What follows belongs to an exercise in optimizing a design on an open flow for small area, a short achievable clock period and few clock cycles per item; a production flow would make more cautious choices. Where RTL was checked, it was by simulation tests only, not by an equivalence proof against the original. The series may have gaps, and a smaller design here may also do less where the tests do not look. Function not checked in run 5: the RTL went through the layout flow alone. Power figures rest on the tool's default switching activity, not on a simulated workload.

File: design/flow/config.mk
export PLATFORM = sky130hd
export DESIGN_NAME = popcount256
export DESIGN_NICKNAME = popcount256
export VERILOG_FILES = /design/flow/design.v
export SDC_FILE = /design/flow/constraint.sdc
export NUM_CORES = 4
export LEC_CHECK = 0
export CAP_MARGIN = 20
export CORE_MARGIN = 2
export CORE_UTILIZATION = 55
export SLEW_MARGIN = 20
export SYNTH_HIERARCHICAL = 1
export BUFFER_PORTS_ARGS = -buffer_cell sky130_fd_sc_hd__buf_1
export CTS_ARGS = -sink_clustering_enable -repair_clock_nets -dont_use_dummy_load 
File: design/flow/constraint.sdc
create_clock -name core_clock -period 9.5 [get_ports {clk_i}]
set_input_delay 1.9000 -clock core_clock [delete_from_list [all_inputs] [get_ports {clk_i}]]
set_output_delay 1.9000 -clock core_clock [all_outputs]
set_load 0.01 [all_outputs]
File: design/flow/design.v
module popcount_pipe (
  input  logic         clk_i,
  input  logic [255:0] data_i,
  output logic [8:0]   count_o
);
  logic s0_1;
  logic c0_2;
  logic s0_3;
  logic c0_4;
  logic s0_5;
  logic c0_6;
  logic s0_7;
  logic c0_8;
  logic s0_9;
  logic c0_10;
  logic s0_11;
  logic c0_12;
  logic s0_13;
  logic c0_14;
  logic s0_15;
  logic c0_16;
  logic s0_17;
  logic c0_18;
  logic s0_19;
  logic c0_20;
  logic s0_21;
  logic c0_22;
  logic s0_23;
  logic c0_24;
  logic s0_25;
  logic c0_26;
  logic s0_27;
  logic c0_28;
  logic s0_29;
  logic c0_30;
  logic s0_31;
  logic c0_32;
  logic s0_33;
  logic c0_34;
  logic s0_35;
  logic c0_36;
  logic s0_37;
  logic c0_38;
  logic s0_39;
  logic c0_40;
  logic s0_41;
  logic c0_42;
  logic s0_43;
  logic c0_44;
  logic s0_45;
  logic c0_46;
  logic s0_47;
  logic c0_48;
  logic s0_49;
  logic c0_50;
  logic s0_51;
  logic c0_52;
  logic s0_53;
  logic c0_54;
  logic s0_55;
  logic c0_56;
  logic s0_57;
  logic c0_58;
  logic s0_59;
  logic c0_60;
  logic s0_61;
  logic c0_62;
  logic s0_63;
  logic c0_64;
  logic s0_65;
  logic c0_66;
  logic s0_67;
  logic c0_68;
  logic s0_69;
  logic c0_70;
  logic s0_71;
  logic c0_72;
  logic s0_73;
  logic c0_74;
  logic s0_75;
  logic c0_76;
  logic s0_77;
  logic c0_78;
  logic s0_79;
  logic c0_80;
  logic s0_81;
  logic c0_82;
  logic s0_83;
  logic c0_84;
  logic s0_85;
  logic c0_86;
  logic s0_87;
  logic c0_88;
  logic s0_89;
  logic c0_90;
  logic s0_91;
  logic c0_92;
  logic s0_93;
  logic c0_94;
  logic s0_95;
  logic c0_96;
  logic s0_97;
  logic c0_98;
  logic s0_99;
  logic c0_100;
  logic s0_101;
  logic c0_102;
  logic s0_103;
  logic c0_104;
  logic s0_105;
  logic c0_106;
  logic s0_107;
  logic c0_108;
  logic s0_109;
  logic c0_110;
  logic s0_111;
  logic c0_112;
  logic s0_113;
  logic c0_114;
  logic s0_115;
  logic c0_116;
  logic s0_117;
  logic c0_118;
  logic s0_119;
  logic c0_120;
  logic s0_121;
  logic c0_122;
  logic s0_123;
  logic c0_124;
  logic s0_125;
  logic c0_126;
  logic s0_127;
  logic c0_128;
  logic s0_129;
  logic c0_130;
  logic s0_131;
  logic c0_132;
  logic s0_133;
  logic c0_134;
  logic s0_135;
  logic c0_136;
  logic s0_137;
  logic c0_138;
  logic s0_139;
  logic c0_140;
  logic s0_141;
  logic c0_142;
  logic s0_143;
  logic c0_144;
  logic s0_145;
  logic c0_146;
  logic s0_147;
  logic c0_148;
  logic s0_149;
  logic c0_150;
  logic s0_151;
  logic c0_152;
  logic s0_153;
  logic c0_154;
  logic s0_155;
  logic c0_156;
  logic s0_157;
  logic c0_158;
  logic s0_159;
  logic c0_160;
  logic s0_161;
  logic c0_162;
  logic s0_163;
  logic c0_164;
  logic s0_165;
  logic c0_166;
  logic s0_167;
  logic c0_168;
  logic s0_169;
  logic c0_170;
  logic s0_171;
  logic c0_172;
  logic s0_173;
  logic c0_174;
  logic s0_175;
  logic c0_176;
  logic s0_177;
  logic c0_178;
  logic s0_179;
  logic c0_180;
  logic s0_181;
  logic c0_182;
  logic s0_183;
  logic c0_184;
  logic s0_185;
  logic c0_186;
  logic s0_187;
  logic c0_188;
  logic s0_189;
  logic c0_190;
  logic s0_191;
  logic c0_192;
  logic s0_193;
  logic c0_194;
  logic s0_195;
  logic c0_196;
  logic s0_197;
  logic c0_198;
  logic s0_199;
  logic c0_200;
  logic s0_201;
  logic c0_202;
  logic s0_203;
  logic c0_204;
  logic s0_205;
  logic c0_206;
  logic s0_207;
  logic c0_208;
  logic s0_209;
  logic c0_210;
  logic s0_211;
  logic c0_212;
  logic s0_213;
  logic c0_214;
  logic s0_215;
  logic c0_216;
  logic s0_217;
  logic c0_218;
  logic s0_219;
  logic c0_220;
  logic s0_221;
  logic c0_222;
  logic s0_223;
  logic c0_224;
  logic s0_225;
  logic c0_226;
  logic s0_227;
  logic c0_228;
  logic s0_229;
  logic c0_230;
  logic s0_231;
  logic c0_232;
  logic s0_233;
  logic c0_234;
  logic s0_235;
  logic c0_236;
  logic s0_237;
  logic c0_238;
  logic s0_239;
  logic c0_240;
  logic s0_241;
  logic c0_242;
  logic s0_243;
  logic c0_244;
  logic s0_245;
  logic c0_246;
  logic s0_247;
  logic c0_248;
  logic s0_249;
  logic c0_250;
  logic s0_251;
  logic c0_252;
  logic s0_253;
  logic c0_254;
  logic s0_255;
  logic c0_256;
  logic s0_257;
  logic c0_258;
  logic s0_259;
  logic c0_260;
  logic s0_261;
  logic c0_262;
  logic s0_263;
  logic c0_264;
  logic s0_265;
  logic c0_266;
  logic s0_267;
  logic c0_268;
  logic s0_269;
  logic c0_270;
  logic s0_271;
  logic c0_272;
  logic s0_273;
  logic c0_274;
  logic s0_275;
  logic c0_276;
  logic s0_277;
  logic c0_278;
  logic s0_279;
  logic c0_280;
  logic s0_281;
  logic c0_282;
  logic [114:0] p0_q;
  logic s1_283;
  logic c1_284;
  logic s1_285;
  logic c1_286;
  logic s1_287;
  logic c1_288;
  logic s1_289;
  logic c1_290;
  logic s1_291;
  logic c1_292;
  logic s1_293;
  logic c1_294;
  logic s1_295;
  logic c1_296;
  logic s1_297;
  logic c1_298;
  logic s1_299;
  logic c1_300;
  logic s1_301;
  logic c1_302;
  logic s1_303;
  logic c1_304;
  logic s1_305;
  logic c1_306;
  logic s1_307;
  logic c1_308;
  logic s1_309;
  logic c1_310;
  logic s1_311;
  logic c1_312;
  logic s1_313;
  logic c1_314;
  logic s1_315;
  logic c1_316;
  logic s1_317;
  logic c1_318;
  logic s1_319;
  logic c1_320;
  logic s1_321;
  logic c1_322;
  logic s1_323;
  logic c1_324;
  logic s1_325;
  logic c1_326;
  logic s1_327;
  logic c1_328;
  logic s1_329;
  logic c1_330;
  logic s1_331;
  logic c1_332;
  logic s1_333;
  logic c1_334;
  logic s1_335;
  logic c1_336;
  logic s1_337;
  logic c1_338;
  logic s1_339;
  logic c1_340;
  logic s1_341;
  logic c1_342;
  logic s1_343;
  logic c1_344;
  logic s1_345;
  logic c1_346;
  logic s1_347;
  logic c1_348;
  logic s1_349;
  logic c1_350;
  logic s1_351;
  logic c1_352;
  logic s1_353;
  logic c1_354;
  logic s1_355;
  logic c1_356;
  logic s1_357;
  logic c1_358;
  logic s1_359;
  logic c1_360;
  logic s1_361;
  logic c1_362;
  logic s1_363;
  logic c1_364;
  logic s1_365;
  logic c1_366;
  logic s1_367;
  logic c1_368;
  logic s1_369;
  logic c1_370;
  logic s1_371;
  logic c1_372;
  logic s1_373;
  logic c1_374;
  logic s1_375;
  logic c1_376;
  logic s1_377;
  logic c1_378;
  logic s1_379;
  logic c1_380;
  logic s1_381;
  logic c1_382;
  logic s1_383;
  logic c1_384;
  logic s1_385;
  logic c1_386;
  logic s1_387;
  logic c1_388;
  logic s1_389;
  logic c1_390;
  logic s1_391;
  logic c1_392;
  logic s1_393;
  logic c1_394;
  logic s1_395;
  logic c1_396;
  logic s1_397;
  logic c1_398;
  logic s1_399;
  logic c1_400;
  logic s1_401;
  logic c1_402;
  logic s1_403;
  logic c1_404;
  logic s1_405;
  logic c1_406;
  logic s1_407;
  logic c1_408;
  logic s1_409;
  logic c1_410;
  logic s1_411;
  logic c1_412;
  logic s1_413;
  logic c1_414;
  logic s1_415;
  logic c1_416;
  logic s1_417;
  logic c1_418;
  logic s1_419;
  logic c1_420;
  logic s1_421;
  logic c1_422;
  logic s1_423;
  logic c1_424;
  logic s1_425;
  logic c1_426;
  logic s1_427;
  logic c1_428;
  logic s1_429;
  logic c1_430;
  logic s1_431;
  logic c1_432;
  logic s1_433;
  logic c1_434;
  logic s1_435;
  logic c1_436;
  logic s1_437;
  logic c1_438;
  logic s1_439;
  logic c1_440;
  logic s1_441;
  logic c1_442;
  logic s1_443;
  logic c1_444;
  logic s1_445;
  logic c1_446;
  logic s1_447;
  logic c1_448;
  logic s1_449;
  logic c1_450;
  logic s1_451;
  logic c1_452;
  logic s1_453;
  logic c1_454;
  logic s1_455;
  logic c1_456;
  logic s1_457;
  logic c1_458;
  logic s1_459;
  logic c1_460;
  logic [25:0] p1_q;
  logic s2_461;
  logic c2_462;
  logic s2_463;
  logic c2_464;
  logic s2_465;
  logic c2_466;
  logic s2_467;
  logic c2_468;
  logic s2_469;
  logic c2_470;
  logic s2_471;
  logic c2_472;
  logic s2_473;
  logic c2_474;
  logic s2_475;
  logic c2_476;
  logic s2_477;
  logic c2_478;
  logic s2_479;
  logic c2_480;
  logic s2_481;
  logic c2_482;
  logic s2_483;
  logic c2_484;
  logic s2_485;
  logic c2_486;
  logic s2_487;
  logic c2_488;
  logic s2_489;
  logic c2_490;
  logic [10:0] p2_q;
  logic s3_491;
  logic c3_492;
  logic s3_493;
  logic c3_494;
  logic [8:0] row_a, row_b;
  fa u_fa2 (.a(data_i[0]), .b(data_i[100]), .c(data_i[101]), .s(s0_1), .co(c0_2));
  fa u_fa4 (.a(data_i[102]), .b(data_i[103]), .c(data_i[104]), .s(s0_3), .co(c0_4));
  fa u_fa6 (.a(data_i[105]), .b(data_i[106]), .c(data_i[107]), .s(s0_5), .co(c0_6));
  fa u_fa8 (.a(data_i[108]), .b(data_i[109]), .c(data_i[10]), .s(s0_7), .co(c0_8));
  fa u_fa10 (.a(data_i[110]), .b(data_i[111]), .c(data_i[112]), .s(s0_9), .co(c0_10));
  fa u_fa12 (.a(data_i[113]), .b(data_i[114]), .c(data_i[115]), .s(s0_11), .co(c0_12));
  fa u_fa14 (.a(data_i[116]), .b(data_i[117]), .c(data_i[118]), .s(s0_13), .co(c0_14));
  fa u_fa16 (.a(data_i[119]), .b(data_i[11]), .c(data_i[120]), .s(s0_15), .co(c0_16));
  fa u_fa18 (.a(data_i[121]), .b(data_i[122]), .c(data_i[123]), .s(s0_17), .co(c0_18));
  fa u_fa20 (.a(data_i[124]), .b(data_i[125]), .c(data_i[126]), .s(s0_19), .co(c0_20));
  fa u_fa22 (.a(data_i[127]), .b(data_i[128]), .c(data_i[129]), .s(s0_21), .co(c0_22));
  fa u_fa24 (.a(data_i[12]), .b(data_i[130]), .c(data_i[131]), .s(s0_23), .co(c0_24));
  fa u_fa26 (.a(data_i[132]), .b(data_i[133]), .c(data_i[134]), .s(s0_25), .co(c0_26));
  fa u_fa28 (.a(data_i[135]), .b(data_i[136]), .c(data_i[137]), .s(s0_27), .co(c0_28));
  fa u_fa30 (.a(data_i[138]), .b(data_i[139]), .c(data_i[13]), .s(s0_29), .co(c0_30));
  fa u_fa32 (.a(data_i[140]), .b(data_i[141]), .c(data_i[142]), .s(s0_31), .co(c0_32));
  fa u_fa34 (.a(data_i[143]), .b(data_i[144]), .c(data_i[145]), .s(s0_33), .co(c0_34));
  fa u_fa36 (.a(data_i[146]), .b(data_i[147]), .c(data_i[148]), .s(s0_35), .co(c0_36));
  fa u_fa38 (.a(data_i[149]), .b(data_i[14]), .c(data_i[150]), .s(s0_37), .co(c0_38));
  fa u_fa40 (.a(data_i[151]), .b(data_i[152]), .c(data_i[153]), .s(s0_39), .co(c0_40));
  fa u_fa42 (.a(data_i[154]), .b(data_i[155]), .c(data_i[156]), .s(s0_41), .co(c0_42));
  fa u_fa44 (.a(data_i[157]), .b(data_i[158]), .c(data_i[159]), .s(s0_43), .co(c0_44));
  fa u_fa46 (.a(data_i[15]), .b(data_i[160]), .c(data_i[161]), .s(s0_45), .co(c0_46));
  fa u_fa48 (.a(data_i[162]), .b(data_i[163]), .c(data_i[164]), .s(s0_47), .co(c0_48));
  fa u_fa50 (.a(data_i[165]), .b(data_i[166]), .c(data_i[167]), .s(s0_49), .co(c0_50));
  fa u_fa52 (.a(data_i[168]), .b(data_i[169]), .c(data_i[16]), .s(s0_51), .co(c0_52));
  fa u_fa54 (.a(data_i[170]), .b(data_i[171]), .c(data_i[172]), .s(s0_53), .co(c0_54));
  fa u_fa56 (.a(data_i[173]), .b(data_i[174]), .c(data_i[175]), .s(s0_55), .co(c0_56));
  fa u_fa58 (.a(data_i[176]), .b(data_i[177]), .c(data_i[178]), .s(s0_57), .co(c0_58));
  fa u_fa60 (.a(data_i[179]), .b(data_i[17]), .c(data_i[180]), .s(s0_59), .co(c0_60));
  fa u_fa62 (.a(data_i[181]), .b(data_i[182]), .c(data_i[183]), .s(s0_61), .co(c0_62));
  fa u_fa64 (.a(data_i[184]), .b(data_i[185]), .c(data_i[186]), .s(s0_63), .co(c0_64));
  fa u_fa66 (.a(data_i[187]), .b(data_i[188]), .c(data_i[189]), .s(s0_65), .co(c0_66));
  fa u_fa68 (.a(data_i[18]), .b(data_i[190]), .c(data_i[191]), .s(s0_67), .co(c0_68));
  fa u_fa70 (.a(data_i[192]), .b(data_i[193]), .c(data_i[194]), .s(s0_69), .co(c0_70));
  fa u_fa72 (.a(data_i[195]), .b(data_i[196]), .c(data_i[197]), .s(s0_71), .co(c0_72));
  fa u_fa74 (.a(data_i[198]), .b(data_i[199]), .c(data_i[19]), .s(s0_73), .co(c0_74));
  fa u_fa76 (.a(data_i[1]), .b(data_i[200]), .c(data_i[201]), .s(s0_75), .co(c0_76));
  fa u_fa78 (.a(data_i[202]), .b(data_i[203]), .c(data_i[204]), .s(s0_77), .co(c0_78));
  fa u_fa80 (.a(data_i[205]), .b(data_i[206]), .c(data_i[207]), .s(s0_79), .co(c0_80));
  fa u_fa82 (.a(data_i[208]), .b(data_i[209]), .c(data_i[20]), .s(s0_81), .co(c0_82));
  fa u_fa84 (.a(data_i[210]), .b(data_i[211]), .c(data_i[212]), .s(s0_83), .co(c0_84));
  fa u_fa86 (.a(data_i[213]), .b(data_i[214]), .c(data_i[215]), .s(s0_85), .co(c0_86));
  fa u_fa88 (.a(data_i[216]), .b(data_i[217]), .c(data_i[218]), .s(s0_87), .co(c0_88));
  fa u_fa90 (.a(data_i[219]), .b(data_i[21]), .c(data_i[220]), .s(s0_89), .co(c0_90));
  fa u_fa92 (.a(data_i[221]), .b(data_i[222]), .c(data_i[223]), .s(s0_91), .co(c0_92));
  fa u_fa94 (.a(data_i[224]), .b(data_i[225]), .c(data_i[226]), .s(s0_93), .co(c0_94));
  fa u_fa96 (.a(data_i[227]), .b(data_i[228]), .c(data_i[229]), .s(s0_95), .co(c0_96));
  fa u_fa98 (.a(data_i[22]), .b(data_i[230]), .c(data_i[231]), .s(s0_97), .co(c0_98));
  fa u_fa100 (.a(data_i[232]), .b(data_i[233]), .c(data_i[234]), .s(s0_99), .co(c0_100));
  fa u_fa102 (.a(data_i[235]), .b(data_i[236]), .c(data_i[237]), .s(s0_101), .co(c0_102));
  fa u_fa104 (.a(data_i[238]), .b(data_i[239]), .c(data_i[23]), .s(s0_103), .co(c0_104));
  fa u_fa106 (.a(data_i[240]), .b(data_i[241]), .c(data_i[242]), .s(s0_105), .co(c0_106));
  fa u_fa108 (.a(data_i[243]), .b(data_i[244]), .c(data_i[245]), .s(s0_107), .co(c0_108));
  fa u_fa110 (.a(data_i[246]), .b(data_i[247]), .c(data_i[248]), .s(s0_109), .co(c0_110));
  fa u_fa112 (.a(data_i[249]), .b(data_i[24]), .c(data_i[250]), .s(s0_111), .co(c0_112));
  fa u_fa114 (.a(data_i[251]), .b(data_i[252]), .c(data_i[253]), .s(s0_113), .co(c0_114));
  fa u_fa116 (.a(data_i[254]), .b(data_i[255]), .c(data_i[25]), .s(s0_115), .co(c0_116));
  fa u_fa118 (.a(data_i[26]), .b(data_i[27]), .c(data_i[28]), .s(s0_117), .co(c0_118));
  fa u_fa120 (.a(data_i[29]), .b(data_i[2]), .c(data_i[30]), .s(s0_119), .co(c0_120));
  fa u_fa122 (.a(data_i[31]), .b(data_i[32]), .c(data_i[33]), .s(s0_121), .co(c0_122));
  fa u_fa124 (.a(data_i[34]), .b(data_i[35]), .c(data_i[36]), .s(s0_123), .co(c0_124));
  fa u_fa126 (.a(data_i[37]), .b(data_i[38]), .c(data_i[39]), .s(s0_125), .co(c0_126));
  fa u_fa128 (.a(data_i[3]), .b(data_i[40]), .c(data_i[41]), .s(s0_127), .co(c0_128));
  fa u_fa130 (.a(data_i[42]), .b(data_i[43]), .c(data_i[44]), .s(s0_129), .co(c0_130));
  fa u_fa132 (.a(data_i[45]), .b(data_i[46]), .c(data_i[47]), .s(s0_131), .co(c0_132));
  fa u_fa134 (.a(data_i[48]), .b(data_i[49]), .c(data_i[4]), .s(s0_133), .co(c0_134));
  fa u_fa136 (.a(data_i[50]), .b(data_i[51]), .c(data_i[52]), .s(s0_135), .co(c0_136));
  fa u_fa138 (.a(data_i[53]), .b(data_i[54]), .c(data_i[55]), .s(s0_137), .co(c0_138));
  fa u_fa140 (.a(data_i[56]), .b(data_i[57]), .c(data_i[58]), .s(s0_139), .co(c0_140));
  fa u_fa142 (.a(data_i[59]), .b(data_i[5]), .c(data_i[60]), .s(s0_141), .co(c0_142));
  fa u_fa144 (.a(data_i[61]), .b(data_i[62]), .c(data_i[63]), .s(s0_143), .co(c0_144));
  fa u_fa146 (.a(data_i[64]), .b(data_i[65]), .c(data_i[66]), .s(s0_145), .co(c0_146));
  fa u_fa148 (.a(data_i[67]), .b(data_i[68]), .c(data_i[69]), .s(s0_147), .co(c0_148));
  fa u_fa150 (.a(data_i[6]), .b(data_i[70]), .c(data_i[71]), .s(s0_149), .co(c0_150));
  fa u_fa152 (.a(data_i[72]), .b(data_i[73]), .c(data_i[74]), .s(s0_151), .co(c0_152));
  fa u_fa154 (.a(data_i[75]), .b(data_i[76]), .c(data_i[77]), .s(s0_153), .co(c0_154));
  fa u_fa156 (.a(data_i[78]), .b(data_i[79]), .c(data_i[7]), .s(s0_155), .co(c0_156));
  fa u_fa158 (.a(data_i[80]), .b(data_i[81]), .c(data_i[82]), .s(s0_157), .co(c0_158));
  fa u_fa160 (.a(data_i[83]), .b(data_i[84]), .c(data_i[85]), .s(s0_159), .co(c0_160));
  fa u_fa162 (.a(data_i[86]), .b(data_i[87]), .c(data_i[88]), .s(s0_161), .co(c0_162));
  fa u_fa164 (.a(data_i[89]), .b(data_i[8]), .c(data_i[90]), .s(s0_163), .co(c0_164));
  fa u_fa166 (.a(data_i[91]), .b(data_i[92]), .c(data_i[93]), .s(s0_165), .co(c0_166));
  fa u_fa168 (.a(data_i[94]), .b(data_i[95]), .c(data_i[96]), .s(s0_167), .co(c0_168));
  fa u_fa170 (.a(data_i[97]), .b(data_i[98]), .c(data_i[99]), .s(s0_169), .co(c0_170));
  fa u_fa172 (.a(data_i[9]), .b(s0_1), .c(s0_101), .s(s0_171), .co(c0_172));
  fa u_fa174 (.a(s0_103), .b(s0_105), .c(s0_107), .s(s0_173), .co(c0_174));
  fa u_fa176 (.a(s0_109), .b(s0_11), .c(s0_111), .s(s0_175), .co(c0_176));
  fa u_fa178 (.a(s0_113), .b(s0_115), .c(s0_117), .s(s0_177), .co(c0_178));
  fa u_fa180 (.a(s0_119), .b(s0_121), .c(s0_123), .s(s0_179), .co(c0_180));
  fa u_fa182 (.a(s0_125), .b(s0_127), .c(s0_129), .s(s0_181), .co(c0_182));
  fa u_fa184 (.a(s0_13), .b(s0_131), .c(s0_133), .s(s0_183), .co(c0_184));
  fa u_fa186 (.a(s0_135), .b(s0_137), .c(s0_139), .s(s0_185), .co(c0_186));
  fa u_fa188 (.a(s0_141), .b(s0_143), .c(s0_145), .s(s0_187), .co(c0_188));
  fa u_fa190 (.a(s0_147), .b(s0_149), .c(s0_15), .s(s0_189), .co(c0_190));
  fa u_fa192 (.a(s0_151), .b(s0_153), .c(s0_155), .s(s0_191), .co(c0_192));
  fa u_fa194 (.a(s0_157), .b(s0_159), .c(s0_161), .s(s0_193), .co(c0_194));
  fa u_fa196 (.a(s0_163), .b(s0_165), .c(s0_167), .s(s0_195), .co(c0_196));
  fa u_fa198 (.a(s0_169), .b(s0_17), .c(s0_19), .s(s0_197), .co(c0_198));
  fa u_fa200 (.a(s0_21), .b(s0_23), .c(s0_25), .s(s0_199), .co(c0_200));
  fa u_fa202 (.a(s0_27), .b(s0_29), .c(s0_3), .s(s0_201), .co(c0_202));
  fa u_fa204 (.a(s0_31), .b(s0_33), .c(s0_35), .s(s0_203), .co(c0_204));
  fa u_fa206 (.a(s0_37), .b(s0_39), .c(s0_41), .s(s0_205), .co(c0_206));
  fa u_fa208 (.a(s0_43), .b(s0_45), .c(s0_47), .s(s0_207), .co(c0_208));
  fa u_fa210 (.a(s0_49), .b(s0_5), .c(s0_51), .s(s0_209), .co(c0_210));
  fa u_fa212 (.a(s0_53), .b(s0_55), .c(s0_57), .s(s0_211), .co(c0_212));
  fa u_fa214 (.a(s0_59), .b(s0_61), .c(s0_63), .s(s0_213), .co(c0_214));
  fa u_fa216 (.a(s0_65), .b(s0_67), .c(s0_69), .s(s0_215), .co(c0_216));
  fa u_fa218 (.a(s0_7), .b(s0_71), .c(s0_73), .s(s0_217), .co(c0_218));
  fa u_fa220 (.a(s0_75), .b(s0_77), .c(s0_79), .s(s0_219), .co(c0_220));
  fa u_fa222 (.a(s0_81), .b(s0_83), .c(s0_85), .s(s0_221), .co(c0_222));
  fa u_fa224 (.a(s0_87), .b(s0_89), .c(s0_9), .s(s0_223), .co(c0_224));
  fa u_fa226 (.a(s0_91), .b(s0_93), .c(s0_95), .s(s0_225), .co(c0_226));
  fa u_fa228 (.a(c0_10), .b(c0_100), .c(c0_102), .s(s0_227), .co(c0_228));
  fa u_fa230 (.a(c0_104), .b(c0_106), .c(c0_108), .s(s0_229), .co(c0_230));
  fa u_fa232 (.a(c0_110), .b(c0_112), .c(c0_114), .s(s0_231), .co(c0_232));
  fa u_fa234 (.a(c0_116), .b(c0_118), .c(c0_12), .s(s0_233), .co(c0_234));
  fa u_fa236 (.a(c0_120), .b(c0_122), .c(c0_124), .s(s0_235), .co(c0_236));
  fa u_fa238 (.a(c0_126), .b(c0_128), .c(c0_130), .s(s0_237), .co(c0_238));
  fa u_fa240 (.a(c0_132), .b(c0_134), .c(c0_136), .s(s0_239), .co(c0_240));
  fa u_fa242 (.a(c0_138), .b(c0_14), .c(c0_140), .s(s0_241), .co(c0_242));
  fa u_fa244 (.a(c0_142), .b(c0_144), .c(c0_146), .s(s0_243), .co(c0_244));
  fa u_fa246 (.a(c0_148), .b(c0_150), .c(c0_152), .s(s0_245), .co(c0_246));
  fa u_fa248 (.a(c0_154), .b(c0_156), .c(c0_158), .s(s0_247), .co(c0_248));
  fa u_fa250 (.a(c0_16), .b(c0_160), .c(c0_162), .s(s0_249), .co(c0_250));
  fa u_fa252 (.a(c0_164), .b(c0_166), .c(c0_168), .s(s0_251), .co(c0_252));
  fa u_fa254 (.a(c0_170), .b(c0_18), .c(c0_2), .s(s0_253), .co(c0_254));
  fa u_fa256 (.a(c0_20), .b(c0_22), .c(c0_24), .s(s0_255), .co(c0_256));
  fa u_fa258 (.a(c0_26), .b(c0_28), .c(c0_30), .s(s0_257), .co(c0_258));
  fa u_fa260 (.a(c0_32), .b(c0_34), .c(c0_36), .s(s0_259), .co(c0_260));
  fa u_fa262 (.a(c0_38), .b(c0_4), .c(c0_40), .s(s0_261), .co(c0_262));
  fa u_fa264 (.a(c0_42), .b(c0_44), .c(c0_46), .s(s0_263), .co(c0_264));
  fa u_fa266 (.a(c0_48), .b(c0_50), .c(c0_52), .s(s0_265), .co(c0_266));
  fa u_fa268 (.a(c0_54), .b(c0_56), .c(c0_58), .s(s0_267), .co(c0_268));
  fa u_fa270 (.a(c0_6), .b(c0_60), .c(c0_62), .s(s0_269), .co(c0_270));
  fa u_fa272 (.a(c0_64), .b(c0_66), .c(c0_68), .s(s0_271), .co(c0_272));
  fa u_fa274 (.a(c0_70), .b(c0_72), .c(c0_74), .s(s0_273), .co(c0_274));
  fa u_fa276 (.a(c0_76), .b(c0_78), .c(c0_8), .s(s0_275), .co(c0_276));
  fa u_fa278 (.a(c0_80), .b(c0_82), .c(c0_84), .s(s0_277), .co(c0_278));
  fa u_fa280 (.a(c0_86), .b(c0_88), .c(c0_90), .s(s0_279), .co(c0_280));
  fa u_fa282 (.a(c0_92), .b(c0_94), .c(c0_96), .s(s0_281), .co(c0_282));
  fa u_fa284 (.a(p0_q[0]), .b(p0_q[10]), .c(p0_q[11]), .s(s1_283), .co(c1_284));
  fa u_fa286 (.a(p0_q[12]), .b(p0_q[13]), .c(p0_q[14]), .s(s1_285), .co(c1_286));
  fa u_fa288 (.a(p0_q[15]), .b(p0_q[16]), .c(p0_q[17]), .s(s1_287), .co(c1_288));
  fa u_fa290 (.a(p0_q[18]), .b(p0_q[19]), .c(p0_q[1]), .s(s1_289), .co(c1_290));
  fa u_fa292 (.a(p0_q[20]), .b(p0_q[21]), .c(p0_q[22]), .s(s1_291), .co(c1_292));
  fa u_fa294 (.a(p0_q[23]), .b(p0_q[24]), .c(p0_q[25]), .s(s1_293), .co(c1_294));
  fa u_fa296 (.a(p0_q[26]), .b(p0_q[27]), .c(p0_q[28]), .s(s1_295), .co(c1_296));
  fa u_fa298 (.a(p0_q[29]), .b(p0_q[2]), .c(p0_q[3]), .s(s1_297), .co(c1_298));
  fa u_fa300 (.a(p0_q[4]), .b(p0_q[5]), .c(p0_q[6]), .s(s1_299), .co(c1_300));
  fa u_fa302 (.a(p0_q[7]), .b(p0_q[8]), .c(p0_q[9]), .s(s1_301), .co(c1_302));
  fa u_fa304 (.a(s1_283), .b(s1_285), .c(s1_287), .s(s1_303), .co(c1_304));
  fa u_fa306 (.a(s1_289), .b(s1_291), .c(s1_293), .s(s1_305), .co(c1_306));
  fa u_fa308 (.a(s1_295), .b(s1_297), .c(s1_299), .s(s1_307), .co(c1_308));
  fa u_fa310 (.a(s1_301), .b(s1_303), .c(s1_305), .s(s1_309), .co(c1_310));
  fa u_fa312 (.a(p0_q[30]), .b(p0_q[31]), .c(p0_q[32]), .s(s1_311), .co(c1_312));
  fa u_fa314 (.a(p0_q[33]), .b(p0_q[34]), .c(p0_q[35]), .s(s1_313), .co(c1_314));
  fa u_fa316 (.a(p0_q[36]), .b(p0_q[37]), .c(p0_q[38]), .s(s1_315), .co(c1_316));
  fa u_fa318 (.a(p0_q[39]), .b(p0_q[40]), .c(p0_q[41]), .s(s1_317), .co(c1_318));
  fa u_fa320 (.a(p0_q[42]), .b(p0_q[43]), .c(p0_q[44]), .s(s1_319), .co(c1_320));
  fa u_fa322 (.a(p0_q[45]), .b(p0_q[46]), .c(p0_q[47]), .s(s1_321), .co(c1_322));
  fa u_fa324 (.a(p0_q[48]), .b(p0_q[49]), .c(p0_q[50]), .s(s1_323), .co(c1_324));
  fa u_fa326 (.a(p0_q[51]), .b(p0_q[52]), .c(p0_q[53]), .s(s1_325), .co(c1_326));
  fa u_fa328 (.a(p0_q[54]), .b(p0_q[55]), .c(p0_q[56]), .s(s1_327), .co(c1_328));
  fa u_fa330 (.a(p0_q[57]), .b(p0_q[58]), .c(p0_q[59]), .s(s1_329), .co(c1_330));
  fa u_fa332 (.a(p0_q[60]), .b(p0_q[61]), .c(p0_q[62]), .s(s1_331), .co(c1_332));
  fa u_fa334 (.a(p0_q[63]), .b(p0_q[64]), .c(p0_q[65]), .s(s1_333), .co(c1_334));
  fa u_fa336 (.a(p0_q[66]), .b(p0_q[67]), .c(p0_q[68]), .s(s1_335), .co(c1_336));
  fa u_fa338 (.a(p0_q[69]), .b(p0_q[70]), .c(p0_q[71]), .s(s1_337), .co(c1_338));
  fa u_fa340 (.a(p0_q[72]), .b(p0_q[73]), .c(p0_q[74]), .s(s1_339), .co(c1_340));
  fa u_fa342 (.a(p0_q[75]), .b(p0_q[76]), .c(p0_q[77]), .s(s1_341), .co(c1_342));
  fa u_fa344 (.a(p0_q[78]), .b(p0_q[79]), .c(p0_q[80]), .s(s1_343), .co(c1_344));
  fa u_fa346 (.a(p0_q[81]), .b(p0_q[82]), .c(p0_q[83]), .s(s1_345), .co(c1_346));
  fa u_fa348 (.a(p0_q[84]), .b(p0_q[85]), .c(p0_q[86]), .s(s1_347), .co(c1_348));
  fa u_fa350 (.a(c1_284), .b(c1_286), .c(c1_288), .s(s1_349), .co(c1_350));
  fa u_fa352 (.a(c1_290), .b(c1_292), .c(c1_294), .s(s1_351), .co(c1_352));
  fa u_fa354 (.a(c1_296), .b(c1_298), .c(c1_300), .s(s1_353), .co(c1_354));
  fa u_fa356 (.a(c1_302), .b(s1_311), .c(s1_313), .s(s1_355), .co(c1_356));
  fa u_fa358 (.a(s1_315), .b(s1_317), .c(s1_319), .s(s1_357), .co(c1_358));
  fa u_fa360 (.a(s1_321), .b(s1_323), .c(s1_325), .s(s1_359), .co(c1_360));
  fa u_fa362 (.a(s1_327), .b(s1_329), .c(s1_331), .s(s1_361), .co(c1_362));
  fa u_fa364 (.a(s1_333), .b(s1_335), .c(s1_337), .s(s1_363), .co(c1_364));
  fa u_fa366 (.a(s1_339), .b(s1_341), .c(s1_343), .s(s1_365), .co(c1_366));
  fa u_fa368 (.a(s1_345), .b(s1_347), .c(c1_304), .s(s1_367), .co(c1_368));
  fa u_fa370 (.a(c1_306), .b(c1_308), .c(s1_349), .s(s1_369), .co(c1_370));
  fa u_fa372 (.a(s1_351), .b(s1_353), .c(s1_355), .s(s1_371), .co(c1_372));
  fa u_fa374 (.a(s1_357), .b(s1_359), .c(s1_361), .s(s1_373), .co(c1_374));
  fa u_fa376 (.a(s1_363), .b(s1_365), .c(s1_367), .s(s1_375), .co(c1_376));
  fa u_fa378 (.a(c1_310), .b(s1_369), .c(s1_371), .s(s1_377), .co(c1_378));
  fa u_fa380 (.a(p0_q[100]), .b(p0_q[101]), .c(p0_q[102]), .s(s1_379), .co(c1_380));
  fa u_fa382 (.a(p0_q[103]), .b(p0_q[104]), .c(p0_q[105]), .s(s1_381), .co(c1_382));
  fa u_fa384 (.a(p0_q[106]), .b(p0_q[107]), .c(p0_q[108]), .s(s1_383), .co(c1_384));
  fa u_fa386 (.a(p0_q[109]), .b(p0_q[110]), .c(p0_q[111]), .s(s1_385), .co(c1_386));
  fa u_fa388 (.a(p0_q[112]), .b(p0_q[113]), .c(p0_q[114]), .s(s1_387), .co(c1_388));
  fa u_fa390 (.a(p0_q[87]), .b(p0_q[88]), .c(p0_q[89]), .s(s1_389), .co(c1_390));
  fa u_fa392 (.a(p0_q[90]), .b(p0_q[91]), .c(p0_q[92]), .s(s1_391), .co(c1_392));
  fa u_fa394 (.a(p0_q[93]), .b(p0_q[94]), .c(p0_q[95]), .s(s1_393), .co(c1_394));
  fa u_fa396 (.a(p0_q[96]), .b(p0_q[97]), .c(p0_q[98]), .s(s1_395), .co(c1_396));
  fa u_fa398 (.a(p0_q[99]), .b(c1_312), .c(c1_314), .s(s1_397), .co(c1_398));
  fa u_fa400 (.a(c1_316), .b(c1_318), .c(c1_320), .s(s1_399), .co(c1_400));
  fa u_fa402 (.a(c1_322), .b(c1_324), .c(c1_326), .s(s1_401), .co(c1_402));
  fa u_fa404 (.a(c1_328), .b(c1_330), .c(c1_332), .s(s1_403), .co(c1_404));
  fa u_fa406 (.a(c1_334), .b(c1_336), .c(c1_338), .s(s1_405), .co(c1_406));
  fa u_fa408 (.a(c1_340), .b(c1_342), .c(c1_344), .s(s1_407), .co(c1_408));
  fa u_fa410 (.a(c1_346), .b(c1_348), .c(s1_379), .s(s1_409), .co(c1_410));
  fa u_fa412 (.a(s1_381), .b(s1_383), .c(s1_385), .s(s1_411), .co(c1_412));
  fa u_fa414 (.a(s1_387), .b(s1_389), .c(s1_391), .s(s1_413), .co(c1_414));
  fa u_fa416 (.a(s1_393), .b(s1_395), .c(c1_350), .s(s1_415), .co(c1_416));
  fa u_fa418 (.a(c1_352), .b(c1_354), .c(s1_397), .s(s1_417), .co(c1_418));
  fa u_fa420 (.a(c1_356), .b(c1_358), .c(c1_360), .s(s1_419), .co(c1_420));
  fa u_fa422 (.a(c1_362), .b(c1_364), .c(c1_366), .s(s1_421), .co(c1_422));
  fa u_fa424 (.a(s1_399), .b(s1_401), .c(s1_403), .s(s1_423), .co(c1_424));
  fa u_fa426 (.a(s1_405), .b(s1_407), .c(s1_409), .s(s1_425), .co(c1_426));
  fa u_fa428 (.a(s1_411), .b(s1_413), .c(c1_368), .s(s1_427), .co(c1_428));
  fa u_fa430 (.a(s1_415), .b(c1_370), .c(c1_372), .s(s1_429), .co(c1_430));
  fa u_fa432 (.a(s1_417), .b(s1_419), .c(c1_374), .s(s1_431), .co(c1_432));
  fa u_fa434 (.a(s1_421), .b(s1_423), .c(s1_425), .s(s1_433), .co(c1_434));
  fa u_fa436 (.a(c1_380), .b(c1_382), .c(c1_384), .s(s1_435), .co(c1_436));
  fa u_fa438 (.a(c1_386), .b(c1_388), .c(c1_390), .s(s1_437), .co(c1_438));
  fa u_fa440 (.a(c1_392), .b(c1_394), .c(c1_396), .s(s1_439), .co(c1_440));
  fa u_fa442 (.a(c1_398), .b(c1_400), .c(c1_402), .s(s1_441), .co(c1_442));
  fa u_fa444 (.a(c1_404), .b(c1_406), .c(c1_408), .s(s1_443), .co(c1_444));
  fa u_fa446 (.a(c1_410), .b(c1_412), .c(c1_414), .s(s1_445), .co(c1_446));
  fa u_fa448 (.a(s1_435), .b(s1_437), .c(s1_439), .s(s1_447), .co(c1_448));
  fa u_fa450 (.a(c1_416), .b(c1_418), .c(c1_420), .s(s1_449), .co(c1_450));
  fa u_fa452 (.a(s1_441), .b(c1_422), .c(c1_424), .s(s1_451), .co(c1_452));
  fa u_fa454 (.a(c1_426), .b(s1_443), .c(s1_445), .s(s1_453), .co(c1_454));
  fa u_fa456 (.a(c1_436), .b(c1_438), .c(c1_440), .s(s1_455), .co(c1_456));
  fa u_fa458 (.a(c1_442), .b(c1_444), .c(c1_446), .s(s1_457), .co(c1_458));
  fa u_fa460 (.a(c1_448), .b(s1_455), .c(c1_450), .s(s1_459), .co(c1_460));
  fa u_fa462 (.a(p1_q[2]), .b(p1_q[3]), .c(p1_q[4]), .s(s2_461), .co(c2_462));
  fa u_fa464 (.a(p1_q[10]), .b(p1_q[5]), .c(p1_q[6]), .s(s2_463), .co(c2_464));
  fa u_fa466 (.a(p1_q[7]), .b(p1_q[8]), .c(p1_q[9]), .s(s2_465), .co(c2_466));
  fa u_fa468 (.a(c2_462), .b(s2_463), .c(s2_465), .s(s2_467), .co(c2_468));
  fa u_fa470 (.a(p1_q[11]), .b(p1_q[12]), .c(p1_q[13]), .s(s2_469), .co(c2_470));
  fa u_fa472 (.a(p1_q[14]), .b(p1_q[15]), .c(p1_q[16]), .s(s2_471), .co(c2_472));
  fa u_fa474 (.a(p1_q[17]), .b(p1_q[18]), .c(c2_464), .s(s2_473), .co(c2_474));
  fa u_fa476 (.a(c2_466), .b(s2_469), .c(s2_471), .s(s2_475), .co(c2_476));
  fa u_fa478 (.a(s2_473), .b(c2_468), .c(s2_475), .s(s2_477), .co(c2_478));
  fa u_fa480 (.a(p1_q[19]), .b(p1_q[20]), .c(p1_q[21]), .s(s2_479), .co(c2_480));
  fa u_fa482 (.a(p1_q[22]), .b(c2_470), .c(c2_472), .s(s2_481), .co(c2_482));
  fa u_fa484 (.a(s2_479), .b(c2_474), .c(s2_481), .s(s2_483), .co(c2_484));
  fa u_fa486 (.a(c2_476), .b(c2_478), .c(s2_483), .s(s2_485), .co(c2_486));
  fa u_fa488 (.a(p1_q[23]), .b(p1_q[24]), .c(p1_q[25]), .s(s2_487), .co(c2_488));
  fa u_fa490 (.a(c2_480), .b(s2_487), .c(c2_482), .s(s2_489), .co(c2_490));
  fa u_fa492 (.a(p2_q[6]), .b(p2_q[7]), .c(p2_q[8]), .s(s3_491), .co(c3_492));
  fa u_fa494 (.a(p2_q[10]), .b(p2_q[9]), .c(c3_492), .s(s3_493), .co(c3_494));
  assign row_a = {1'b0, c3_494, s3_493, s3_491, p2_q[5], p2_q[4], p2_q[3], p2_q[2], p2_q[0]};
  assign row_b = {1'b0, 1'b0, 1'b0, 1'b0, 1'b0, 1'b0, 1'b0, 1'b0, p2_q[1]};
  assign count_o = row_a + row_b;
  always_ff @(posedge clk_i) begin
    p0_q[0] <= s0_97;
    p0_q[1] <= s0_99;
    p0_q[2] <= s0_171;
    p0_q[3] <= s0_173;
    p0_q[4] <= s0_175;
    p0_q[5] <= s0_177;
    p0_q[6] <= s0_179;
    p0_q[7] <= s0_181;
    p0_q[8] <= s0_183;
    p0_q[9] <= s0_185;
    p0_q[10] <= s0_187;
    p0_q[11] <= s0_189;
    p0_q[12] <= s0_191;
    p0_q[13] <= s0_193;
    p0_q[14] <= s0_195;
    p0_q[15] <= s0_197;
    p0_q[16] <= s0_199;
    p0_q[17] <= s0_201;
    p0_q[18] <= s0_203;
    p0_q[19] <= s0_205;
    p0_q[20] <= s0_207;
    p0_q[21] <= s0_209;
    p0_q[22] <= s0_211;
    p0_q[23] <= s0_213;
    p0_q[24] <= s0_215;
    p0_q[25] <= s0_217;
    p0_q[26] <= s0_219;
    p0_q[27] <= s0_221;
    p0_q[28] <= s0_223;
    p0_q[29] <= s0_225;
    p0_q[30] <= c0_98;
    p0_q[31] <= c0_172;
    p0_q[32] <= c0_174;
    p0_q[33] <= c0_176;
    p0_q[34] <= c0_178;
    p0_q[35] <= c0_180;
    p0_q[36] <= c0_182;
    p0_q[37] <= c0_184;
    p0_q[38] <= c0_186;
    p0_q[39] <= c0_188;
    p0_q[40] <= c0_190;
    p0_q[41] <= c0_192;
    p0_q[42] <= c0_194;
    p0_q[43] <= c0_196;
    p0_q[44] <= c0_198;
    p0_q[45] <= c0_200;
    p0_q[46] <= c0_202;
    p0_q[47] <= c0_204;
    p0_q[48] <= c0_206;
    p0_q[49] <= c0_208;
    p0_q[50] <= c0_210;
    p0_q[51] <= c0_212;
    p0_q[52] <= c0_214;
    p0_q[53] <= c0_216;
    p0_q[54] <= c0_218;
    p0_q[55] <= c0_220;
    p0_q[56] <= c0_222;
    p0_q[57] <= c0_224;
    p0_q[58] <= c0_226;
    p0_q[59] <= s0_227;
    p0_q[60] <= s0_229;
    p0_q[61] <= s0_231;
    p0_q[62] <= s0_233;
    p0_q[63] <= s0_235;
    p0_q[64] <= s0_237;
    p0_q[65] <= s0_239;
    p0_q[66] <= s0_241;
    p0_q[67] <= s0_243;
    p0_q[68] <= s0_245;
    p0_q[69] <= s0_247;
    p0_q[70] <= s0_249;
    p0_q[71] <= s0_251;
    p0_q[72] <= s0_253;
    p0_q[73] <= s0_255;
    p0_q[74] <= s0_257;
    p0_q[75] <= s0_259;
    p0_q[76] <= s0_261;
    p0_q[77] <= s0_263;
    p0_q[78] <= s0_265;
    p0_q[79] <= s0_267;
    p0_q[80] <= s0_269;
    p0_q[81] <= s0_271;
    p0_q[82] <= s0_273;
    p0_q[83] <= s0_275;
    p0_q[84] <= s0_277;
    p0_q[85] <= s0_279;
    p0_q[86] <= s0_281;
    p0_q[87] <= c0_228;
    p0_q[88] <= c0_230;
    p0_q[89] <= c0_232;
    p0_q[90] <= c0_234;
    p0_q[91] <= c0_236;
    p0_q[92] <= c0_238;
    p0_q[93] <= c0_240;
    p0_q[94] <= c0_242;
    p0_q[95] <= c0_244;
    p0_q[96] <= c0_246;
    p0_q[97] <= c0_248;
    p0_q[98] <= c0_250;
    p0_q[99] <= c0_252;
    p0_q[100] <= c0_254;
    p0_q[101] <= c0_256;
    p0_q[102] <= c0_258;
    p0_q[103] <= c0_260;
    p0_q[104] <= c0_262;
    p0_q[105] <= c0_264;
    p0_q[106] <= c0_266;
    p0_q[107] <= c0_268;
    p0_q[108] <= c0_270;
    p0_q[109] <= c0_272;
    p0_q[110] <= c0_274;
    p0_q[111] <= c0_276;
    p0_q[112] <= c0_278;
    p0_q[113] <= c0_280;
    p0_q[114] <= c0_282;
  end
  always_ff @(posedge clk_i) begin
    p1_q[0] <= s1_307;
    p1_q[1] <= s1_309;
    p1_q[2] <= s1_373;
    p1_q[3] <= s1_375;
    p1_q[4] <= s1_377;
    p1_q[5] <= c1_376;
    p1_q[6] <= s1_427;
    p1_q[7] <= s1_429;
    p1_q[8] <= c1_378;
    p1_q[9] <= s1_431;
    p1_q[10] <= s1_433;
    p1_q[11] <= s1_447;
    p1_q[12] <= c1_428;
    p1_q[13] <= c1_430;
    p1_q[14] <= s1_449;
    p1_q[15] <= c1_432;
    p1_q[16] <= s1_451;
    p1_q[17] <= c1_434;
    p1_q[18] <= s1_453;
    p1_q[19] <= c1_452;
    p1_q[20] <= s1_457;
    p1_q[21] <= c1_454;
    p1_q[22] <= s1_459;
    p1_q[23] <= c1_456;
    p1_q[24] <= c1_458;
    p1_q[25] <= c1_460;
  end
  always_ff @(posedge clk_i) begin
    p2_q[0] <= p1_q[0];
    p2_q[1] <= p1_q[1];
    p2_q[2] <= s2_461;
    p2_q[3] <= s2_467;
    p2_q[4] <= s2_477;
    p2_q[5] <= s2_485;
    p2_q[6] <= c2_484;
    p2_q[7] <= s2_489;
    p2_q[8] <= c2_486;
    p2_q[9] <= c2_488;
    p2_q[10] <= c2_490;
  end
endmodule
module fa (
  input  logic a, b, c,
  output logic s, co
);
  assign s  = a ^ b ^ c;
  assign co = (a & b) | (c & (a ^ b));
endmodule
module popcount256 (
  input  logic         clk_i,
  input  logic         rst_ni,
  input  logic         valid_i,
  input  logic [255:0] data_i,
  output logic         valid_o,
  output logic [8:0]   popcount_o
);
  localparam int unsigned Latency = 4;
  logic [8:0] count;
  popcount_pipe u_popcount (
    .clk_i  (clk_i),
    .data_i (data_i),
    .count_o(count)
  );
  logic [Latency-1:0] valid_q;
  always_ff @(posedge clk_i or negedge rst_ni) begin
    if (!rst_ni) begin
      valid_q <= '0;
    end else begin
      valid_q <= {valid_q[Latency-2:0], valid_i};
    end
  end
  assign valid_o = valid_q[Latency-1];
  always_ff @(posedge clk_i) begin
    popcount_o <= count;
  end
endmodule
File: design/flow/flow/run.sh
#!/bin/bash
# Own layout flow: the standard ORFS flow (standard.sh, standard synthesis
# unchanged), with sky130 buf_1 cells as the port buffers and a clock tree
# built without dummy balancing loads. Each tool's output is in the ORFS logs
# (orfs/logs/...); make's own output goes to standard.log.
set -euo pipefail
cat >> config.mk <<'EOF2'
export BUFFER_PORTS_ARGS = -buffer_cell sky130_fd_sc_hd__buf_1
export CTS_ARGS = -sink_clustering_enable -repair_clock_nets -dont_use_dummy_load 
EOF2
bash standard.sh finish > standard.log 2>&1
File: design/flow/standard.sh
#!/bin/bash
# synth_recipe.tcl (not shown) runs the flow's synth.tcl, then flattens the netlist and writes it again
# the make line also repeats each setting of config.mk as NAME=value (left out here)
make -C /OpenROAD-flow-scripts/flow DESIGN_CONFIG=/design/flow/config.mk WORK_HOME=/design/flow/orfs CLKGATE_MAP_FILE= SYNTH_SCRIPT=/design/flow/synth_recipe.tcl "${@:-finish}"
==> run_1/detail.png <==
Scale bar: 10 um. Window x 51 to 76, y 77 to 102 um. Cells in gray, sequential cells in the stronger gray; small squares are vias.
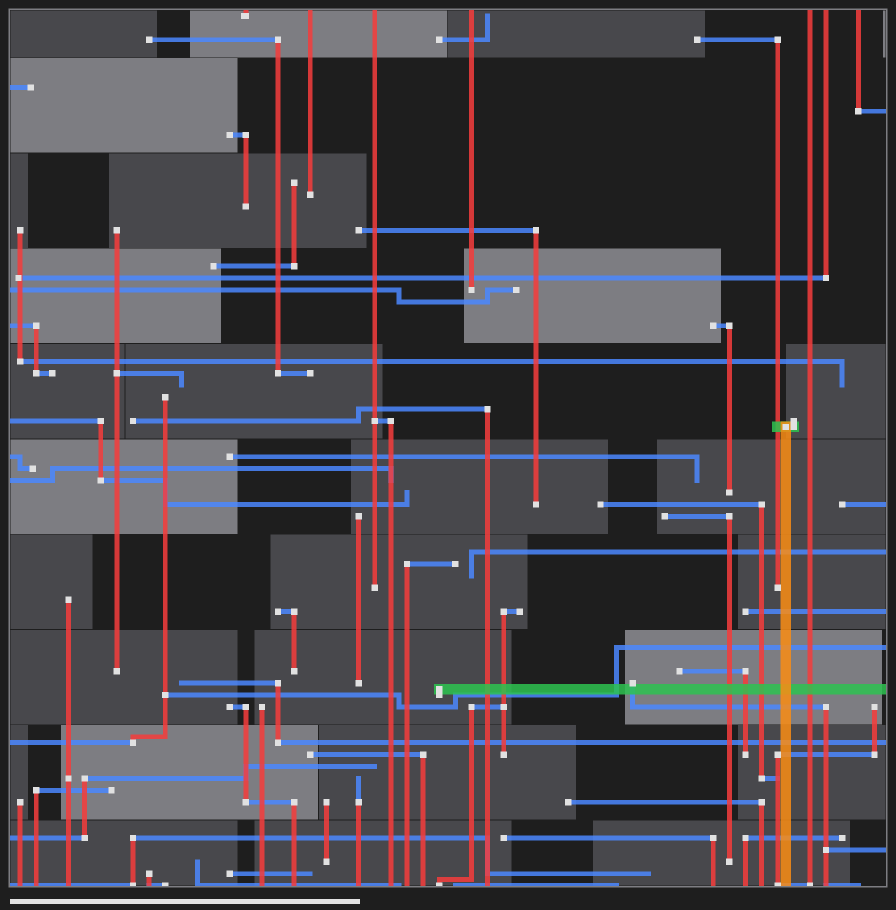
[orange] metal 4
[blue] metal 1
[green] metal 3
[red] metal 2
most frequent: fa_1 (13), dfxtp_1 (6)
sequential cells in the window: 6
cells with their middle in the window: 19
netlist names of flops here include: `u_popcount.p0_q` (4), `u_popcount.p1_q` (2)

==> run_1/layer_met2.png <==
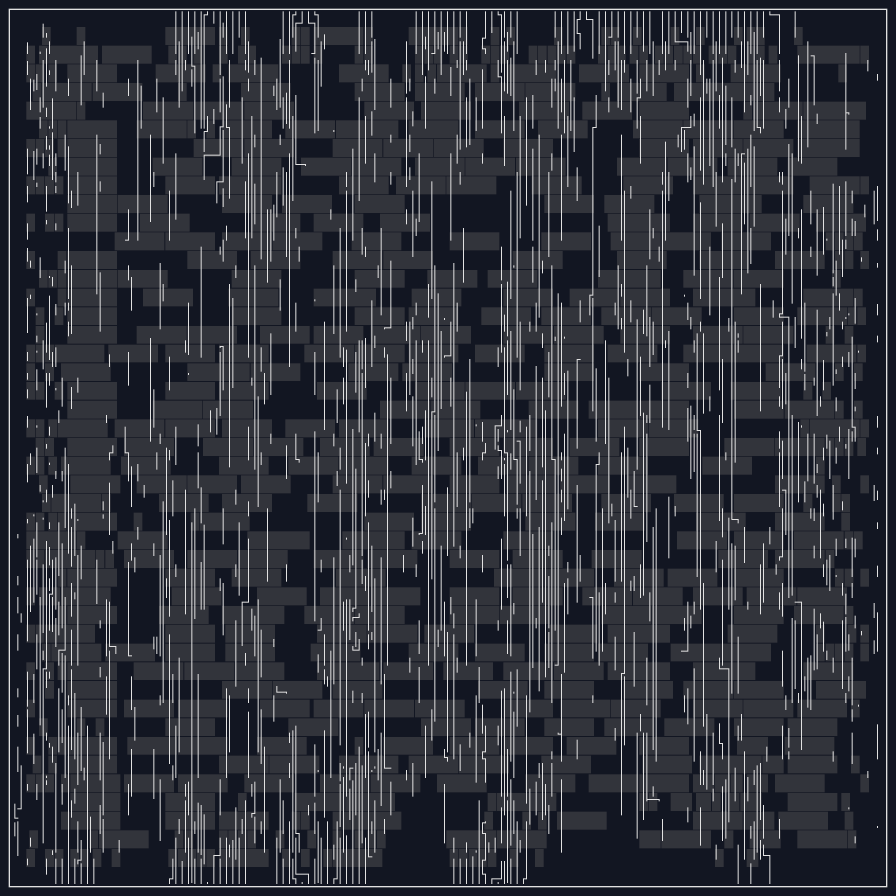
nets with wire on the layer: 1,075
share of all routed wire: 51%
main direction: vertical

==> run_1/metal_density.png <==
26 x 26 tiles, from dark blue (low) to red (high), scaled to the fullest tile. Values are wire area over tile area, all layers added.
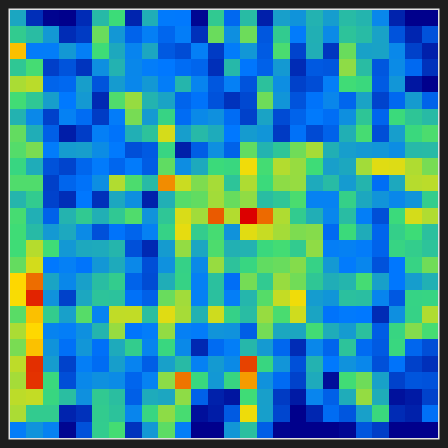
nearly empty tiles: 2.7%
fullest tile: 0.42
tiles over half the peak: 22%
densest ninth of the die: center
mean over tiles: 0.15
total number of vias: 4,232
total global routing track utilization: 21.1%
mean routed wirelength per cell: 17.1 um
final routed wirelength across all metal layers: 15,500 um

==> tab_implementation.tex, run 1 <==
\begin{tabular}{lr}
\hline
Metric & Value \\
\hline
\multicolumn{2}{l}{\textbf{Placement}} \\
HPWL Detailed & 14,300 um \\
Post-place instance area & 0.00963 sq mm \\
Inst Count DP & 885 \\
GPL Wtd Cong & 0.829 \\
\# port buffers & 268 \\
\multicolumn{2}{l}{\textbf{Yosys}} \\
Number of distinct library cells after synthesis & 12 \\
Synthesis-stage register bit count & 165 \\
Post-synthesis cell type with the largest combined area & sky130\_fd\_sc\_hd\_\_fa\_1 \\
Leading cell types by total area after synthesis & sky130\_fd\_sc\_hd\_\_fa\_1 (59\%), sky130\_fd\_sc\_hd\_\_dfxtp\_1 (38\%), sky130\_fd\_sc\_hd\_\_dfrtp\_1 (1.2\%) \\
Syn\_nets & 937 \\
YS warnings & 8 \\
Part of the Yosys area used for sequential elements & 39.6\% \\
Cell count after synthesis & 429 \\
Syn Std Cell Area & 0.00839 sq mm \\
Post-synthesis area per instance & 19.6 sq um \\
\multicolumn{2}{l}{\textbf{Timing}} \\
Final worst path period share & 30.0\% \\
Minimum clock period after layout & 2850 ps \\
Fin Hold WS & 324 ps \\
Measured slew at the worst slew-check pin & 245 ps \\
Headroom to the max-slew limit & 83.6\% \\
Max-slew violation count & 0 \\
Setup-violating endpoint count in the final report & 0 \\
Final Hold Viols & 0 \\
Total negative setup slack & 0 ps \\
\multicolumn{2}{l}{\textbf{Setup path}} \\
Cells along the critical path & buf\_1 > fa\_1 > fa\_1 \\
Required arrival time at the worst endpoint & 9780 ps \\
Slowest cell on crit path & sky130\_fd\_sc\_hd\_\_fa\_1 \\
Family with the most delay on the worst path & adder cells \\
CP dominant cell by count & sky130\_fd\_sc\_hd\_\_fa\_1 \\
Start-to-end type of the worst setup path & in2reg \\
Critical path data arrival time & 3130 ps \\
Largest fanout on the critical path & 1 \\
Peak per-stage delay on the critical path & 680 ps \\
Type of element capturing the critical path & flip-flop \\
\multicolumn{2}{l}{\textbf{Floorplan}} \\
Floorplan core area & 0.0150 sq mm \\
Vertical extent of the die & 128 um \\
Die span in x & 128 um \\
Starting utilization of the core area & 55.8\% \\
Number of cell rows & 45 \\
Number of top-level design ports & 269 \\
\multicolumn{2}{l}{\textbf{Drt}} \\
DR DRC count & 0 \\
Remaining antenna violation count & 0 \\
Initial detailed-routing violation count & 116 \\
First-pass detailed-route iteration total & 4 \\
Average via count per standard cell & 4.69 \\
\multicolumn{2}{l}{\textbf{Run}} \\
Max-cap check violation count & 0 \\
\multicolumn{2}{l}{\textbf{Clocking}} \\
Number of buffers added by the clock tree synthesis step & 17 \\
CTS root buffer & sky130\_fd\_sc\_hd\_\_clkbuf\_16 \\
CTS-repair resized insts & 0 \\
Maximum level of the CTS H-tree & 4 \\
Clock sink count & 165 \\
Number of hold buffers added after CTS & 0 \\
Buffer depth of the longest clock path & 2 \\
Clock input transition at the sequential cells of the worst setup and hold paths & 70 ps \\
Clk Latency, worst-skew pair & 420 ps \\
\multicolumn{2}{l}{\textbf{Power and ir drop}} \\
Sequential power share & 32.1\% \\
Cell internal pwr & 2.20 mW \\
Part of the power in the clock network & 15.3\% \\
Part of the power in combinational logic & 52.7\% \\
Net switching power of the design & 1.32 mW \\
Final total power & 3.52 mW \\
Power Density & 350 mW/mm\^{}2 \\
Worst IR drop on VDD & 0.198 mV \\
\multicolumn{2}{l}{\textbf{Final layout}} \\
Total inserted antenna cells & 0 \\
Layout overhead on the synthesized area & 19.9\% \\
Most common library cell in the layout ignoring fill and taps & sky130\_fd\_sc\_hd\_\_buf\_1 \\
Design Area, Final & 0.0101 sq mm \\
Sequential cell area in the final layout & 0.00332 sq mm \\
Most frequent cells in the layout & sky130\_fd\_sc\_hd\_\_buf\_1 (268), sky130\_fd\_sc\_hd\_\_fa\_1 (247), sky130\_fd\_sc\_hd\_\_dfxtp\_1 (161), sky130\_fd\_sc\_hd\_\_clkbuf\_16 (17), sky130\_fd\_sc\_hd\_\_xnor2\_1 (5) \\
FILL cells & 1,156 \\
Layout cells sized above 1 & 2.38\% \\
\multicolumn{2}{l}{\textbf{Outcome}} \\
Status & timing/DRC/antenna clean \\
\multicolumn{2}{l}{\textbf{Min path}} \\
Hold Path Class & reg2reg \\
\hline
\end{tabular}
Testbench counts for the RTL of run 1, summed over its fixed seeds: cycles 16,024, items 16,000.
==> run 1: cell families (layout without fill, tap and decap cells) <==
kind of cell	count (synthesis)	count (layout)	synth area share (%)
adder cells (fa/ha/maj)	249	249	59.2
flip-flops	165	165	39.6
AND/OR/NAND/NOR	9	9	0.567
XOR/XNOR	6	6	0.626
buffers and inverters	0	285	0
==> run 1: through the flow <==
stage               utilization [%]  setup WS (ps)
detailed placement             64.1           6240
CTS                            66.9           6670
global route                   66.9           6660
global placement               64.1           6220
floorplan                         -           6510
finish                         66.9           6650
==> run 1: worst reg2reg max path, stage by stage (launching register included) <==
cell,delay (ps)
sky130_fd_sc_hd__dfxtp_1,320
sky130_fd_sc_hd__fa_1,480
sky130_fd_sc_hd__fa_1,490
sky130_fd_sc_hd__fa_1,440
sky130_fd_sc_hd__fa_1,430
sky130_fd_sc_hd__fa_1,450
==> run 1: modules after synthesis, one instance, submodules excluded <==
module / cells inside / cell area (sq um)
fa: 1 / 20.0
popcount256: 13 / 280
popcount_pipe: 169 / 3170
==> run 1: cells in the mapped netlist <==
cell type and n:
sky130_fd_sc_hd__nand2_1 2, sky130_fd_sc_hd__fa_1 247, sky130_fd_sc_hd__nand4_1 1, sky130_fd_sc_hd__and4_1 1
sky130_fd_sc_hd__dfrtp_1 4, sky130_fd_sc_hd__and3_1 1, sky130_fd_sc_hd__xnor2_1 5, sky130_fd_sc_hd__dfxtp_1 161
sky130_fd_sc_hd__nand3_1 3, sky130_fd_sc_hd__xor2_1 1, sky130_fd_sc_hd__nor2_1 1, sky130_fd_sc_hd__ha_1 2
==> run 1: power by group through the flow <==
stage                     Sequential (mW)  Clock (mW)  Combinational, mW
after floorplan                      1.13           0               1.17
after global placement               1.14           0               1.85
after detailed placement             1.15           0               1.92
after CTS                            1.14       0.547               1.93
after global routing                 1.16       0.572               2.12
final                                1.13       0.538               1.86
==> run 1: layout make-up <==
type	instances	share of cell area [%]
multi-input combinational	264	50.4
sequential	165	33.0
tap	188	2.34
timing repair buffer	268	10.0
clock buffer	17	4.23
==> run 1: state kept, by name (all words and copies together) (netlist names) <==
name	cells
valid_q	4
u_popcount.p2_q	11
u_popcount.p0_q	115
u_popcount.p1_q	26
popcount_o	9
==> run 1: final timing paths <==
kind	from	to	slack (ps)	depth (start not counted)
min in group asynchronous	rst_ni	valid_q[3]$_DFF_PN0_	1290	1
setup / recovery	data_i[0]	u_popcount.p0_q[2]$_DFF_P_	6650	3
hold / removal	u_popcount.p1_q[1]$_DFF_P_	u_popcount.p2_q[1]$_DFF_P_	320	0
hold reg to reg	u_popcount.p1_q[1]$_DFF_P_	u_popcount.p2_q[1]$_DFF_P_	320	0
max in group asynchronous	rst_ni	valid_q[0]$_DFF_PN0_	8040	1
setup reg to reg	u_popcount.p0_q[26]$_DFF_P_	u_popcount.p1_q[22]$_DFF_P_	6760	5
==> run 1: per-layer routing <==
layer	track usage (%)	vias to the layer above	routed length [um]
met5	0	-	0
met4	7.30	0	295
met3	4.27	22	930
met2	35.9	195	7950
met1	27.6	2143	6280
li1	-	1872	-
## Run 2: what changed since run 1
--- a/design/flow/flow/run.sh
+++ b/design/flow/flow/run.sh
@@ -8,3 +8,3 @@
 export BUFFER_PORTS_ARGS = -buffer_cell sky130_fd_sc_hd__buf_1
-export CTS_ARGS = -sink_clustering_enable -repair_clock_nets -dont_use_dummy_load 
+export CTS_ARGS = -sink_clustering_enable -repair_clock_nets -dont_use_dummy_load -buf_list sky130_fd_sc_hd__clkbuf_8 -sink_clustering_size 20
 EOF2
--- a/design/flow/config.mk
+++ b/design/flow/config.mk
@@ -9,3 +9,3 @@
 export CORE_MARGIN = 2
-export CORE_UTILIZATION = 55
+export CORE_UTILIZATION = 68
 export SLEW_MARGIN = 20
@@ -13,2 +13,2 @@
 export BUFFER_PORTS_ARGS = -buffer_cell sky130_fd_sc_hd__buf_1
-export CTS_ARGS = -sink_clustering_enable -repair_clock_nets -dont_use_dummy_load 
+export CTS_ARGS = -sink_clustering_enable -repair_clock_nets -dont_use_dummy_load -buf_list sky130_fd_sc_hd__clkbuf_8 -sink_clustering_size 20
==> run 2 against run 1 <==
Against the previous run: largest cell class unchanged; register-to-register slack better by 20 ps; cell count down 4.5%; still clean; clock power down 33%; core utilization up 15 points; sequential power about the same.
==> tab_implementation.tex, run 2 <==
\begin{tabular}{lr}
\hline
Metric & Value \\
\hline
\multicolumn{2}{l}{\textbf{Yosys}} \\
Post-synthesis area per instance & 19.6 sq um (unchanged) \\
Number of flops mapped to enable cells by yosys & 0 (unchanged) \\
Area share of the leading cell type in the synthesized netlist & 58.9\% (unchanged) \\
Syn Std Cell Area & 0.00839 sq mm (unchanged) \\
Leading cell types by total area after synthesis & sky130\_fd\_sc\_hd\_\_fa\_1 (59\%), sky130\_fd\_sc\_hd\_\_dfxtp\_1 (38\%), sky130\_fd\_sc\_hd\_\_dfrtp\_1 (1.2\%) (unchanged) \\
Most instantiated library cell after synthesis & sky130\_fd\_sc\_hd\_\_fa\_1 (unchanged) \\
Top FF cell, synth & sky130\_fd\_sc\_hd\_\_dfxtp\_1 (unchanged) \\
Syn\_nets & 937 (unchanged) \\
Commonest cells in the synthesized netlist & sky130\_fd\_sc\_hd\_\_fa\_1 (247), sky130\_fd\_sc\_hd\_\_dfxtp\_1 (161), sky130\_fd\_sc\_hd\_\_xnor2\_1 (5), sky130\_fd\_sc\_hd\_\_dfrtp\_1 (4), sky130\_fd\_sc\_hd\_\_nand3\_1 (3) (unchanged) \\
Part of the Yosys area used for sequential elements & 39.6\% (unchanged) \\
Post-synthesis cell type with the largest combined area & sky130\_fd\_sc\_hd\_\_fa\_1 (unchanged) \\
Number of distinct library cells after synthesis & 12 (unchanged) \\
Cell count after synthesis & 429 (unchanged) \\
YS warnings & 8 (unchanged) \\
Async SR Flop Fraction & 2.42\% (unchanged) \\
Synthesis-stage register bit count & 165 (unchanged) \\
\multicolumn{2}{l}{\textbf{Clocking}} \\
CTS-repair resized insts & 0 (unchanged) \\
Number of hold buffers added after CTS & 0 (unchanged) \\
Clock input transition at the sequential cells of the worst setup and hold paths & 70 ps (about the same) \\
Clk Latency, worst-skew pair & 430 ps (was 420 ps) \\
CTS root buffer & sky130\_fd\_sc\_hd\_\_clkbuf\_8 (was sky130\_fd\_sc\_hd\_\_clkbuf\_16) \\
Number of buffers added by the clock tree synthesis step & 17 (unchanged) \\
Buffer depth of the longest clock path & 2 (unchanged) \\
TritonCTS clock tree & built (unchanged) \\
Maximum level of the CTS H-tree & 4 (unchanged) \\
Clock sink count & 165 (unchanged) \\
Number of buffers inserted to repair setup after CTS & 0 (unchanged) \\
\multicolumn{2}{l}{\textbf{Floorplan}} \\
Floorplan core area & 0.0120 sq mm (was 0.0150 sq mm) \\
Vertical extent of the die & 115 um (was 128 um) \\
Die span in x & 115 um (was 128 um) \\
Number of cell rows & 40 (was 45) \\
Starting utilization of the core area & 69.9\% (was 55.8\%) \\
Number of top-level design ports & 269 (unchanged) \\
Overall die area & 0.0132 sq mm (was 0.0163 sq mm) \\
\multicolumn{2}{l}{\textbf{Drt}} \\
DR DRC count & 0 (unchanged) \\
Average via count per standard cell & 4.97 (was 4.69) \\
Remaining antenna violation count & 0 (unchanged) \\
Initial detailed-routing violation count & 114 (was 116) \\
First-pass detailed-route iteration total & 4 (unchanged) \\
\multicolumn{2}{l}{\textbf{Final layout}} \\
Final core utilization & 81.7\% (was 66.9\%) \\
Design Area, Final & 0.00982 sq mm (was 0.0101 sq mm) \\
Most frequent cells in the layout & sky130\_fd\_sc\_hd\_\_buf\_1 (268), sky130\_fd\_sc\_hd\_\_fa\_1 (247), sky130\_fd\_sc\_hd\_\_dfxtp\_1 (161), sky130\_fd\_sc\_hd\_\_clkbuf\_8 (17), sky130\_fd\_sc\_hd\_\_xnor2\_1 (5) (was sky130\_fd\_sc\_hd\_\_buf\_1 (268), sky130\_fd\_sc\_hd\_\_fa\_1 (247), sky130\_fd\_sc\_hd\_\_dfxtp\_1 (161), sky130\_fd\_sc\_hd\_\_clkbuf\_16 (17), sky130\_fd\_sc\_hd\_\_xnor2\_1 (5)) \\
Most common library cell in the layout ignoring fill and taps & sky130\_fd\_sc\_hd\_\_buf\_1 (unchanged) \\
Total inserted antenna cells & 0 (unchanged) \\
Register ranked first by flip-flop count & u\_popcount.p0\_q (unchanged) \\
Number of nets in the finished design & 1,224 (unchanged) \\
Layout overhead on the synthesized area & 17.0\% (was 19.9\%) \\
Layout cells sized above 1 & 2.38\% (unchanged) \\
Max FFs per register & 115 (unchanged) \\
Top flop regs & u\_popcount.p0\_q: 115 flops, u\_popcount.p1\_q: 26 flops, u\_popcount.p2\_q: 11 flops (unchanged) \\
\multicolumn{2}{l}{\textbf{Timing}} \\
Total negative setup slack & 0 ps (unchanged) \\
Setup repair after global routing missed its margin & false (unchanged) \\
Setup-violating endpoint count in the final report & 0 (unchanged) \\
Worst clock skew & 23.0 ps (was 20.2 ps) \\
Max-slew violation count & 0 (unchanged) \\
Max Clock Freq & 0.352 GHz (was 0.351 GHz) \\
Final Hold Viols & 0 (unchanged) \\
Final worst path period share & 29.9\% (was 30.0\%) \\
Minimum clock period after layout & 2840 ps (was 2850 ps) \\
Headroom to the max-slew limit & 82.0\% (was 83.6\%) \\
Measured slew at the worst slew-check pin & 270 ps (was 245 ps) \\
Fin Hold WS & 318 ps (was 324 ps) \\
\multicolumn{2}{l}{\textbf{Setup path}} \\
Critical path data arrival time & 3150 ps (was 3130 ps) \\
Required arrival time at the worst endpoint & 9810 ps (was 9780 ps) \\
Worst R2R End & u\_popcount.p1\_q[22]\$\_DFF\_P\_ (unchanged) \\
Largest fanout on the critical path & 1 (unchanged) \\
Start-to-end type of the worst setup path & in2reg (unchanged) \\
Source of the worst register-to-register timing path & u\_popcount.p0\_q[20]\$\_DFF\_P\_ (was u\_popcount.p0\_q[26]\$\_DFF\_P\_) \\
Length in cells of the worst reg-to-reg path & 5 (unchanged) \\
Type of element capturing the critical path & flip-flop (unchanged) \\
Register-to-register setup slack & 6780 ps (was 6760 ps) \\
Element type at the critical path start & primary input (unchanged) \\
\multicolumn{2}{l}{\textbf{Placement}} \\
HPWL Detailed & 14,000 um (was 14,300 um) \\
\# port buffers & 268 (unchanged) \\
GPL Wtd Cong & 0.786 (was 0.829) \\
Post-place instance area & 0.00958 sq mm (was 0.00963 sq mm) \\
\multicolumn{2}{l}{\textbf{Min path}} \\
Launch instance of the worst min-delay path & u\_popcount.p1\_q[1]\$\_DFF\_P\_ (unchanged) \\
Worst Hold End & u\_popcount.p2\_q[1]\$\_DFF\_P\_ (unchanged) \\
Hold Path Depth & 0 (unchanged) \\
Hold Path Class & reg2reg (unchanged) \\
\multicolumn{2}{l}{\textbf{Power and ir drop}} \\
Leakage Power & 3.70 nW (was 3.78 nW) \\
Worst IR drop on VDD & 0.232 mV (was 0.198 mV) \\
Power Density & 336 mW/mm\^{}2 (was 350 mW/mm\^{}2) \\
\multicolumn{2}{l}{\textbf{Run}} \\
Max-cap check violation count & 0 (unchanged) \\
\multicolumn{2}{l}{\textbf{GRT}} \\
Number of antenna violations at the first check in global routing & 0 (unchanged) \\
Largest net degree at the start of global routing & 17 (was 18) \\
GRT Residual Overflow & 0 (unchanged) \\
Wire length of the first global-routing pass & 24,700 um (about the same) \\
Via count of the first global-routing pass & 5,063 (was 5,172) \\
\multicolumn{2}{l}{\textbf{Outcome}} \\
Status & timing/DRC/antenna clean (unchanged) \\
\hline
\end{tabular}
run 2: cell counts after synthesis:
No cell type changed its count.
run 2: cell type report:
type / instances / area (sq um)
well taps: 147 / 184
repair buffers: 268 / 1010
flip-flops and latches: 165 / 3320
multi-input cells: 264 / 5070
clock buffers: 17 / 234
fillers: 645 / 2190
run 2: stage by stage:
stage,setup slack (ps),cells,power [mW]
2_1_floorplan,6510,429,2.30
3_3_place_gp,6240,844,2.88
3_5_place_dp,6210,844,3.01
4_1_cts,6660,861,3.38
5_1_grt,6640,861,3.64
6_report,6660,861,3.30
run 2: logic make-up after synthesis:
logic type    after synthesis  share of synthesized area, %
fa+ha+maj                 249                          59.2
flops                     165                          39.6
simple gates                9                         0.567
xor+xnor                    6                         0.626
run 2: report_power, final:
group          switching [mW]  internal, mW  leakage (nW)
sequential              0.130          1.00          1.40
combinational           0.937         0.876          2.17
clock                   0.202         0.158         0.122
total                    1.27          2.03          3.70
run 2: worst max-delay path by stage:
stage	from	endpoint	slack, ps	depth (start not counted)
floorplan	data_i[59]	u_popcount.p0_q[10]$_DFF_P_	6510	2
global placement	data_i[0]	u_popcount.p0_q[2]$_DFF_P_	6240	3
detailed placement	data_i[0]	u_popcount.p0_q[2]$_DFF_P_	6210	3
CTS	popcount_o[7]$_DFF_P_	popcount_o[7]	6660	1
global route	valid_q[3]$_DFF_PN0_	valid_o	6640	1
finish	data_i[0]	u_popcount.p0_q[2]$_DFF_P_	6660	3
run 2: per-layer routing:
layer,global-route usage [%],share of wire (%)
met1,34.4,38
met2,46.5,55
met3,4.32,4.8
met4,8.35,1.7
met5,0,0
run 2: worst max-delay path: stages:
cell and delay, ps:
sky130_fd_sc_hd__buf_1 90, sky130_fd_sc_hd__fa_1 700, sky130_fd_sc_hd__fa_1 460
run 2: Yosys stat by module, one instance, submodules excluded:
module / cells / copies in the design / cell area (sq um)
fa: 1 / 247 / 20.0
popcount_pipe: 169 / 1 / 3170
popcount256: 13 / 1 / 280
==> run_2/detail.png <==
Scale bar: 10 um. Window x 45 to 70, y 68 to 93 um. Cells in gray, sequential cells in the stronger gray; small squares are vias.
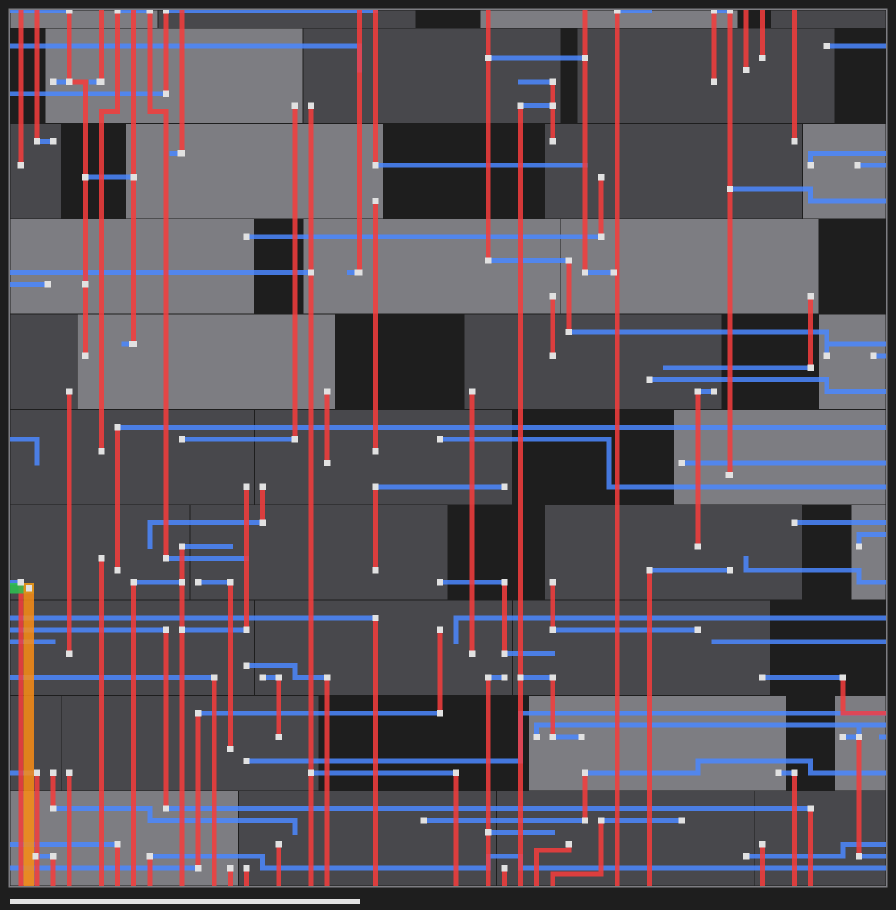
[blue] metal 1
[green] metal 3
[red] metal 2
[orange] metal 4
most frequent: fa_1 (15), dfxtp_1 (9), clkbuf_8 (1)
netlist names of flops here include: `u_popcount.p0_q` (7), `u_popcount.p1_q` (2)
cells with their middle in the window: 25
sequential cells in the window: 9

==> run_2/metal_density.png <==
23 x 23 tiles, from dark blue (low) to red (high), scaled to the fullest tile. Values are wire area over tile area, all layers added.
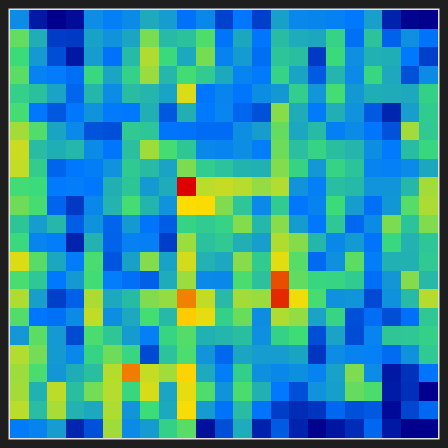
nearly empty tiles: 1.3%
mean over tiles: 0.18
emptiest ninth of the die: south-east
densest ninth of the die: center
tiles over half the peak: 22%
fullest tile: 0.49
total global routing track utilization: 26.4%
final routed wirelength across all metal layers: 15,500 um
mean routed wirelength per cell: 18.0 um
total number of vias: 4,282

## Run 3: what changed since run 2
--- a/design/flow/config.mk
+++ b/design/flow/config.mk
@@ -9,3 +9,3 @@
 export CORE_MARGIN = 2
-export CORE_UTILIZATION = 68
+export CORE_UTILIZATION = 55
 export SLEW_MARGIN = 20
==> run 3 against run 2 <==
Against the previous run: still clean; cell count up 4.8%; total power up 1.0%; count of clock-buffer cells in the layout unchanged; largest cell class unchanged; largest power group unchanged.
==> tab_implementation.tex, run 3 <==
\begin{tabular}{lr}
\hline
Metric & Value \\
\hline
\multicolumn{2}{l}{\textbf{Final layout}} \\
Design Area, Final & 0.00987 sq mm (was 0.00982 sq mm) \\
Layout cells sized above 1 & 2.38\% (unchanged) \\
Number of nets in the finished design & 1,224 (unchanged) \\
Count of placed standard cells in the final layout, fillers left out & 902 (was 861) \\
Most frequent cells in the layout & sky130\_fd\_sc\_hd\_\_buf\_1 (268), sky130\_fd\_sc\_hd\_\_fa\_1 (247), sky130\_fd\_sc\_hd\_\_dfxtp\_1 (161), sky130\_fd\_sc\_hd\_\_clkbuf\_8 (17), sky130\_fd\_sc\_hd\_\_xnor2\_1 (5) (unchanged) \\
Register ranked first by flip-flop count & u\_popcount.p0\_q (unchanged) \\
Max FFs per register & 115 (unchanged) \\
Final core utilization & 65.6\% (was 81.7\%) \\
Top flop regs & u\_popcount.p0\_q: 115 flops, u\_popcount.p1\_q: 26 flops, u\_popcount.p2\_q: 11 flops (unchanged) \\
Layout overhead on the synthesized area & 17.6\% (was 17.0\%) \\
\multicolumn{2}{l}{\textbf{Floorplan}} \\
Number of cell rows & 45 (was 40) \\
Floorplan core area & 0.0150 sq mm (was 0.0120 sq mm) \\
Vertical extent of the die & 128 um (was 115 um) \\
\multicolumn{2}{l}{\textbf{Yosys}} \\
Most instantiated library cell after synthesis & sky130\_fd\_sc\_hd\_\_fa\_1 (unchanged) \\
Syn Std Cell Area & 0.00839 sq mm (unchanged) \\
Cell count after synthesis & 429 (unchanged) \\
Number of flops mapped to enable cells by yosys & 0 (unchanged) \\
Syn\_nets & 937 (unchanged) \\
Leading cell types by total area after synthesis & sky130\_fd\_sc\_hd\_\_fa\_1 (59\%), sky130\_fd\_sc\_hd\_\_dfxtp\_1 (38\%), sky130\_fd\_sc\_hd\_\_dfrtp\_1 (1.2\%) (unchanged) \\
Commonest cells in the synthesized netlist & sky130\_fd\_sc\_hd\_\_fa\_1 (247), sky130\_fd\_sc\_hd\_\_dfxtp\_1 (161), sky130\_fd\_sc\_hd\_\_xnor2\_1 (5), sky130\_fd\_sc\_hd\_\_dfrtp\_1 (4), sky130\_fd\_sc\_hd\_\_nand3\_1 (3) (unchanged) \\
\multicolumn{2}{l}{\textbf{Min path}} \\
Hold Path Class & reg2reg (unchanged) \\
\multicolumn{2}{l}{\textbf{Drt}} \\
DR DRC count & 0 (unchanged) \\
Final routed wirelength across all metal layers & 15,300 um (was 15,500 um) \\
First-pass detailed-route iteration total & 4 (unchanged) \\
Mean routed wirelength per cell & 17.0 um (was 18.0 um) \\
\multicolumn{2}{l}{\textbf{Setup path}} \\
Slowest cell on crit path & sky130\_fd\_sc\_hd\_\_dfxtp\_1 (was sky130\_fd\_sc\_hd\_\_fa\_1) \\
Type of element capturing the critical path & output pin (was flip-flop) \\
Length in cells of the worst reg-to-reg path & 5 (unchanged) \\
Largest fanout on the critical path & 1 (unchanged) \\
Buf+Inv Stages, Crit Path & 1 (unchanged) \\
\multicolumn{2}{l}{\textbf{Timing}} \\
Measured slew at the worst slew-check pin & 246 ps (was 270 ps) \\
Minimum clock period after layout & 2840 ps (about the same) \\
Setup-violating endpoint count in the final report & 0 (unchanged) \\
Fin Hold WS & 321 ps (was 318 ps) \\
Final worst path period share & 29.9\% (about the same) \\
Setup repair after global routing missed its margin & false (unchanged) \\
\multicolumn{2}{l}{\textbf{Clocking}} \\
Clock input transition at the sequential cells of the worst setup and hold paths & 90 ps (was 70 ps) \\
CTS-repair resized insts & 0 (unchanged) \\
Number of buffers inserted to repair setup after CTS & 0 (unchanged) \\
Number of hold buffers added after CTS & 0 (unchanged) \\
\multicolumn{2}{l}{\textbf{Outcome}} \\
Status & timing/DRC/antenna clean (unchanged) \\
\multicolumn{2}{l}{\textbf{GRT}} \\
Global routing's busiest layer & met2 (unchanged) \\
Total global routing track utilization & 21.2\% (was 26.4\%) \\
Global routing met3 resource utilization & 4.61\% (was 4.32\%) \\
Met2 usage & 35.9\% (was 46.5\%) \\
Via count of the first global-routing pass & 5,133 (was 5,063) \\
\multicolumn{2}{l}{\textbf{Placement}} \\
Inst Count DP & 885 (was 844) \\
GPL Wtd Cong & 0.829 (was 0.786) \\
\hline
\end{tabular}
-- run 3: cell counts in the layout (fill, tap and decap cells not counted) --
No cell type changed its count.
-- run 3: final cells by class --
cell class                 count  area (sq um)
fill                        1175          5160
sequential                   165          3320
timing repair buffer         268          1010
clock buffer                  17           234
multi-input combinational    264          5070
tap                          188           235
-- run 3: report_power, final --
group | switching (mW) | internal, mW
Clock | 0.206 | 0.158
Sequential | 0.127 | 1.00
Combinational | 0.957 | 0.891
-- run 3: logic make-up after synthesis --
logic type	count (synthesis)	synth area share, %
adder cells (fa/ha/maj)	249	59.2
flip-flops	165	39.6
AND/OR/NAND/NOR	9	0.567
XOR/XNOR	6	0.626
-- run 3: per-module statistics from Yosys (local to each module, per instance) --
module         times used  cell area, sq um  flip-flops and latches
fa                    247              20.0                       0
popcount256             1               280                      13
popcount_pipe           1              3170                     152
-- run 3: path summary, 6_finish.rpt --
kind                                                  start                           to  slack, ps
worst max-delay path                  popcount_o[8]$_DFF_P_                popcount_o[8]       6660
worst min-delay path             u_popcount.p1_q[1]$_DFF_P_   u_popcount.p2_q[1]$_DFF_P_        320
worst max register to register  u_popcount.p0_q[26]$_DFF_P_  u_popcount.p1_q[22]$_DFF_P_       6760
worst min register to register   u_popcount.p1_q[1]$_DFF_P_   u_popcount.p2_q[1]$_DFF_P_        320
max in group asynchronous                            rst_ni         valid_q[0]$_DFF_PN0_       8080
min in group asynchronous                            rst_ni         valid_q[3]$_DFF_PN0_       1260
-- run 3: through the flow --
stage          power (mW)  setup slack (ps)
2_1_floorplan        2.30              6510
5_1_grt              3.67              6590
3_3_place_gp         3.00              6220
6_report             3.34              6660
4_1_cts              3.44              6620
3_5_place_dp         3.07              6240
-- run 3: layer usage --
metal	vias up	wire length, um
met5	-	0
met3	20	977
li1	1868	-
met2	187	7990
met4	0	222
met1	2139	6160
==> run_3/layer_met3.png <==
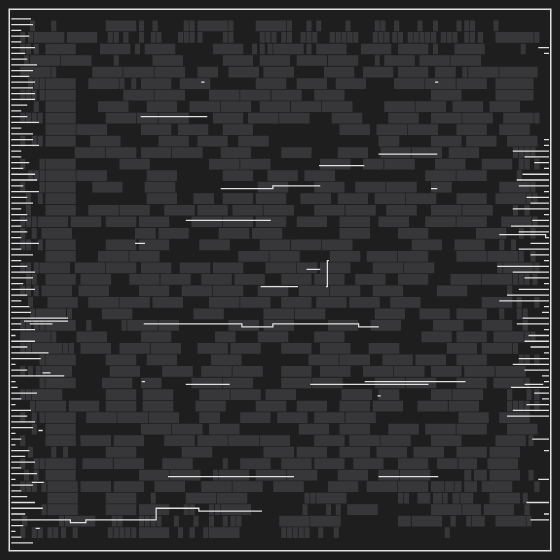
wire length on this layer: 978 um
longest straight run: 29.4 um
nets with wire on the layer: 160
share of all routed wire: 6.4%
main direction: horizontal

==> run_3/clocks.png <==
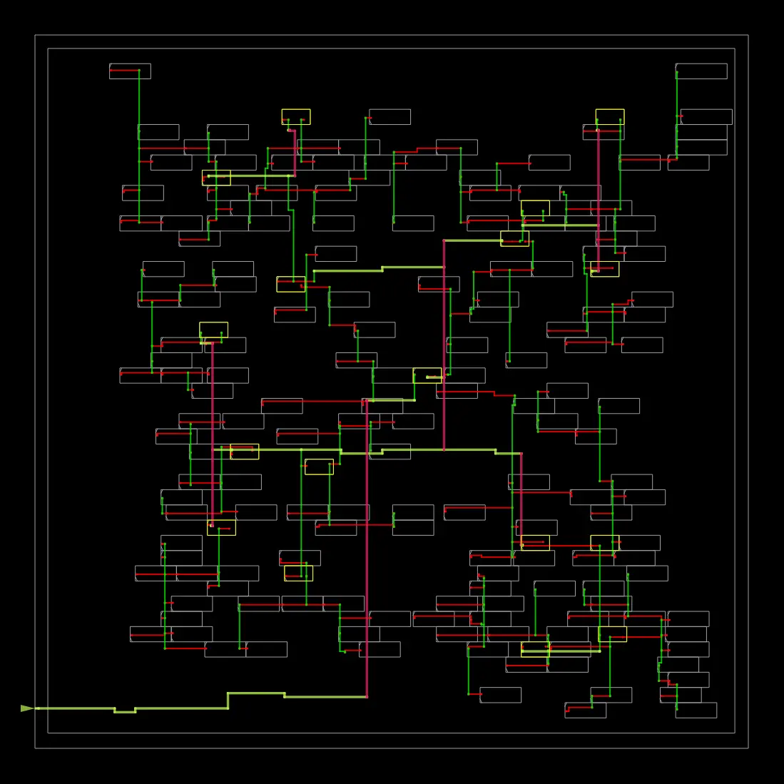
Clk Latency, worst-skew pair: 460 ps
number of buffers added by the clock tree synthesis step: 17
worst clock skew: 31.8 ps
clock-net power: 0.363 mW
number of clock-tree buffers in the layout: 17

## Run 4: what changed since run 3
--- a/design/flow/flow/run.sh
+++ b/design/flow/flow/run.sh
@@ -8,3 +8,3 @@
 export BUFFER_PORTS_ARGS = -buffer_cell sky130_fd_sc_hd__buf_1
-export CTS_ARGS = -sink_clustering_enable -repair_clock_nets -dont_use_dummy_load -buf_list sky130_fd_sc_hd__clkbuf_8 -sink_clustering_size 20
+export CTS_ARGS = -sink_clustering_enable -repair_clock_nets -dont_use_dummy_load -buf_list sky130_fd_sc_hd__clkbuf_8 -sink_clustering_size 40
 EOF2
--- a/design/flow/config.mk
+++ b/design/flow/config.mk
@@ -9,3 +9,3 @@
 export CORE_MARGIN = 2
-export CORE_UTILIZATION = 55
+export CORE_UTILIZATION = 60
 export SLEW_MARGIN = 20
@@ -13,2 +13,2 @@
 export BUFFER_PORTS_ARGS = -buffer_cell sky130_fd_sc_hd__buf_1
-export CTS_ARGS = -sink_clustering_enable -repair_clock_nets -dont_use_dummy_load -buf_list sky130_fd_sc_hd__clkbuf_8 -sink_clustering_size 20
+export CTS_ARGS = -sink_clustering_enable -repair_clock_nets -dont_use_dummy_load -buf_list sky130_fd_sc_hd__clkbuf_8 -sink_clustering_size 40
==> run 4 against run 3 <==
Against the previous run: area after synthesis is the same; combinational power shrank 4%; clock skew shrank 18 ps; clock power shrank 1%; highest routed layer unchanged; global-route usage is 1.5 points higher; hold slack better by 6.7 ps; setup slack improved by 15 ps; still clean on timing, DRC and antenna; routed wire length fell by 1.2%; count of clock-buffer cells in the layout unchanged; register-to-register slack barely moved; maximum frequency is 0.52% higher.
==> tab_implementation.tex, run 4 <==
\begin{tabular}{lr}
\hline
Metric & Value \\
\hline
\multicolumn{2}{l}{\textbf{Final layout}} \\
Total inserted antenna cells & 0 (unchanged) \\
Max FFs per register & 115 (unchanged) \\
Most common library cell in the layout ignoring fill and taps & sky130\_fd\_sc\_hd\_\_buf\_1 (unchanged) \\
Top flop regs & u\_popcount.p0\_q: 115 flops, u\_popcount.p1\_q: 26 flops, u\_popcount.p2\_q: 11 flops (unchanged) \\
Final core utilization & 71.6\% (was 65.6\%) \\
Most frequent cells in the layout & sky130\_fd\_sc\_hd\_\_buf\_1 (268), sky130\_fd\_sc\_hd\_\_fa\_1 (247), sky130\_fd\_sc\_hd\_\_dfxtp\_1 (161), sky130\_fd\_sc\_hd\_\_clkbuf\_8 (17), sky130\_fd\_sc\_hd\_\_xnor2\_1 (5) (unchanged) \\
Layout overhead on the synthesized area & 17.5\% (was 17.6\%) \\
Layout cells sized above 1 & 2.38\% (unchanged) \\
Register ranked first by flip-flop count & u\_popcount.p0\_q (unchanged) \\
FILL cells & 930 (was 1,175) \\
Number of nets in the finished design & 1,224 (unchanged) \\
\multicolumn{2}{l}{\textbf{Min path}} \\
Launch instance of the worst min-delay path & u\_popcount.p1\_q[1]\$\_DFF\_P\_ (unchanged) \\
Hold Path Class & reg2reg (unchanged) \\
Hold Path Depth & 0 (unchanged) \\
\multicolumn{2}{l}{\textbf{Clocking}} \\
CTS-repair resized insts & 0 (unchanged) \\
Clock sink count & 165 (unchanged) \\
Number of buffers added by the clock tree synthesis step & 17 (unchanged) \\
Number of buffers inserted to repair setup after CTS & 0 (unchanged) \\
Maximum level of the CTS H-tree & 4 (unchanged) \\
CTS root buffer & sky130\_fd\_sc\_hd\_\_clkbuf\_8 (unchanged) \\
Clock input transition at the sequential cells of the worst setup and hold paths & 70 ps (was 90 ps) \\
TritonCTS clock tree & built (unchanged) \\
Buffer depth of the longest clock path & 2 (unchanged) \\
Number of hold buffers added after CTS & 0 (unchanged) \\
\multicolumn{2}{l}{\textbf{Yosys}} \\
Part of the Yosys area used for sequential elements & 39.6\% (unchanged) \\
Cell count after synthesis & 429 (unchanged) \\
Area share of the leading cell type in the synthesized netlist & 58.9\% (unchanged) \\
Leading cell types by total area after synthesis & sky130\_fd\_sc\_hd\_\_fa\_1 (59\%), sky130\_fd\_sc\_hd\_\_dfxtp\_1 (38\%), sky130\_fd\_sc\_hd\_\_dfrtp\_1 (1.2\%) (unchanged) \\
Post-synthesis area per instance & 19.6 sq um (unchanged) \\
YS warnings & 8 (unchanged) \\
Post-synthesis cell type with the largest combined area & sky130\_fd\_sc\_hd\_\_fa\_1 (unchanged) \\
Async SR Flop Fraction & 2.42\% (unchanged) \\
Number of flops mapped to enable cells by yosys & 0 (unchanged) \\
Top FF cell, synth & sky130\_fd\_sc\_hd\_\_dfxtp\_1 (unchanged) \\
Number of distinct library cells after synthesis & 12 (unchanged) \\
Commonest cells in the synthesized netlist & sky130\_fd\_sc\_hd\_\_fa\_1 (247), sky130\_fd\_sc\_hd\_\_dfxtp\_1 (161), sky130\_fd\_sc\_hd\_\_xnor2\_1 (5), sky130\_fd\_sc\_hd\_\_dfrtp\_1 (4), sky130\_fd\_sc\_hd\_\_nand3\_1 (3) (unchanged) \\
Synthesis-stage register bit count & 165 (unchanged) \\
Syn\_nets & 937 (unchanged) \\
Syn Std Cell Area & 0.00839 sq mm (unchanged) \\
Most instantiated library cell after synthesis & sky130\_fd\_sc\_hd\_\_fa\_1 (unchanged) \\
\multicolumn{2}{l}{\textbf{Setup path}} \\
Critical path data arrival time & 3130 ps (was 940 ps) \\
Worst setup startpoint & data\_i[0] (was popcount\_o[8]\$\_DFF\_P\_) \\
Length in cells of the worst reg-to-reg path & 5 (unchanged) \\
Required arrival time at the worst endpoint & 9800 ps (was 7600 ps) \\
Start-to-end type of the worst setup path & in2reg (was reg2out) \\
Type of element capturing the critical path & flip-flop (was output pin) \\
Element type at the critical path start & primary input (was flip-flop) \\
Source of the worst register-to-register timing path & u\_popcount.p0\_q[7]\$\_DFF\_P\_ (was u\_popcount.p0\_q[26]\$\_DFF\_P\_) \\
Largest fanout on the critical path & 1 (unchanged) \\
\multicolumn{2}{l}{\textbf{GRT}} \\
Number of antenna violations at the first check in global routing & 0 (unchanged) \\
GRT Residual Overflow & 0 (unchanged) \\
Largest net degree at the start of global routing & 17 (was 18) \\
Wire length of the first global-routing pass & 24,100 um (was 24,600 um) \\
Total global routing track utilization & 22.6\% (was 21.2\%) \\
Via count of the first global-routing pass & 5,092 (was 5,133) \\
\multicolumn{2}{l}{\textbf{Run}} \\
Max-cap check violation count & 0 (unchanged) \\
\multicolumn{2}{l}{\textbf{Timing}} \\
Max Clock Freq & 0.354 GHz (was 0.352 GHz) \\
Final worst path period share & 29.7\% (was 29.9\%) \\
Fin Hold WS & 327 ps (was 321 ps) \\
Measured slew at the worst slew-check pin & 242 ps (was 246 ps) \\
Setup-violating endpoint count in the final report & 0 (unchanged) \\
Minimum clock period after layout & 2820 ps (was 2840 ps) \\
Final Hold Viols & 0 (unchanged) \\
Headroom to the max-slew limit & 83.8\% (was 83.6\%) \\
Max-slew violation count & 0 (unchanged) \\
Setup repair after global routing missed its margin & false (unchanged) \\
Total negative setup slack & 0 ps (unchanged) \\
\multicolumn{2}{l}{\textbf{Floorplan}} \\
Starting utilization of the core area & 60.9\% (was 55.8\%) \\
Floorplan core area & 0.0138 sq mm (was 0.0150 sq mm) \\
Vertical extent of the die & 122 um (was 128 um) \\
Number of top-level design ports & 269 (unchanged) \\
Overall die area & 0.0150 sq mm (was 0.0163 sq mm) \\
Die span in x & 122 um (was 128 um) \\
Number of cell rows & 43 (was 45) \\
\multicolumn{2}{l}{\textbf{Placement}} \\
HPWL Detailed & 14,000 um (was 14,300 um) \\
\# port buffers & 268 (unchanged) \\
GPL Wtd Cong & 0.826 (was 0.829) \\
\multicolumn{2}{l}{\textbf{Drt}} \\
Average via count per standard cell & 4.75 (was 4.67) \\
First-pass detailed-route iteration total & 4 (unchanged) \\
Initial detailed-routing violation count & 84 (was 143) \\
Mean routed wirelength per cell & 17.0 um (about the same) \\
DR DRC count & 0 (unchanged) \\
Remaining antenna violation count & 0 (unchanged) \\
Final routed wirelength across all metal layers & 15,200 um (was 15,300 um) \\
Total number of vias & 4,243 (was 4,214) \\
\multicolumn{2}{l}{\textbf{Power and ir drop}} \\
Worst IR drop on VDD & 0.201 mV (was 0.181 mV) \\
Power Density & 331 mW/mm\^{}2 (was 338 mW/mm\^{}2) \\
Leakage Power & 3.70 nW (unchanged) \\
\multicolumn{2}{l}{\textbf{Outcome}} \\
Status & timing/DRC/antenna clean (unchanged) \\
\hline
\end{tabular}
==> run 4: cell counts in the layout (fill, tap and decap cells not counted) <==
No cell type changed its count.
==> run 4: final timing paths <==
check / end / slack (ps)
hold reg to reg: u_popcount.p2_q[1]$_DFF_P_ / 330
setup / recovery: u_popcount.p0_q[2]$_DFF_P_ / 6680
max in group asynchronous: valid_q[2]$_DFF_PN0_ / 8020
hold / removal: u_popcount.p2_q[1]$_DFF_P_ / 330
setup reg to reg: u_popcount.p1_q[22]$_DFF_P_ / 6770
min in group asynchronous: valid_q[1]$_DFF_PN0_ / 1290
==> run 4: per-module statistics from Yosys, one instance, submodules excluded <==
module | flip-flops and latches | copies in the design
fa | 0 | 247
popcount256 | 13 | 1
popcount_pipe | 152 | 1
==> run 4: kinds of logic after synthesis <==
family	share of synthesized area, %
fa+ha+maj	59.2
flops	39.6
simple gates	0.567
xor+xnor	0.626
==> run 4: layer usage <==
layer | GRT usage, % | vias to the layer above | wire length (um)
met5 | 0 | - | 0
met4 | 7.26 | 0 | 210
met3 | 4.79 | 18 | 918
met2 | 38.9 | 171 | 8050
met1 | 29.2 | 2181 | 5980
li1 | - | 1873 | -
==> run 4: report_power, final <==
| group | switching [mW] | internal [mW] | leakage, nW |
|---|---|---|---|
| combinational | 0.918 | 0.852 | 2.17 |
| clock | 0.201 | 0.158 | 0.122 |
| sequential | 0.129 | 1.00 | 1.40 |
==> run 4: layout make-up <==
type / instances / area, sq um / area share [%]
flip-flops and latches: 165 / 3320 / 33.7
well taps: 180 / 225 / 2.28
multi-input cells: 264 / 5070 / 51.4
repair buffers: 268 / 1010 / 10.2
clock buffers: 17 / 234 / 2.37
==> run 4: critical path, stage by stage <==
cell                    delay (ps)
sky130_fd_sc_hd__buf_1          90
sky130_fd_sc_hd__fa_1          680
sky130_fd_sc_hd__fa_1          460
==> run 4: stage by stage <==
step	setup slack (ps)	area (sq um)	power, mW	std cells
global placement	6270	9620	2.92	877
global route	6630	9860	3.60	894
CTS	6650	9860	3.34	894
floorplan	6510	8390	2.30	429
detailed placement	6240	9620	2.98	877
finish	6680	9860	3.26	894
==> run_4/detail.png <==
Scale bar: 10 um. Window x 49 to 74, y 73 to 98 um. Cells in gray, sequential cells in the stronger gray; small squares are vias.
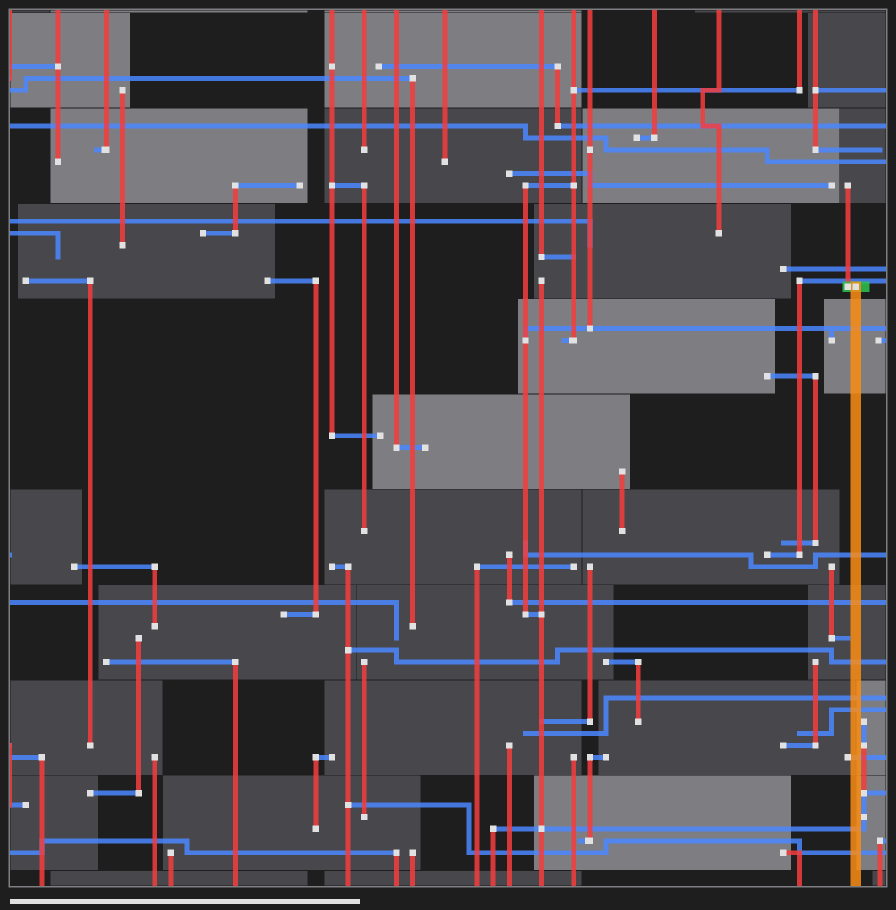
[red] metal 2
[blue] metal 1
[green] metal 3
[orange] metal 4
most frequent: fa_1 (11), dfxtp_1 (6)
netlist names of flops here include: `u_popcount.p0_q` (5), `u_popcount.p1_q` (1)
cells with their middle in the window: 17
sequential cells in the window: 6

==> run_4/clocks.png <==
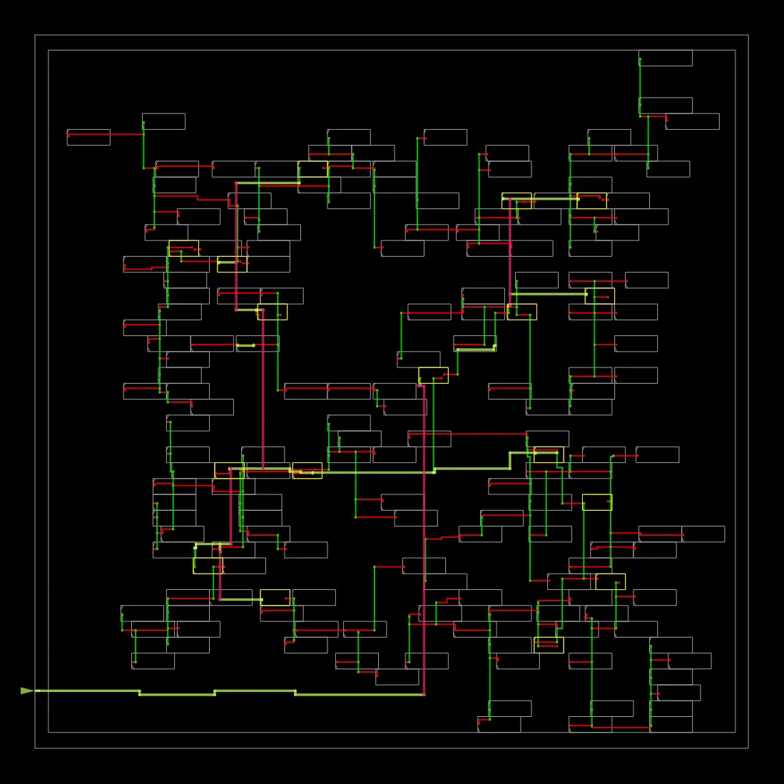
Clk Latency, worst-skew pair: 430 ps
clock-net power: 0.359 mW
worst clock skew: 13.6 ps

--- run 5 (changed files replaced; the others as in run 4) ---
==> design/flow/design.v <==
module popcount_pipe (
  input  logic         clk_i,
  input  logic [255:0] data_i,
  output logic [8:0]   count_o
);
  logic s0_1;
  logic c0_2;
  logic s0_3;
  logic c0_4;
  logic s0_5;
  logic c0_6;
  logic s0_7;
  logic c0_8;
  logic s0_9;
  logic c0_10;
  logic s0_11;
  logic c0_12;
  logic s0_13;
  logic c0_14;
  logic s0_15;
  logic c0_16;
  logic s0_17;
  logic c0_18;
  logic s0_19;
  logic c0_20;
  logic s0_21;
  logic c0_22;
  logic s0_23;
  logic c0_24;
  logic s0_25;
  logic c0_26;
  logic s0_27;
  logic c0_28;
  logic s0_29;
  logic c0_30;
  logic s0_31;
  logic c0_32;
  logic s0_33;
  logic c0_34;
  logic s0_35;
  logic c0_36;
  logic s0_37;
  logic c0_38;
  logic s0_39;
  logic c0_40;
  logic s0_41;
  logic c0_42;
  logic s0_43;
  logic c0_44;
  logic s0_45;
  logic c0_46;
  logic s0_47;
  logic c0_48;
  logic s0_49;
  logic c0_50;
  logic s0_51;
  logic c0_52;
  logic s0_53;
  logic c0_54;
  logic s0_55;
  logic c0_56;
  logic s0_57;
  logic c0_58;
  logic s0_59;
  logic c0_60;
  logic s0_61;
  logic c0_62;
  logic s0_63;
  logic c0_64;
  logic s0_65;
  logic c0_66;
  logic s0_67;
  logic c0_68;
  logic s0_69;
  logic c0_70;
  logic s0_71;
  logic c0_72;
  logic s0_73;
  logic c0_74;
  logic s0_75;
  logic c0_76;
  logic s0_77;
  logic c0_78;
  logic s0_79;
  logic c0_80;
  logic s0_81;
  logic c0_82;
  logic s0_83;
  logic c0_84;
  logic s0_85;
  logic c0_86;
  logic s0_87;
  logic c0_88;
  logic s0_89;
  logic c0_90;
  logic s0_91;
  logic c0_92;
  logic s0_93;
  logic c0_94;
  logic s0_95;
  logic c0_96;
  logic s0_97;
  logic c0_98;
  logic s0_99;
  logic c0_100;
  logic s0_101;
  logic c0_102;
  logic s0_103;
  logic c0_104;
  logic s0_105;
  logic c0_106;
  logic s0_107;
  logic c0_108;
  logic s0_109;
  logic c0_110;
  logic s0_111;
  logic c0_112;
  logic s0_113;
  logic c0_114;
  logic s0_115;
  logic c0_116;
  logic s0_117;
  logic c0_118;
  logic s0_119;
  logic c0_120;
  logic s0_121;
  logic c0_122;
  logic s0_123;
  logic c0_124;
  logic s0_125;
  logic c0_126;
  logic s0_127;
  logic c0_128;
  logic s0_129;
  logic c0_130;
  logic s0_131;
  logic c0_132;
  logic s0_133;
  logic c0_134;
  logic s0_135;
  logic c0_136;
  logic s0_137;
  logic c0_138;
  logic s0_139;
  logic c0_140;
  logic s0_141;
  logic c0_142;
  logic s0_143;
  logic c0_144;
  logic s0_145;
  logic c0_146;
  logic s0_147;
  logic c0_148;
  logic s0_149;
  logic c0_150;
  logic s0_151;
  logic c0_152;
  logic s0_153;
  logic c0_154;
  logic s0_155;
  logic c0_156;
  logic s0_157;
  logic c0_158;
  logic s0_159;
  logic c0_160;
  logic s0_161;
  logic c0_162;
  logic s0_163;
  logic c0_164;
  logic s0_165;
  logic c0_166;
  logic s0_167;
  logic c0_168;
  logic s0_169;
  logic c0_170;
  logic s0_171;
  logic c0_172;
  logic s0_173;
  logic c0_174;
  logic s0_175;
  logic c0_176;
  logic s0_177;
  logic c0_178;
  logic s0_179;
  logic c0_180;
  logic s0_181;
  logic c0_182;
  logic s0_183;
  logic c0_184;
  logic s0_185;
  logic c0_186;
  logic s0_187;
  logic c0_188;
  logic s0_189;
  logic c0_190;
  logic s0_191;
  logic c0_192;
  logic s0_193;
  logic c0_194;
  logic s0_195;
  logic c0_196;
  logic s0_197;
  logic c0_198;
  logic s0_199;
  logic c0_200;
  logic s0_201;
  logic c0_202;
  logic s0_203;
  logic c0_204;
  logic s0_205;
  logic c0_206;
  logic s0_207;
  logic c0_208;
  logic s0_209;
  logic c0_210;
  logic s0_211;
  logic c0_212;
  logic s0_213;
  logic c0_214;
  logic s0_215;
  logic c0_216;
  logic s0_217;
  logic c0_218;
  logic s0_219;
  logic c0_220;
  logic s0_221;
  logic c0_222;
  logic s0_223;
  logic c0_224;
  logic s0_225;
  logic c0_226;
  logic s0_227;
  logic c0_228;
  logic s0_229;
  logic c0_230;
  logic s0_231;
  logic c0_232;
  logic s0_233;
  logic c0_234;
  logic s0_235;
  logic c0_236;
  logic s0_237;
  logic c0_238;
  logic s0_239;
  logic c0_240;
  logic s0_241;
  logic c0_242;
  logic s0_243;
  logic c0_244;
  logic s0_245;
  logic c0_246;
  logic s0_247;
  logic c0_248;
  logic s0_249;
  logic c0_250;
  logic s0_251;
  logic c0_252;
  logic s0_253;
  logic c0_254;
  logic s0_255;
  logic c0_256;
  logic s0_257;
  logic c0_258;
  logic s0_259;
  logic c0_260;
  logic s0_261;
  logic c0_262;
  logic s0_263;
  logic c0_264;
  logic s0_265;
  logic c0_266;
  logic s0_267;
  logic c0_268;
  logic s0_269;
  logic c0_270;
  logic s0_271;
  logic c0_272;
  logic s0_273;
  logic c0_274;
  logic s0_275;
  logic c0_276;
  logic s0_277;
  logic c0_278;
  logic s0_279;
  logic c0_280;
  logic s0_281;
  logic c0_282;
  logic [114:0] p0_q;
  logic s1_283;
  logic c1_284;
  logic s1_285;
  logic c1_286;
  logic s1_287;
  logic c1_288;
  logic s1_289;
  logic c1_290;
  logic s1_291;
  logic c1_292;
  logic s1_293;
  logic c1_294;
  logic s1_295;
  logic c1_296;
  logic s1_297;
  logic c1_298;
  logic s1_299;
  logic c1_300;
  logic s1_301;
  logic c1_302;
  logic s1_303;
  logic c1_304;
  logic s1_305;
  logic c1_306;
  logic s1_307;
  logic c1_308;
  logic s1_309;
  logic c1_310;
  logic s1_311;
  logic c1_312;
  logic s1_313;
  logic c1_314;
  logic s1_315;
  logic c1_316;
  logic s1_317;
  logic c1_318;
  logic s1_319;
  logic c1_320;
  logic s1_321;
  logic c1_322;
  logic s1_323;
  logic c1_324;
  logic s1_325;
  logic c1_326;
  logic s1_327;
  logic c1_328;
  logic s1_329;
  logic c1_330;
  logic s1_331;
  logic c1_332;
  logic s1_333;
  logic c1_334;
  logic s1_335;
  logic c1_336;
  logic s1_337;
  logic c1_338;
  logic s1_339;
  logic c1_340;
  logic s1_341;
  logic c1_342;
  logic s1_343;
  logic c1_344;
  logic s1_345;
  logic c1_346;
  logic s1_347;
  logic c1_348;
  logic s1_349;
  logic c1_350;
  logic s1_351;
  logic c1_352;
  logic s1_353;
  logic c1_354;
  logic s1_355;
  logic c1_356;
  logic s1_357;
  logic c1_358;
  logic s1_359;
  logic c1_360;
  logic s1_361;
  logic c1_362;
  logic s1_363;
  logic c1_364;
  logic s1_365;
  logic c1_366;
  logic s1_367;
  logic c1_368;
  logic s1_369;
  logic c1_370;
  logic s1_371;
  logic c1_372;
  logic s1_373;
  logic c1_374;
  logic s1_375;
  logic c1_376;
  logic s1_377;
  logic c1_378;
  logic s1_379;
  logic c1_380;
  logic s1_381;
  logic c1_382;
  logic s1_383;
  logic c1_384;
  logic s1_385;
  logic c1_386;
  logic s1_387;
  logic c1_388;
  logic s1_389;
  logic c1_390;
  logic s1_391;
  logic c1_392;
  logic s1_393;
  logic c1_394;
  logic s1_395;
  logic c1_396;
  logic s1_397;
  logic c1_398;
  logic s1_399;
  logic c1_400;
  logic s1_401;
  logic c1_402;
  logic s1_403;
  logic c1_404;
  logic s1_405;
  logic c1_406;
  logic s1_407;
  logic c1_408;
  logic s1_409;
  logic c1_410;
  logic s1_411;
  logic c1_412;
  logic s1_413;
  logic c1_414;
  logic s1_415;
  logic c1_416;
  logic s1_417;
  logic c1_418;
  logic s1_419;
  logic c1_420;
  logic s1_421;
  logic c1_422;
  logic s1_423;
  logic c1_424;
  logic s1_425;
  logic c1_426;
  logic s1_427;
  logic c1_428;
  logic s1_429;
  logic c1_430;
  logic s1_431;
  logic c1_432;
  logic s1_433;
  logic c1_434;
  logic s1_435;
  logic c1_436;
  logic s1_437;
  logic c1_438;
  logic s1_439;
  logic c1_440;
  logic s1_441;
  logic c1_442;
  logic s1_443;
  logic c1_444;
  logic s1_445;
  logic c1_446;
  logic s1_447;
  logic c1_448;
  logic s1_449;
  logic c1_450;
  logic s1_451;
  logic c1_452;
  logic s1_453;
  logic c1_454;
  logic s1_455;
  logic c1_456;
  logic s1_457;
  logic c1_458;
  logic s1_459;
  logic c1_460;
  logic [25:0] p1_q;
  logic s2_461;
  logic c2_462;
  logic s2_463;
  logic c2_464;
  logic s2_465;
  logic c2_466;
  logic s2_467;
  logic c2_468;
  logic s2_469;
  logic c2_470;
  logic s2_471;
  logic c2_472;
  logic s2_473;
  logic c2_474;
  logic s2_475;
  logic c2_476;
  logic s2_477;
  logic c2_478;
  logic s2_479;
  logic c2_480;
  logic s2_481;
  logic c2_482;
  logic s2_483;
  logic c2_484;
  logic s2_485;
  logic c2_486;
  logic s2_487;
  logic c2_488;
  logic s2_489;
  logic c2_490;
  logic [10:0] p2_q;
  logic s3_491;
  logic c3_492;
  logic s3_493;
  logic c3_494;
  logic [8:0] row_a, row_b;
  fa u_fa2 (.a(data_i[0]), .b(data_i[1]), .c(data_i[2]), .s(s0_1), .co(c0_2));
  fa u_fa4 (.a(data_i[3]), .b(data_i[4]), .c(data_i[5]), .s(s0_3), .co(c0_4));
  fa u_fa6 (.a(data_i[6]), .b(data_i[7]), .c(data_i[8]), .s(s0_5), .co(c0_6));
  fa u_fa8 (.a(data_i[9]), .b(data_i[10]), .c(data_i[11]), .s(s0_7), .co(c0_8));
  fa u_fa10 (.a(data_i[12]), .b(data_i[13]), .c(data_i[14]), .s(s0_9), .co(c0_10));
  fa u_fa12 (.a(data_i[15]), .b(data_i[16]), .c(data_i[17]), .s(s0_11), .co(c0_12));
  fa u_fa14 (.a(data_i[18]), .b(data_i[19]), .c(data_i[20]), .s(s0_13), .co(c0_14));
  fa u_fa16 (.a(data_i[21]), .b(data_i[22]), .c(data_i[23]), .s(s0_15), .co(c0_16));
  fa u_fa18 (.a(data_i[24]), .b(data_i[25]), .c(data_i[26]), .s(s0_17), .co(c0_18));
  fa u_fa20 (.a(data_i[27]), .b(data_i[28]), .c(data_i[29]), .s(s0_19), .co(c0_20));
  fa u_fa22 (.a(data_i[30]), .b(data_i[31]), .c(data_i[32]), .s(s0_21), .co(c0_22));
  fa u_fa24 (.a(data_i[33]), .b(data_i[34]), .c(data_i[35]), .s(s0_23), .co(c0_24));
  fa u_fa26 (.a(data_i[36]), .b(data_i[37]), .c(data_i[38]), .s(s0_25), .co(c0_26));
  fa u_fa28 (.a(data_i[39]), .b(data_i[40]), .c(data_i[41]), .s(s0_27), .co(c0_28));
  fa u_fa30 (.a(data_i[42]), .b(data_i[43]), .c(data_i[44]), .s(s0_29), .co(c0_30));
  fa u_fa32 (.a(data_i[45]), .b(data_i[46]), .c(data_i[47]), .s(s0_31), .co(c0_32));
  fa u_fa34 (.a(data_i[48]), .b(data_i[49]), .c(data_i[50]), .s(s0_33), .co(c0_34));
  fa u_fa36 (.a(data_i[51]), .b(data_i[52]), .c(data_i[53]), .s(s0_35), .co(c0_36));
  fa u_fa38 (.a(data_i[54]), .b(data_i[55]), .c(data_i[56]), .s(s0_37), .co(c0_38));
  fa u_fa40 (.a(data_i[57]), .b(data_i[58]), .c(data_i[59]), .s(s0_39), .co(c0_40));
  fa u_fa42 (.a(data_i[60]), .b(data_i[61]), .c(data_i[62]), .s(s0_41), .co(c0_42));
  fa u_fa44 (.a(data_i[63]), .b(data_i[64]), .c(data_i[65]), .s(s0_43), .co(c0_44));
  fa u_fa46 (.a(data_i[66]), .b(data_i[67]), .c(data_i[68]), .s(s0_45), .co(c0_46));
  fa u_fa48 (.a(data_i[69]), .b(data_i[70]), .c(data_i[71]), .s(s0_47), .co(c0_48));
  fa u_fa50 (.a(data_i[72]), .b(data_i[73]), .c(data_i[74]), .s(s0_49), .co(c0_50));
  fa u_fa52 (.a(data_i[75]), .b(data_i[76]), .c(data_i[77]), .s(s0_51), .co(c0_52));
  fa u_fa54 (.a(data_i[78]), .b(data_i[79]), .c(data_i[80]), .s(s0_53), .co(c0_54));
  fa u_fa56 (.a(data_i[81]), .b(data_i[82]), .c(data_i[83]), .s(s0_55), .co(c0_56));
  fa u_fa58 (.a(data_i[84]), .b(data_i[85]), .c(data_i[86]), .s(s0_57), .co(c0_58));
  fa u_fa60 (.a(data_i[87]), .b(data_i[88]), .c(data_i[89]), .s(s0_59), .co(c0_60));
  fa u_fa62 (.a(data_i[90]), .b(data_i[91]), .c(data_i[92]), .s(s0_61), .co(c0_62));
  fa u_fa64 (.a(data_i[93]), .b(data_i[94]), .c(data_i[95]), .s(s0_63), .co(c0_64));
  fa u_fa66 (.a(data_i[96]), .b(data_i[97]), .c(data_i[98]), .s(s0_65), .co(c0_66));
  fa u_fa68 (.a(data_i[99]), .b(data_i[100]), .c(data_i[101]), .s(s0_67), .co(c0_68));
  fa u_fa70 (.a(data_i[102]), .b(data_i[103]), .c(data_i[104]), .s(s0_69), .co(c0_70));
  fa u_fa72 (.a(data_i[105]), .b(data_i[106]), .c(data_i[107]), .s(s0_71), .co(c0_72));
  fa u_fa74 (.a(data_i[108]), .b(data_i[109]), .c(data_i[110]), .s(s0_73), .co(c0_74));
  fa u_fa76 (.a(data_i[111]), .b(data_i[112]), .c(data_i[113]), .s(s0_75), .co(c0_76));
  fa u_fa78 (.a(data_i[114]), .b(data_i[115]), .c(data_i[116]), .s(s0_77), .co(c0_78));
  fa u_fa80 (.a(data_i[117]), .b(data_i[118]), .c(data_i[119]), .s(s0_79), .co(c0_80));
  fa u_fa82 (.a(data_i[120]), .b(data_i[121]), .c(data_i[122]), .s(s0_81), .co(c0_82));
  fa u_fa84 (.a(data_i[123]), .b(data_i[124]), .c(data_i[125]), .s(s0_83), .co(c0_84));
  fa u_fa86 (.a(data_i[126]), .b(data_i[127]), .c(data_i[128]), .s(s0_85), .co(c0_86));
  fa u_fa88 (.a(data_i[129]), .b(data_i[130]), .c(data_i[131]), .s(s0_87), .co(c0_88));
  fa u_fa90 (.a(data_i[132]), .b(data_i[133]), .c(data_i[134]), .s(s0_89), .co(c0_90));
  fa u_fa92 (.a(data_i[135]), .b(data_i[136]), .c(data_i[137]), .s(s0_91), .co(c0_92));
  fa u_fa94 (.a(data_i[138]), .b(data_i[139]), .c(data_i[140]), .s(s0_93), .co(c0_94));
  fa u_fa96 (.a(data_i[141]), .b(data_i[142]), .c(data_i[143]), .s(s0_95), .co(c0_96));
  fa u_fa98 (.a(data_i[144]), .b(data_i[145]), .c(data_i[146]), .s(s0_97), .co(c0_98));
  fa u_fa100 (.a(data_i[147]), .b(data_i[148]), .c(data_i[149]), .s(s0_99), .co(c0_100));
  fa u_fa102 (.a(data_i[150]), .b(data_i[151]), .c(data_i[152]), .s(s0_101), .co(c0_102));
  fa u_fa104 (.a(data_i[153]), .b(data_i[154]), .c(data_i[155]), .s(s0_103), .co(c0_104));
  fa u_fa106 (.a(data_i[156]), .b(data_i[157]), .c(data_i[158]), .s(s0_105), .co(c0_106));
  fa u_fa108 (.a(data_i[159]), .b(data_i[160]), .c(data_i[161]), .s(s0_107), .co(c0_108));
  fa u_fa110 (.a(data_i[162]), .b(data_i[163]), .c(data_i[164]), .s(s0_109), .co(c0_110));
  fa u_fa112 (.a(data_i[165]), .b(data_i[166]), .c(data_i[167]), .s(s0_111), .co(c0_112));
  fa u_fa114 (.a(data_i[168]), .b(data_i[169]), .c(data_i[170]), .s(s0_113), .co(c0_114));
  fa u_fa116 (.a(data_i[171]), .b(data_i[172]), .c(data_i[173]), .s(s0_115), .co(c0_116));
  fa u_fa118 (.a(data_i[174]), .b(data_i[175]), .c(data_i[176]), .s(s0_117), .co(c0_118));
  fa u_fa120 (.a(data_i[177]), .b(data_i[178]), .c(data_i[179]), .s(s0_119), .co(c0_120));
  fa u_fa122 (.a(data_i[180]), .b(data_i[181]), .c(data_i[182]), .s(s0_121), .co(c0_122));
  fa u_fa124 (.a(data_i[183]), .b(data_i[184]), .c(data_i[185]), .s(s0_123), .co(c0_124));
  fa u_fa126 (.a(data_i[186]), .b(data_i[187]), .c(data_i[188]), .s(s0_125), .co(c0_126));
  fa u_fa128 (.a(data_i[189]), .b(data_i[190]), .c(data_i[191]), .s(s0_127), .co(c0_128));
  fa u_fa130 (.a(data_i[192]), .b(data_i[193]), .c(data_i[194]), .s(s0_129), .co(c0_130));
  fa u_fa132 (.a(data_i[195]), .b(data_i[196]), .c(data_i[197]), .s(s0_131), .co(c0_132));
  fa u_fa134 (.a(data_i[198]), .b(data_i[199]), .c(data_i[200]), .s(s0_133), .co(c0_134));
  fa u_fa136 (.a(data_i[201]), .b(data_i[202]), .c(data_i[203]), .s(s0_135), .co(c0_136));
  fa u_fa138 (.a(data_i[204]), .b(data_i[205]), .c(data_i[206]), .s(s0_137), .co(c0_138));
  fa u_fa140 (.a(data_i[207]), .b(data_i[208]), .c(data_i[209]), .s(s0_139), .co(c0_140));
  fa u_fa142 (.a(data_i[210]), .b(data_i[211]), .c(data_i[212]), .s(s0_141), .co(c0_142));
  fa u_fa144 (.a(data_i[213]), .b(data_i[214]), .c(data_i[215]), .s(s0_143), .co(c0_144));
  fa u_fa146 (.a(data_i[216]), .b(data_i[217]), .c(data_i[218]), .s(s0_145), .co(c0_146));
  fa u_fa148 (.a(data_i[219]), .b(data_i[220]), .c(data_i[221]), .s(s0_147), .co(c0_148));
  fa u_fa150 (.a(data_i[222]), .b(data_i[223]), .c(data_i[224]), .s(s0_149), .co(c0_150));
  fa u_fa152 (.a(data_i[225]), .b(data_i[226]), .c(data_i[227]), .s(s0_151), .co(c0_152));
  fa u_fa154 (.a(data_i[228]), .b(data_i[229]), .c(data_i[230]), .s(s0_153), .co(c0_154));
  fa u_fa156 (.a(data_i[231]), .b(data_i[232]), .c(data_i[233]), .s(s0_155), .co(c0_156));
  fa u_fa158 (.a(data_i[234]), .b(data_i[235]), .c(data_i[236]), .s(s0_157), .co(c0_158));
  fa u_fa160 (.a(data_i[237]), .b(data_i[238]), .c(data_i[239]), .s(s0_159), .co(c0_160));
  fa u_fa162 (.a(data_i[240]), .b(data_i[241]), .c(data_i[242]), .s(s0_161), .co(c0_162));
  fa u_fa164 (.a(data_i[243]), .b(data_i[244]), .c(data_i[245]), .s(s0_163), .co(c0_164));
  fa u_fa166 (.a(data_i[246]), .b(data_i[247]), .c(data_i[248]), .s(s0_165), .co(c0_166));
  fa u_fa168 (.a(data_i[249]), .b(data_i[250]), .c(data_i[251]), .s(s0_167), .co(c0_168));
  fa u_fa170 (.a(data_i[252]), .b(data_i[253]), .c(data_i[254]), .s(s0_169), .co(c0_170));
  fa u_fa172 (.a(data_i[255]), .b(s0_1), .c(s0_3), .s(s0_171), .co(c0_172));
  fa u_fa174 (.a(s0_5), .b(s0_7), .c(s0_9), .s(s0_173), .co(c0_174));
  fa u_fa176 (.a(s0_11), .b(s0_13), .c(s0_15), .s(s0_175), .co(c0_176));
  fa u_fa178 (.a(s0_17), .b(s0_19), .c(s0_21), .s(s0_177), .co(c0_178));
  fa u_fa180 (.a(s0_23), .b(s0_25), .c(s0_27), .s(s0_179), .co(c0_180));
  fa u_fa182 (.a(s0_29), .b(s0_31), .c(s0_33), .s(s0_181), .co(c0_182));
  fa u_fa184 (.a(s0_35), .b(s0_37), .c(s0_39), .s(s0_183), .co(c0_184));
  fa u_fa186 (.a(s0_41), .b(s0_43), .c(s0_45), .s(s0_185), .co(c0_186));
  fa u_fa188 (.a(s0_47), .b(s0_49), .c(s0_51), .s(s0_187), .co(c0_188));
  fa u_fa190 (.a(s0_53), .b(s0_55), .c(s0_57), .s(s0_189), .co(c0_190));
  fa u_fa192 (.a(s0_59), .b(s0_61), .c(s0_63), .s(s0_191), .co(c0_192));
  fa u_fa194 (.a(s0_65), .b(s0_67), .c(s0_69), .s(s0_193), .co(c0_194));
  fa u_fa196 (.a(s0_71), .b(s0_73), .c(s0_75), .s(s0_195), .co(c0_196));
  fa u_fa198 (.a(s0_77), .b(s0_79), .c(s0_81), .s(s0_197), .co(c0_198));
  fa u_fa200 (.a(s0_83), .b(s0_85), .c(s0_87), .s(s0_199), .co(c0_200));
  fa u_fa202 (.a(s0_89), .b(s0_91), .c(s0_93), .s(s0_201), .co(c0_202));
  fa u_fa204 (.a(s0_95), .b(s0_97), .c(s0_99), .s(s0_203), .co(c0_204));
  fa u_fa206 (.a(s0_101), .b(s0_103), .c(s0_105), .s(s0_205), .co(c0_206));
  fa u_fa208 (.a(s0_107), .b(s0_109), .c(s0_111), .s(s0_207), .co(c0_208));
  fa u_fa210 (.a(s0_113), .b(s0_115), .c(s0_117), .s(s0_209), .co(c0_210));
  fa u_fa212 (.a(s0_119), .b(s0_121), .c(s0_123), .s(s0_211), .co(c0_212));
  fa u_fa214 (.a(s0_125), .b(s0_127), .c(s0_129), .s(s0_213), .co(c0_214));
  fa u_fa216 (.a(s0_131), .b(s0_133), .c(s0_135), .s(s0_215), .co(c0_216));
  fa u_fa218 (.a(s0_137), .b(s0_139), .c(s0_141), .s(s0_217), .co(c0_218));
  fa u_fa220 (.a(s0_143), .b(s0_145), .c(s0_147), .s(s0_219), .co(c0_220));
  fa u_fa222 (.a(s0_149), .b(s0_151), .c(s0_153), .s(s0_221), .co(c0_222));
  fa u_fa224 (.a(s0_155), .b(s0_157), .c(s0_159), .s(s0_223), .co(c0_224));
  fa u_fa226 (.a(s0_161), .b(s0_163), .c(s0_165), .s(s0_225), .co(c0_226));
  fa u_fa228 (.a(c0_2), .b(c0_4), .c(c0_6), .s(s0_227), .co(c0_228));
  fa u_fa230 (.a(c0_8), .b(c0_10), .c(c0_12), .s(s0_229), .co(c0_230));
  fa u_fa232 (.a(c0_14), .b(c0_16), .c(c0_18), .s(s0_231), .co(c0_232));
  fa u_fa234 (.a(c0_20), .b(c0_22), .c(c0_24), .s(s0_233), .co(c0_234));
  fa u_fa236 (.a(c0_26), .b(c0_28), .c(c0_30), .s(s0_235), .co(c0_236));
  fa u_fa238 (.a(c0_32), .b(c0_34), .c(c0_36), .s(s0_237), .co(c0_238));
  fa u_fa240 (.a(c0_38), .b(c0_40), .c(c0_42), .s(s0_239), .co(c0_240));
  fa u_fa242 (.a(c0_44), .b(c0_46), .c(c0_48), .s(s0_241), .co(c0_242));
  fa u_fa244 (.a(c0_50), .b(c0_52), .c(c0_54), .s(s0_243), .co(c0_244));
  fa u_fa246 (.a(c0_56), .b(c0_58), .c(c0_60), .s(s0_245), .co(c0_246));
  fa u_fa248 (.a(c0_62), .b(c0_64), .c(c0_66), .s(s0_247), .co(c0_248));
  fa u_fa250 (.a(c0_68), .b(c0_70), .c(c0_72), .s(s0_249), .co(c0_250));
  fa u_fa252 (.a(c0_74), .b(c0_76), .c(c0_78), .s(s0_251), .co(c0_252));
  fa u_fa254 (.a(c0_80), .b(c0_82), .c(c0_84), .s(s0_253), .co(c0_254));
  fa u_fa256 (.a(c0_86), .b(c0_88), .c(c0_90), .s(s0_255), .co(c0_256));
  fa u_fa258 (.a(c0_92), .b(c0_94), .c(c0_96), .s(s0_257), .co(c0_258));
  fa u_fa260 (.a(c0_98), .b(c0_100), .c(c0_102), .s(s0_259), .co(c0_260));
  fa u_fa262 (.a(c0_104), .b(c0_106), .c(c0_108), .s(s0_261), .co(c0_262));
  fa u_fa264 (.a(c0_110), .b(c0_112), .c(c0_114), .s(s0_263), .co(c0_264));
  fa u_fa266 (.a(c0_116), .b(c0_118), .c(c0_120), .s(s0_265), .co(c0_266));
  fa u_fa268 (.a(c0_122), .b(c0_124), .c(c0_126), .s(s0_267), .co(c0_268));
  fa u_fa270 (.a(c0_128), .b(c0_130), .c(c0_132), .s(s0_269), .co(c0_270));
  fa u_fa272 (.a(c0_134), .b(c0_136), .c(c0_138), .s(s0_271), .co(c0_272));
  fa u_fa274 (.a(c0_140), .b(c0_142), .c(c0_144), .s(s0_273), .co(c0_274));
  fa u_fa276 (.a(c0_146), .b(c0_148), .c(c0_150), .s(s0_275), .co(c0_276));
  fa u_fa278 (.a(c0_152), .b(c0_154), .c(c0_156), .s(s0_277), .co(c0_278));
  fa u_fa280 (.a(c0_158), .b(c0_160), .c(c0_162), .s(s0_279), .co(c0_280));
  fa u_fa282 (.a(c0_164), .b(c0_166), .c(c0_168), .s(s0_281), .co(c0_282));
  fa u_fa284 (.a(p0_q[0]), .b(p0_q[1]), .c(p0_q[2]), .s(s1_283), .co(c1_284));
  fa u_fa286 (.a(p0_q[3]), .b(p0_q[4]), .c(p0_q[5]), .s(s1_285), .co(c1_286));
  fa u_fa288 (.a(p0_q[6]), .b(p0_q[7]), .c(p0_q[8]), .s(s1_287), .co(c1_288));
  fa u_fa290 (.a(p0_q[9]), .b(p0_q[10]), .c(p0_q[11]), .s(s1_289), .co(c1_290));
  fa u_fa292 (.a(p0_q[12]), .b(p0_q[13]), .c(p0_q[14]), .s(s1_291), .co(c1_292));
  fa u_fa294 (.a(p0_q[15]), .b(p0_q[16]), .c(p0_q[17]), .s(s1_293), .co(c1_294));
  fa u_fa296 (.a(p0_q[18]), .b(p0_q[19]), .c(p0_q[20]), .s(s1_295), .co(c1_296));
  fa u_fa298 (.a(p0_q[21]), .b(p0_q[22]), .c(p0_q[23]), .s(s1_297), .co(c1_298));
  fa u_fa300 (.a(p0_q[24]), .b(p0_q[25]), .c(p0_q[26]), .s(s1_299), .co(c1_300));
  fa u_fa302 (.a(p0_q[27]), .b(p0_q[28]), .c(p0_q[29]), .s(s1_301), .co(c1_302));
  fa u_fa304 (.a(s1_283), .b(s1_285), .c(s1_287), .s(s1_303), .co(c1_304));
  fa u_fa306 (.a(s1_289), .b(s1_291), .c(s1_293), .s(s1_305), .co(c1_306));
  fa u_fa308 (.a(s1_295), .b(s1_297), .c(s1_299), .s(s1_307), .co(c1_308));
  fa u_fa310 (.a(s1_301), .b(s1_303), .c(s1_305), .s(s1_309), .co(c1_310));
  fa u_fa312 (.a(p0_q[30]), .b(p0_q[31]), .c(p0_q[32]), .s(s1_311), .co(c1_312));
  fa u_fa314 (.a(p0_q[33]), .b(p0_q[34]), .c(p0_q[35]), .s(s1_313), .co(c1_314));
  fa u_fa316 (.a(p0_q[36]), .b(p0_q[37]), .c(p0_q[38]), .s(s1_315), .co(c1_316));
  fa u_fa318 (.a(p0_q[39]), .b(p0_q[40]), .c(p0_q[41]), .s(s1_317), .co(c1_318));
  fa u_fa320 (.a(p0_q[42]), .b(p0_q[43]), .c(p0_q[44]), .s(s1_319), .co(c1_320));
  fa u_fa322 (.a(p0_q[45]), .b(p0_q[46]), .c(p0_q[47]), .s(s1_321), .co(c1_322));
  fa u_fa324 (.a(p0_q[48]), .b(p0_q[49]), .c(p0_q[50]), .s(s1_323), .co(c1_324));
  fa u_fa326 (.a(p0_q[51]), .b(p0_q[52]), .c(p0_q[53]), .s(s1_325), .co(c1_326));
  fa u_fa328 (.a(p0_q[54]), .b(p0_q[55]), .c(p0_q[56]), .s(s1_327), .co(c1_328));
  fa u_fa330 (.a(p0_q[57]), .b(p0_q[58]), .c(p0_q[59]), .s(s1_329), .co(c1_330));
  fa u_fa332 (.a(p0_q[60]), .b(p0_q[61]), .c(p0_q[62]), .s(s1_331), .co(c1_332));
  fa u_fa334 (.a(p0_q[63]), .b(p0_q[64]), .c(p0_q[65]), .s(s1_333), .co(c1_334));
  fa u_fa336 (.a(p0_q[66]), .b(p0_q[67]), .c(p0_q[68]), .s(s1_335), .co(c1_336));
  fa u_fa338 (.a(p0_q[69]), .b(p0_q[70]), .c(p0_q[71]), .s(s1_337), .co(c1_338));
  fa u_fa340 (.a(p0_q[72]), .b(p0_q[73]), .c(p0_q[74]), .s(s1_339), .co(c1_340));
  fa u_fa342 (.a(p0_q[75]), .b(p0_q[76]), .c(p0_q[77]), .s(s1_341), .co(c1_342));
  fa u_fa344 (.a(p0_q[78]), .b(p0_q[79]), .c(p0_q[80]), .s(s1_343), .co(c1_344));
  fa u_fa346 (.a(p0_q[81]), .b(p0_q[82]), .c(p0_q[83]), .s(s1_345), .co(c1_346));
  fa u_fa348 (.a(p0_q[84]), .b(p0_q[85]), .c(p0_q[86]), .s(s1_347), .co(c1_348));
  fa u_fa350 (.a(c1_284), .b(c1_286), .c(c1_288), .s(s1_349), .co(c1_350));
  fa u_fa352 (.a(c1_290), .b(c1_292), .c(c1_294), .s(s1_351), .co(c1_352));
  fa u_fa354 (.a(c1_296), .b(c1_298), .c(c1_300), .s(s1_353), .co(c1_354));
  fa u_fa356 (.a(c1_302), .b(s1_311), .c(s1_313), .s(s1_355), .co(c1_356));
  fa u_fa358 (.a(s1_315), .b(s1_317), .c(s1_319), .s(s1_357), .co(c1_358));
  fa u_fa360 (.a(s1_321), .b(s1_323), .c(s1_325), .s(s1_359), .co(c1_360));
  fa u_fa362 (.a(s1_327), .b(s1_329), .c(s1_331), .s(s1_361), .co(c1_362));
  fa u_fa364 (.a(s1_333), .b(s1_335), .c(s1_337), .s(s1_363), .co(c1_364));
  fa u_fa366 (.a(s1_339), .b(s1_341), .c(s1_343), .s(s1_365), .co(c1_366));
  fa u_fa368 (.a(s1_345), .b(s1_347), .c(c1_304), .s(s1_367), .co(c1_368));
  fa u_fa370 (.a(s1_349), .b(c1_306), .c(s1_351), .s(s1_369), .co(c1_370));
  fa u_fa372 (.a(c1_308), .b(s1_353), .c(s1_355), .s(s1_371), .co(c1_372));
  fa u_fa374 (.a(s1_357), .b(s1_359), .c(s1_361), .s(s1_373), .co(c1_374));
  fa u_fa376 (.a(s1_363), .b(s1_365), .c(s1_367), .s(s1_375), .co(c1_376));
  fa u_fa378 (.a(c1_310), .b(s1_369), .c(s1_371), .s(s1_377), .co(c1_378));
  fa u_fa380 (.a(p0_q[87]), .b(p0_q[88]), .c(p0_q[89]), .s(s1_379), .co(c1_380));
  fa u_fa382 (.a(p0_q[90]), .b(p0_q[91]), .c(p0_q[92]), .s(s1_381), .co(c1_382));
  fa u_fa384 (.a(p0_q[93]), .b(p0_q[94]), .c(p0_q[95]), .s(s1_383), .co(c1_384));
  fa u_fa386 (.a(p0_q[96]), .b(p0_q[97]), .c(p0_q[98]), .s(s1_385), .co(c1_386));
  fa u_fa388 (.a(p0_q[99]), .b(p0_q[100]), .c(p0_q[101]), .s(s1_387), .co(c1_388));
  fa u_fa390 (.a(p0_q[102]), .b(p0_q[103]), .c(p0_q[104]), .s(s1_389), .co(c1_390));
  fa u_fa392 (.a(p0_q[105]), .b(p0_q[106]), .c(p0_q[107]), .s(s1_391), .co(c1_392));
  fa u_fa394 (.a(p0_q[108]), .b(p0_q[109]), .c(p0_q[110]), .s(s1_393), .co(c1_394));
  fa u_fa396 (.a(p0_q[111]), .b(p0_q[112]), .c(p0_q[113]), .s(s1_395), .co(c1_396));
  fa u_fa398 (.a(p0_q[114]), .b(c1_312), .c(c1_314), .s(s1_397), .co(c1_398));
  fa u_fa400 (.a(c1_316), .b(c1_318), .c(c1_320), .s(s1_399), .co(c1_400));
  fa u_fa402 (.a(c1_322), .b(c1_324), .c(c1_326), .s(s1_401), .co(c1_402));
  fa u_fa404 (.a(c1_328), .b(c1_330), .c(c1_332), .s(s1_403), .co(c1_404));
  fa u_fa406 (.a(c1_334), .b(c1_336), .c(c1_338), .s(s1_405), .co(c1_406));
  fa u_fa408 (.a(c1_340), .b(c1_342), .c(c1_344), .s(s1_407), .co(c1_408));
  fa u_fa410 (.a(c1_346), .b(c1_348), .c(s1_379), .s(s1_409), .co(c1_410));
  fa u_fa412 (.a(s1_381), .b(s1_383), .c(s1_385), .s(s1_411), .co(c1_412));
  fa u_fa414 (.a(s1_387), .b(s1_389), .c(s1_391), .s(s1_413), .co(c1_414));
  fa u_fa416 (.a(s1_393), .b(s1_395), .c(c1_350), .s(s1_415), .co(c1_416));
  fa u_fa418 (.a(c1_352), .b(c1_354), .c(s1_397), .s(s1_417), .co(c1_418));
  fa u_fa420 (.a(c1_356), .b(c1_358), .c(s1_399), .s(s1_419), .co(c1_420));
  fa u_fa422 (.a(c1_360), .b(s1_401), .c(c1_362), .s(s1_421), .co(c1_422));
  fa u_fa424 (.a(s1_403), .b(c1_364), .c(s1_405), .s(s1_423), .co(c1_424));
  fa u_fa426 (.a(c1_366), .b(s1_407), .c(s1_409), .s(s1_425), .co(c1_426));
  fa u_fa428 (.a(s1_411), .b(s1_413), .c(c1_368), .s(s1_427), .co(c1_428));
  fa u_fa430 (.a(s1_415), .b(c1_370), .c(s1_417), .s(s1_429), .co(c1_430));
  fa u_fa432 (.a(c1_372), .b(s1_419), .c(c1_374), .s(s1_431), .co(c1_432));
  fa u_fa434 (.a(s1_421), .b(s1_423), .c(s1_425), .s(s1_433), .co(c1_434));
  fa u_fa436 (.a(c1_380), .b(c1_382), .c(c1_384), .s(s1_435), .co(c1_436));
  fa u_fa438 (.a(c1_386), .b(c1_388), .c(c1_390), .s(s1_437), .co(c1_438));
  fa u_fa440 (.a(c1_392), .b(c1_394), .c(c1_396), .s(s1_439), .co(c1_440));
  fa u_fa442 (.a(c1_398), .b(c1_400), .c(c1_402), .s(s1_441), .co(c1_442));
  fa u_fa444 (.a(c1_404), .b(c1_410), .c(c1_406), .s(s1_443), .co(c1_444));
  fa u_fa446 (.a(c1_408), .b(s1_435), .c(c1_412), .s(s1_445), .co(c1_446));
  fa u_fa448 (.a(s1_437), .b(c1_414), .c(s1_439), .s(s1_447), .co(c1_448));
  fa u_fa450 (.a(c1_416), .b(c1_418), .c(c1_420), .s(s1_449), .co(c1_450));
  fa u_fa452 (.a(s1_441), .b(c1_422), .c(s1_443), .s(s1_451), .co(c1_452));
  fa u_fa454 (.a(c1_424), .b(c1_426), .c(s1_445), .s(s1_453), .co(c1_454));
  fa u_fa456 (.a(c1_436), .b(c1_438), .c(c1_440), .s(s1_455), .co(c1_456));
  fa u_fa458 (.a(c1_442), .b(c1_444), .c(c1_446), .s(s1_457), .co(c1_458));
  fa u_fa460 (.a(s1_455), .b(c1_448), .c(c1_450), .s(s1_459), .co(c1_460));
  fa u_fa462 (.a(p1_q[2]), .b(p1_q[3]), .c(p1_q[4]), .s(s2_461), .co(c2_462));
  fa u_fa464 (.a(p1_q[5]), .b(p1_q[6]), .c(p1_q[7]), .s(s2_463), .co(c2_464));
  fa u_fa466 (.a(p1_q[8]), .b(p1_q[9]), .c(p1_q[10]), .s(s2_465), .co(c2_466));
  fa u_fa468 (.a(c2_462), .b(s2_463), .c(s2_465), .s(s2_467), .co(c2_468));
  fa u_fa470 (.a(p1_q[11]), .b(p1_q[12]), .c(p1_q[13]), .s(s2_469), .co(c2_470));
  fa u_fa472 (.a(p1_q[14]), .b(p1_q[15]), .c(p1_q[16]), .s(s2_471), .co(c2_472));
  fa u_fa474 (.a(p1_q[17]), .b(p1_q[18]), .c(c2_464), .s(s2_473), .co(c2_474));
  fa u_fa476 (.a(c2_466), .b(s2_469), .c(s2_471), .s(s2_475), .co(c2_476));
  fa u_fa478 (.a(s2_473), .b(c2_468), .c(s2_475), .s(s2_477), .co(c2_478));
  fa u_fa480 (.a(p1_q[19]), .b(p1_q[20]), .c(p1_q[21]), .s(s2_479), .co(c2_480));
  fa u_fa482 (.a(p1_q[22]), .b(c2_470), .c(c2_472), .s(s2_481), .co(c2_482));
  fa u_fa484 (.a(s2_479), .b(c2_474), .c(s2_481), .s(s2_483), .co(c2_484));
  fa u_fa486 (.a(c2_476), .b(c2_478), .c(s2_483), .s(s2_485), .co(c2_486));
  fa u_fa488 (.a(p1_q[23]), .b(p1_q[24]), .c(p1_q[25]), .s(s2_487), .co(c2_488));
  fa u_fa490 (.a(c2_480), .b(s2_487), .c(c2_482), .s(s2_489), .co(c2_490));
  fa u_fa492 (.a(p2_q[6]), .b(p2_q[7]), .c(p2_q[8]), .s(s3_491), .co(c3_492));
  fa u_fa494 (.a(p2_q[9]), .b(p2_q[10]), .c(c3_492), .s(s3_493), .co(c3_494));
  assign row_a = {1'b0, c3_494, s3_493, s3_491, p2_q[5], p2_q[4], p2_q[3], p2_q[2], p2_q[0]};
  assign row_b = {1'b0, 1'b0, 1'b0, 1'b0, 1'b0, 1'b0, 1'b0, 1'b0, p2_q[1]};
  assign count_o = row_a + row_b;
  always_ff @(posedge clk_i) begin
    p0_q[0] <= s0_173;
    p0_q[1] <= s0_175;
    p0_q[2] <= s0_177;
    p0_q[3] <= s0_179;
    p0_q[4] <= s0_181;
    p0_q[5] <= s0_183;
    p0_q[6] <= s0_185;
    p0_q[7] <= s0_187;
    p0_q[8] <= s0_189;
    p0_q[9] <= s0_171;
    p0_q[10] <= s0_191;
    p0_q[11] <= s0_193;
    p0_q[12] <= s0_195;
    p0_q[13] <= s0_197;
    p0_q[14] <= s0_199;
    p0_q[15] <= s0_201;
    p0_q[16] <= s0_203;
    p0_q[17] <= s0_205;
    p0_q[18] <= s0_207;
    p0_q[19] <= s0_209;
    p0_q[20] <= s0_211;
    p0_q[21] <= s0_213;
    p0_q[22] <= s0_215;
    p0_q[23] <= s0_217;
    p0_q[24] <= s0_219;
    p0_q[25] <= s0_221;
    p0_q[26] <= s0_223;
    p0_q[27] <= s0_225;
    p0_q[28] <= s0_167;
    p0_q[29] <= s0_169;
    p0_q[30] <= s0_227;
    p0_q[31] <= c0_174;
    p0_q[32] <= s0_229;
    p0_q[33] <= c0_176;
    p0_q[34] <= s0_231;
    p0_q[35] <= c0_178;
    p0_q[36] <= s0_233;
    p0_q[37] <= c0_180;
    p0_q[38] <= s0_235;
    p0_q[39] <= c0_182;
    p0_q[40] <= s0_237;
    p0_q[41] <= c0_184;
    p0_q[42] <= s0_239;
    p0_q[43] <= c0_186;
    p0_q[44] <= s0_241;
    p0_q[45] <= c0_188;
    p0_q[46] <= s0_243;
    p0_q[47] <= c0_190;
    p0_q[48] <= s0_245;
    p0_q[49] <= c0_172;
    p0_q[50] <= c0_192;
    p0_q[51] <= s0_247;
    p0_q[52] <= c0_194;
    p0_q[53] <= s0_249;
    p0_q[54] <= c0_196;
    p0_q[55] <= s0_251;
    p0_q[56] <= c0_198;
    p0_q[57] <= s0_253;
    p0_q[58] <= c0_200;
    p0_q[59] <= s0_255;
    p0_q[60] <= c0_202;
    p0_q[61] <= s0_257;
    p0_q[62] <= c0_204;
    p0_q[63] <= s0_259;
    p0_q[64] <= c0_206;
    p0_q[65] <= s0_261;
    p0_q[66] <= c0_208;
    p0_q[67] <= s0_263;
    p0_q[68] <= c0_210;
    p0_q[69] <= s0_265;
    p0_q[70] <= c0_212;
    p0_q[71] <= s0_267;
    p0_q[72] <= c0_214;
    p0_q[73] <= s0_269;
    p0_q[74] <= c0_216;
    p0_q[75] <= s0_271;
    p0_q[76] <= c0_218;
    p0_q[77] <= s0_273;
    p0_q[78] <= c0_220;
    p0_q[79] <= s0_275;
    p0_q[80] <= c0_222;
    p0_q[81] <= s0_277;
    p0_q[82] <= c0_224;
    p0_q[83] <= s0_279;
    p0_q[84] <= c0_226;
    p0_q[85] <= s0_281;
    p0_q[86] <= c0_170;
    p0_q[87] <= c0_228;
    p0_q[88] <= c0_230;
    p0_q[89] <= c0_232;
    p0_q[90] <= c0_234;
    p0_q[91] <= c0_236;
    p0_q[92] <= c0_238;
    p0_q[93] <= c0_240;
    p0_q[94] <= c0_242;
    p0_q[95] <= c0_244;
    p0_q[96] <= c0_246;
    p0_q[97] <= c0_248;
    p0_q[98] <= c0_250;
    p0_q[99] <= c0_252;
    p0_q[100] <= c0_254;
    p0_q[101] <= c0_256;
    p0_q[102] <= c0_258;
    p0_q[103] <= c0_260;
    p0_q[104] <= c0_262;
    p0_q[105] <= c0_264;
    p0_q[106] <= c0_266;
    p0_q[107] <= c0_268;
    p0_q[108] <= c0_270;
    p0_q[109] <= c0_272;
    p0_q[110] <= c0_274;
    p0_q[111] <= c0_276;
    p0_q[112] <= c0_278;
    p0_q[113] <= c0_280;
    p0_q[114] <= c0_282;
  end
  always_ff @(posedge clk_i) begin
    p1_q[0] <= s1_309;
    p1_q[1] <= s1_307;
    p1_q[2] <= s1_373;
    p1_q[3] <= s1_377;
    p1_q[4] <= s1_375;
    p1_q[5] <= s1_431;
    p1_q[6] <= s1_429;
    p1_q[7] <= s1_427;
    p1_q[8] <= c1_378;
    p1_q[9] <= s1_433;
    p1_q[10] <= c1_376;
    p1_q[11] <= c1_432;
    p1_q[12] <= s1_451;
    p1_q[13] <= s1_449;
    p1_q[14] <= c1_430;
    p1_q[15] <= c1_428;
    p1_q[16] <= c1_434;
    p1_q[17] <= s1_453;
    p1_q[18] <= s1_447;
    p1_q[19] <= c1_452;
    p1_q[20] <= s1_457;
    p1_q[21] <= s1_459;
    p1_q[22] <= c1_454;
    p1_q[23] <= c1_458;
    p1_q[24] <= c1_456;
    p1_q[25] <= c1_460;
  end
  always_ff @(posedge clk_i) begin
    p2_q[0] <= p1_q[0];
    p2_q[1] <= p1_q[1];
    p2_q[2] <= s2_461;
    p2_q[3] <= s2_467;
    p2_q[4] <= s2_477;
    p2_q[5] <= s2_485;
    p2_q[6] <= s2_489;
    p2_q[7] <= c2_484;
    p2_q[8] <= c2_486;
    p2_q[9] <= c2_488;
    p2_q[10] <= c2_490;
  end
endmodule
module fa (
  input  logic a, b, c,
  output logic s, co
);
  assign s  = a ^ b ^ c;
  assign co = (a & b) | (c & (a ^ b));
endmodule
module popcount256 (
  input  logic         clk_i,
  input  logic         rst_ni,
  input  logic         valid_i,
  input  logic [255:0] data_i,
  output logic         valid_o,
  output logic [8:0]   popcount_o
);
  localparam int unsigned Latency = 4;
  logic [8:0] count;
  popcount_pipe u_popcount (
    .clk_i  (clk_i),
    .data_i (data_i),
    .count_o(count)
  );
  logic [Latency-1:0] valid_q;
  always_ff @(posedge clk_i or negedge rst_ni) begin
    if (!rst_ni) begin
      valid_q <= '0;
    end else begin
      valid_q <= {valid_q[Latency-2:0], valid_i};
    end
  end
  assign valid_o = valid_q[Latency-1];
  always_ff @(posedge clk_i) begin
    popcount_o <= count;
  end
endmodule
==> design/flow/flow/run.sh <==
#!/bin/bash
# Own layout flow: the standard ORFS flow (standard.sh, standard synthesis
# unchanged), with sky130 buf_1 cells as the port buffers and a clock tree
# built without dummy balancing loads. Each tool's output is in the ORFS logs
# (orfs/logs/...); make's own output goes to standard.log.
set -euo pipefail
cat >> config.mk <<'EOF2'
export BUFFER_PORTS_ARGS = -buffer_cell sky130_fd_sc_hd__buf_1
export CTS_ARGS = -sink_clustering_enable -repair_clock_nets -dont_use_dummy_load -buf_list sky130_fd_sc_hd__clkbuf_8
EOF2
bash standard.sh finish > standard.log 2>&1
==> design/flow/config.mk <==
export PLATFORM = sky130hd
export DESIGN_NAME = popcount256
export DESIGN_NICKNAME = popcount256
export VERILOG_FILES = /design/flow/design.v
export SDC_FILE = /design/flow/constraint.sdc
export NUM_CORES = 4
export LEC_CHECK = 0
export CAP_MARGIN = 20
export CORE_MARGIN = 2
export CORE_UTILIZATION = 55
export SLEW_MARGIN = 20
export SYNTH_HIERARCHICAL = 1
export BUFFER_PORTS_ARGS = -buffer_cell sky130_fd_sc_hd__buf_1
export CTS_ARGS = -sink_clustering_enable -repair_clock_nets -dont_use_dummy_load -buf_list sky130_fd_sc_hd__clkbuf_8
==> run 5 against run 4 <==
Against the previous run: still clean on timing, DRC and antenna; core utilization decreased by 5.9 points; die area increased by 8.8%; routed wire length decreased by 8.8%; critical path depth decreased by 2; global-route usage decreased by 3.2 points; synthesized cell count unchanged; largest cell class unchanged.
==> tab_implementation.tex, run 5 <==
\begin{tabular}{lr}
\hline
Metric & Value \\
\hline
\multicolumn{2}{l}{\textbf{Clocking}} \\
Number of buffers added by the clock tree synthesis step & 17 (unchanged) \\
Maximum level of the CTS H-tree & 4 (unchanged) \\
Clock input transition at the sequential cells of the worst setup and hold paths & 80 ps (was 70 ps) \\
CTS-repair resized insts & 0 (unchanged) \\
CTS root buffer & sky130\_fd\_sc\_hd\_\_clkbuf\_8 (unchanged) \\
Number of buffers inserted to repair setup after CTS & 0 (unchanged) \\
\multicolumn{2}{l}{\textbf{GRT}} \\
Largest net degree at the start of global routing & 17 (unchanged) \\
Via count of the first global-routing pass & 4,983 (was 5,092) \\
Total global routing track utilization & 19.4\% (was 22.6\%) \\
\multicolumn{2}{l}{\textbf{Yosys}} \\
Adder and majority gate portion of the synthesized area & 59.2\% (unchanged) \\
Cell count after synthesis & 429 (unchanged) \\
Post-synthesis area per instance & 19.6 sq um (unchanged) \\
Area share of the leading cell type in the synthesized netlist & 58.9\% (unchanged) \\
Largest family of logic cells by synthesized area & adder cells (unchanged) \\
Commonest cells in the synthesized netlist & sky130\_fd\_sc\_hd\_\_fa\_1 (247), sky130\_fd\_sc\_hd\_\_dfxtp\_1 (161), sky130\_fd\_sc\_hd\_\_xnor2\_1 (5), sky130\_fd\_sc\_hd\_\_dfrtp\_1 (4), sky130\_fd\_sc\_hd\_\_nand3\_1 (3) (unchanged) \\
YS warnings & 8 (unchanged) \\
Number of distinct library cells after synthesis & 12 (unchanged) \\
Simple-gate portion of the synthesized area & 0.566\% (unchanged) \\
Area fraction in compound gates after synthesis & 0\% (unchanged) \\
\multicolumn{2}{l}{\textbf{Power and ir drop}} \\
Final total power & 3.22 mW (was 3.26 mW) \\
Worst IR drop on VDD & 0.146 mV (was 0.201 mV) \\
Sequential power share & 34.9\% (was 34.6\%) \\
Proportion of total power due to net switching & 38.0\% (was 38.3\%) \\
Net switching power of the design & 1.22 mW (was 1.25 mW) \\
Part of the power in combinational logic & 53.9\% (was 54.3\%) \\
Part of the power in the clock network & 11.2\% (was 11.0\%) \\
\multicolumn{2}{l}{\textbf{Min path}} \\
Hold Path Depth & 0 (unchanged) \\
Hold Path Class & reg2reg (unchanged) \\
\multicolumn{2}{l}{\textbf{Setup path}} \\
Family with the most delay on the worst path & flip-flops (was adder cells) \\
Slowest cell on crit path & sky130\_fd\_sc\_hd\_\_dfrtp\_1 (was sky130\_fd\_sc\_hd\_\_fa\_1) \\
Critical path data arrival time & 910 ps (was 3130 ps) \\
Cells along the critical path & buf\_1 (was buf\_1 > fa\_1 > fa\_1) \\
Type of element capturing the critical path & output pin (was flip-flop) \\
Peak per-stage delay on the critical path & 360 ps (was 680 ps) \\
\multicolumn{2}{l}{\textbf{Final layout}} \\
Most common library cell in the layout ignoring fill and taps & sky130\_fd\_sc\_hd\_\_buf\_1 (unchanged) \\
FILL cells & 1,148 (was 930) \\
Max FFs per register & 115 (unchanged) \\
Layout cells sized above 1 & 2.38\% (unchanged) \\
Most frequent cells in the layout & sky130\_fd\_sc\_hd\_\_buf\_1 (268), sky130\_fd\_sc\_hd\_\_fa\_1 (247), sky130\_fd\_sc\_hd\_\_dfxtp\_1 (161), sky130\_fd\_sc\_hd\_\_clkbuf\_8 (17), sky130\_fd\_sc\_hd\_\_xnor2\_1 (5) (unchanged) \\
Top flop regs & u\_popcount.p0\_q: 115 flops, u\_popcount.p1\_q: 26 flops, u\_popcount.p2\_q: 11 flops (unchanged) \\
Register ranked first by flip-flop count & u\_popcount.p0\_q (unchanged) \\
Layout overhead on the synthesized area & 17.6\% (was 17.5\%) \\
\multicolumn{2}{l}{\textbf{Timing}} \\
Max-slew violation count & 0 (unchanged) \\
Final Hold Viols & 0 (unchanged) \\
Setup-violating endpoint count in the final report & 0 (unchanged) \\
Final worst path period share & 29.6\% (was 29.7\%) \\
Setup repair after global routing missed its margin & false (unchanged) \\
\multicolumn{2}{l}{\textbf{Floorplan}} \\
Floorplan core area & 0.0150 sq mm (was 0.0138 sq mm) \\
Overall die area & 0.0163 sq mm (was 0.0150 sq mm) \\
Vertical extent of the die & 128 um (was 122 um) \\
Starting utilization of the core area & 55.8\% (was 60.9\%) \\
Number of top-level design ports & 269 (unchanged) \\
Die span in x & 128 um (was 122 um) \\
\multicolumn{2}{l}{\textbf{Placement}} \\
GPL Wtd Cong & 0.761 (was 0.826) \\
\# port buffers & 268 (unchanged) \\
\multicolumn{2}{l}{\textbf{Drt}} \\
DR DRC count & 0 (unchanged) \\
\multicolumn{2}{l}{\textbf{Outcome}} \\
Status & timing/DRC/antenna clean (unchanged) \\
\hline
\end{tabular}
run 5: cell counts in the layout (fill, tap and decap cells not counted):
Identical to the previous run, type by type.
run 5: logic make-up (layout without fill, tap and decap cells):
| group | count (synthesis) | in the layout |
|---|---|---|
| xor+xnor | 6 | 6 |
| buf+inv | 0 | 285 |
| fa+ha+maj | 249 | 249 |
| flops | 165 | 165 |
| simple gates | 9 | 9 |
run 5: cell type report:
| cell class | count | area [sq um] | share of cell area [%] |
|---|---|---|---|
| clock buffer | 17 | 234 | 2.37 |
| multi-input combinational | 264 | 5070 | 51.4 |
| timing repair buffer | 268 | 1010 | 10.2 |
| sequential | 165 | 3320 | 33.7 |
| tap | 188 | 235 | 2.38 |
run 5: worst paths after layout:
path | from | to | slack, ps
worst max-delay path | valid_q[3]$_DFF_PN0_ | valid_o | 6690
worst min-delay path | u_popcount.p1_q[1]$_DFF_P_ | u_popcount.p2_q[1]$_DFF_P_ | 320
worst max register to register | u_popcount.p0_q[9]$_DFF_P_ | u_popcount.p1_q[21]$_DFF_P_ | 6710
worst min register to register | u_popcount.p1_q[1]$_DFF_P_ | u_popcount.p2_q[1]$_DFF_P_ | 320
max in group asynchronous | rst_ni | valid_q[3]$_DFF_PN0_ | 8070
min in group asynchronous | rst_ni | valid_q[0]$_DFF_PN0_ | 1270
run 5: power groups by stage:
stage               Clock, mW  Combinational, mW  Sequential (mW)
floorplan                   0               1.18             1.13
global placement            0               1.75             1.14
detailed placement          0               1.81             1.15
CTS                     0.377               1.81             1.13
global route            0.402               2.06             1.16
finish                  0.361               1.74             1.13
run 5: metrics by stage:
stage               std cells  instance area (sq um)  utilization (%)  setup WS (ps)  hold WS, ps
finish                    902                   9870             65.6           6690          317
global route              902                   9870             65.6           6620          327
floorplan                 429                   8390                -           6510          310
detailed placement        885                   9630             64.1           6320          314
global placement          885                   9630             64.1           6310          315
CTS                       902                   9870             65.6           6640          320
run 5: routing by layer:
layer	global-route usage, %	routed length [um]	part of all wire [%]
met5	0	0	0
met4	4.65	106	0.77
met3	4.40	759	5.5
met2	33.1	7270	53
met1	25.8	5690	41
run 5: Yosys stat by module (local to each module, per instance):
| module | copies in the design | area, sq um | cells inside | flops+latches |
|---|---|---|---|---|
| popcount_pipe | 1 | 3170 | 169 | 152 |
| popcount256 | 1 | 280 | 13 | 13 |
| fa | 247 | 20.0 | 1 | 0 |
==> run_5/layer_met3.png <==
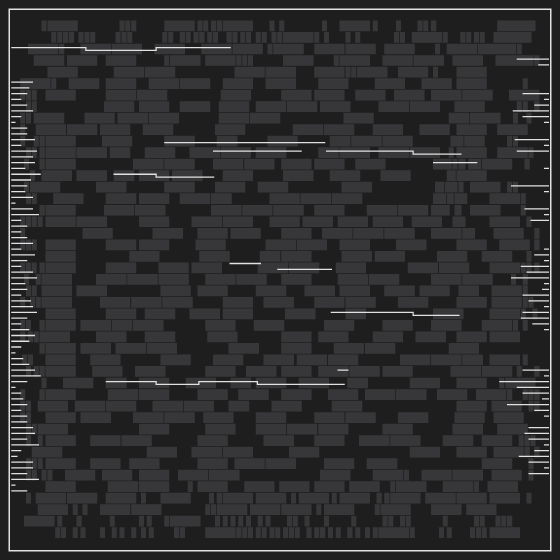
share of all routed wire: 5.5%
wire length on this layer: 760 um
global routing met3 resource utilization: 4.40%
total number of vias: 4,144
final routed wirelength across all metal layers: 13,800 um

==> run_5/clocks.png <==
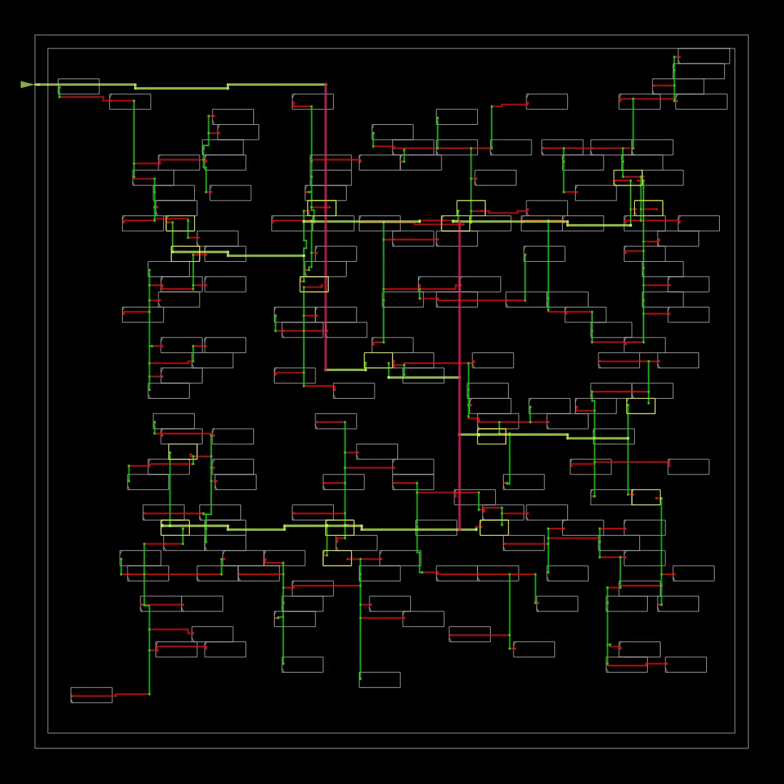
worst clock skew: 30.4 ps
Clk Latency, worst-skew pair: 440 ps
clock sink count: 165

## Run 6: what changed since run 5
--- a/design/flow/design.v
+++ b/design/flow/design.v
@@ -927,3 +927,3 @@
 );
-  localparam int unsigned Latency = 4;
+  localparam integer Latency = 4;
   logic [8:0] count;
==> run 6 against run 5 <==
Against the previous run: critical endpoint unchanged; combinational power hardly changed; still clean; core utilization stayed put; global-route usage stayed put.
==> tab_implementation.tex, run 6 <==
\begin{tabular}{lr}
\hline
Metric & Value \\
\hline
\multicolumn{2}{l}{\textbf{Timing}} \\
Headroom to the max-slew limit & 87.1\% (unchanged) \\
Measured slew at the worst slew-check pin & 193 ps (unchanged) \\
Minimum clock period after layout & 2810 ps (unchanged) \\
Setup repair after global routing missed its margin & false (unchanged) \\
Final worst path period share & 29.6\% (unchanged) \\
Max-slew violation count & 0 (unchanged) \\
\multicolumn{2}{l}{\textbf{Yosys}} \\
Part of the Yosys area used for sequential elements & 39.6\% (unchanged) \\
Number of distinct library cells after synthesis & 12 (unchanged) \\
YS warnings & 8 (unchanged) \\
Post-synthesis area per instance & 19.6 sq um (unchanged) \\
Post-synthesis cell type with the largest combined area & sky130\_fd\_sc\_hd\_\_fa\_1 (unchanged) \\
Area share of the leading cell type in the synthesized netlist & 58.9\% (unchanged) \\
Synthesis-stage register bit count & 165 (unchanged) \\
\multicolumn{2}{l}{\textbf{Setup path}} \\
Type of element capturing the critical path & output pin (unchanged) \\
Family with the most delay on the worst path & flip-flops (unchanged) \\
Slowest cell on crit path & sky130\_fd\_sc\_hd\_\_dfrtp\_1 (unchanged) \\
Buf+Inv Stages, Crit Path & 1 (unchanged) \\
\multicolumn{2}{l}{\textbf{Placement}} \\
HPWL Detailed & 12,800 um (unchanged) \\
Post-place instance area & 0.00963 sq mm (unchanged) \\
\multicolumn{2}{l}{\textbf{Drt}} \\
Total number of vias & 4,144 (unchanged) \\
Final routed wirelength across all metal layers & 13,800 um (unchanged) \\
Remaining antenna violation count & 0 (unchanged) \\
\multicolumn{2}{l}{\textbf{Floorplan}} \\
Die span in x & 128 um (unchanged) \\
Starting utilization of the core area & 55.8\% (unchanged) \\
Overall die area & 0.0163 sq mm (unchanged) \\
\multicolumn{2}{l}{\textbf{GRT}} \\
Number of antenna violations at the first check in global routing & 0 (unchanged) \\
Largest net degree at the start of global routing & 17 (unchanged) \\
Wire length of the first global-routing pass & 23,000 um (unchanged) \\
\multicolumn{2}{l}{\textbf{Min path}} \\
Hold Path Depth & 0 (unchanged) \\
\multicolumn{2}{l}{\textbf{Final layout}} \\
Layout overhead on the synthesized area & 17.6\% (unchanged) \\
Design Area, Final & 0.00987 sq mm (unchanged) \\
FILL cells & 1,148 (unchanged) \\
Most frequent cells in the layout & sky130\_fd\_sc\_hd\_\_buf\_1 (268), sky130\_fd\_sc\_hd\_\_fa\_1 (247), sky130\_fd\_sc\_hd\_\_dfxtp\_1 (161), sky130\_fd\_sc\_hd\_\_clkbuf\_8 (17), sky130\_fd\_sc\_hd\_\_xnor2\_1 (5) (unchanged) \\
Final core utilization & 65.6\% (unchanged) \\
Register ranked first by flip-flop count & u\_popcount.p0\_q (unchanged) \\
Sequential cell area in the final layout & 0.00332 sq mm (unchanged) \\
Total area of multi-input combinational cells & 0.00507 sq mm (unchanged) \\
\multicolumn{2}{l}{\textbf{Run}} \\
Max-cap check violation count & 0 (unchanged) \\
\multicolumn{2}{l}{\textbf{Clocking}} \\
Buffer depth of the longest clock path & 2 (unchanged) \\
Number of buffers inserted to repair setup after CTS & 0 (unchanged) \\
TritonCTS clock tree & built (unchanged) \\
CTS root buffer & sky130\_fd\_sc\_hd\_\_clkbuf\_8 (unchanged) \\
\multicolumn{2}{l}{\textbf{Outcome}} \\
Status & timing/DRC/antenna clean (unchanged) \\
\multicolumn{2}{l}{\textbf{Power and ir drop}} \\
Sequential power share & 34.9\% (about the same) \\
Net switching power of the design & 1.22 mW (unchanged) \\
\hline
\end{tabular}
Testbench counts for the RTL of run 6, summed over its fixed seeds: cycles 16,024, items 16,000.
run 6: layer usage:
layer | global-route usage, % | routed length, um
met5 | 0 | 0
met4 | 4.65 | 106
met3 | 4.40 | 759
met2 | 33.1 | 7270
met1 | 25.8 | 5690
run 6: cell families (layout without fill, tap and decap cells):
logic type | Yosys count | in the layout | synth area share (%)
and+or+nand+nor | 9 | 9 | 0.567
adders and majority gates | 249 | 249 | 59.2
buffers and inverters | 0 | 285 | 0
xor gates and xnor gates | 6 | 6 | 0.626
DFF | 165 | 165 | 39.6
run 6: layout make-up:
class                   count  share of cell area [%]
multi-input cells         264                    51.4
well taps                 188                    2.38
flip-flops and latches    165                    33.7
clock buffers              17                    2.37
repair buffers            268                    10.2
run 6: worst max path at each step:
stage,from,end
6_report,valid_q[3]$_DFF_PN0_,valid_o
3_3_place_gp,data_i[0],u_popcount.p0_q[9]$_DFF_P_
5_1_grt,popcount_o[7]$_DFF_P_,popcount_o[7]
3_5_place_dp,data_i[0],u_popcount.p0_q[9]$_DFF_P_
2_1_floorplan,data_i[6],u_popcount.p0_q[0]$_DFF_P_
4_1_cts,popcount_o[7]$_DFF_P_,popcount_o[7]
run 6: power groups by stage:
stage / Clock (mW) / Combinational (mW) / Sequential (mW)
final: 0.361 / 1.74 / 1.13
after global routing: 0.402 / 2.06 / 1.16
after CTS: 0.377 / 1.81 / 1.13
after detailed placement: 0 / 1.81 / 1.15
after global placement: 0 / 1.75 / 1.14
after floorplan: 0 / 1.18 / 1.13
run 6: per-stage QoR:
stage                     hold WS [ps]  std cells  setup WS, ps
after global routing               327        902          6620
after detailed placement           314        885          6320
after floorplan                    310        429          6510
after CTS                          320        902          6640
final                              317        902          6690
after global placement             315        885          6310
run 6: per-module statistics from Yosys (local to each module, per instance):
module         flip-flops and latches  area [sq um]  copies in the design  cells inside
fa                                  0          20.0                   247             1
popcount256                        13           280                     1            13
popcount_pipe                     152          3170                     1           169
==> run_6/metal_density.png <==
26 x 26 tiles, from dark blue (low) to red (high), scaled to the fullest tile. Values are wire area over tile area, all layers added.
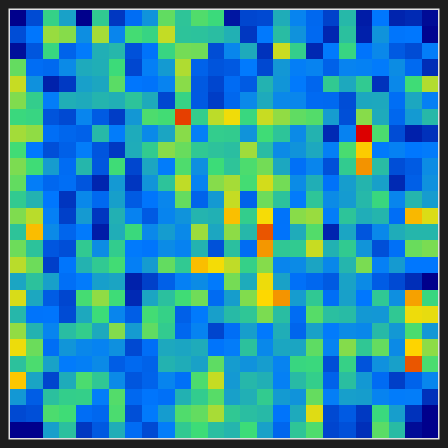
emptiest ninth of the die: north-east
tiles over half the peak: 20%
fullest tile: 0.37
nearly empty tiles: 1.2%
mean over tiles: 0.13
densest ninth of the die: center

==> run_6/layer_met2.png <==
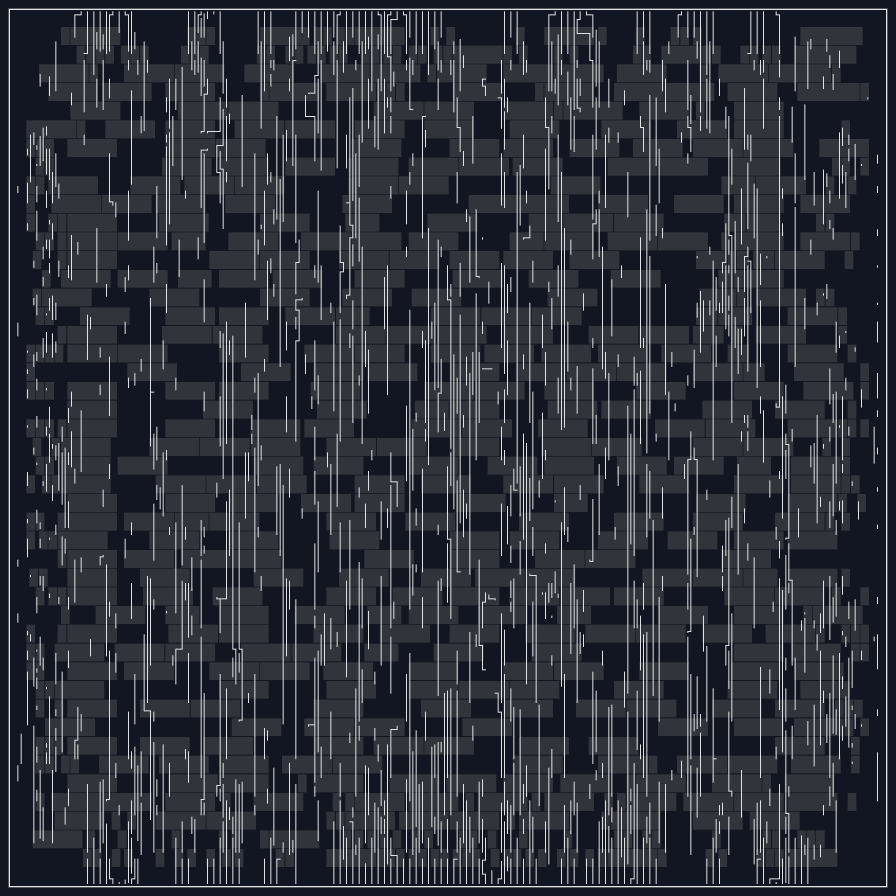
main direction: vertical
longest straight run: 45.6 um
met2 usage: 33.1%

## Run 7: what changed since run 6
--- a/design/flow/config.mk
+++ b/design/flow/config.mk
@@ -9,3 +9,3 @@
 export CORE_MARGIN = 2
-export CORE_UTILIZATION = 55
+export CORE_UTILIZATION = 65
 export SLEW_MARGIN = 20
==> run 7 against run 6 <==
Against the previous run: still clean; sequential power is essentially flat; maximum frequency shrank 1.8%; combinational power is essentially flat; cell count shrank 1.8%; core utilization grew 12 points; non-clock buffer count is the same; largest cell class unchanged; highest routed layer unchanged.
==> tab_implementation.tex, run 7 <==
\begin{tabular}{lr}
\hline
Metric & Value \\
\hline
\multicolumn{2}{l}{\textbf{Timing}} \\
Max-slew violation count & 0 (unchanged) \\
Measured slew at the worst slew-check pin & 235 ps (was 193 ps) \\
Final worst path period share & 30.1\% (was 29.6\%) \\
Max Clock Freq & 0.350 GHz (was 0.356 GHz) \\
Minimum clock period after layout & 2860 ps (was 2810 ps) \\
Worst clock skew & 15.6 ps (was 30.4 ps) \\
Headroom to the max-slew limit & 84.3\% (was 87.1\%) \\
Final Hold Viols & 0 (unchanged) \\
Setup repair after global routing missed its margin & false (unchanged) \\
Setup-violating endpoint count in the final report & 0 (unchanged) \\
Setup slack after layout & 6640 ps (was 6690 ps) \\
\multicolumn{2}{l}{\textbf{Clocking}} \\
TritonCTS clock tree & built (unchanged) \\
Clock input transition at the sequential cells of the worst setup and hold paths & 70 ps (was 80 ps) \\
Maximum level of the CTS H-tree & 4 (unchanged) \\
CTS-repair resized insts & 0 (unchanged) \\
Clk Latency, worst-skew pair & 430 ps (was 440 ps) \\
Number of hold buffers added after CTS & 0 (unchanged) \\
Buffer depth of the longest clock path & 2 (unchanged) \\
Number of buffers inserted to repair setup after CTS & 0 (unchanged) \\
CTS root buffer & sky130\_fd\_sc\_hd\_\_clkbuf\_8 (unchanged) \\
Clock sink count & 165 (unchanged) \\
\multicolumn{2}{l}{\textbf{Power and ir drop}} \\
Leakage Power & 3.70 nW (unchanged) \\
Power Density & 326 mW/mm\^{}2 (about the same) \\
Worst IR drop on VDD & 0.239 mV (was 0.146 mV) \\
\multicolumn{2}{l}{\textbf{Placement}} \\
Inst Count DP & 869 (was 885) \\
Placement Setup Slack & 6320 ps (about the same) \\
GPL Wtd Cong & 0.786 (was 0.761) \\
\# port buffers & 268 (unchanged) \\
HPWL Detailed & 12,800 um (about the same) \\
\multicolumn{2}{l}{\textbf{GRT}} \\
Via count of the first global-routing pass & 5,363 (was 4,983) \\
Wire length of the first global-routing pass & 25,000 um (was 23,000 um) \\
Number of antenna violations at the first check in global routing & 0 (unchanged) \\
GRT Residual Overflow & 0 (unchanged) \\
Largest net degree at the start of global routing & 17 (unchanged) \\
Total global routing track utilization & 24.4\% (was 19.4\%) \\
\multicolumn{2}{l}{\textbf{Setup path}} \\
Critical path data arrival time & 3160 ps (was 910 ps) \\
Worst setup startpoint & data\_i[151] (was valid\_q[3]\$\_DFF\_PN0\_) \\
Largest fanout on the critical path & 1 (unchanged) \\
Type of element capturing the critical path & flip-flop (was output pin) \\
Required arrival time at the worst endpoint & 9800 ps (was 7600 ps) \\
Start-to-end type of the worst setup path & in2reg (was reg2out) \\
Element type at the critical path start & primary input (was flip-flop) \\
\multicolumn{2}{l}{\textbf{Floorplan}} \\
Number of top-level design ports & 269 (unchanged) \\
Floorplan core area & 0.0126 sq mm (was 0.0150 sq mm) \\
Overall die area & 0.0138 sq mm (was 0.0163 sq mm) \\
Starting utilization of the core area & 66.5\% (was 55.8\%) \\
Number of cell rows & 41 (was 45) \\
Vertical extent of the die & 118 um (was 128 um) \\
Die span in x & 118 um (was 128 um) \\
\multicolumn{2}{l}{\textbf{Drt}} \\
Total number of vias & 4,153 (was 4,144) \\
Final routed wirelength across all metal layers & 14,400 um (was 13,800 um) \\
Mean routed wirelength per cell & 16.2 um (was 15.3 um) \\
First-pass detailed-route iteration total & 4 (unchanged) \\
Remaining antenna violation count & 0 (unchanged) \\
Initial detailed-routing violation count & 135 (was 106) \\
Average via count per standard cell & 4.69 (was 4.59) \\
DR DRC count & 0 (unchanged) \\
\multicolumn{2}{l}{\textbf{Yosys}} \\
Post-synthesis cell type with the largest combined area & sky130\_fd\_sc\_hd\_\_fa\_1 (unchanged) \\
Syn\_nets & 937 (unchanged) \\
Commonest cells in the synthesized netlist & sky130\_fd\_sc\_hd\_\_fa\_1 (247), sky130\_fd\_sc\_hd\_\_dfxtp\_1 (161), sky130\_fd\_sc\_hd\_\_xnor2\_1 (5), sky130\_fd\_sc\_hd\_\_dfrtp\_1 (4), sky130\_fd\_sc\_hd\_\_nand3\_1 (3) (unchanged) \\
Area share of the leading cell type in the synthesized netlist & 58.9\% (unchanged) \\
Async SR Flop Fraction & 2.42\% (unchanged) \\
YS warnings & 8 (unchanged) \\
Synthesis-stage register bit count & 165 (unchanged) \\
Part of the Yosys area used for sequential elements & 39.6\% (unchanged) \\
Top FF cell, synth & sky130\_fd\_sc\_hd\_\_dfxtp\_1 (unchanged) \\
Number of distinct library cells after synthesis & 12 (unchanged) \\
Number of flops mapped to enable cells by yosys & 0 (unchanged) \\
Most instantiated library cell after synthesis & sky130\_fd\_sc\_hd\_\_fa\_1 (unchanged) \\
Syn Std Cell Area & 0.00839 sq mm (unchanged) \\
Leading cell types by total area after synthesis & sky130\_fd\_sc\_hd\_\_fa\_1 (59\%), sky130\_fd\_sc\_hd\_\_dfxtp\_1 (38\%), sky130\_fd\_sc\_hd\_\_dfrtp\_1 (1.2\%) (unchanged) \\
Post-synthesis area per instance & 19.6 sq um (unchanged) \\
Cell count after synthesis & 429 (unchanged) \\
\multicolumn{2}{l}{\textbf{Final layout}} \\
Number of nets in the finished design & 1,224 (unchanged) \\
Total area of multi-input combinational cells & 0.00507 sq mm (unchanged) \\
Sequential cell area in the final layout & 0.00332 sq mm (unchanged) \\
Most frequent cells in the layout & sky130\_fd\_sc\_hd\_\_buf\_1 (268), sky130\_fd\_sc\_hd\_\_fa\_1 (247), sky130\_fd\_sc\_hd\_\_dfxtp\_1 (161), sky130\_fd\_sc\_hd\_\_clkbuf\_8 (17), sky130\_fd\_sc\_hd\_\_xnor2\_1 (5) (unchanged) \\
Top flop regs & u\_popcount.p0\_q: 115 flops, u\_popcount.p1\_q: 26 flops, u\_popcount.p2\_q: 11 flops (unchanged) \\
FILL cells & 792 (was 1,148) \\
Max FFs per register & 115 (unchanged) \\
Count of placed standard cells in the final layout, fillers left out & 886 (was 902) \\
Layout overhead on the synthesized area & 17.3\% (was 17.6\%) \\
Total inserted antenna cells & 0 (unchanged) \\
Most common library cell in the layout ignoring fill and taps & sky130\_fd\_sc\_hd\_\_buf\_1 (unchanged) \\
Register ranked first by flip-flop count & u\_popcount.p0\_q (unchanged) \\
Layout cells sized above 1 & 2.38\% (unchanged) \\
\multicolumn{2}{l}{\textbf{Min path}} \\
Hold Path Class & reg2reg (unchanged) \\
Launch instance of the worst min-delay path & u\_popcount.p1\_q[1]\$\_DFF\_P\_ (unchanged) \\
\multicolumn{2}{l}{\textbf{Run}} \\
Max-cap check violation count & 0 (unchanged) \\
\multicolumn{2}{l}{\textbf{Outcome}} \\
Status & timing/DRC/antenna clean (unchanged) \\
\hline
\end{tabular}
run 7: cell counts after synthesis:
Identical to the previous run, type by type.
run 7: power by group:
group / switching [mW] / total (mW) / internal (mW) / leakage [nW]
sequential: 0.129 / 1.13 / 1.00 / 1.40
combinational: 0.883 / 1.72 / 0.841 / 2.17
clock: 0.199 / 0.356 / 0.158 / 0.122
total: 1.21 / 3.21 / 2.00 / 3.70
run 7: cell type report:
type,count,area share (%)
multi-input combinational,264,51.5
sequential,165,33.7
timing repair buffer,268,10.2
clock buffer,17,2.38
tap,172,2.19
run 7: Yosys stat by module (local to each module, per instance):
module,flops+latches,cells
fa,0,1
popcount256,13,13
popcount_pipe,152,169
run 7: final timing paths:
path,to,slack [ps],depth (start not counted)
max in group asynchronous,valid_q[2]$_DFF_PN0_,8040,1
min in group asynchronous,valid_q[3]$_DFF_PN0_,1280,1
hold reg to reg,u_popcount.p2_q[1]$_DFF_P_,330,0
hold / removal,u_popcount.p2_q[1]$_DFF_P_,330,0
setup reg to reg,u_popcount.p1_q[21]$_DFF_P_,6770,5
setup / recovery,u_popcount.p0_q[17]$_DFF_P_,6640,3
run 7: critical path: stages:
cell and delay [ps]:
sky130_fd_sc_hd__buf_1 200, sky130_fd_sc_hd__fa_1 530, sky130_fd_sc_hd__fa_1 530
run 7: cell families (layout without fill, tap and decap cells):
logic type | after synthesis | after routing | share of synthesized area, %
simple gates | 9 | 9 | 0.567
flops | 165 | 165 | 39.6
buf+inv | 0 | 285 | 0
xor+xnor | 6 | 6 | 0.626
fa+ha+maj | 249 | 249 | 59.2
run 7: metal layers:
layer | global-route usage, % | share of wire [%] | vias up
met2 | 42.4 | 55 | 150
met4 | 5.87 | 1.1 | 0
met1 | 31.6 | 39 | 2124
li1 | - | - | 1869
met5 | 0 | 0 | -
met3 | 5.91 | 5.2 | 10
run 7: per-stage QoR:
stage               area, sq um  power [mW]  hold WS, ps
global placement           9610        2.85          314
floorplan                  8390        2.30          310
detailed placement         9610        2.95          313
global route               9850        3.62          334
finish                     9850        3.21          329
CTS                        9850        3.30          329
==> run_7/detail.png <==
Scale bar: 10 um. Window x 46 to 71, y 70 to 95 um. Cells in gray, sequential cells in the stronger gray; small squares are vias.
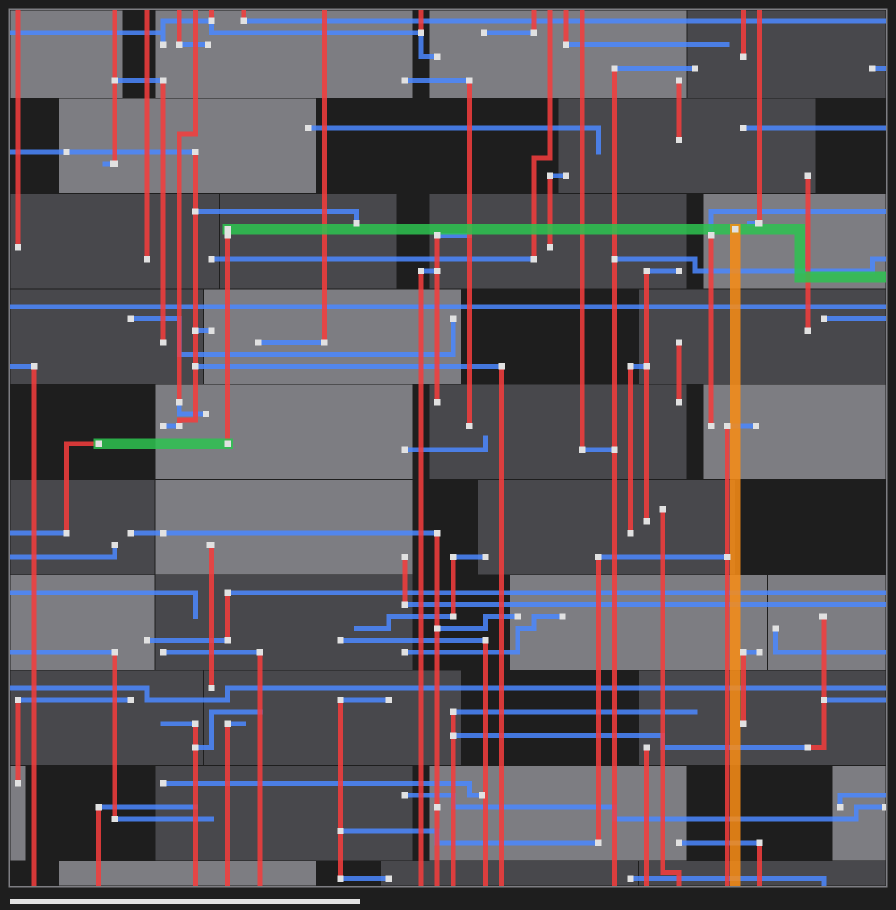
[red] metal 2
[orange] metal 4
[green] metal 3
[blue] metal 1
sequential cells in the window: 11
most frequent: fa_1 (13), dfxtp_1 (11), clkbuf_8 (2)
cells with their middle in the window: 26
netlist names of flops here include: `u_popcount.p0_q` (6), `u_popcount.p2_q` (3), `u_popcount.p1_q` (2)

==> run_7/metal_density.png <==
24 x 24 tiles, from dark blue (low) to red (high), scaled to the fullest tile. Values are wire area over tile area, all layers added.
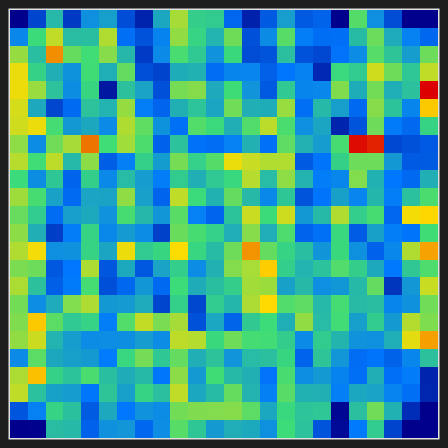
fullest tile: 0.40
tiles over half the peak: 29%
nearly empty tiles: 1.7%
mean over tiles: 0.16

## Run 8: what changed since run 7
--- a/design/flow/config.mk
+++ b/design/flow/config.mk
@@ -9,3 +9,4 @@
 export CORE_MARGIN = 2
-export CORE_UTILIZATION = 65
+export CORE_UTILIZATION = 55
+export PLACE_DENSITY = 0.8
 export SLEW_MARGIN = 20
==> run 8 against run 7 <==
Against the previous run: still clean on timing, DRC and antenna; sequential power hardly changed; routed wire length is 6.9% higher; synthesized cell count stayed put; register-to-register slack hardly changed; non-clock buffer count stayed put; maximum frequency is 2.2% higher; critical path depth is 2 lower; flip-flop and latch count stayed put; first-iteration DRC count is 24% lower; sequential share of layout area is 0.068 points lower; setup slack better by 61 ps; critical path type is now reg2out; largest cell class unchanged.
==> tab_implementation.tex, run 8 <==
\begin{tabular}{lr}
\hline
Metric & Value \\
\hline
\multicolumn{2}{l}{\textbf{Drt}} \\
DR DRC count & 0 (unchanged) \\
Mean routed wirelength per cell & 17.1 um (was 16.2 um) \\
Initial detailed-routing violation count & 102 (was 135) \\
First-pass detailed-route iteration total & 4 (unchanged) \\
Total number of vias & 4,294 (was 4,153) \\
\multicolumn{2}{l}{\textbf{Timing}} \\
Max Clock Freq & 0.357 GHz (was 0.350 GHz) \\
Minimum clock period after layout & 2800 ps (was 2860 ps) \\
Fin Hold WS & 327 ps (was 329 ps) \\
Headroom to the max-slew limit & 86.0\% (was 84.3\%) \\
Setup slack after layout & 6700 ps (was 6640 ps) \\
Setup-violating endpoint count in the final report & 0 (unchanged) \\
Final Hold Viols & 0 (unchanged) \\
Measured slew at the worst slew-check pin & 210 ps (was 235 ps) \\
Max-slew violation count & 0 (unchanged) \\
Final worst path period share & 29.5\% (was 30.1\%) \\
Setup repair after global routing missed its margin & false (unchanged) \\
\multicolumn{2}{l}{\textbf{Clocking}} \\
TritonCTS clock tree & built (unchanged) \\
Clk Latency, worst-skew pair & 440 ps (was 430 ps) \\
Clock sink count & 165 (unchanged) \\
Number of buffers added by the clock tree synthesis step & 17 (unchanged) \\
Clock input transition at the sequential cells of the worst setup and hold paths & 60 ps (was 70 ps) \\
Maximum level of the CTS H-tree & 4 (unchanged) \\
Number of buffers inserted to repair setup after CTS & 0 (unchanged) \\
Buffer depth of the longest clock path & 2 (unchanged) \\
CTS-repair resized insts & 0 (unchanged) \\
Number of hold buffers added after CTS & 0 (unchanged) \\
\multicolumn{2}{l}{\textbf{Yosys}} \\
Post-synthesis cell type with the largest combined area & sky130\_fd\_sc\_hd\_\_fa\_1 (unchanged) \\
Commonest cells in the synthesized netlist & sky130\_fd\_sc\_hd\_\_fa\_1 (247), sky130\_fd\_sc\_hd\_\_dfxtp\_1 (161), sky130\_fd\_sc\_hd\_\_xnor2\_1 (5), sky130\_fd\_sc\_hd\_\_dfrtp\_1 (4), sky130\_fd\_sc\_hd\_\_nand3\_1 (3) (unchanged) \\
Part of the Yosys area used for sequential elements & 39.6\% (unchanged) \\
Area share of the leading cell type in the synthesized netlist & 58.9\% (unchanged) \\
Cell count after synthesis & 429 (unchanged) \\
Number of flops mapped to enable cells by yosys & 0 (unchanged) \\
Leading cell types by total area after synthesis & sky130\_fd\_sc\_hd\_\_fa\_1 (59\%), sky130\_fd\_sc\_hd\_\_dfxtp\_1 (38\%), sky130\_fd\_sc\_hd\_\_dfrtp\_1 (1.2\%) (unchanged) \\
Async SR Flop Fraction & 2.42\% (unchanged) \\
Syn Std Cell Area & 0.00839 sq mm (unchanged) \\
Synthesis-stage register bit count & 165 (unchanged) \\
\multicolumn{2}{l}{\textbf{Floorplan}} \\
Vertical extent of the die & 128 um (was 118 um) \\
Overall die area & 0.0163 sq mm (was 0.0138 sq mm) \\
Die span in x & 128 um (was 118 um) \\
Floorplan core area & 0.0150 sq mm (was 0.0126 sq mm) \\
Starting utilization of the core area & 55.8\% (was 66.5\%) \\
Number of cell rows & 45 (was 41) \\
Number of top-level design ports & 269 (unchanged) \\
\multicolumn{2}{l}{\textbf{Final layout}} \\
Most frequent cells in the layout & sky130\_fd\_sc\_hd\_\_buf\_1 (268), sky130\_fd\_sc\_hd\_\_fa\_1 (247), sky130\_fd\_sc\_hd\_\_dfxtp\_1 (161), sky130\_fd\_sc\_hd\_\_clkbuf\_8 (17), sky130\_fd\_sc\_hd\_\_xnor2\_1 (5) (unchanged) \\
Layout cells sized above 1 & 2.38\% (unchanged) \\
Top flop regs & u\_popcount.p0\_q: 115 flops, u\_popcount.p1\_q: 26 flops, u\_popcount.p2\_q: 11 flops (unchanged) \\
Register ranked first by flip-flop count & u\_popcount.p0\_q (unchanged) \\
Number of nets in the finished design & 1,224 (unchanged) \\
Layout overhead on the synthesized area & 17.6\% (was 17.3\%) \\
Most common library cell in the layout ignoring fill and taps & sky130\_fd\_sc\_hd\_\_buf\_1 (unchanged) \\
Final core utilization & 65.6\% (was 78.0\%) \\
\multicolumn{2}{l}{\textbf{Power and ir drop}} \\
Final total power & 3.26 mW (was 3.21 mW) \\
Proportion of total power due to net switching & 38.3\% (was 37.7\%) \\
Net switching power of the design & 1.25 mW (was 1.21 mW) \\
Part of the power in the clock network & 11.1\% (about the same) \\
Part of the power in combinational logic & 54.3\% (was 53.7\%) \\
Sequential power share & 34.5\% (was 35.2\%) \\
Power Density & 331 mW/mm\^{}2 (was 326 mW/mm\^{}2) \\
Worst IR drop on VDD & 0.209 mV (was 0.239 mV) \\
Cell internal pwr & 2.01 mW (was 2.00 mW) \\
\multicolumn{2}{l}{\textbf{Setup path}} \\
Slowest cell on crit path & sky130\_fd\_sc\_hd\_\_dfrtp\_1 (was sky130\_fd\_sc\_hd\_\_fa\_1) \\
Worst setup startpoint & valid\_q[3]\$\_DFF\_PN0\_ (was data\_i[151]) \\
Length in cells of the worst reg-to-reg path & 5 (unchanged) \\
Worst R2R End & u\_popcount.p1\_q[21]\$\_DFF\_P\_ (unchanged) \\
Capture point of the critical path & valid\_o (was u\_popcount.p0\_q[17]\$\_DFF\_P\_) \\
Required arrival time at the worst endpoint & 7600 ps (was 9800 ps) \\
Family with the most delay on the worst path & flip-flops (was adder cells) \\
Start-to-end type of the worst setup path & reg2out (was in2reg) \\
Source of the worst register-to-register timing path & u\_popcount.p0\_q[9]\$\_DFF\_P\_ (was u\_popcount.p0\_q[36]\$\_DFF\_P\_) \\
Critical path data arrival time & 900 ps (was 3160 ps) \\
Peak per-stage delay on the critical path & 350 ps (was 530 ps) \\
Cells along the critical path & buf\_1 (was buf\_1 > fa\_1 > fa\_1) \\
CP Depth & 1 (was 3) \\
Type of element capturing the critical path & output pin (was flip-flop) \\
Buf+Inv Stages, Crit Path & 1 (unchanged) \\
Largest fanout on the critical path & 1 (unchanged) \\
\multicolumn{2}{l}{\textbf{GRT}} \\
Largest net degree at the start of global routing & 17 (unchanged) \\
Wire length of the first global-routing pass & 26,100 um (was 25,000 um) \\
GRT Residual Overflow & 0 (unchanged) \\
\multicolumn{2}{l}{\textbf{Placement}} \\
Placement Setup Slack & 6300 ps (was 6320 ps) \\
\# port buffers & 268 (unchanged) \\
HPWL Detailed & 14,100 um (was 12,800 um) \\
GPL Wtd Cong & 0.834 (was 0.786) \\
\multicolumn{2}{l}{\textbf{Outcome}} \\
Status & timing/DRC/antenna clean (unchanged) \\
\multicolumn{2}{l}{\textbf{Min path}} \\
Hold Path Class & reg2reg (unchanged) \\
\hline
\end{tabular}
-- run 8: cell counts in the layout (fill, tap and decap cells not counted) --
No cell type changed its count.
-- run 8: area by class of cell --
cell class / instances / area, sq um
tap: 188 / 235
sequential: 165 / 3320
fill: 1082 / 5160
clock buffer: 17 / 234
timing repair buffer: 268 / 1010
multi-input combinational: 264 / 5070
-- run 8: power groups by stage --
stage	Clock [mW]	Combinational [mW]	Sequential, mW
finish	0.364	1.77	1.13
global route	0.409	2.11	1.16
CTS	0.380	1.84	1.13
detailed placement	0	1.84	1.15
global placement	0	1.72	1.14
floorplan	0	1.18	1.13
-- run 8: how the worst min path moves through the flow --
| stage | from | end | slack (ps) | cells after the start |
|---|---|---|---|---|
| final | u_popcount.p1_q[1]$_DFF_P_ | u_popcount.p2_q[1]$_DFF_P_ | 330 | 0 |
| after global routing | u_popcount.p1_q[1]$_DFF_P_ | u_popcount.p2_q[1]$_DFF_P_ | 340 | 0 |
| after CTS | u_popcount.p1_q[1]$_DFF_P_ | u_popcount.p2_q[1]$_DFF_P_ | 330 | 0 |
| after detailed placement | u_popcount.p1_q[1]$_DFF_P_ | u_popcount.p2_q[1]$_DFF_P_ | 310 | 0 |
| after global placement | u_popcount.p1_q[0]$_DFF_P_ | u_popcount.p2_q[0]$_DFF_P_ | 320 | 0 |
| after floorplan | u_popcount.p1_q[0]$_DFF_P_ | u_popcount.p2_q[0]$_DFF_P_ | 310 | 0 |
-- run 8: per-module statistics from Yosys, one instance, submodules excluded --
module,area (sq um),cells inside,copies in the design
fa,20.0,1,247
popcount256,280,13,1
popcount_pipe,3170,169,1
-- run 8: kinds of logic (layout without fill, tap and decap cells) --
| group | after synthesis | after routing | synth area share [%] |
|---|---|---|---|
| flops | 165 | 165 | 39.6 |
| fa+ha+maj | 249 | 249 | 59.2 |
| simple gates | 9 | 9 | 0.567 |
| xor+xnor | 6 | 6 | 0.626 |
| buf+inv | 0 | 285 | 0 |
-- run 8: layer usage --
| layer | part of all wire, % | wire length (um) | global-route usage [%] | vias up |
|---|---|---|---|---|
| met4 | 2.0 | 313 | 7.89 | 0 |
| met5 | 0 | 0 | 0 | - |
| met3 | 4.9 | 755 | 5.78 | 30 |
| met1 | 36 | 5570 | 26.3 | 2232 |
| li1 | - | - | - | 1870 |
| met2 | 57 | 8750 | 39.1 | 162 |
-- run 8: stage by stage --
step	cell area, sq um	cells
global placement	9630	885
detailed placement	9630	885
global route	9870	902
floorplan	8390	429
finish	9870	902
CTS	9870	902
==> run_8/layer_met3.png <==
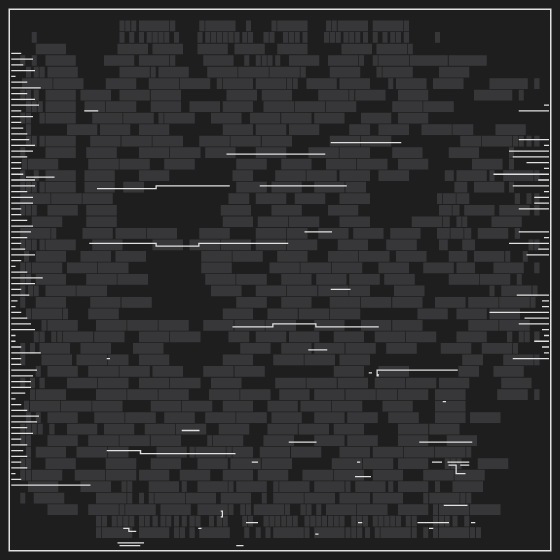
share of all routed wire: 4.9%
wire length on this layer: 756 um
nets with wire on the layer: 128
longest straight run: 23.0 um
main direction: horizontal

==> run_8/layer_met2.png <==
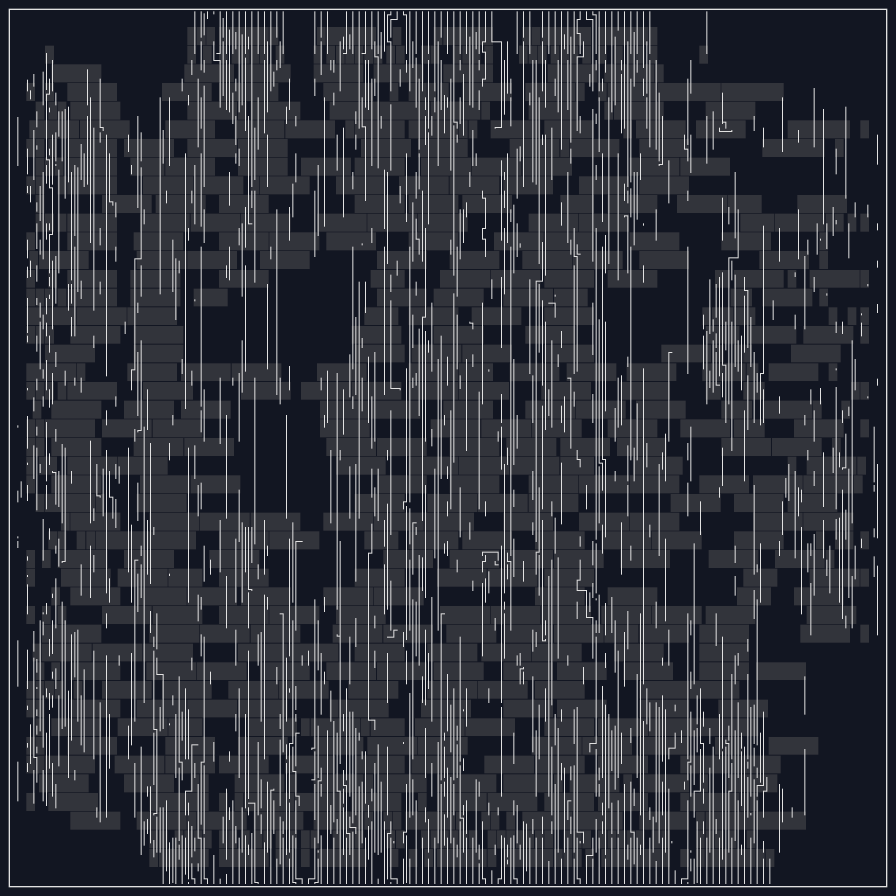
nets with wire on the layer: 1,117
wire length on this layer: 8,750 um
main direction: vertical
share of all routed wire: 57%
final routed wirelength across all metal layers: 15,400 um
met2 usage: 39.1%

## Run 9: what changed since run 8
--- a/design/flow/config.mk
+++ b/design/flow/config.mk
@@ -9,4 +9,5 @@
 export CORE_MARGIN = 2
-export CORE_UTILIZATION = 55
-export PLACE_DENSITY = 0.8
+export CORE_UTILIZATION = 45
+export GPL_ROUTABILITY_DRIVEN = 0
+export PLACE_DENSITY = 0.9
 export SLEW_MARGIN = 20
==> run 9 against run 8 <==
Against the previous run: cell area up 0.52%; total power up 1.4%; maximum frequency up 0.10%; via count down 0.12%; global-route usage down 3.5 points; critical path depth unchanged; setup slack better by 2.9 ps; count of clock-buffer cells in the layout unchanged; critical endpoint unchanged; largest cell class unchanged; largest power group unchanged.
==> tab_implementation.tex, run 9 <==
\begin{tabular}{lr}
\hline
Metric & Value \\
\hline
\multicolumn{2}{l}{\textbf{Clocking}} \\
Number of buffers inserted to repair setup after CTS & 0 (unchanged) \\
CTS root buffer & sky130\_fd\_sc\_hd\_\_clkbuf\_8 (unchanged) \\
TritonCTS clock tree & built (unchanged) \\
Clock input transition at the sequential cells of the worst setup and hold paths & 70 ps (was 60 ps) \\
CTS-repair resized insts & 0 (unchanged) \\
Clock sink count & 165 (unchanged) \\
Number of buffers added by the clock tree synthesis step & 17 (unchanged) \\
Number of hold buffers added after CTS & 0 (unchanged) \\
Clk Latency, worst-skew pair & 430 ps (was 440 ps) \\
Buffer depth of the longest clock path & 2 (unchanged) \\
Maximum level of the CTS H-tree & 4 (unchanged) \\
\multicolumn{2}{l}{\textbf{Drt}} \\
Average via count per standard cell & 4.55 (was 4.76) \\
Mean routed wirelength per cell & 17.7 um (was 17.1 um) \\
First-pass detailed-route iteration total & 4 (unchanged) \\
Total number of vias & 4,289 (was 4,294) \\
Initial detailed-routing violation count & 102 (unchanged) \\
Final routed wirelength across all metal layers & 16,700 um (was 15,400 um) \\
Remaining antenna violation count & 0 (unchanged) \\
\multicolumn{2}{l}{\textbf{Timing}} \\
Total negative setup slack & 0 ps (unchanged) \\
Headroom to the max-slew limit & 85.7\% (was 86.0\%) \\
Setup repair after global routing missed its margin & false (unchanged) \\
Max Clock Freq & 0.358 GHz (was 0.357 GHz) \\
Final Hold Viols & 0 (unchanged) \\
Measured slew at the worst slew-check pin & 215 ps (was 210 ps) \\
Setup slack after layout & 6700 ps (about the same) \\
Max-slew violation count & 0 (unchanged) \\
Setup-violating endpoint count in the final report & 0 (unchanged) \\
Final worst path period share & 29.4\% (was 29.5\%) \\
Minimum clock period after layout & 2800 ps (about the same) \\
\multicolumn{2}{l}{\textbf{Floorplan}} \\
Starting utilization of the core area & 46.2\% (was 55.8\%) \\
Number of cell rows & 49 (was 45) \\
Number of top-level design ports & 269 (unchanged) \\
Floorplan core area & 0.0181 sq mm (was 0.0150 sq mm) \\
Vertical extent of the die & 141 um (was 128 um) \\
Overall die area & 0.0198 sq mm (was 0.0163 sq mm) \\
Die span in x & 141 um (was 128 um) \\
\multicolumn{2}{l}{\textbf{Yosys}} \\
Commonest cells in the synthesized netlist & sky130\_fd\_sc\_hd\_\_fa\_1 (247), sky130\_fd\_sc\_hd\_\_dfxtp\_1 (161), sky130\_fd\_sc\_hd\_\_xnor2\_1 (5), sky130\_fd\_sc\_hd\_\_dfrtp\_1 (4), sky130\_fd\_sc\_hd\_\_nand3\_1 (3) (unchanged) \\
Number of distinct library cells after synthesis & 12 (unchanged) \\
Cell count after synthesis & 429 (unchanged) \\
Async SR Flop Fraction & 2.42\% (unchanged) \\
Post-synthesis cell type with the largest combined area & sky130\_fd\_sc\_hd\_\_fa\_1 (unchanged) \\
Post-synthesis area per instance & 19.6 sq um (unchanged) \\
Synthesis-stage register bit count & 165 (unchanged) \\
Syn\_nets & 937 (unchanged) \\
Most instantiated library cell after synthesis & sky130\_fd\_sc\_hd\_\_fa\_1 (unchanged) \\
Number of flops mapped to enable cells by yosys & 0 (unchanged) \\
Part of the Yosys area used for sequential elements & 39.6\% (unchanged) \\
Leading cell types by total area after synthesis & sky130\_fd\_sc\_hd\_\_fa\_1 (59\%), sky130\_fd\_sc\_hd\_\_dfxtp\_1 (38\%), sky130\_fd\_sc\_hd\_\_dfrtp\_1 (1.2\%) (unchanged) \\
YS warnings & 8 (unchanged) \\
Syn Std Cell Area & 0.00839 sq mm (unchanged) \\
Area share of the leading cell type in the synthesized netlist & 58.9\% (unchanged) \\
Top FF cell, synth & sky130\_fd\_sc\_hd\_\_dfxtp\_1 (unchanged) \\
\multicolumn{2}{l}{\textbf{Final layout}} \\
FILL cells & 1,446 (was 1,082) \\
Total inserted antenna cells & 0 (unchanged) \\
Layout cells sized above 1 & 2.38\% (unchanged) \\
Top flop regs & u\_popcount.p0\_q: 115 flops, u\_popcount.p1\_q: 26 flops, u\_popcount.p2\_q: 11 flops (unchanged) \\
Register ranked first by flip-flop count & u\_popcount.p0\_q (unchanged) \\
Max FFs per register & 115 (unchanged) \\
Count of placed standard cells in the final layout, fillers left out & 943 (was 902) \\
Most frequent cells in the layout & sky130\_fd\_sc\_hd\_\_buf\_1 (268), sky130\_fd\_sc\_hd\_\_fa\_1 (247), sky130\_fd\_sc\_hd\_\_dfxtp\_1 (161), sky130\_fd\_sc\_hd\_\_clkbuf\_8 (17), sky130\_fd\_sc\_hd\_\_xnor2\_1 (5) (unchanged) \\
Number of nets in the finished design & 1,224 (unchanged) \\
Most common library cell in the layout ignoring fill and taps & sky130\_fd\_sc\_hd\_\_buf\_1 (unchanged) \\
Layout overhead on the synthesized area & 18.2\% (was 17.6\%) \\
Design Area, Final & 0.00992 sq mm (was 0.00987 sq mm) \\
\multicolumn{2}{l}{\textbf{Power and ir drop}} \\
Power Density & 334 mW/mm\^{}2 (was 331 mW/mm\^{}2) \\
Leakage Power & 3.70 nW (unchanged) \\
Sequential power share & 34.2\% (was 34.5\%) \\
Cell internal pwr & 2.03 mW (was 2.01 mW) \\
Part of the power in the clock network & 10.9\% (was 11.1\%) \\
Net switching power of the design & 1.28 mW (was 1.25 mW) \\
Part of the power in combinational logic & 55.0\% (was 54.3\%) \\
Proportion of total power due to net switching & 38.7\% (was 38.3\%) \\
Worst IR drop on VDD & 0.176 mV (was 0.209 mV) \\
Final total power & 3.31 mW (was 3.26 mW) \\
\multicolumn{2}{l}{\textbf{Setup path}} \\
Start-to-end type of the worst setup path & reg2out (unchanged) \\
Peak per-stage delay on the critical path & 360 ps (was 350 ps) \\
Required arrival time at the worst endpoint & 7600 ps (about the same) \\
Slowest cell on crit path & sky130\_fd\_sc\_hd\_\_dfrtp\_1 (unchanged) \\
Critical path data arrival time & 900 ps (about the same) \\
Cells along the critical path & buf\_1 (unchanged) \\
Type of element capturing the critical path & output pin (unchanged) \\
Largest fanout on the critical path & 1 (unchanged) \\
Element type at the critical path start & flip-flop (unchanged) \\
Source of the worst register-to-register timing path & u\_popcount.p0\_q[30]\$\_DFF\_P\_ (was u\_popcount.p0\_q[9]\$\_DFF\_P\_) \\
Buf+Inv Stages, Crit Path & 1 (unchanged) \\
Worst setup startpoint & valid\_q[3]\$\_DFF\_PN0\_ (unchanged) \\
Family with the most delay on the worst path & flip-flops (unchanged) \\
\multicolumn{2}{l}{\textbf{GRT}} \\
Number of antenna violations at the first check in global routing & 0 (unchanged) \\
Largest net degree at the start of global routing & 17 (unchanged) \\
Via count of the first global-routing pass & 5,448 (was 5,476) \\
Wire length of the first global-routing pass & 26,900 um (was 26,100 um) \\
GRT Residual Overflow & 0 (unchanged) \\
Total global routing track utilization & 18.6\% (was 22.1\%) \\
\multicolumn{2}{l}{\textbf{Run}} \\
Max-cap check violation count & 0 (unchanged) \\
\multicolumn{2}{l}{\textbf{Outcome}} \\
Status & timing/DRC/antenna clean (unchanged) \\
\multicolumn{2}{l}{\textbf{Placement}} \\
Inst Count DP & 926 (was 885) \\
\# port buffers & 268 (unchanged) \\
Post-place instance area & 0.00969 sq mm (was 0.00963 sq mm) \\
Placement Setup Slack & 6300 ps (about the same) \\
HPWL Detailed & 15,500 um (was 14,100 um) \\
\multicolumn{2}{l}{\textbf{Min path}} \\
Launch instance of the worst min-delay path & u\_popcount.p1\_q[0]\$\_DFF\_P\_ (was u\_popcount.p1\_q[1]\$\_DFF\_P\_) \\
Hold Path Class & reg2reg (unchanged) \\
\hline
\end{tabular}
==> run 9: cell counts after synthesis <==
No cell type changed its count.
==> run 9: power by group through the flow <==
stage / clock network (mW) / logic [mW] / registers, mW
after global routing: 0.403 / 2.13 / 1.16
after floorplan: 0 / 1.18 / 1.13
after global placement: 0 / 1.73 / 1.14
after detailed placement: 0 / 1.91 / 1.15
after CTS: 0.375 / 1.91 / 1.14
final: 0.360 / 1.82 / 1.13
==> run 9: metrics by stage <==
step / utilization [%] / hold slack [ps]
global placement: 53.4 / 313
floorplan: - / 310
global route: 54.7 / 337
finish: 54.7 / 327
detailed placement: 53.4 / 314
CTS: 54.7 / 330
==> run 9: logic make-up after synthesis <==
group	Yosys count	synth area share (%)
XOR/XNOR	6	0.626
adder cells (fa/ha/maj)	249	59.2
flip-flops	165	39.6
AND/OR/NAND/NOR	9	0.567
==> run 9: per-module statistics from Yosys (local to each module, per instance) <==
module / flops+latches / cells inside / copies in the design
popcount256: 13 / 13 / 1
fa: 0 / 1 / 247
popcount_pipe: 152 / 169 / 1
==> run 9: metal layers <==
| metal | up-vias | global-route usage (%) | wire length (um) |
|---|---|---|---|
| met5 | - | 0 | 0 |
| met4 | 0 | 4.95 | 269 |
| met3 | 22 | 4.55 | 726 |
| met2 | 135 | 34.9 | 9770 |
| met1 | 2264 | 21.4 | 5960 |
| li1 | 1868 | - | - |
==> run 9: cell type report <==
type	instances	area (sq um)	share of cell area, %
clock buffers	17	234	2.36
multi-input cells	264	5070	51.1
flip-flops and latches	165	3320	33.5
well taps	229	287	2.89
repair buffers	268	1010	10.1
==> run 9: path summary, 6_finish.rpt <==
kind	end	slack, ps	cells after the start
max reg2reg	u_popcount.p1_q[21]$_DFF_P_	6740	5
min in group asynchronous	valid_q[0]$_DFF_PN0_	1290	1
max in group asynchronous	valid_q[2]$_DFF_PN0_	8020	1
min reg2reg	u_popcount.p2_q[0]$_DFF_P_	330	0
min	u_popcount.p2_q[0]$_DFF_P_	330	0
max	valid_o	6700	1
==> run_9/layer_met2.png <==
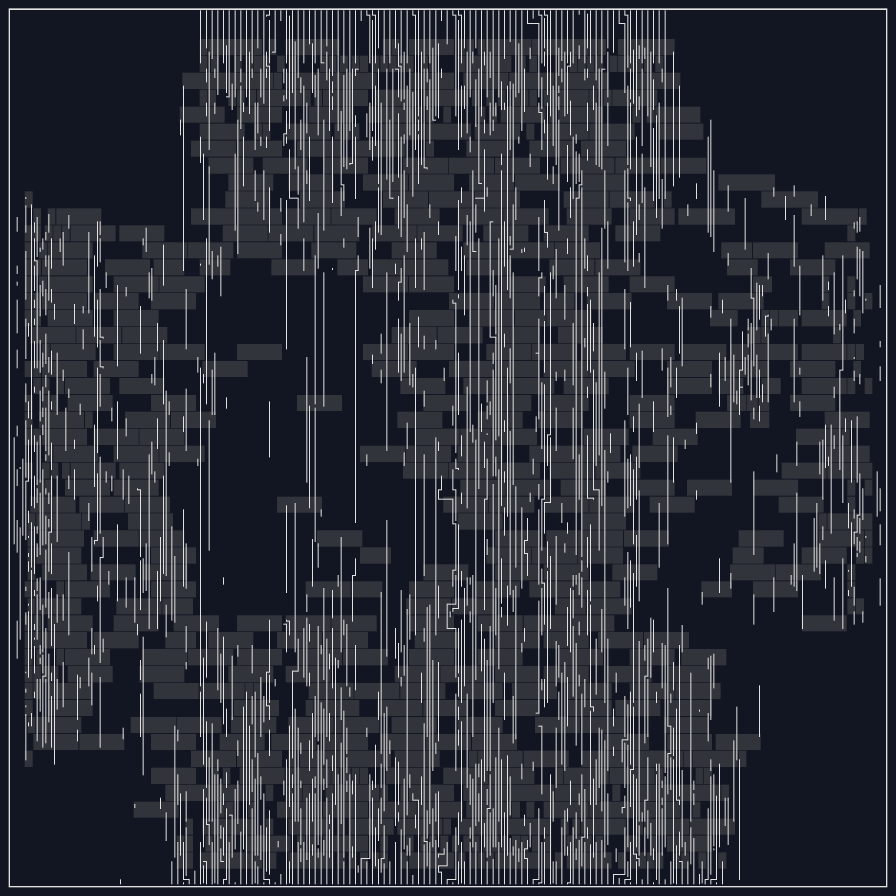
longest straight run: 59.2 um
wire length on this layer: 9,770 um
main direction: vertical

==> run_9/clocks.png <==
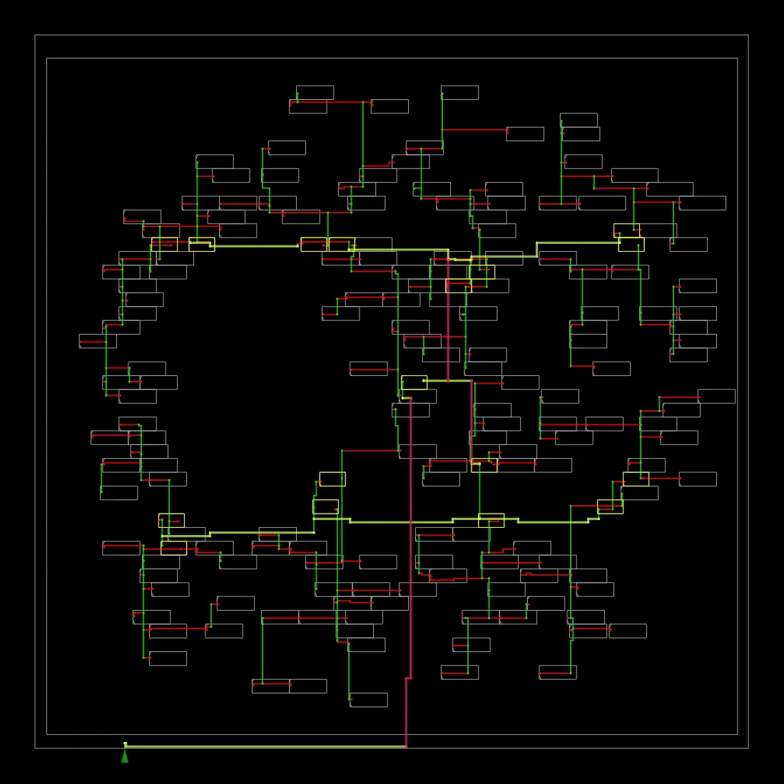
worst clock skew: 20.3 ps
count of flip-flops and latches: 165

## Run 10: what changed since run 9
--- a/design/flow/flow/run.sh
+++ b/design/flow/flow/run.sh
@@ -8,3 +8,3 @@
 export BUFFER_PORTS_ARGS = -buffer_cell sky130_fd_sc_hd__buf_1
-export CTS_ARGS = -sink_clustering_enable -repair_clock_nets -dont_use_dummy_load -buf_list sky130_fd_sc_hd__clkbuf_8
+export CTS_ARGS = -sink_clustering_enable -repair_clock_nets -dont_use_dummy_load -buf_list "sky130_fd_sc_hd__clkbuf_4 sky130_fd_sc_hd__clkbuf_8"
 EOF2
==> design/flow/config.mk (replaced) <==
export PLATFORM = sky130hd
export DESIGN_NAME = popcount256
export DESIGN_NICKNAME = popcount256
export VERILOG_FILES = /design/flow/design.v
export SDC_FILE = /design/flow/constraint.sdc
export NUM_CORES = 4
export LEC_CHECK = 0
export CAP_MARGIN = 20
export CORE_MARGIN = 2
export CORE_UTILIZATION = 55
export SLEW_MARGIN = 20
export SYNTH_HIERARCHICAL = 1
export BUFFER_PORTS_ARGS = -buffer_cell sky130_fd_sc_hd__buf_1
export CTS_ARGS = -sink_clustering_enable -repair_clock_nets -dont_use_dummy_load -buf_list "sky130_fd_sc_hd__clkbuf_4 sky130_fd_sc_hd__clkbuf_8"
==> run 10 against run 9 <==
Against the previous run: routed wire length fell by 17%; global-route usage increased by 0.77 points; critical path depth is the same; largest power group unchanged; highest routed layer unchanged; non-clock buffer count stayed put; core utilization increased by 11 points; flip-flop and latch count did not move; count of clock-buffer cells in the layout unchanged; sequential share of layout area rose by 0.17 points; via count down 3.4%; cell count shrank 4.3%; register-to-register slack lost 30 ps; clock skew is 10 ps higher.
==> tab_implementation.tex, run 10 <==
\begin{tabular}{lr}
\hline
Metric & Value \\
\hline
\multicolumn{2}{l}{\textbf{Outcome}} \\
Status & timing/DRC/antenna clean (unchanged) \\
\multicolumn{2}{l}{\textbf{Clocking}} \\
CTS root buffer & sky130\_fd\_sc\_hd\_\_clkbuf\_8 (unchanged) \\
Number of buffers added by the clock tree synthesis step & 17 (unchanged) \\
Clock sink count & 165 (unchanged) \\
Clock input transition at the sequential cells of the worst setup and hold paths & 80 ps (was 70 ps) \\
\multicolumn{2}{l}{\textbf{Floorplan}} \\
Die span in x & 128 um (was 141 um) \\
Floorplan core area & 0.0150 sq mm (was 0.0181 sq mm) \\
Number of cell rows & 45 (was 49) \\
Starting utilization of the core area & 55.8\% (was 46.2\%) \\
Vertical extent of the die & 128 um (was 141 um) \\
Number of top-level design ports & 269 (unchanged) \\
\multicolumn{2}{l}{\textbf{Yosys}} \\
Synthesis-stage register bit count & 165 (unchanged) \\
Leading cell types by total area after synthesis & sky130\_fd\_sc\_hd\_\_fa\_1 (59\%), sky130\_fd\_sc\_hd\_\_dfxtp\_1 (38\%), sky130\_fd\_sc\_hd\_\_dfrtp\_1 (1.2\%) (unchanged) \\
Number of flops mapped to enable cells by yosys & 0 (unchanged) \\
Part of the Yosys area used for sequential elements & 39.6\% (unchanged) \\
Syn\_nets & 937 (unchanged) \\
Post-synthesis cell type with the largest combined area & sky130\_fd\_sc\_hd\_\_fa\_1 (unchanged) \\
Most instantiated library cell after synthesis & sky130\_fd\_sc\_hd\_\_fa\_1 (unchanged) \\
Area share of the leading cell type in the synthesized netlist & 58.9\% (unchanged) \\
Top FF cell, synth & sky130\_fd\_sc\_hd\_\_dfxtp\_1 (unchanged) \\
\multicolumn{2}{l}{\textbf{Final layout}} \\
Number of nets in the finished design & 1,224 (unchanged) \\
Most common library cell in the layout ignoring fill and taps & sky130\_fd\_sc\_hd\_\_buf\_1 (unchanged) \\
Layout overhead on the synthesized area & 17.6\% (was 18.2\%) \\
Total inserted antenna cells & 0 (unchanged) \\
Final core utilization & 65.6\% (was 54.7\%) \\
Max FFs per register & 115 (unchanged) \\
Total area of multi-input combinational cells & 0.00507 sq mm (unchanged) \\
Layout cells sized above 1 & 2.38\% (unchanged) \\
Count of placed standard cells in the final layout, fillers left out & 902 (was 943) \\
\multicolumn{2}{l}{\textbf{Power and ir drop}} \\
Final total power & 3.22 mW (was 3.31 mW) \\
Worst IR drop on VDD & 0.146 mV (was 0.176 mV) \\
Power Density & 326 mW/mm\^{}2 (was 334 mW/mm\^{}2) \\
\multicolumn{2}{l}{\textbf{Drt}} \\
Mean routed wirelength per cell & 15.3 um (was 17.7 um) \\
Initial detailed-routing violation count & 106 (was 102) \\
First-pass detailed-route iteration total & 4 (unchanged) \\
Average via count per standard cell & 4.59 (was 4.55) \\
\multicolumn{2}{l}{\textbf{GRT}} \\
Met2 usage & 33.1\% (was 34.9\%) \\
Met1 track utilization from global routing & 25.8\% (was 21.4\%) \\
Global routing's busiest layer & met2 (unchanged) \\
Total global routing track utilization & 19.4\% (was 18.6\%) \\
Via count of the first global-routing pass & 4,983 (was 5,448) \\
Global routing met3 resource utilization & 4.40\% (was 4.55\%) \\
Largest net degree at the start of global routing & 17 (unchanged) \\
GRT Residual Overflow & 0 (unchanged) \\
\multicolumn{2}{l}{\textbf{Min path}} \\
Hold Path Class & reg2reg (unchanged) \\
\multicolumn{2}{l}{\textbf{Timing}} \\
Fin Hold WS & 317 ps (was 327 ps) \\
Measured slew at the worst slew-check pin & 193 ps (was 215 ps) \\
Setup-violating endpoint count in the final report & 0 (unchanged) \\
Worst clock skew & 30.4 ps (was 20.3 ps) \\
Minimum clock period after layout & 2810 ps (was 2800 ps) \\
Max Clock Freq & 0.356 GHz (was 0.358 GHz) \\
Max-slew violation count & 0 (unchanged) \\
\multicolumn{2}{l}{\textbf{Setup path}} \\
Peak per-stage delay on the critical path & 360 ps (about the same) \\
Start-to-end type of the worst setup path & reg2out (unchanged) \\
Element type at the critical path start & flip-flop (unchanged) \\
Slowest cell on crit path & sky130\_fd\_sc\_hd\_\_dfrtp\_1 (unchanged) \\
\multicolumn{2}{l}{\textbf{Placement}} \\
\# port buffers & 268 (unchanged) \\
GPL Wtd Cong & 0.761 \\
\hline
\end{tabular}
-- run 10: cell counts after synthesis --
Identical to the previous run, type by type.
-- run 10: worst paths after layout --
check	from	end	slack, ps	cells past startpoint
worst max-delay path	valid_q[3]$_DFF_PN0_	valid_o	6690	1
worst min-delay path	u_popcount.p1_q[1]$_DFF_P_	u_popcount.p2_q[1]$_DFF_P_	320	0
worst max register to register	u_popcount.p0_q[9]$_DFF_P_	u_popcount.p1_q[21]$_DFF_P_	6710	5
worst min register to register	u_popcount.p1_q[1]$_DFF_P_	u_popcount.p2_q[1]$_DFF_P_	320	0
max in group asynchronous	rst_ni	valid_q[3]$_DFF_PN0_	8070	1
min in group asynchronous	rst_ni	valid_q[0]$_DFF_PN0_	1270	1
-- run 10: layer usage --
metal	share of wire, %	vias up	wire, um
li1	-	1868	-
met2	53	142	7270
met5	0	-	0
met4	0.77	0	106
met3	5.5	6	759
met1	41	2128	5690
-- run 10: cell type report --
type,instances,area share [%]
Multi-Input combinational cell,264,51.4
Tap cell,188,2.38
Sequential cell,165,33.7
Timing Repair Buffer,268,10.2
Clock buffer,17,2.37
-- run 10: cell families after synthesis --
family,synth area share (%)
adder cells (fa/ha/maj),59.2
flip-flops,39.6
AND/OR/NAND/NOR,0.567
XOR/XNOR,0.626
-- run 10: stage by stage --
stage / area (sq um) / worst slack (ps)
final: 9870 / 6690
after global routing: 9870 / 6620
after CTS: 9870 / 6640
after detailed placement: 9630 / 6320
after global placement: 9630 / 6310
after floorplan: 8390 / 6510
-- run 10: modules after synthesis (local to each module, per instance) --
module / cell area, sq um / times used / cells inside
popcount256: 280 / 1 / 13
popcount_pipe: 3170 / 1 / 169
fa: 20.0 / 247 / 1
-- run 10: power by group --
| part | switching, mW | internal [mW] | total, mW | leakage [nW] |
|---|---|---|---|---|
| registers | 0.125 | 1.00 | 1.13 | 1.40 |
| logic | 0.896 | 0.840 | 1.74 | 2.17 |
| clock network | 0.203 | 0.158 | 0.361 | 0.122 |
-- run 10: worst reg2reg max path, stage by stage (launching register included) --
cell,delay (ps)
sky130_fd_sc_hd__dfxtp_1,330
sky130_fd_sc_hd__fa_1,470
sky130_fd_sc_hd__fa_1,520
sky130_fd_sc_hd__fa_1,470
sky130_fd_sc_hd__fa_1,430
sky130_fd_sc_hd__fa_1,440
==> run_10/detail.png <==
Scale bar: 10 um. Window x 51 to 76, y 77 to 102 um. Cells in gray, sequential cells in the stronger gray; small squares are vias.
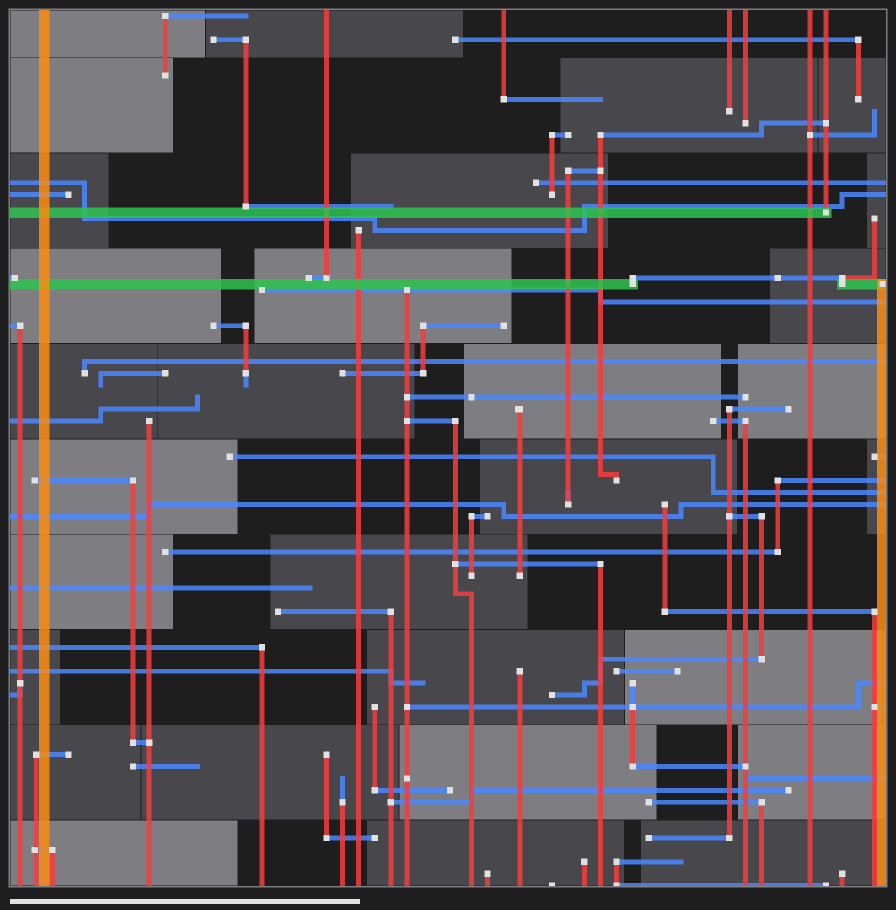
[red] metal 2
[green] metal 3
[blue] metal 1
[orange] metal 4
sequential cells in the window: 11
most frequent: fa_1 (11), dfxtp_1 (11), clkbuf_8 (2)
cells with their middle in the window: 24
netlist names of flops here include: `u_popcount.p1_q` (4), `u_popcount.p2_q` (4), `u_popcount.p0_q` (3)

## Run 11: what changed since run 10
--- a/design/flow/flow/run.sh
+++ b/design/flow/flow/run.sh
@@ -8,3 +8,3 @@
 export BUFFER_PORTS_ARGS = -buffer_cell sky130_fd_sc_hd__buf_1
-export CTS_ARGS = -sink_clustering_enable -repair_clock_nets -dont_use_dummy_load -buf_list "sky130_fd_sc_hd__clkbuf_4 sky130_fd_sc_hd__clkbuf_8"
+export CTS_ARGS = -sink_clustering_enable -repair_clock_nets -dont_use_dummy_load -buf_list sky130_fd_sc_hd__clkbuf_16 -sink_clustering_size 30 -sink_clustering_max_diameter 100
 EOF2
--- a/design/flow/config.mk
+++ b/design/flow/config.mk
@@ -13,2 +13,2 @@
 export BUFFER_PORTS_ARGS = -buffer_cell sky130_fd_sc_hd__buf_1
-export CTS_ARGS = -sink_clustering_enable -repair_clock_nets -dont_use_dummy_load -buf_list "sky130_fd_sc_hd__clkbuf_4 sky130_fd_sc_hd__clkbuf_8"
+export CTS_ARGS = -sink_clustering_enable -repair_clock_nets -dont_use_dummy_load -buf_list sky130_fd_sc_hd__clkbuf_16 -sink_clustering_size 30 -sink_clustering_max_diameter 100
==> run 11 against run 10 <==
Against the previous run: total power increased by 5.5%; synthesized cell count unchanged; largest power group unchanged; setup slack improved by 17 ps; via count increased by 0.58%; flip-flop and latch count unchanged; first-iteration DRC count decreased by 13%; combinational power about the same; critical path depth increased by 4; sequential power about the same; clock power increased by 49%; clock skew decreased by 10 ps.
==> tab_implementation.tex, run 11 <==
\begin{tabular}{lr}
\hline
Metric & Value \\
\hline
\multicolumn{2}{l}{\textbf{Setup path}} \\
Capture point of the critical path & u\_popcount.p1\_q[21]\$\_DFF\_P\_ (was valid\_o) \\
Source of the worst register-to-register timing path & u\_popcount.p0\_q[9]\$\_DFF\_P\_ (unchanged) \\
Length in cells of the worst reg-to-reg path & 5 (unchanged) \\
Worst R2R End & u\_popcount.p1\_q[21]\$\_DFF\_P\_ (unchanged) \\
Register-to-register setup slack & 6710 ps (about the same) \\
Start-to-end type of the worst setup path & reg2reg (was reg2out) \\
Critical path data arrival time & 3060 ps (was 910 ps) \\
Worst setup startpoint & u\_popcount.p0\_q[9]\$\_DFF\_P\_ (was valid\_q[3]\$\_DFF\_PN0\_) \\
\multicolumn{2}{l}{\textbf{Yosys}} \\
Largest family of logic cells by synthesized area & adder cells (unchanged) \\
Leading cell types by total area after synthesis & sky130\_fd\_sc\_hd\_\_fa\_1 (59\%), sky130\_fd\_sc\_hd\_\_dfxtp\_1 (38\%), sky130\_fd\_sc\_hd\_\_dfrtp\_1 (1.2\%) (unchanged) \\
Async SR Flop Fraction & 2.42\% (unchanged) \\
XOR/XNOR share of the synthesized area & 0.626\% (unchanged) \\
Part of the Yosys area used for sequential elements & 39.6\% (unchanged) \\
Syn\_nets & 937 (unchanged) \\
Number of distinct library cells after synthesis & 12 (unchanged) \\
Share of cell area taken by muxes after synthesis & 0\% (unchanged) \\
Simple-gate portion of the synthesized area & 0.566\% (unchanged) \\
Area fraction in compound gates after synthesis & 0\% (unchanged) \\
Number of flops mapped to enable cells by yosys & 0 (unchanged) \\
Commonest cells in the synthesized netlist & sky130\_fd\_sc\_hd\_\_fa\_1 (247), sky130\_fd\_sc\_hd\_\_dfxtp\_1 (161), sky130\_fd\_sc\_hd\_\_xnor2\_1 (5), sky130\_fd\_sc\_hd\_\_dfrtp\_1 (4), sky130\_fd\_sc\_hd\_\_nand3\_1 (3) (unchanged) \\
Cell count after synthesis & 429 (unchanged) \\
Syn Std Cell Area & 0.00839 sq mm (unchanged) \\
Most instantiated library cell after synthesis & sky130\_fd\_sc\_hd\_\_fa\_1 (unchanged) \\
Adder and majority gate portion of the synthesized area & 59.2\% (unchanged) \\
Top FF cell, synth & sky130\_fd\_sc\_hd\_\_dfxtp\_1 (unchanged) \\
Post-synthesis cell type with the largest combined area & sky130\_fd\_sc\_hd\_\_fa\_1 (unchanged) \\
Area share of the leading cell type in the synthesized netlist & 58.9\% (unchanged) \\
Post-synthesis area per instance & 19.6 sq um (unchanged) \\
\multicolumn{2}{l}{\textbf{Timing}} \\
Headroom to the max-slew limit & 87.5\% (was 87.1\%) \\
Worst clock skew & 20.0 ps (was 30.4 ps) \\
Max Clock Freq & 0.358 GHz (was 0.356 GHz) \\
Setup repair after global routing missed its margin & false (unchanged) \\
Setup slack after layout & 6710 ps (was 6690 ps) \\
Final Hold Viols & 0 (unchanged) \\
Minimum clock period after layout & 2790 ps (was 2810 ps) \\
Measured slew at the worst slew-check pin & 188 ps (was 193 ps) \\
Setup-violating endpoint count in the final report & 0 (unchanged) \\
Final worst path period share & 29.4\% (was 29.6\%) \\
Total negative setup slack & 0 ps (unchanged) \\
Fin Hold WS & 317 ps (about the same) \\
\multicolumn{2}{l}{\textbf{Drt}} \\
DR DRC count & 0 (unchanged) \\
First-pass detailed-route iteration total & 4 (unchanged) \\
Average via count per standard cell & 4.62 (was 4.59) \\
Initial detailed-routing violation count & 92 (was 106) \\
\multicolumn{2}{l}{\textbf{Final layout}} \\
Design Area, Final & 0.0101 sq mm (was 0.00987 sq mm) \\
Max FFs per register & 115 (unchanged) \\
Top flop regs & u\_popcount.p0\_q: 115 flops, u\_popcount.p1\_q: 26 flops, u\_popcount.p2\_q: 11 flops (unchanged) \\
Most common library cell in the layout ignoring fill and taps & sky130\_fd\_sc\_hd\_\_buf\_1 (unchanged) \\
Layout cells sized above 1 & 2.38\% (unchanged) \\
Most frequent cells in the layout & sky130\_fd\_sc\_hd\_\_buf\_1 (268), sky130\_fd\_sc\_hd\_\_fa\_1 (247), sky130\_fd\_sc\_hd\_\_dfxtp\_1 (161), sky130\_fd\_sc\_hd\_\_clkbuf\_16 (17), sky130\_fd\_sc\_hd\_\_xnor2\_1 (5) (was sky130\_fd\_sc\_hd\_\_buf\_1 (268), sky130\_fd\_sc\_hd\_\_fa\_1 (247), sky130\_fd\_sc\_hd\_\_dfxtp\_1 (161), sky130\_fd\_sc\_hd\_\_clkbuf\_8 (17), sky130\_fd\_sc\_hd\_\_xnor2\_1 (5)) \\
Register ranked first by flip-flop count & u\_popcount.p0\_q (unchanged) \\
Total inserted antenna cells & 0 (unchanged) \\
\multicolumn{2}{l}{\textbf{Outcome}} \\
Status & timing/DRC/antenna clean (unchanged) \\
\multicolumn{2}{l}{\textbf{Placement}} \\
GPL Wtd Cong & 0.761 (unchanged) \\
Post-place instance area & 0.00963 sq mm (unchanged) \\
Inst Count DP & 885 (unchanged) \\
\multicolumn{2}{l}{\textbf{Floorplan}} \\
Vertical extent of the die & 128 um (unchanged) \\
Number of top-level design ports & 269 (unchanged) \\
Die span in x & 128 um (unchanged) \\
Number of cell rows & 45 (unchanged) \\
Floorplan core area & 0.0150 sq mm (unchanged) \\
\multicolumn{2}{l}{\textbf{GRT}} \\
Via count of the first global-routing pass & 4,997 (was 4,983) \\
Number of antenna violations at the first check in global routing & 0 (unchanged) \\
Wire length of the first global-routing pass & 23,200 um (was 23,000 um) \\
GRT Residual Overflow & 0 (unchanged) \\
Largest net degree at the start of global routing & 17 (unchanged) \\
\multicolumn{2}{l}{\textbf{Power and ir drop}} \\
Leakage Power & 3.78 nW (was 3.70 nW) \\
Worst IR drop on VDD & 0.155 mV (was 0.146 mV) \\
Power Density & 338 mW/mm\^{}2 (was 326 mW/mm\^{}2) \\
\multicolumn{2}{l}{\textbf{Clocking}} \\
Maximum level of the CTS H-tree & 4 (unchanged) \\
Clock sink count & 165 (unchanged) \\
Number of buffers added by the clock tree synthesis step & 17 (unchanged) \\
CTS-repair resized insts & 0 (unchanged) \\
Clk Latency, worst-skew pair & 420 ps (was 440 ps) \\
Number of hold buffers added after CTS & 0 (unchanged) \\
Buffer depth of the longest clock path & 2 (unchanged) \\
Number of buffers inserted to repair setup after CTS & 0 (unchanged) \\
CTS root buffer & sky130\_fd\_sc\_hd\_\_clkbuf\_16 (was sky130\_fd\_sc\_hd\_\_clkbuf\_8) \\
Clock input transition at the sequential cells of the worst setup and hold paths & 60 ps (was 80 ps) \\
\multicolumn{2}{l}{\textbf{Min path}} \\
Hold Path Class & reg2reg (unchanged) \\
\multicolumn{2}{l}{\textbf{Run}} \\
Max-cap check violation count & 0 (unchanged) \\
\hline
\end{tabular}
-- run 11: cell families (layout without fill, tap and decap cells) --
kind of cell,Yosys count,count (layout)
xor gates and xnor gates,6,6
adders and majority gates,249,249
buffers and inverters,0,285
DFF,165,165
and+or+nand+nor,9,9
-- run 11: layer usage --
layer / global-route usage, % / share of wire (%) / vias up
li1: - / - / 1870
met3: 4.40 / 5.2 / 10
met1: 25.8 / 41 / 2148
met4: 5.04 / 0.96 / 0
met5: 0 / 0 / -
met2: 33.5 / 53 / 140
-- run 11: area by class of cell --
class,instances,area (sq um)
tap,188,235
clock buffer,17,425
timing repair buffer,268,1010
multi-input combinational,264,5070
sequential,165,3320
fill,1122,4970
-- run 11: worst min-delay path by stage --
stage	slack (ps)	depth (start not counted)	start	endpoint
finish	320	0	u_popcount.p1_q[1]$_DFF_P_	u_popcount.p2_q[1]$_DFF_P_
global route	330	0	u_popcount.p1_q[0]$_DFF_P_	u_popcount.p2_q[0]$_DFF_P_
CTS	320	0	u_popcount.p1_q[1]$_DFF_P_	u_popcount.p2_q[1]$_DFF_P_
detailed placement	310	0	u_popcount.p1_q[1]$_DFF_P_	u_popcount.p2_q[1]$_DFF_P_
global placement	310	0	u_popcount.p1_q[1]$_DFF_P_	u_popcount.p2_q[1]$_DFF_P_
floorplan	310	0	u_popcount.p1_q[0]$_DFF_P_	u_popcount.p2_q[0]$_DFF_P_
-- run 11: through the flow --
stage	util (%)	power [mW]
floorplan	-	2.30
global placement	64.1	2.89
detailed placement	64.1	2.96
CTS	66.9	3.51
global route	66.9	3.80
finish	66.9	3.40
-- run 11: worst max-delay path, cell delays in order (launching register included) --
cell                      delay [ps]
sky130_fd_sc_hd__dfxtp_1         320
sky130_fd_sc_hd__fa_1            470
sky130_fd_sc_hd__fa_1            520
sky130_fd_sc_hd__fa_1            470
sky130_fd_sc_hd__fa_1            430
sky130_fd_sc_hd__fa_1            440
-- run 11: where the power goes --
part	total, mW	leakage (nW)	switching, mW	internal (mW)
sequential	1.13	1.40	0.125	1.00
clock	0.538	0.209	0.228	0.310
combinational	1.74	2.17	0.896	0.840
total	3.40	3.78	1.25	2.15
-- run 11: per-module statistics from Yosys (local to each module, per instance) --
module / flip-flops and latches / times used
fa: 0 / 247
popcount256: 13 / 1
popcount_pipe: 152 / 1
==> run_11/metal_density.png <==
26 x 26 tiles, from dark blue (low) to red (high), scaled to the fullest tile. Values are wire area over tile area, all layers added.
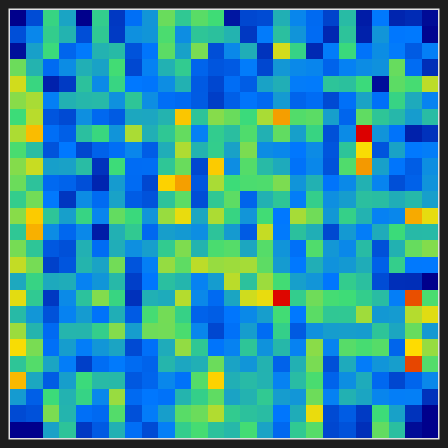
tiles over half the peak: 21%
nearly empty tiles: 1.2%
densest ninth of the die: center
mean over tiles: 0.13
fullest tile: 0.37
mean routed wirelength per cell: 15.4 um
total global routing track utilization: 19.6%
total number of vias: 4,168
final routed wirelength across all metal layers: 13,900 um

==> run_11/layer_met3.png <==
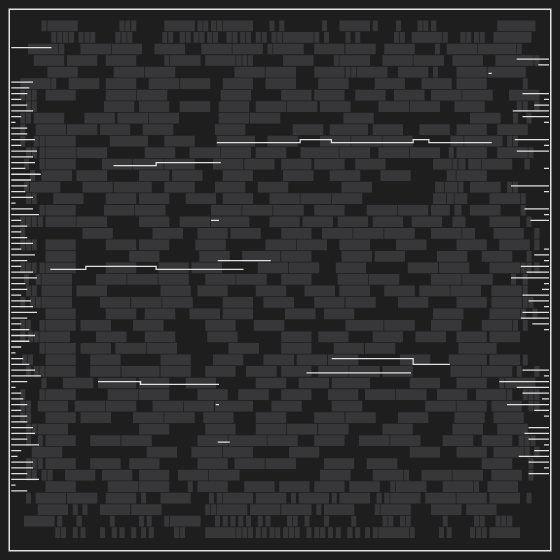
nets with wire on the layer: 125
wire length on this layer: 718 um

## Run 12: what changed since run 11
--- a/design/flow/flow/run.sh
+++ b/design/flow/flow/run.sh
@@ -8,3 +8,3 @@
 export BUFFER_PORTS_ARGS = -buffer_cell sky130_fd_sc_hd__buf_1
-export CTS_ARGS = -sink_clustering_enable -repair_clock_nets -dont_use_dummy_load -buf_list sky130_fd_sc_hd__clkbuf_16 -sink_clustering_size 30 -sink_clustering_max_diameter 100
+export CTS_ARGS = -sink_clustering_enable -repair_clock_nets -dont_use_dummy_load -buf_list sky130_fd_sc_hd__clkbuf_8 -sink_clustering_size 30 -sink_clustering_max_diameter 100 -sink_clustering_levels 1
 EOF2
--- a/design/flow/config.mk
+++ b/design/flow/config.mk
@@ -13,2 +13,2 @@
 export BUFFER_PORTS_ARGS = -buffer_cell sky130_fd_sc_hd__buf_1
-export CTS_ARGS = -sink_clustering_enable -repair_clock_nets -dont_use_dummy_load -buf_list sky130_fd_sc_hd__clkbuf_16 -sink_clustering_size 30 -sink_clustering_max_diameter 100
+export CTS_ARGS = -sink_clustering_enable -repair_clock_nets -dont_use_dummy_load -buf_list sky130_fd_sc_hd__clkbuf_8 -sink_clustering_size 30 -sink_clustering_max_diameter 100 -sink_clustering_levels 1
==> run 12 against run 11 <==
Against the previous run: still clean on timing, DRC and antenna; sequential power hardly changed; combinational power barely moved; first-iteration DRC count is 15% higher; hold slack about the same; maximum frequency shrank 0.62%; global-route usage down 0.16 points; non-clock buffer count unchanged; setup slack got worse by 17 ps; synthesized cell count unchanged; clock skew rose by 10 ps; critical path type is now reg2out; largest cell class unchanged; highest routed layer unchanged.
==> tab_implementation.tex, run 12 <==
\begin{tabular}{lr}
\hline
Metric & Value \\
\hline
\multicolumn{2}{l}{\textbf{Outcome}} \\
Status & timing/DRC/antenna clean (unchanged) \\
\multicolumn{2}{l}{\textbf{Drt}} \\
Remaining antenna violation count & 0 (unchanged) \\
Routed met1 length & 5690 um (was 5710 um) \\
Average via count per standard cell & 4.59 (was 4.62) \\
Mean routed wirelength per cell & 15.3 um (was 15.4 um) \\
\multicolumn{2}{l}{\textbf{Power and ir drop}} \\
Final total power & 3.22 mW (was 3.40 mW) \\
Net switching power of the design & 1.22 mW (was 1.25 mW) \\
Proportion of total power due to net switching & 38.0\% (was 36.7\%) \\
Power Density & 326 mW/mm\^{}2 (was 338 mW/mm\^{}2) \\
Cell internal pwr & 2.00 mW (was 2.15 mW) \\
\multicolumn{2}{l}{\textbf{Clocking}} \\
Number of buffers added by the clock tree synthesis step & 17 (unchanged) \\
Maximum level of the CTS H-tree & 4 (unchanged) \\
Clock sink count & 165 (unchanged) \\
CTS root buffer & sky130\_fd\_sc\_hd\_\_clkbuf\_8 (was sky130\_fd\_sc\_hd\_\_clkbuf\_16) \\
Buffer depth of the longest clock path & 2 (unchanged) \\
\multicolumn{2}{l}{\textbf{Final layout}} \\
Total inserted antenna cells & 0 (unchanged) \\
Max FFs per register & 115 (unchanged) \\
Layout overhead on the synthesized area & 17.6\% (was 19.9\%) \\
Number of nets in the finished design & 1,224 (unchanged) \\
\multicolumn{2}{l}{\textbf{Yosys}} \\
Leading cell types by total area after synthesis & sky130\_fd\_sc\_hd\_\_fa\_1 (59\%), sky130\_fd\_sc\_hd\_\_dfxtp\_1 (38\%), sky130\_fd\_sc\_hd\_\_dfrtp\_1 (1.2\%) (unchanged) \\
Synthesis-stage register bit count & 165 (unchanged) \\
Most instantiated library cell after synthesis & sky130\_fd\_sc\_hd\_\_fa\_1 (unchanged) \\
Post-synthesis area per instance & 19.6 sq um (unchanged) \\
\multicolumn{2}{l}{\textbf{Timing}} \\
Minimum clock period after layout & 2810 ps (was 2790 ps) \\
Worst clock skew & 30.4 ps (was 20.0 ps) \\
Measured slew at the worst slew-check pin & 193 ps (was 188 ps) \\
Max Clock Freq & 0.356 GHz (was 0.358 GHz) \\
\multicolumn{2}{l}{\textbf{GRT}} \\
Number of antenna violations at the first check in global routing & 0 (unchanged) \\
Largest net degree at the start of global routing & 17 (unchanged) \\
GRT Residual Overflow & 0 (unchanged) \\
\multicolumn{2}{l}{\textbf{Min path}} \\
Launch instance of the worst min-delay path & u\_popcount.p1\_q[1]\$\_DFF\_P\_ (unchanged) \\
Hold Path Depth & 0 (unchanged) \\
\multicolumn{2}{l}{\textbf{Setup path}} \\
Length in cells of the worst reg-to-reg path & 5 (unchanged) \\
Worst R2R End & u\_popcount.p1\_q[21]\$\_DFF\_P\_ (unchanged) \\
Required arrival time at the worst endpoint & 7600 ps (was 9770 ps) \\
Start-to-end type of the worst setup path & reg2out (was reg2reg) \\
Largest fanout on the critical path & 1 (unchanged) \\
Register-to-register setup slack & 6710 ps (about the same) \\
Element type at the critical path start & flip-flop (unchanged) \\
\multicolumn{2}{l}{\textbf{Placement}} \\
GPL Wtd Cong & 0.761 (unchanged) \\
\# port buffers & 268 (unchanged) \\
\multicolumn{2}{l}{\textbf{Floorplan}} \\
Die span in x & 128 um (unchanged) \\
\hline
\end{tabular}
==> run 12: final cells by class <==
class	count	area, sq um	share of cell area (%)
timing repair buffer	268	1010	10.2
sequential	165	3320	33.7
multi-input combinational	264	5070	51.4
tap	188	235	2.38
clock buffer	17	234	2.37
==> run 12: power groups by stage <==
stage | sequential, mW | clock [mW] | combinational, mW
after floorplan | 1.13 | 0 | 1.18
after global placement | 1.14 | 0 | 1.75
after detailed placement | 1.15 | 0 | 1.81
after CTS | 1.13 | 0.377 | 1.81
after global routing | 1.16 | 0.402 | 2.06
final | 1.13 | 0.361 | 1.74
==> run 12: kinds of logic after synthesis <==
family,synth area share (%)
DFF,39.6
and+or+nand+nor,0.567
xor gates and xnor gates,0.626
adders and majority gates,59.2
==> run 12: worst max-delay path by stage <==
stage | start | to | slack (ps) | cells after the start
2_1_floorplan | data_i[6] | u_popcount.p0_q[0]$_DFF_P_ | 6510 | 2
3_3_place_gp | data_i[0] | u_popcount.p0_q[9]$_DFF_P_ | 6310 | 3
3_5_place_dp | data_i[0] | u_popcount.p0_q[9]$_DFF_P_ | 6320 | 3
4_1_cts | popcount_o[7]$_DFF_P_ | popcount_o[7] | 6640 | 1
5_1_grt | popcount_o[7]$_DFF_P_ | popcount_o[7] | 6620 | 1
6_report | valid_q[3]$_DFF_PN0_ | valid_o | 6690 | 1
==> run 12: per-layer routing <==
| layer | global-route usage [%] | vias up |
|---|---|---|
| li1 | - | 1868 |
| met1 | 25.8 | 2128 |
| met2 | 33.1 | 142 |
| met3 | 4.40 | 6 |
| met4 | 4.65 | 0 |
| met5 | 0 | - |
==> run 12: modules after synthesis (local to each module, per instance) <==
module,cells inside,cell area [sq um],times used
popcount_pipe,169,3170,1
popcount256,13,280,1
fa,1,20.0,247
==> run 12: stage by stage <==
step | hold slack, ps | cells | util [%] | cell area (sq um) | setup slack, ps
6_report | 317 | 902 | 65.6 | 9870 | 6690
3_3_place_gp | 315 | 885 | 64.1 | 9630 | 6310
3_5_place_dp | 314 | 885 | 64.1 | 9630 | 6320
2_1_floorplan | 310 | 429 | - | 8390 | 6510
5_1_grt | 327 | 902 | 65.6 | 9870 | 6620
4_1_cts | 320 | 902 | 65.6 | 9870 | 6640
## Run 13: what changed since run 12
--- a/design/flow/flow/run.sh
+++ b/design/flow/flow/run.sh
@@ -8,3 +8,3 @@
 export BUFFER_PORTS_ARGS = -buffer_cell sky130_fd_sc_hd__buf_1
-export CTS_ARGS = -sink_clustering_enable -repair_clock_nets -dont_use_dummy_load -buf_list sky130_fd_sc_hd__clkbuf_8 -sink_clustering_size 30 -sink_clustering_max_diameter 100 -sink_clustering_levels 1
+export CTS_ARGS = -sink_clustering_enable -repair_clock_nets -dont_use_dummy_load -buf_list sky130_fd_sc_hd__clkbuf_8 -sink_clustering_levels 2 -sink_clustering_size 25
 EOF2
--- a/design/flow/config.mk
+++ b/design/flow/config.mk
@@ -13,2 +13,2 @@
 export BUFFER_PORTS_ARGS = -buffer_cell sky130_fd_sc_hd__buf_1
-export CTS_ARGS = -sink_clustering_enable -repair_clock_nets -dont_use_dummy_load -buf_list sky130_fd_sc_hd__clkbuf_8 -sink_clustering_size 30 -sink_clustering_max_diameter 100 -sink_clustering_levels 1
+export CTS_ARGS = -sink_clustering_enable -repair_clock_nets -dont_use_dummy_load -buf_list sky130_fd_sc_hd__clkbuf_8 -sink_clustering_levels 2 -sink_clustering_size 25
==> run 13 against run 12 <==
Against the previous run: still clean; hold slack did not move; first-iteration DRC count is the same; cell count unchanged; count of clock-buffer cells in the layout did not move; global-route usage is the same; flip-flop and latch count unchanged; register-to-register slack barely moved; cell area did not move; highest routed layer unchanged.
==> tab_implementation.tex, run 13 <==
\begin{tabular}{lr}
\hline
Metric & Value \\
\hline
\multicolumn{2}{l}{\textbf{Outcome}} \\
Status & timing/DRC/antenna clean (unchanged) \\
\multicolumn{2}{l}{\textbf{Setup path}} \\
Type of element capturing the critical path & output pin (unchanged) \\
Peak per-stage delay on the critical path & 360 ps (about the same) \\
Required arrival time at the worst endpoint & 7600 ps (about the same) \\
Start-to-end type of the worst setup path & reg2out (unchanged) \\
Cells along the critical path & buf\_1 (unchanged) \\
Family with the most delay on the worst path & flip-flops (unchanged) \\
Critical path data arrival time & 910 ps (about the same) \\
Buf+Inv Stages, Crit Path & 1 (unchanged) \\
Element type at the critical path start & flip-flop (unchanged) \\
\multicolumn{2}{l}{\textbf{Timing}} \\
Final worst path period share & 29.6\% (unchanged) \\
Setup slack after layout & 6690 ps (unchanged) \\
Max-slew violation count & 0 (unchanged) \\
Minimum clock period after layout & 2810 ps (unchanged) \\
Setup-violating endpoint count in the final report & 0 (unchanged) \\
Total negative setup slack & 0 ps (unchanged) \\
Final Hold Viols & 0 (unchanged) \\
Worst clock skew & 30.4 ps (unchanged) \\
Setup repair after global routing missed its margin & false (unchanged) \\
Headroom to the max-slew limit & 87.1\% (unchanged) \\
\multicolumn{2}{l}{\textbf{Drt}} \\
Remaining antenna violation count & 0 (unchanged) \\
First-pass detailed-route iteration total & 4 (unchanged) \\
Final routed wirelength across all metal layers & 13,800 um (unchanged) \\
Initial detailed-routing violation count & 106 (unchanged) \\
Total number of vias & 4,144 (unchanged) \\
\multicolumn{2}{l}{\textbf{Clocking}} \\
CTS-repair resized insts & 0 (unchanged) \\
CTS root buffer & sky130\_fd\_sc\_hd\_\_clkbuf\_8 (unchanged) \\
TritonCTS clock tree & built (unchanged) \\
Buffer depth of the longest clock path & 2 (unchanged) \\
Number of buffers added by the clock tree synthesis step & 17 (unchanged) \\
Maximum level of the CTS H-tree & 4 (unchanged) \\
Clock sink count & 165 (unchanged) \\
Clock input transition at the sequential cells of the worst setup and hold paths & 80 ps (about the same) \\
Number of buffers inserted to repair setup after CTS & 0 (unchanged) \\
Number of hold buffers added after CTS & 0 (unchanged) \\
Clk Latency, worst-skew pair & 440 ps (about the same) \\
\multicolumn{2}{l}{\textbf{Final layout}} \\
Most common library cell in the layout ignoring fill and taps & sky130\_fd\_sc\_hd\_\_buf\_1 (unchanged) \\
Top flop regs & u\_popcount.p0\_q: 115 flops, u\_popcount.p1\_q: 26 flops, u\_popcount.p2\_q: 11 flops (unchanged) \\
Number of nets in the finished design & 1,224 (unchanged) \\
Count of placed standard cells in the final layout, fillers left out & 902 (unchanged) \\
Max FFs per register & 115 (unchanged) \\
Total area of multi-input combinational cells & 0.00507 sq mm (unchanged) \\
Register ranked first by flip-flop count & u\_popcount.p0\_q (unchanged) \\
Layout cells sized above 1 & 2.38\% (unchanged) \\
Layout overhead on the synthesized area & 17.6\% (unchanged) \\
\multicolumn{2}{l}{\textbf{Power and ir drop}} \\
Worst IR drop on VDD & 0.146 mV (unchanged) \\
Leakage Power & 3.70 nW (unchanged) \\
Power Density & 326 mW/mm\^{}2 (unchanged) \\
\multicolumn{2}{l}{\textbf{Placement}} \\
Inst Count DP & 885 (unchanged) \\
GPL Wtd Cong & 0.761 (unchanged) \\
\# port buffers & 268 (unchanged) \\
\multicolumn{2}{l}{\textbf{Yosys}} \\
Most instantiated library cell after synthesis & sky130\_fd\_sc\_hd\_\_fa\_1 (unchanged) \\
Cell count after synthesis & 429 (unchanged) \\
Number of flops mapped to enable cells by yosys & 0 (unchanged) \\
Number of distinct library cells after synthesis & 12 (unchanged) \\
Async SR Flop Fraction & 2.42\% (unchanged) \\
Syn Std Cell Area & 0.00839 sq mm (unchanged) \\
Area share of the leading cell type in the synthesized netlist & 58.9\% (unchanged) \\
Top FF cell, synth & sky130\_fd\_sc\_hd\_\_dfxtp\_1 (unchanged) \\
Synthesis-stage register bit count & 165 (unchanged) \\
Post-synthesis area per instance & 19.6 sq um (unchanged) \\
Syn\_nets & 937 (unchanged) \\
Post-synthesis cell type with the largest combined area & sky130\_fd\_sc\_hd\_\_fa\_1 (unchanged) \\
Part of the Yosys area used for sequential elements & 39.6\% (unchanged) \\
\multicolumn{2}{l}{\textbf{GRT}} \\
Total global routing track utilization & 19.4\% (unchanged) \\
GRT Residual Overflow & 0 (unchanged) \\
Global routing's busiest layer & met2 (unchanged) \\
Met2 usage & 33.1\% (unchanged) \\
Largest net degree at the start of global routing & 17 (unchanged) \\
Number of antenna violations at the first check in global routing & 0 (unchanged) \\
\multicolumn{2}{l}{\textbf{Floorplan}} \\
Number of top-level design ports & 269 (unchanged) \\
Overall die area & 0.0163 sq mm (unchanged) \\
Floorplan core area & 0.0150 sq mm (unchanged) \\
Starting utilization of the core area & 55.8\% (unchanged) \\
Vertical extent of the die & 128 um (unchanged) \\
Number of cell rows & 45 (unchanged) \\
\multicolumn{2}{l}{\textbf{Min path}} \\
Hold Path Class & reg2reg (unchanged) \\
\hline
\end{tabular}
==> run 13: cell counts after synthesis <==
No cell type changed its count.
==> run 13: kinds of logic after synthesis <==
family | synth area share, %
adders and majority gates | 59.2
DFF | 39.6
xor gates and xnor gates | 0.626
and+or+nand+nor | 0.567
==> run 13: metrics by stage <==
stage | utilization [%] | cell area, sq um | hold slack [ps] | total power [mW]
floorplan | - | 8390 | 310 | 2.30
global placement | 64.1 | 9630 | 315 | 2.89
detailed placement | 64.1 | 9630 | 314 | 2.96
CTS | 65.6 | 9870 | 320 | 3.32
global route | 65.6 | 9870 | 327 | 3.62
finish | 65.6 | 9870 | 317 | 3.22
==> run 13: path summary, 6_finish.rpt <==
check                      cells after the start                          end                        from  slack (ps)
max                                            1                      valid_o        valid_q[3]$_DFF_PN0_        6690
min                                            0   u_popcount.p2_q[1]$_DFF_P_  u_popcount.p1_q[1]$_DFF_P_         320
max reg2reg                                    5  u_popcount.p1_q[21]$_DFF_P_  u_popcount.p0_q[9]$_DFF_P_        6710
min reg2reg                                    0   u_popcount.p2_q[1]$_DFF_P_  u_popcount.p1_q[1]$_DFF_P_         320
max in group asynchronous                      1         valid_q[3]$_DFF_PN0_                      rst_ni        8070
min in group asynchronous                      1         valid_q[0]$_DFF_PN0_                      rst_ni        1270
==> run 13: where the power goes <==
part	switching (mW)	internal (mW)
registers	0.125	1.00
clock network	0.203	0.158
logic	0.896	0.840
total	1.22	2.00
==> run 13: cell type report <==
type,count,area share [%]
multi-input cells,264,51.4
well taps,188,2.38
clock buffers,17,2.37
repair buffers,268,10.2
flip-flops and latches,165,33.7
==> run 13: metal layers <==
metal	vias to the layer above	wire, um	share of wire, %
li1	1868	-	-
met1	2128	5690	41
met2	142	7270	53
met3	6	759	5.5
met4	0	106	0.77
met5	-	0	0
==> run 13: per-module statistics from Yosys (local to each module, per instance) <==
module / copies in the design / flip-flops and latches
popcount256: 1 / 13
popcount_pipe: 1 / 152
fa: 247 / 0
## Run 14: what changed since run 13
--- a/design/flow/flow/run.sh
+++ b/design/flow/flow/run.sh
@@ -8,3 +8,3 @@
 export BUFFER_PORTS_ARGS = -buffer_cell sky130_fd_sc_hd__buf_1
-export CTS_ARGS = -sink_clustering_enable -repair_clock_nets -dont_use_dummy_load -buf_list sky130_fd_sc_hd__clkbuf_8 -sink_clustering_levels 2 -sink_clustering_size 25
+export CTS_ARGS = -sink_clustering_enable -repair_clock_nets -dont_use_dummy_load -buf_list sky130_fd_sc_hd__clkbuf_8 -sink_buffer_max_cap_derate 1.0 -sink_clustering_size 25
 EOF2
--- a/design/flow/config.mk
+++ b/design/flow/config.mk
@@ -13,2 +13,2 @@
 export BUFFER_PORTS_ARGS = -buffer_cell sky130_fd_sc_hd__buf_1
-export CTS_ARGS = -sink_clustering_enable -repair_clock_nets -dont_use_dummy_load -buf_list sky130_fd_sc_hd__clkbuf_8 -sink_clustering_levels 2 -sink_clustering_size 25
+export CTS_ARGS = -sink_clustering_enable -repair_clock_nets -dont_use_dummy_load -buf_list sky130_fd_sc_hd__clkbuf_8 -sink_buffer_max_cap_derate 1.0 -sink_clustering_size 25
==> run 14 against run 13 <==
Against the previous run: register-to-register slack about the same; still clean; highest routed layer unchanged; via count unchanged; hold slack unchanged; critical path depth unchanged; largest cell class unchanged; count of clock-buffer cells in the layout unchanged; combinational power about the same; first-iteration DRC count unchanged; die area unchanged; setup slack unchanged; core utilization unchanged.
==> tab_implementation.tex, run 14 <==
\begin{tabular}{lr}
\hline
Metric & Value \\
\hline
\multicolumn{2}{l}{\textbf{Outcome}} \\
Status & timing/DRC/antenna clean (unchanged) \\
\multicolumn{2}{l}{\textbf{Final layout}} \\
Most frequent cells in the layout & sky130\_fd\_sc\_hd\_\_buf\_1 (268), sky130\_fd\_sc\_hd\_\_fa\_1 (247), sky130\_fd\_sc\_hd\_\_dfxtp\_1 (161), sky130\_fd\_sc\_hd\_\_clkbuf\_8 (17), sky130\_fd\_sc\_hd\_\_xnor2\_1 (5) (unchanged) \\
Max FFs per register & 115 (unchanged) \\
Sequential cell area in the final layout & 0.00332 sq mm (unchanged) \\
Final core utilization & 65.6\% (unchanged) \\
Total area of multi-input combinational cells & 0.00507 sq mm (unchanged) \\
Layout overhead on the synthesized area & 17.6\% (unchanged) \\
Layout cells sized above 1 & 2.38\% (unchanged) \\
Register ranked first by flip-flop count & u\_popcount.p0\_q (unchanged) \\
\multicolumn{2}{l}{\textbf{Yosys}} \\
Syn\_nets & 937 (unchanged) \\
YS warnings & 8 (unchanged) \\
Most instantiated library cell after synthesis & sky130\_fd\_sc\_hd\_\_fa\_1 (unchanged) \\
Area share of the leading cell type in the synthesized netlist & 58.9\% (unchanged) \\
Share of cell area taken by muxes after synthesis & 0\% (unchanged) \\
Largest family of logic cells by synthesized area & adder cells (unchanged) \\
Number of distinct library cells after synthesis & 12 (unchanged) \\
Syn Std Cell Area & 0.00839 sq mm (unchanged) \\
Commonest cells in the synthesized netlist & sky130\_fd\_sc\_hd\_\_fa\_1 (247), sky130\_fd\_sc\_hd\_\_dfxtp\_1 (161), sky130\_fd\_sc\_hd\_\_xnor2\_1 (5), sky130\_fd\_sc\_hd\_\_dfrtp\_1 (4), sky130\_fd\_sc\_hd\_\_nand3\_1 (3) (unchanged) \\
Post-synthesis area per instance & 19.6 sq um (unchanged) \\
Number of flops mapped to enable cells by yosys & 0 (unchanged) \\
Synthesis-stage register bit count & 165 (unchanged) \\
Simple-gate portion of the synthesized area & 0.566\% (unchanged) \\
Top FF cell, synth & sky130\_fd\_sc\_hd\_\_dfxtp\_1 (unchanged) \\
Area fraction in compound gates after synthesis & 0\% (unchanged) \\
XOR/XNOR share of the synthesized area & 0.626\% (unchanged) \\
Post-synthesis cell type with the largest combined area & sky130\_fd\_sc\_hd\_\_fa\_1 (unchanged) \\
\multicolumn{2}{l}{\textbf{Floorplan}} \\
Number of top-level design ports & 269 (unchanged) \\
Vertical extent of the die & 128 um (unchanged) \\
Overall die area & 0.0163 sq mm (unchanged) \\
Die span in x & 128 um (unchanged) \\
Floorplan core area & 0.0150 sq mm (unchanged) \\
\multicolumn{2}{l}{\textbf{Clocking}} \\
CTS-repair resized insts & 0 (unchanged) \\
Number of hold buffers added after CTS & 0 (unchanged) \\
Number of buffers inserted to repair setup after CTS & 0 (unchanged) \\
TritonCTS clock tree & built (unchanged) \\
Clock input transition at the sequential cells of the worst setup and hold paths & 80 ps (about the same) \\
Maximum level of the CTS H-tree & 4 (unchanged) \\
Clock sink count & 165 (unchanged) \\
Buffer depth of the longest clock path & 2 (unchanged) \\
\multicolumn{2}{l}{\textbf{GRT}} \\
Number of antenna violations at the first check in global routing & 0 (unchanged) \\
Largest net degree at the start of global routing & 17 (unchanged) \\
GRT Residual Overflow & 0 (unchanged) \\
Total global routing track utilization & 19.4\% (unchanged) \\
Via count of the first global-routing pass & 4,983 (unchanged) \\
\multicolumn{2}{l}{\textbf{Drt}} \\
Mean routed wirelength per cell & 15.3 um (unchanged) \\
Remaining antenna violation count & 0 (unchanged) \\
Average via count per standard cell & 4.59 (unchanged) \\
DR DRC count & 0 (unchanged) \\
First-pass detailed-route iteration total & 4 (unchanged) \\
Final routed wirelength across all metal layers & 13,800 um (unchanged) \\
\multicolumn{2}{l}{\textbf{Timing}} \\
Max Clock Freq & 0.356 GHz (unchanged) \\
Headroom to the max-slew limit & 87.1\% (unchanged) \\
Setup repair after global routing missed its margin & false (unchanged) \\
Total negative setup slack & 0 ps (unchanged) \\
Worst clock skew & 30.4 ps (unchanged) \\
Minimum clock period after layout & 2810 ps (unchanged) \\
\multicolumn{2}{l}{\textbf{Placement}} \\
HPWL Detailed & 12,800 um (unchanged) \\
GPL Wtd Cong & 0.761 (unchanged) \\
\multicolumn{2}{l}{\textbf{Setup path}} \\
Slowest cell on crit path & sky130\_fd\_sc\_hd\_\_dfrtp\_1 (unchanged) \\
Start-to-end type of the worst setup path & reg2out (unchanged) \\
Type of element capturing the critical path & output pin (unchanged) \\
Peak per-stage delay on the critical path & 360 ps (about the same) \\
\multicolumn{2}{l}{\textbf{Min path}} \\
Hold Path Class & reg2reg (unchanged) \\
\multicolumn{2}{l}{\textbf{Power and ir drop}} \\
Worst IR drop on VDD & 0.146 mV (unchanged) \\
\hline
\end{tabular}
[run 14: cell counts after synthesis]
No cell type changed its count.
[run 14: layer usage]
layer | track usage (%) | up-vias | routed length, um
li1 | - | 1868 | -
met4 | 4.65 | 0 | 106
met1 | 25.8 | 2128 | 5690
met3 | 4.40 | 6 | 759
met5 | 0 | - | 0
met2 | 33.1 | 142 | 7270
[run 14: through the flow]
stage	cell area (sq um)	instances	hold slack [ps]	power [mW]	setup WS, ps
floorplan	8390	429	310	2.30	6510
global placement	9630	885	315	2.89	6310
detailed placement	9630	885	314	2.96	6320
CTS	9870	902	320	3.32	6640
global route	9870	902	327	3.62	6620
finish	9870	902	317	3.22	6690
[run 14: final timing paths]
| kind | from | endpoint | slack, ps | depth (start not counted) |
|---|---|---|---|---|
| max | valid_q[3]$_DFF_PN0_ | valid_o | 6690 | 1 |
| min | u_popcount.p1_q[1]$_DFF_P_ | u_popcount.p2_q[1]$_DFF_P_ | 320 | 0 |
| max reg2reg | u_popcount.p0_q[9]$_DFF_P_ | u_popcount.p1_q[21]$_DFF_P_ | 6710 | 5 |
| min reg2reg | u_popcount.p1_q[1]$_DFF_P_ | u_popcount.p2_q[1]$_DFF_P_ | 320 | 0 |
| max in group asynchronous | rst_ni | valid_q[3]$_DFF_PN0_ | 8070 | 1 |
| min in group asynchronous | rst_ni | valid_q[0]$_DFF_PN0_ | 1270 | 1 |
[run 14: area by class of cell]
| class | instances | share of cell area, % |
|---|---|---|
| tap | 188 | 2.38 |
| clock buffer | 17 | 2.37 |
| multi-input combinational | 264 | 51.4 |
| timing repair buffer | 268 | 10.2 |
| sequential | 165 | 33.7 |
[run 14: where the power goes]
group	switching, mW	internal (mW)	leakage (nW)
Sequential	0.125	1.00	1.40
Combinational	0.896	0.840	2.17
Clock	0.203	0.158	0.122
Total	1.22	2.00	3.70
[run 14: Yosys stat by module (local to each module, per instance)]
module | flops+latches | cells inside | area, sq um
fa | 0 | 1 | 20.0
popcount256 | 13 | 13 | 280
popcount_pipe | 152 | 169 | 3170
[run 14: cell families after synthesis]
family	after synthesis
xor gates and xnor gates	6
adders and majority gates	249
DFF	165
and+or+nand+nor	9
## Run 15: what changed since run 14
==> design/flow/flow/run.sh (replaced) <==
#!/bin/bash
# Own layout flow: the standard ORFS flow (standard.sh, standard synthesis
# unchanged), with sky130 buf_1 cells as the input port buffers, buf_2 as the
# output port buffers (flow/pre_global_place.tcl), and a clock tree
# built without dummy balancing loads. Each tool's output is in the ORFS logs
# (orfs/logs/...); make's own output goes to standard.log.
set -euo pipefail
cat >> config.mk <<EOF2
export BUFFER_PORTS_ARGS = -inputs -buffer_cell sky130_fd_sc_hd__buf_1
export PRE_GLOBAL_PLACE_TCL = $PWD/flow/pre_global_place.tcl
export CTS_ARGS = -sink_clustering_enable -repair_clock_nets -dont_use_dummy_load -buf_list sky130_fd_sc_hd__clkbuf_8
EOF2
bash standard.sh finish > standard.log 2>&1
==> design/flow/flow/pre_global_place.tcl (new file) <==
# Buffer the output ports with buf_2 (the inputs get buf_1 from the
# flow's own buffer_ports call right after this hook).
buffer_ports -outputs -buffer_cell sky130_fd_sc_hd__buf_4
--- a/design/flow/config.mk
+++ b/design/flow/config.mk
@@ -12,3 +12,4 @@
 export SYNTH_HIERARCHICAL = 1
-export BUFFER_PORTS_ARGS = -buffer_cell sky130_fd_sc_hd__buf_1
-export CTS_ARGS = -sink_clustering_enable -repair_clock_nets -dont_use_dummy_load -buf_list sky130_fd_sc_hd__clkbuf_8 -sink_buffer_max_cap_derate 1.0 -sink_clustering_size 25
+export BUFFER_PORTS_ARGS = -inputs -buffer_cell sky130_fd_sc_hd__buf_1
+export PRE_GLOBAL_PLACE_TCL = /design/flow/flow/pre_global_place.tcl
+export CTS_ARGS = -sink_clustering_enable -repair_clock_nets -dont_use_dummy_load -buf_list sky130_fd_sc_hd__clkbuf_8
==> run 15 against run 14 <==
Against the previous run: still clean on timing, DRC and antenna; total power about the same; non-clock buffer count down 10; count of clock-buffer cells in the layout did not move; via count did not move; cell count is 1.1% lower; core utilization decreased by 0.25 points; maximum frequency is 0.66% higher; area after synthesis stayed put; cell area decreased by 0.38%; combinational power about the same; critical path type is now reg2reg.
==> tab_implementation.tex, run 15 <==
\begin{tabular}{lr}
\hline
Metric & Value \\
\hline
\multicolumn{2}{l}{\textbf{Power and ir drop}} \\
Leakage Power & 3.68 nW (was 3.70 nW) \\
Power Density & 328 mW/mm\^{}2 (was 326 mW/mm\^{}2) \\
Worst IR drop on VDD & 0.183 mV (was 0.146 mV) \\
\multicolumn{2}{l}{\textbf{Drt}} \\
First-pass detailed-route iteration total & 4 (unchanged) \\
Final routed wirelength across all metal layers & 13,800 um (about the same) \\
Mean routed wirelength per cell & 15.5 um (was 15.3 um) \\
DR DRC count & 0 (unchanged) \\
Remaining antenna violation count & 0 (unchanged) \\
Total number of vias & 4,144 (unchanged) \\
Average via count per standard cell & 4.65 (was 4.59) \\
\multicolumn{2}{l}{\textbf{Final layout}} \\
Most frequent cells in the layout & sky130\_fd\_sc\_hd\_\_buf\_1 (258), sky130\_fd\_sc\_hd\_\_fa\_1 (247), sky130\_fd\_sc\_hd\_\_dfxtp\_1 (161), sky130\_fd\_sc\_hd\_\_clkbuf\_8 (17), sky130\_fd\_sc\_hd\_\_xnor2\_1 (5) (was sky130\_fd\_sc\_hd\_\_buf\_1 (268), sky130\_fd\_sc\_hd\_\_fa\_1 (247), sky130\_fd\_sc\_hd\_\_dfxtp\_1 (161), sky130\_fd\_sc\_hd\_\_clkbuf\_8 (17), sky130\_fd\_sc\_hd\_\_xnor2\_1 (5)) \\
Register ranked first by flip-flop count & u\_popcount.p0\_q (unchanged) \\
FILL cells & 1,140 (was 1,148) \\
Top flop regs & u\_popcount.p0\_q: 115 flops, u\_popcount.p1\_q: 26 flops, u\_popcount.p2\_q: 11 flops (unchanged) \\
Layout overhead on the synthesized area & 17.1\% (was 17.6\%) \\
Total inserted antenna cells & 0 (unchanged) \\
Most common library cell in the layout ignoring fill and taps & sky130\_fd\_sc\_hd\_\_buf\_1 (unchanged) \\
Max FFs per register & 115 (unchanged) \\
Number of nets in the finished design & 1,214 (was 1,224) \\
Final core utilization & 65.4\% (was 65.6\%) \\
Layout cells sized above 1 & 2.41\% (was 2.38\%) \\
\multicolumn{2}{l}{\textbf{Setup path}} \\
Element type at the critical path start & flip-flop (unchanged) \\
Type of element capturing the critical path & flip-flop (was output pin) \\
Critical path data arrival time & 3090 ps (was 910 ps) \\
Worst setup startpoint & u\_popcount.p0\_q[9]\$\_DFF\_P\_ (was valid\_q[3]\$\_DFF\_PN0\_) \\
Start-to-end type of the worst setup path & reg2reg (was reg2out) \\
Largest fanout on the critical path & 1 (unchanged) \\
CP dominant cell by count & sky130\_fd\_sc\_hd\_\_fa\_1 \\
Peak per-stage delay on the critical path & 510 ps (was 360 ps) \\
Required arrival time at the worst endpoint & 9800 ps (was 7600 ps) \\
Source of the worst register-to-register timing path & u\_popcount.p0\_q[9]\$\_DFF\_P\_ (unchanged) \\
Cells along the critical path & fa\_1 > fa\_1 > fa\_1 > fa\_1 > fa\_1 (was buf\_1) \\
\multicolumn{2}{l}{\textbf{Clocking}} \\
Maximum level of the CTS H-tree & 4 (unchanged) \\
Clock input transition at the sequential cells of the worst setup and hold paths & 80 ps (about the same) \\
CTS-repair resized insts & 0 (unchanged) \\
Clk Latency, worst-skew pair & 440 ps (about the same) \\
Clock sink count & 165 (unchanged) \\
Buffer depth of the longest clock path & 2 (unchanged) \\
TritonCTS clock tree & built (unchanged) \\
Number of buffers added by the clock tree synthesis step & 17 (unchanged) \\
Number of hold buffers added after CTS & 0 (unchanged) \\
Number of buffers inserted to repair setup after CTS & 0 (unchanged) \\
CTS root buffer & sky130\_fd\_sc\_hd\_\_clkbuf\_8 (unchanged) \\
\multicolumn{2}{l}{\textbf{Yosys}} \\
Number of distinct library cells after synthesis & 12 (unchanged) \\
Post-synthesis area per instance & 19.6 sq um (unchanged) \\
Syn Std Cell Area & 0.00839 sq mm (unchanged) \\
Async SR Flop Fraction & 2.42\% (unchanged) \\
Area share of the leading cell type in the synthesized netlist & 58.9\% (unchanged) \\
YS warnings & 8 (unchanged) \\
Cell count after synthesis & 429 (unchanged) \\
Post-synthesis cell type with the largest combined area & sky130\_fd\_sc\_hd\_\_fa\_1 (unchanged) \\
Syn\_nets & 937 (unchanged) \\
Leading cell types by total area after synthesis & sky130\_fd\_sc\_hd\_\_fa\_1 (59\%), sky130\_fd\_sc\_hd\_\_dfxtp\_1 (38\%), sky130\_fd\_sc\_hd\_\_dfrtp\_1 (1.2\%) (unchanged) \\
Most instantiated library cell after synthesis & sky130\_fd\_sc\_hd\_\_fa\_1 (unchanged) \\
Number of flops mapped to enable cells by yosys & 0 (unchanged) \\
Commonest cells in the synthesized netlist & sky130\_fd\_sc\_hd\_\_fa\_1 (247), sky130\_fd\_sc\_hd\_\_dfxtp\_1 (161), sky130\_fd\_sc\_hd\_\_xnor2\_1 (5), sky130\_fd\_sc\_hd\_\_dfrtp\_1 (4), sky130\_fd\_sc\_hd\_\_nand3\_1 (3) (unchanged) \\
Top FF cell, synth & sky130\_fd\_sc\_hd\_\_dfxtp\_1 (unchanged) \\
\multicolumn{2}{l}{\textbf{Floorplan}} \\
Floorplan core area & 0.0150 sq mm (unchanged) \\
Die span in x & 128 um (unchanged) \\
Starting utilization of the core area & 55.8\% (unchanged) \\
Vertical extent of the die & 128 um (unchanged) \\
Overall die area & 0.0163 sq mm (unchanged) \\
\multicolumn{2}{l}{\textbf{Timing}} \\
Worst clock skew & 19.3 ps (was 30.4 ps) \\
Setup repair after global routing missed its margin & false (unchanged) \\
Minimum clock period after layout & 2790 ps (was 2810 ps) \\
Final Hold Viols & 0 (unchanged) \\
Headroom to the max-slew limit & 86.3\% (was 87.1\%) \\
Final worst path period share & 29.4\% (was 29.6\%) \\
Fin Hold WS & 332 ps (was 317 ps) \\
Max-slew violation count & 0 (unchanged) \\
Setup-violating endpoint count in the final report & 0 (unchanged) \\
Total negative setup slack & 0 ps (unchanged) \\
Max Clock Freq & 0.358 GHz (was 0.356 GHz) \\
\multicolumn{2}{l}{\textbf{Outcome}} \\
Status & timing/DRC/antenna clean (unchanged) \\
\multicolumn{2}{l}{\textbf{GRT}} \\
Total global routing track utilization & 20.0\% (was 19.4\%) \\
Largest net degree at the start of global routing & 17 (unchanged) \\
GRT Residual Overflow & 0 (unchanged) \\
Via count of the first global-routing pass & 5,144 (was 4,983) \\
Wire length of the first global-routing pass & 23,700 um (was 23,000 um) \\
\multicolumn{2}{l}{\textbf{Placement}} \\
Placement Setup Slack & 6340 ps (was 6320 ps) \\
\# port buffers & 268 (unchanged) \\
HPWL Detailed & 12,800 um (about the same) \\
\multicolumn{2}{l}{\textbf{Run}} \\
Max-cap check violation count & 0 (unchanged) \\
\multicolumn{2}{l}{\textbf{Min path}} \\
Launch instance of the worst min-delay path & u\_popcount.p1\_q[1]\$\_DFF\_P\_ (unchanged) \\
Hold Path Class & reg2reg (unchanged) \\
\hline
\end{tabular}
## run 15: area by class of cell
type / count / area (sq um) / area share [%]
Multi-Input combinational cell: 264 / 5070 / 51.6
Tap cell: 188 / 235 / 2.39
Clock buffer: 17 / 234 / 2.38
Timing Repair Buffer: 258 / 968 / 9.85
Sequential cell: 165 / 3320 / 33.8
## run 15: per-layer routing
| layer | part of all wire [%] | wire (um) | vias up | GRT usage [%] |
|---|---|---|---|---|
| li1 | - | - | 1847 | - |
| met1 | 41 | 5700 | 2136 | 25.9 |
| met2 | 52 | 7210 | 143 | 33.7 |
| met3 | 5.0 | 696 | 18 | 4.48 |
| met4 | 1.6 | 224 | 0 | 6.85 |
| met5 | 0 | 0 | - | 0 |
## run 15: path summary, 6_finish.rpt
kind                                                to  slack [ps]  cells after the start
max                        u_popcount.p1_q[21]$_DFF_P_        6710                      5
min                         u_popcount.p2_q[1]$_DFF_P_         330                      0
max reg2reg                u_popcount.p1_q[21]$_DFF_P_        6710                      5
min reg2reg                 u_popcount.p2_q[1]$_DFF_P_         330                      0
max in group asynchronous         valid_q[0]$_DFF_PN0_        8080                      1
min in group asynchronous         valid_q[3]$_DFF_PN0_        1260                      1
## run 15: cells by family after synthesis
logic type,share of synthesized area [%]
adders and majority gates,59.2
xor gates and xnor gates,0.626
and+or+nand+nor,0.567
DFF,39.6
## run 15: metrics by stage
| stage | cell area, sq um | cells |
|---|---|---|
| 6_report | 9830 | 892 |
| 5_1_grt | 9830 | 892 |
| 4_1_cts | 9830 | 892 |
| 3_5_place_dp | 9600 | 875 |
| 3_3_place_gp | 9600 | 875 |
| 2_1_floorplan | 8390 | 429 |
## run 15: critical path, delay by kind of cell, from the launching register on
family                     cells  cell delay, ps
adders and majority gates      5            2320
DFF                            1             330
## run 15: report_power, final
part | total [mW] | internal (mW) | switching [mW]
Combinational | 1.72 | 0.836 | 0.887
Clock | 0.365 | 0.158 | 0.207
Sequential | 1.14 | 1.00 | 0.135
## run 15: per-module statistics from Yosys, one instance, submodules excluded
module	flip-flops and latches	cells inside	times used
popcount_pipe	152	169	1
popcount256	13	13	1
fa	0	1	247
==> run_15/metal_density.png <==
26 x 26 tiles, from dark blue (low) to red (high), scaled to the fullest tile. Values are wire area over tile area, all layers added.
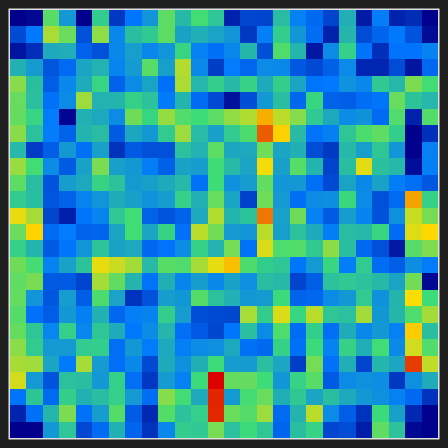
nearly empty tiles: 1.9%
tiles over half the peak: 20%
fullest tile: 0.37
mean over tiles: 0.13
emptiest ninth of the die: north-east

==> run_15/detail.png <==
Scale bar: 10 um. Window x 51 to 76, y 77 to 102 um. Cells in gray, sequential cells in the stronger gray; small squares are vias.
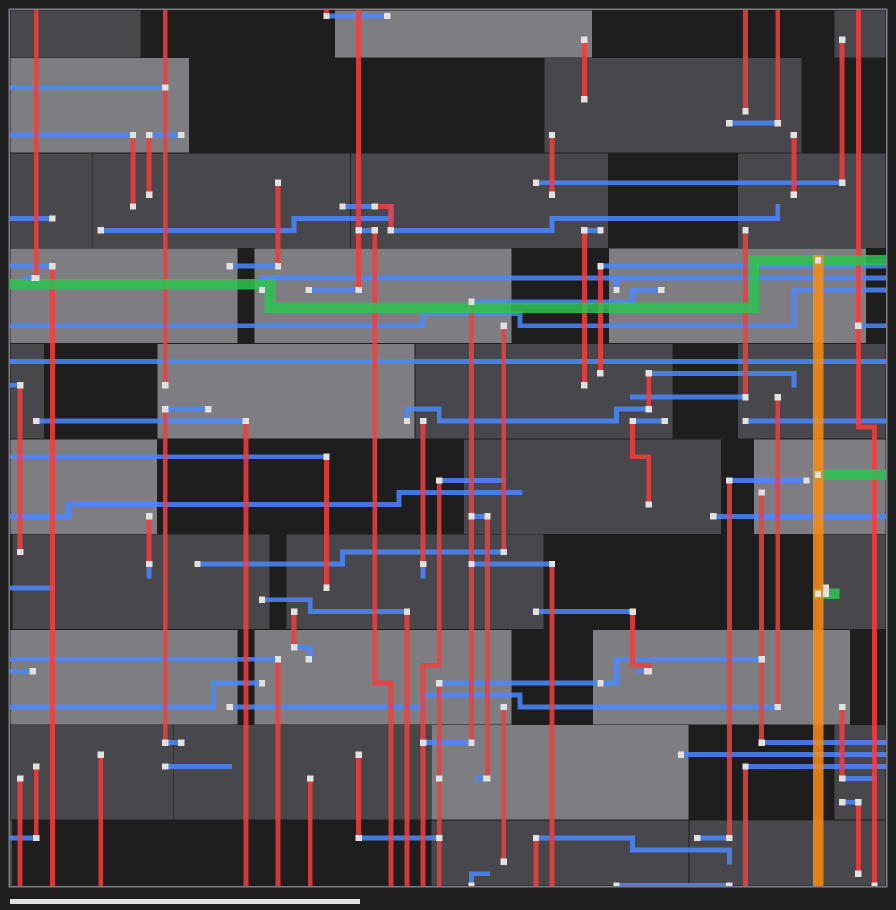
[blue] metal 1
[red] metal 2
[orange] metal 4
[green] metal 3
netlist names of flops here include: `u_popcount.p0_q` (4), `u_popcount.p2_q` (4), `u_popcount.p1_q` (3)
most frequent: fa_1 (13), dfxtp_1 (11)
sequential cells in the window: 11
cells with their middle in the window: 24

[separate check: timing with driven ports]
How much do the figures lean on ideal ports? The routed layouts below were timed once more, with nothing changed but the port constraints. Step 1 assumes that a clkbuf_16 drives the clock port and a buf_2 every other input. Step 2, shift: input delay + t, output delay - t, t = (earliest + latest rising clock arrival at the registers) / 2. This alone moves slack from input paths to output paths. a / b / c = ideal ports / drivers / drivers and shift; a / b = the first two.
run	shift t [ns]	slack for setup (ns)
run 1	0.454	6.653 / 6.666 / 6.214
run 2	0.458	6.657 / 6.653 / 6.217
run 3	0.484	6.661 / 6.622 / 6.212
run 4	0.464	6.675 / 6.649 / 6.228
run 5	0.456	6.691 / 6.656 / 6.311
run 6	0.456	6.691 / 6.656 / 6.311
run 7	0.462	6.640 / 6.630 / 6.190
run 8	0.470	6.701 / 6.660 / 6.315
run 9	0.462	6.704 / 6.665 / 6.287
run 10	0.456	6.691 / 6.656 / 6.311
run 11	0.445	6.709 / 6.675 / 6.302
run 12	0.456	6.691 / 6.656 / 6.311
run 13	0.456	6.691 / 6.656 / 6.311
run 14	0.456	6.691 / 6.656 / 6.311
run 15	0.471	6.710 / 6.710 / 6.334
After both steps setup and hold are still met in every run listed.
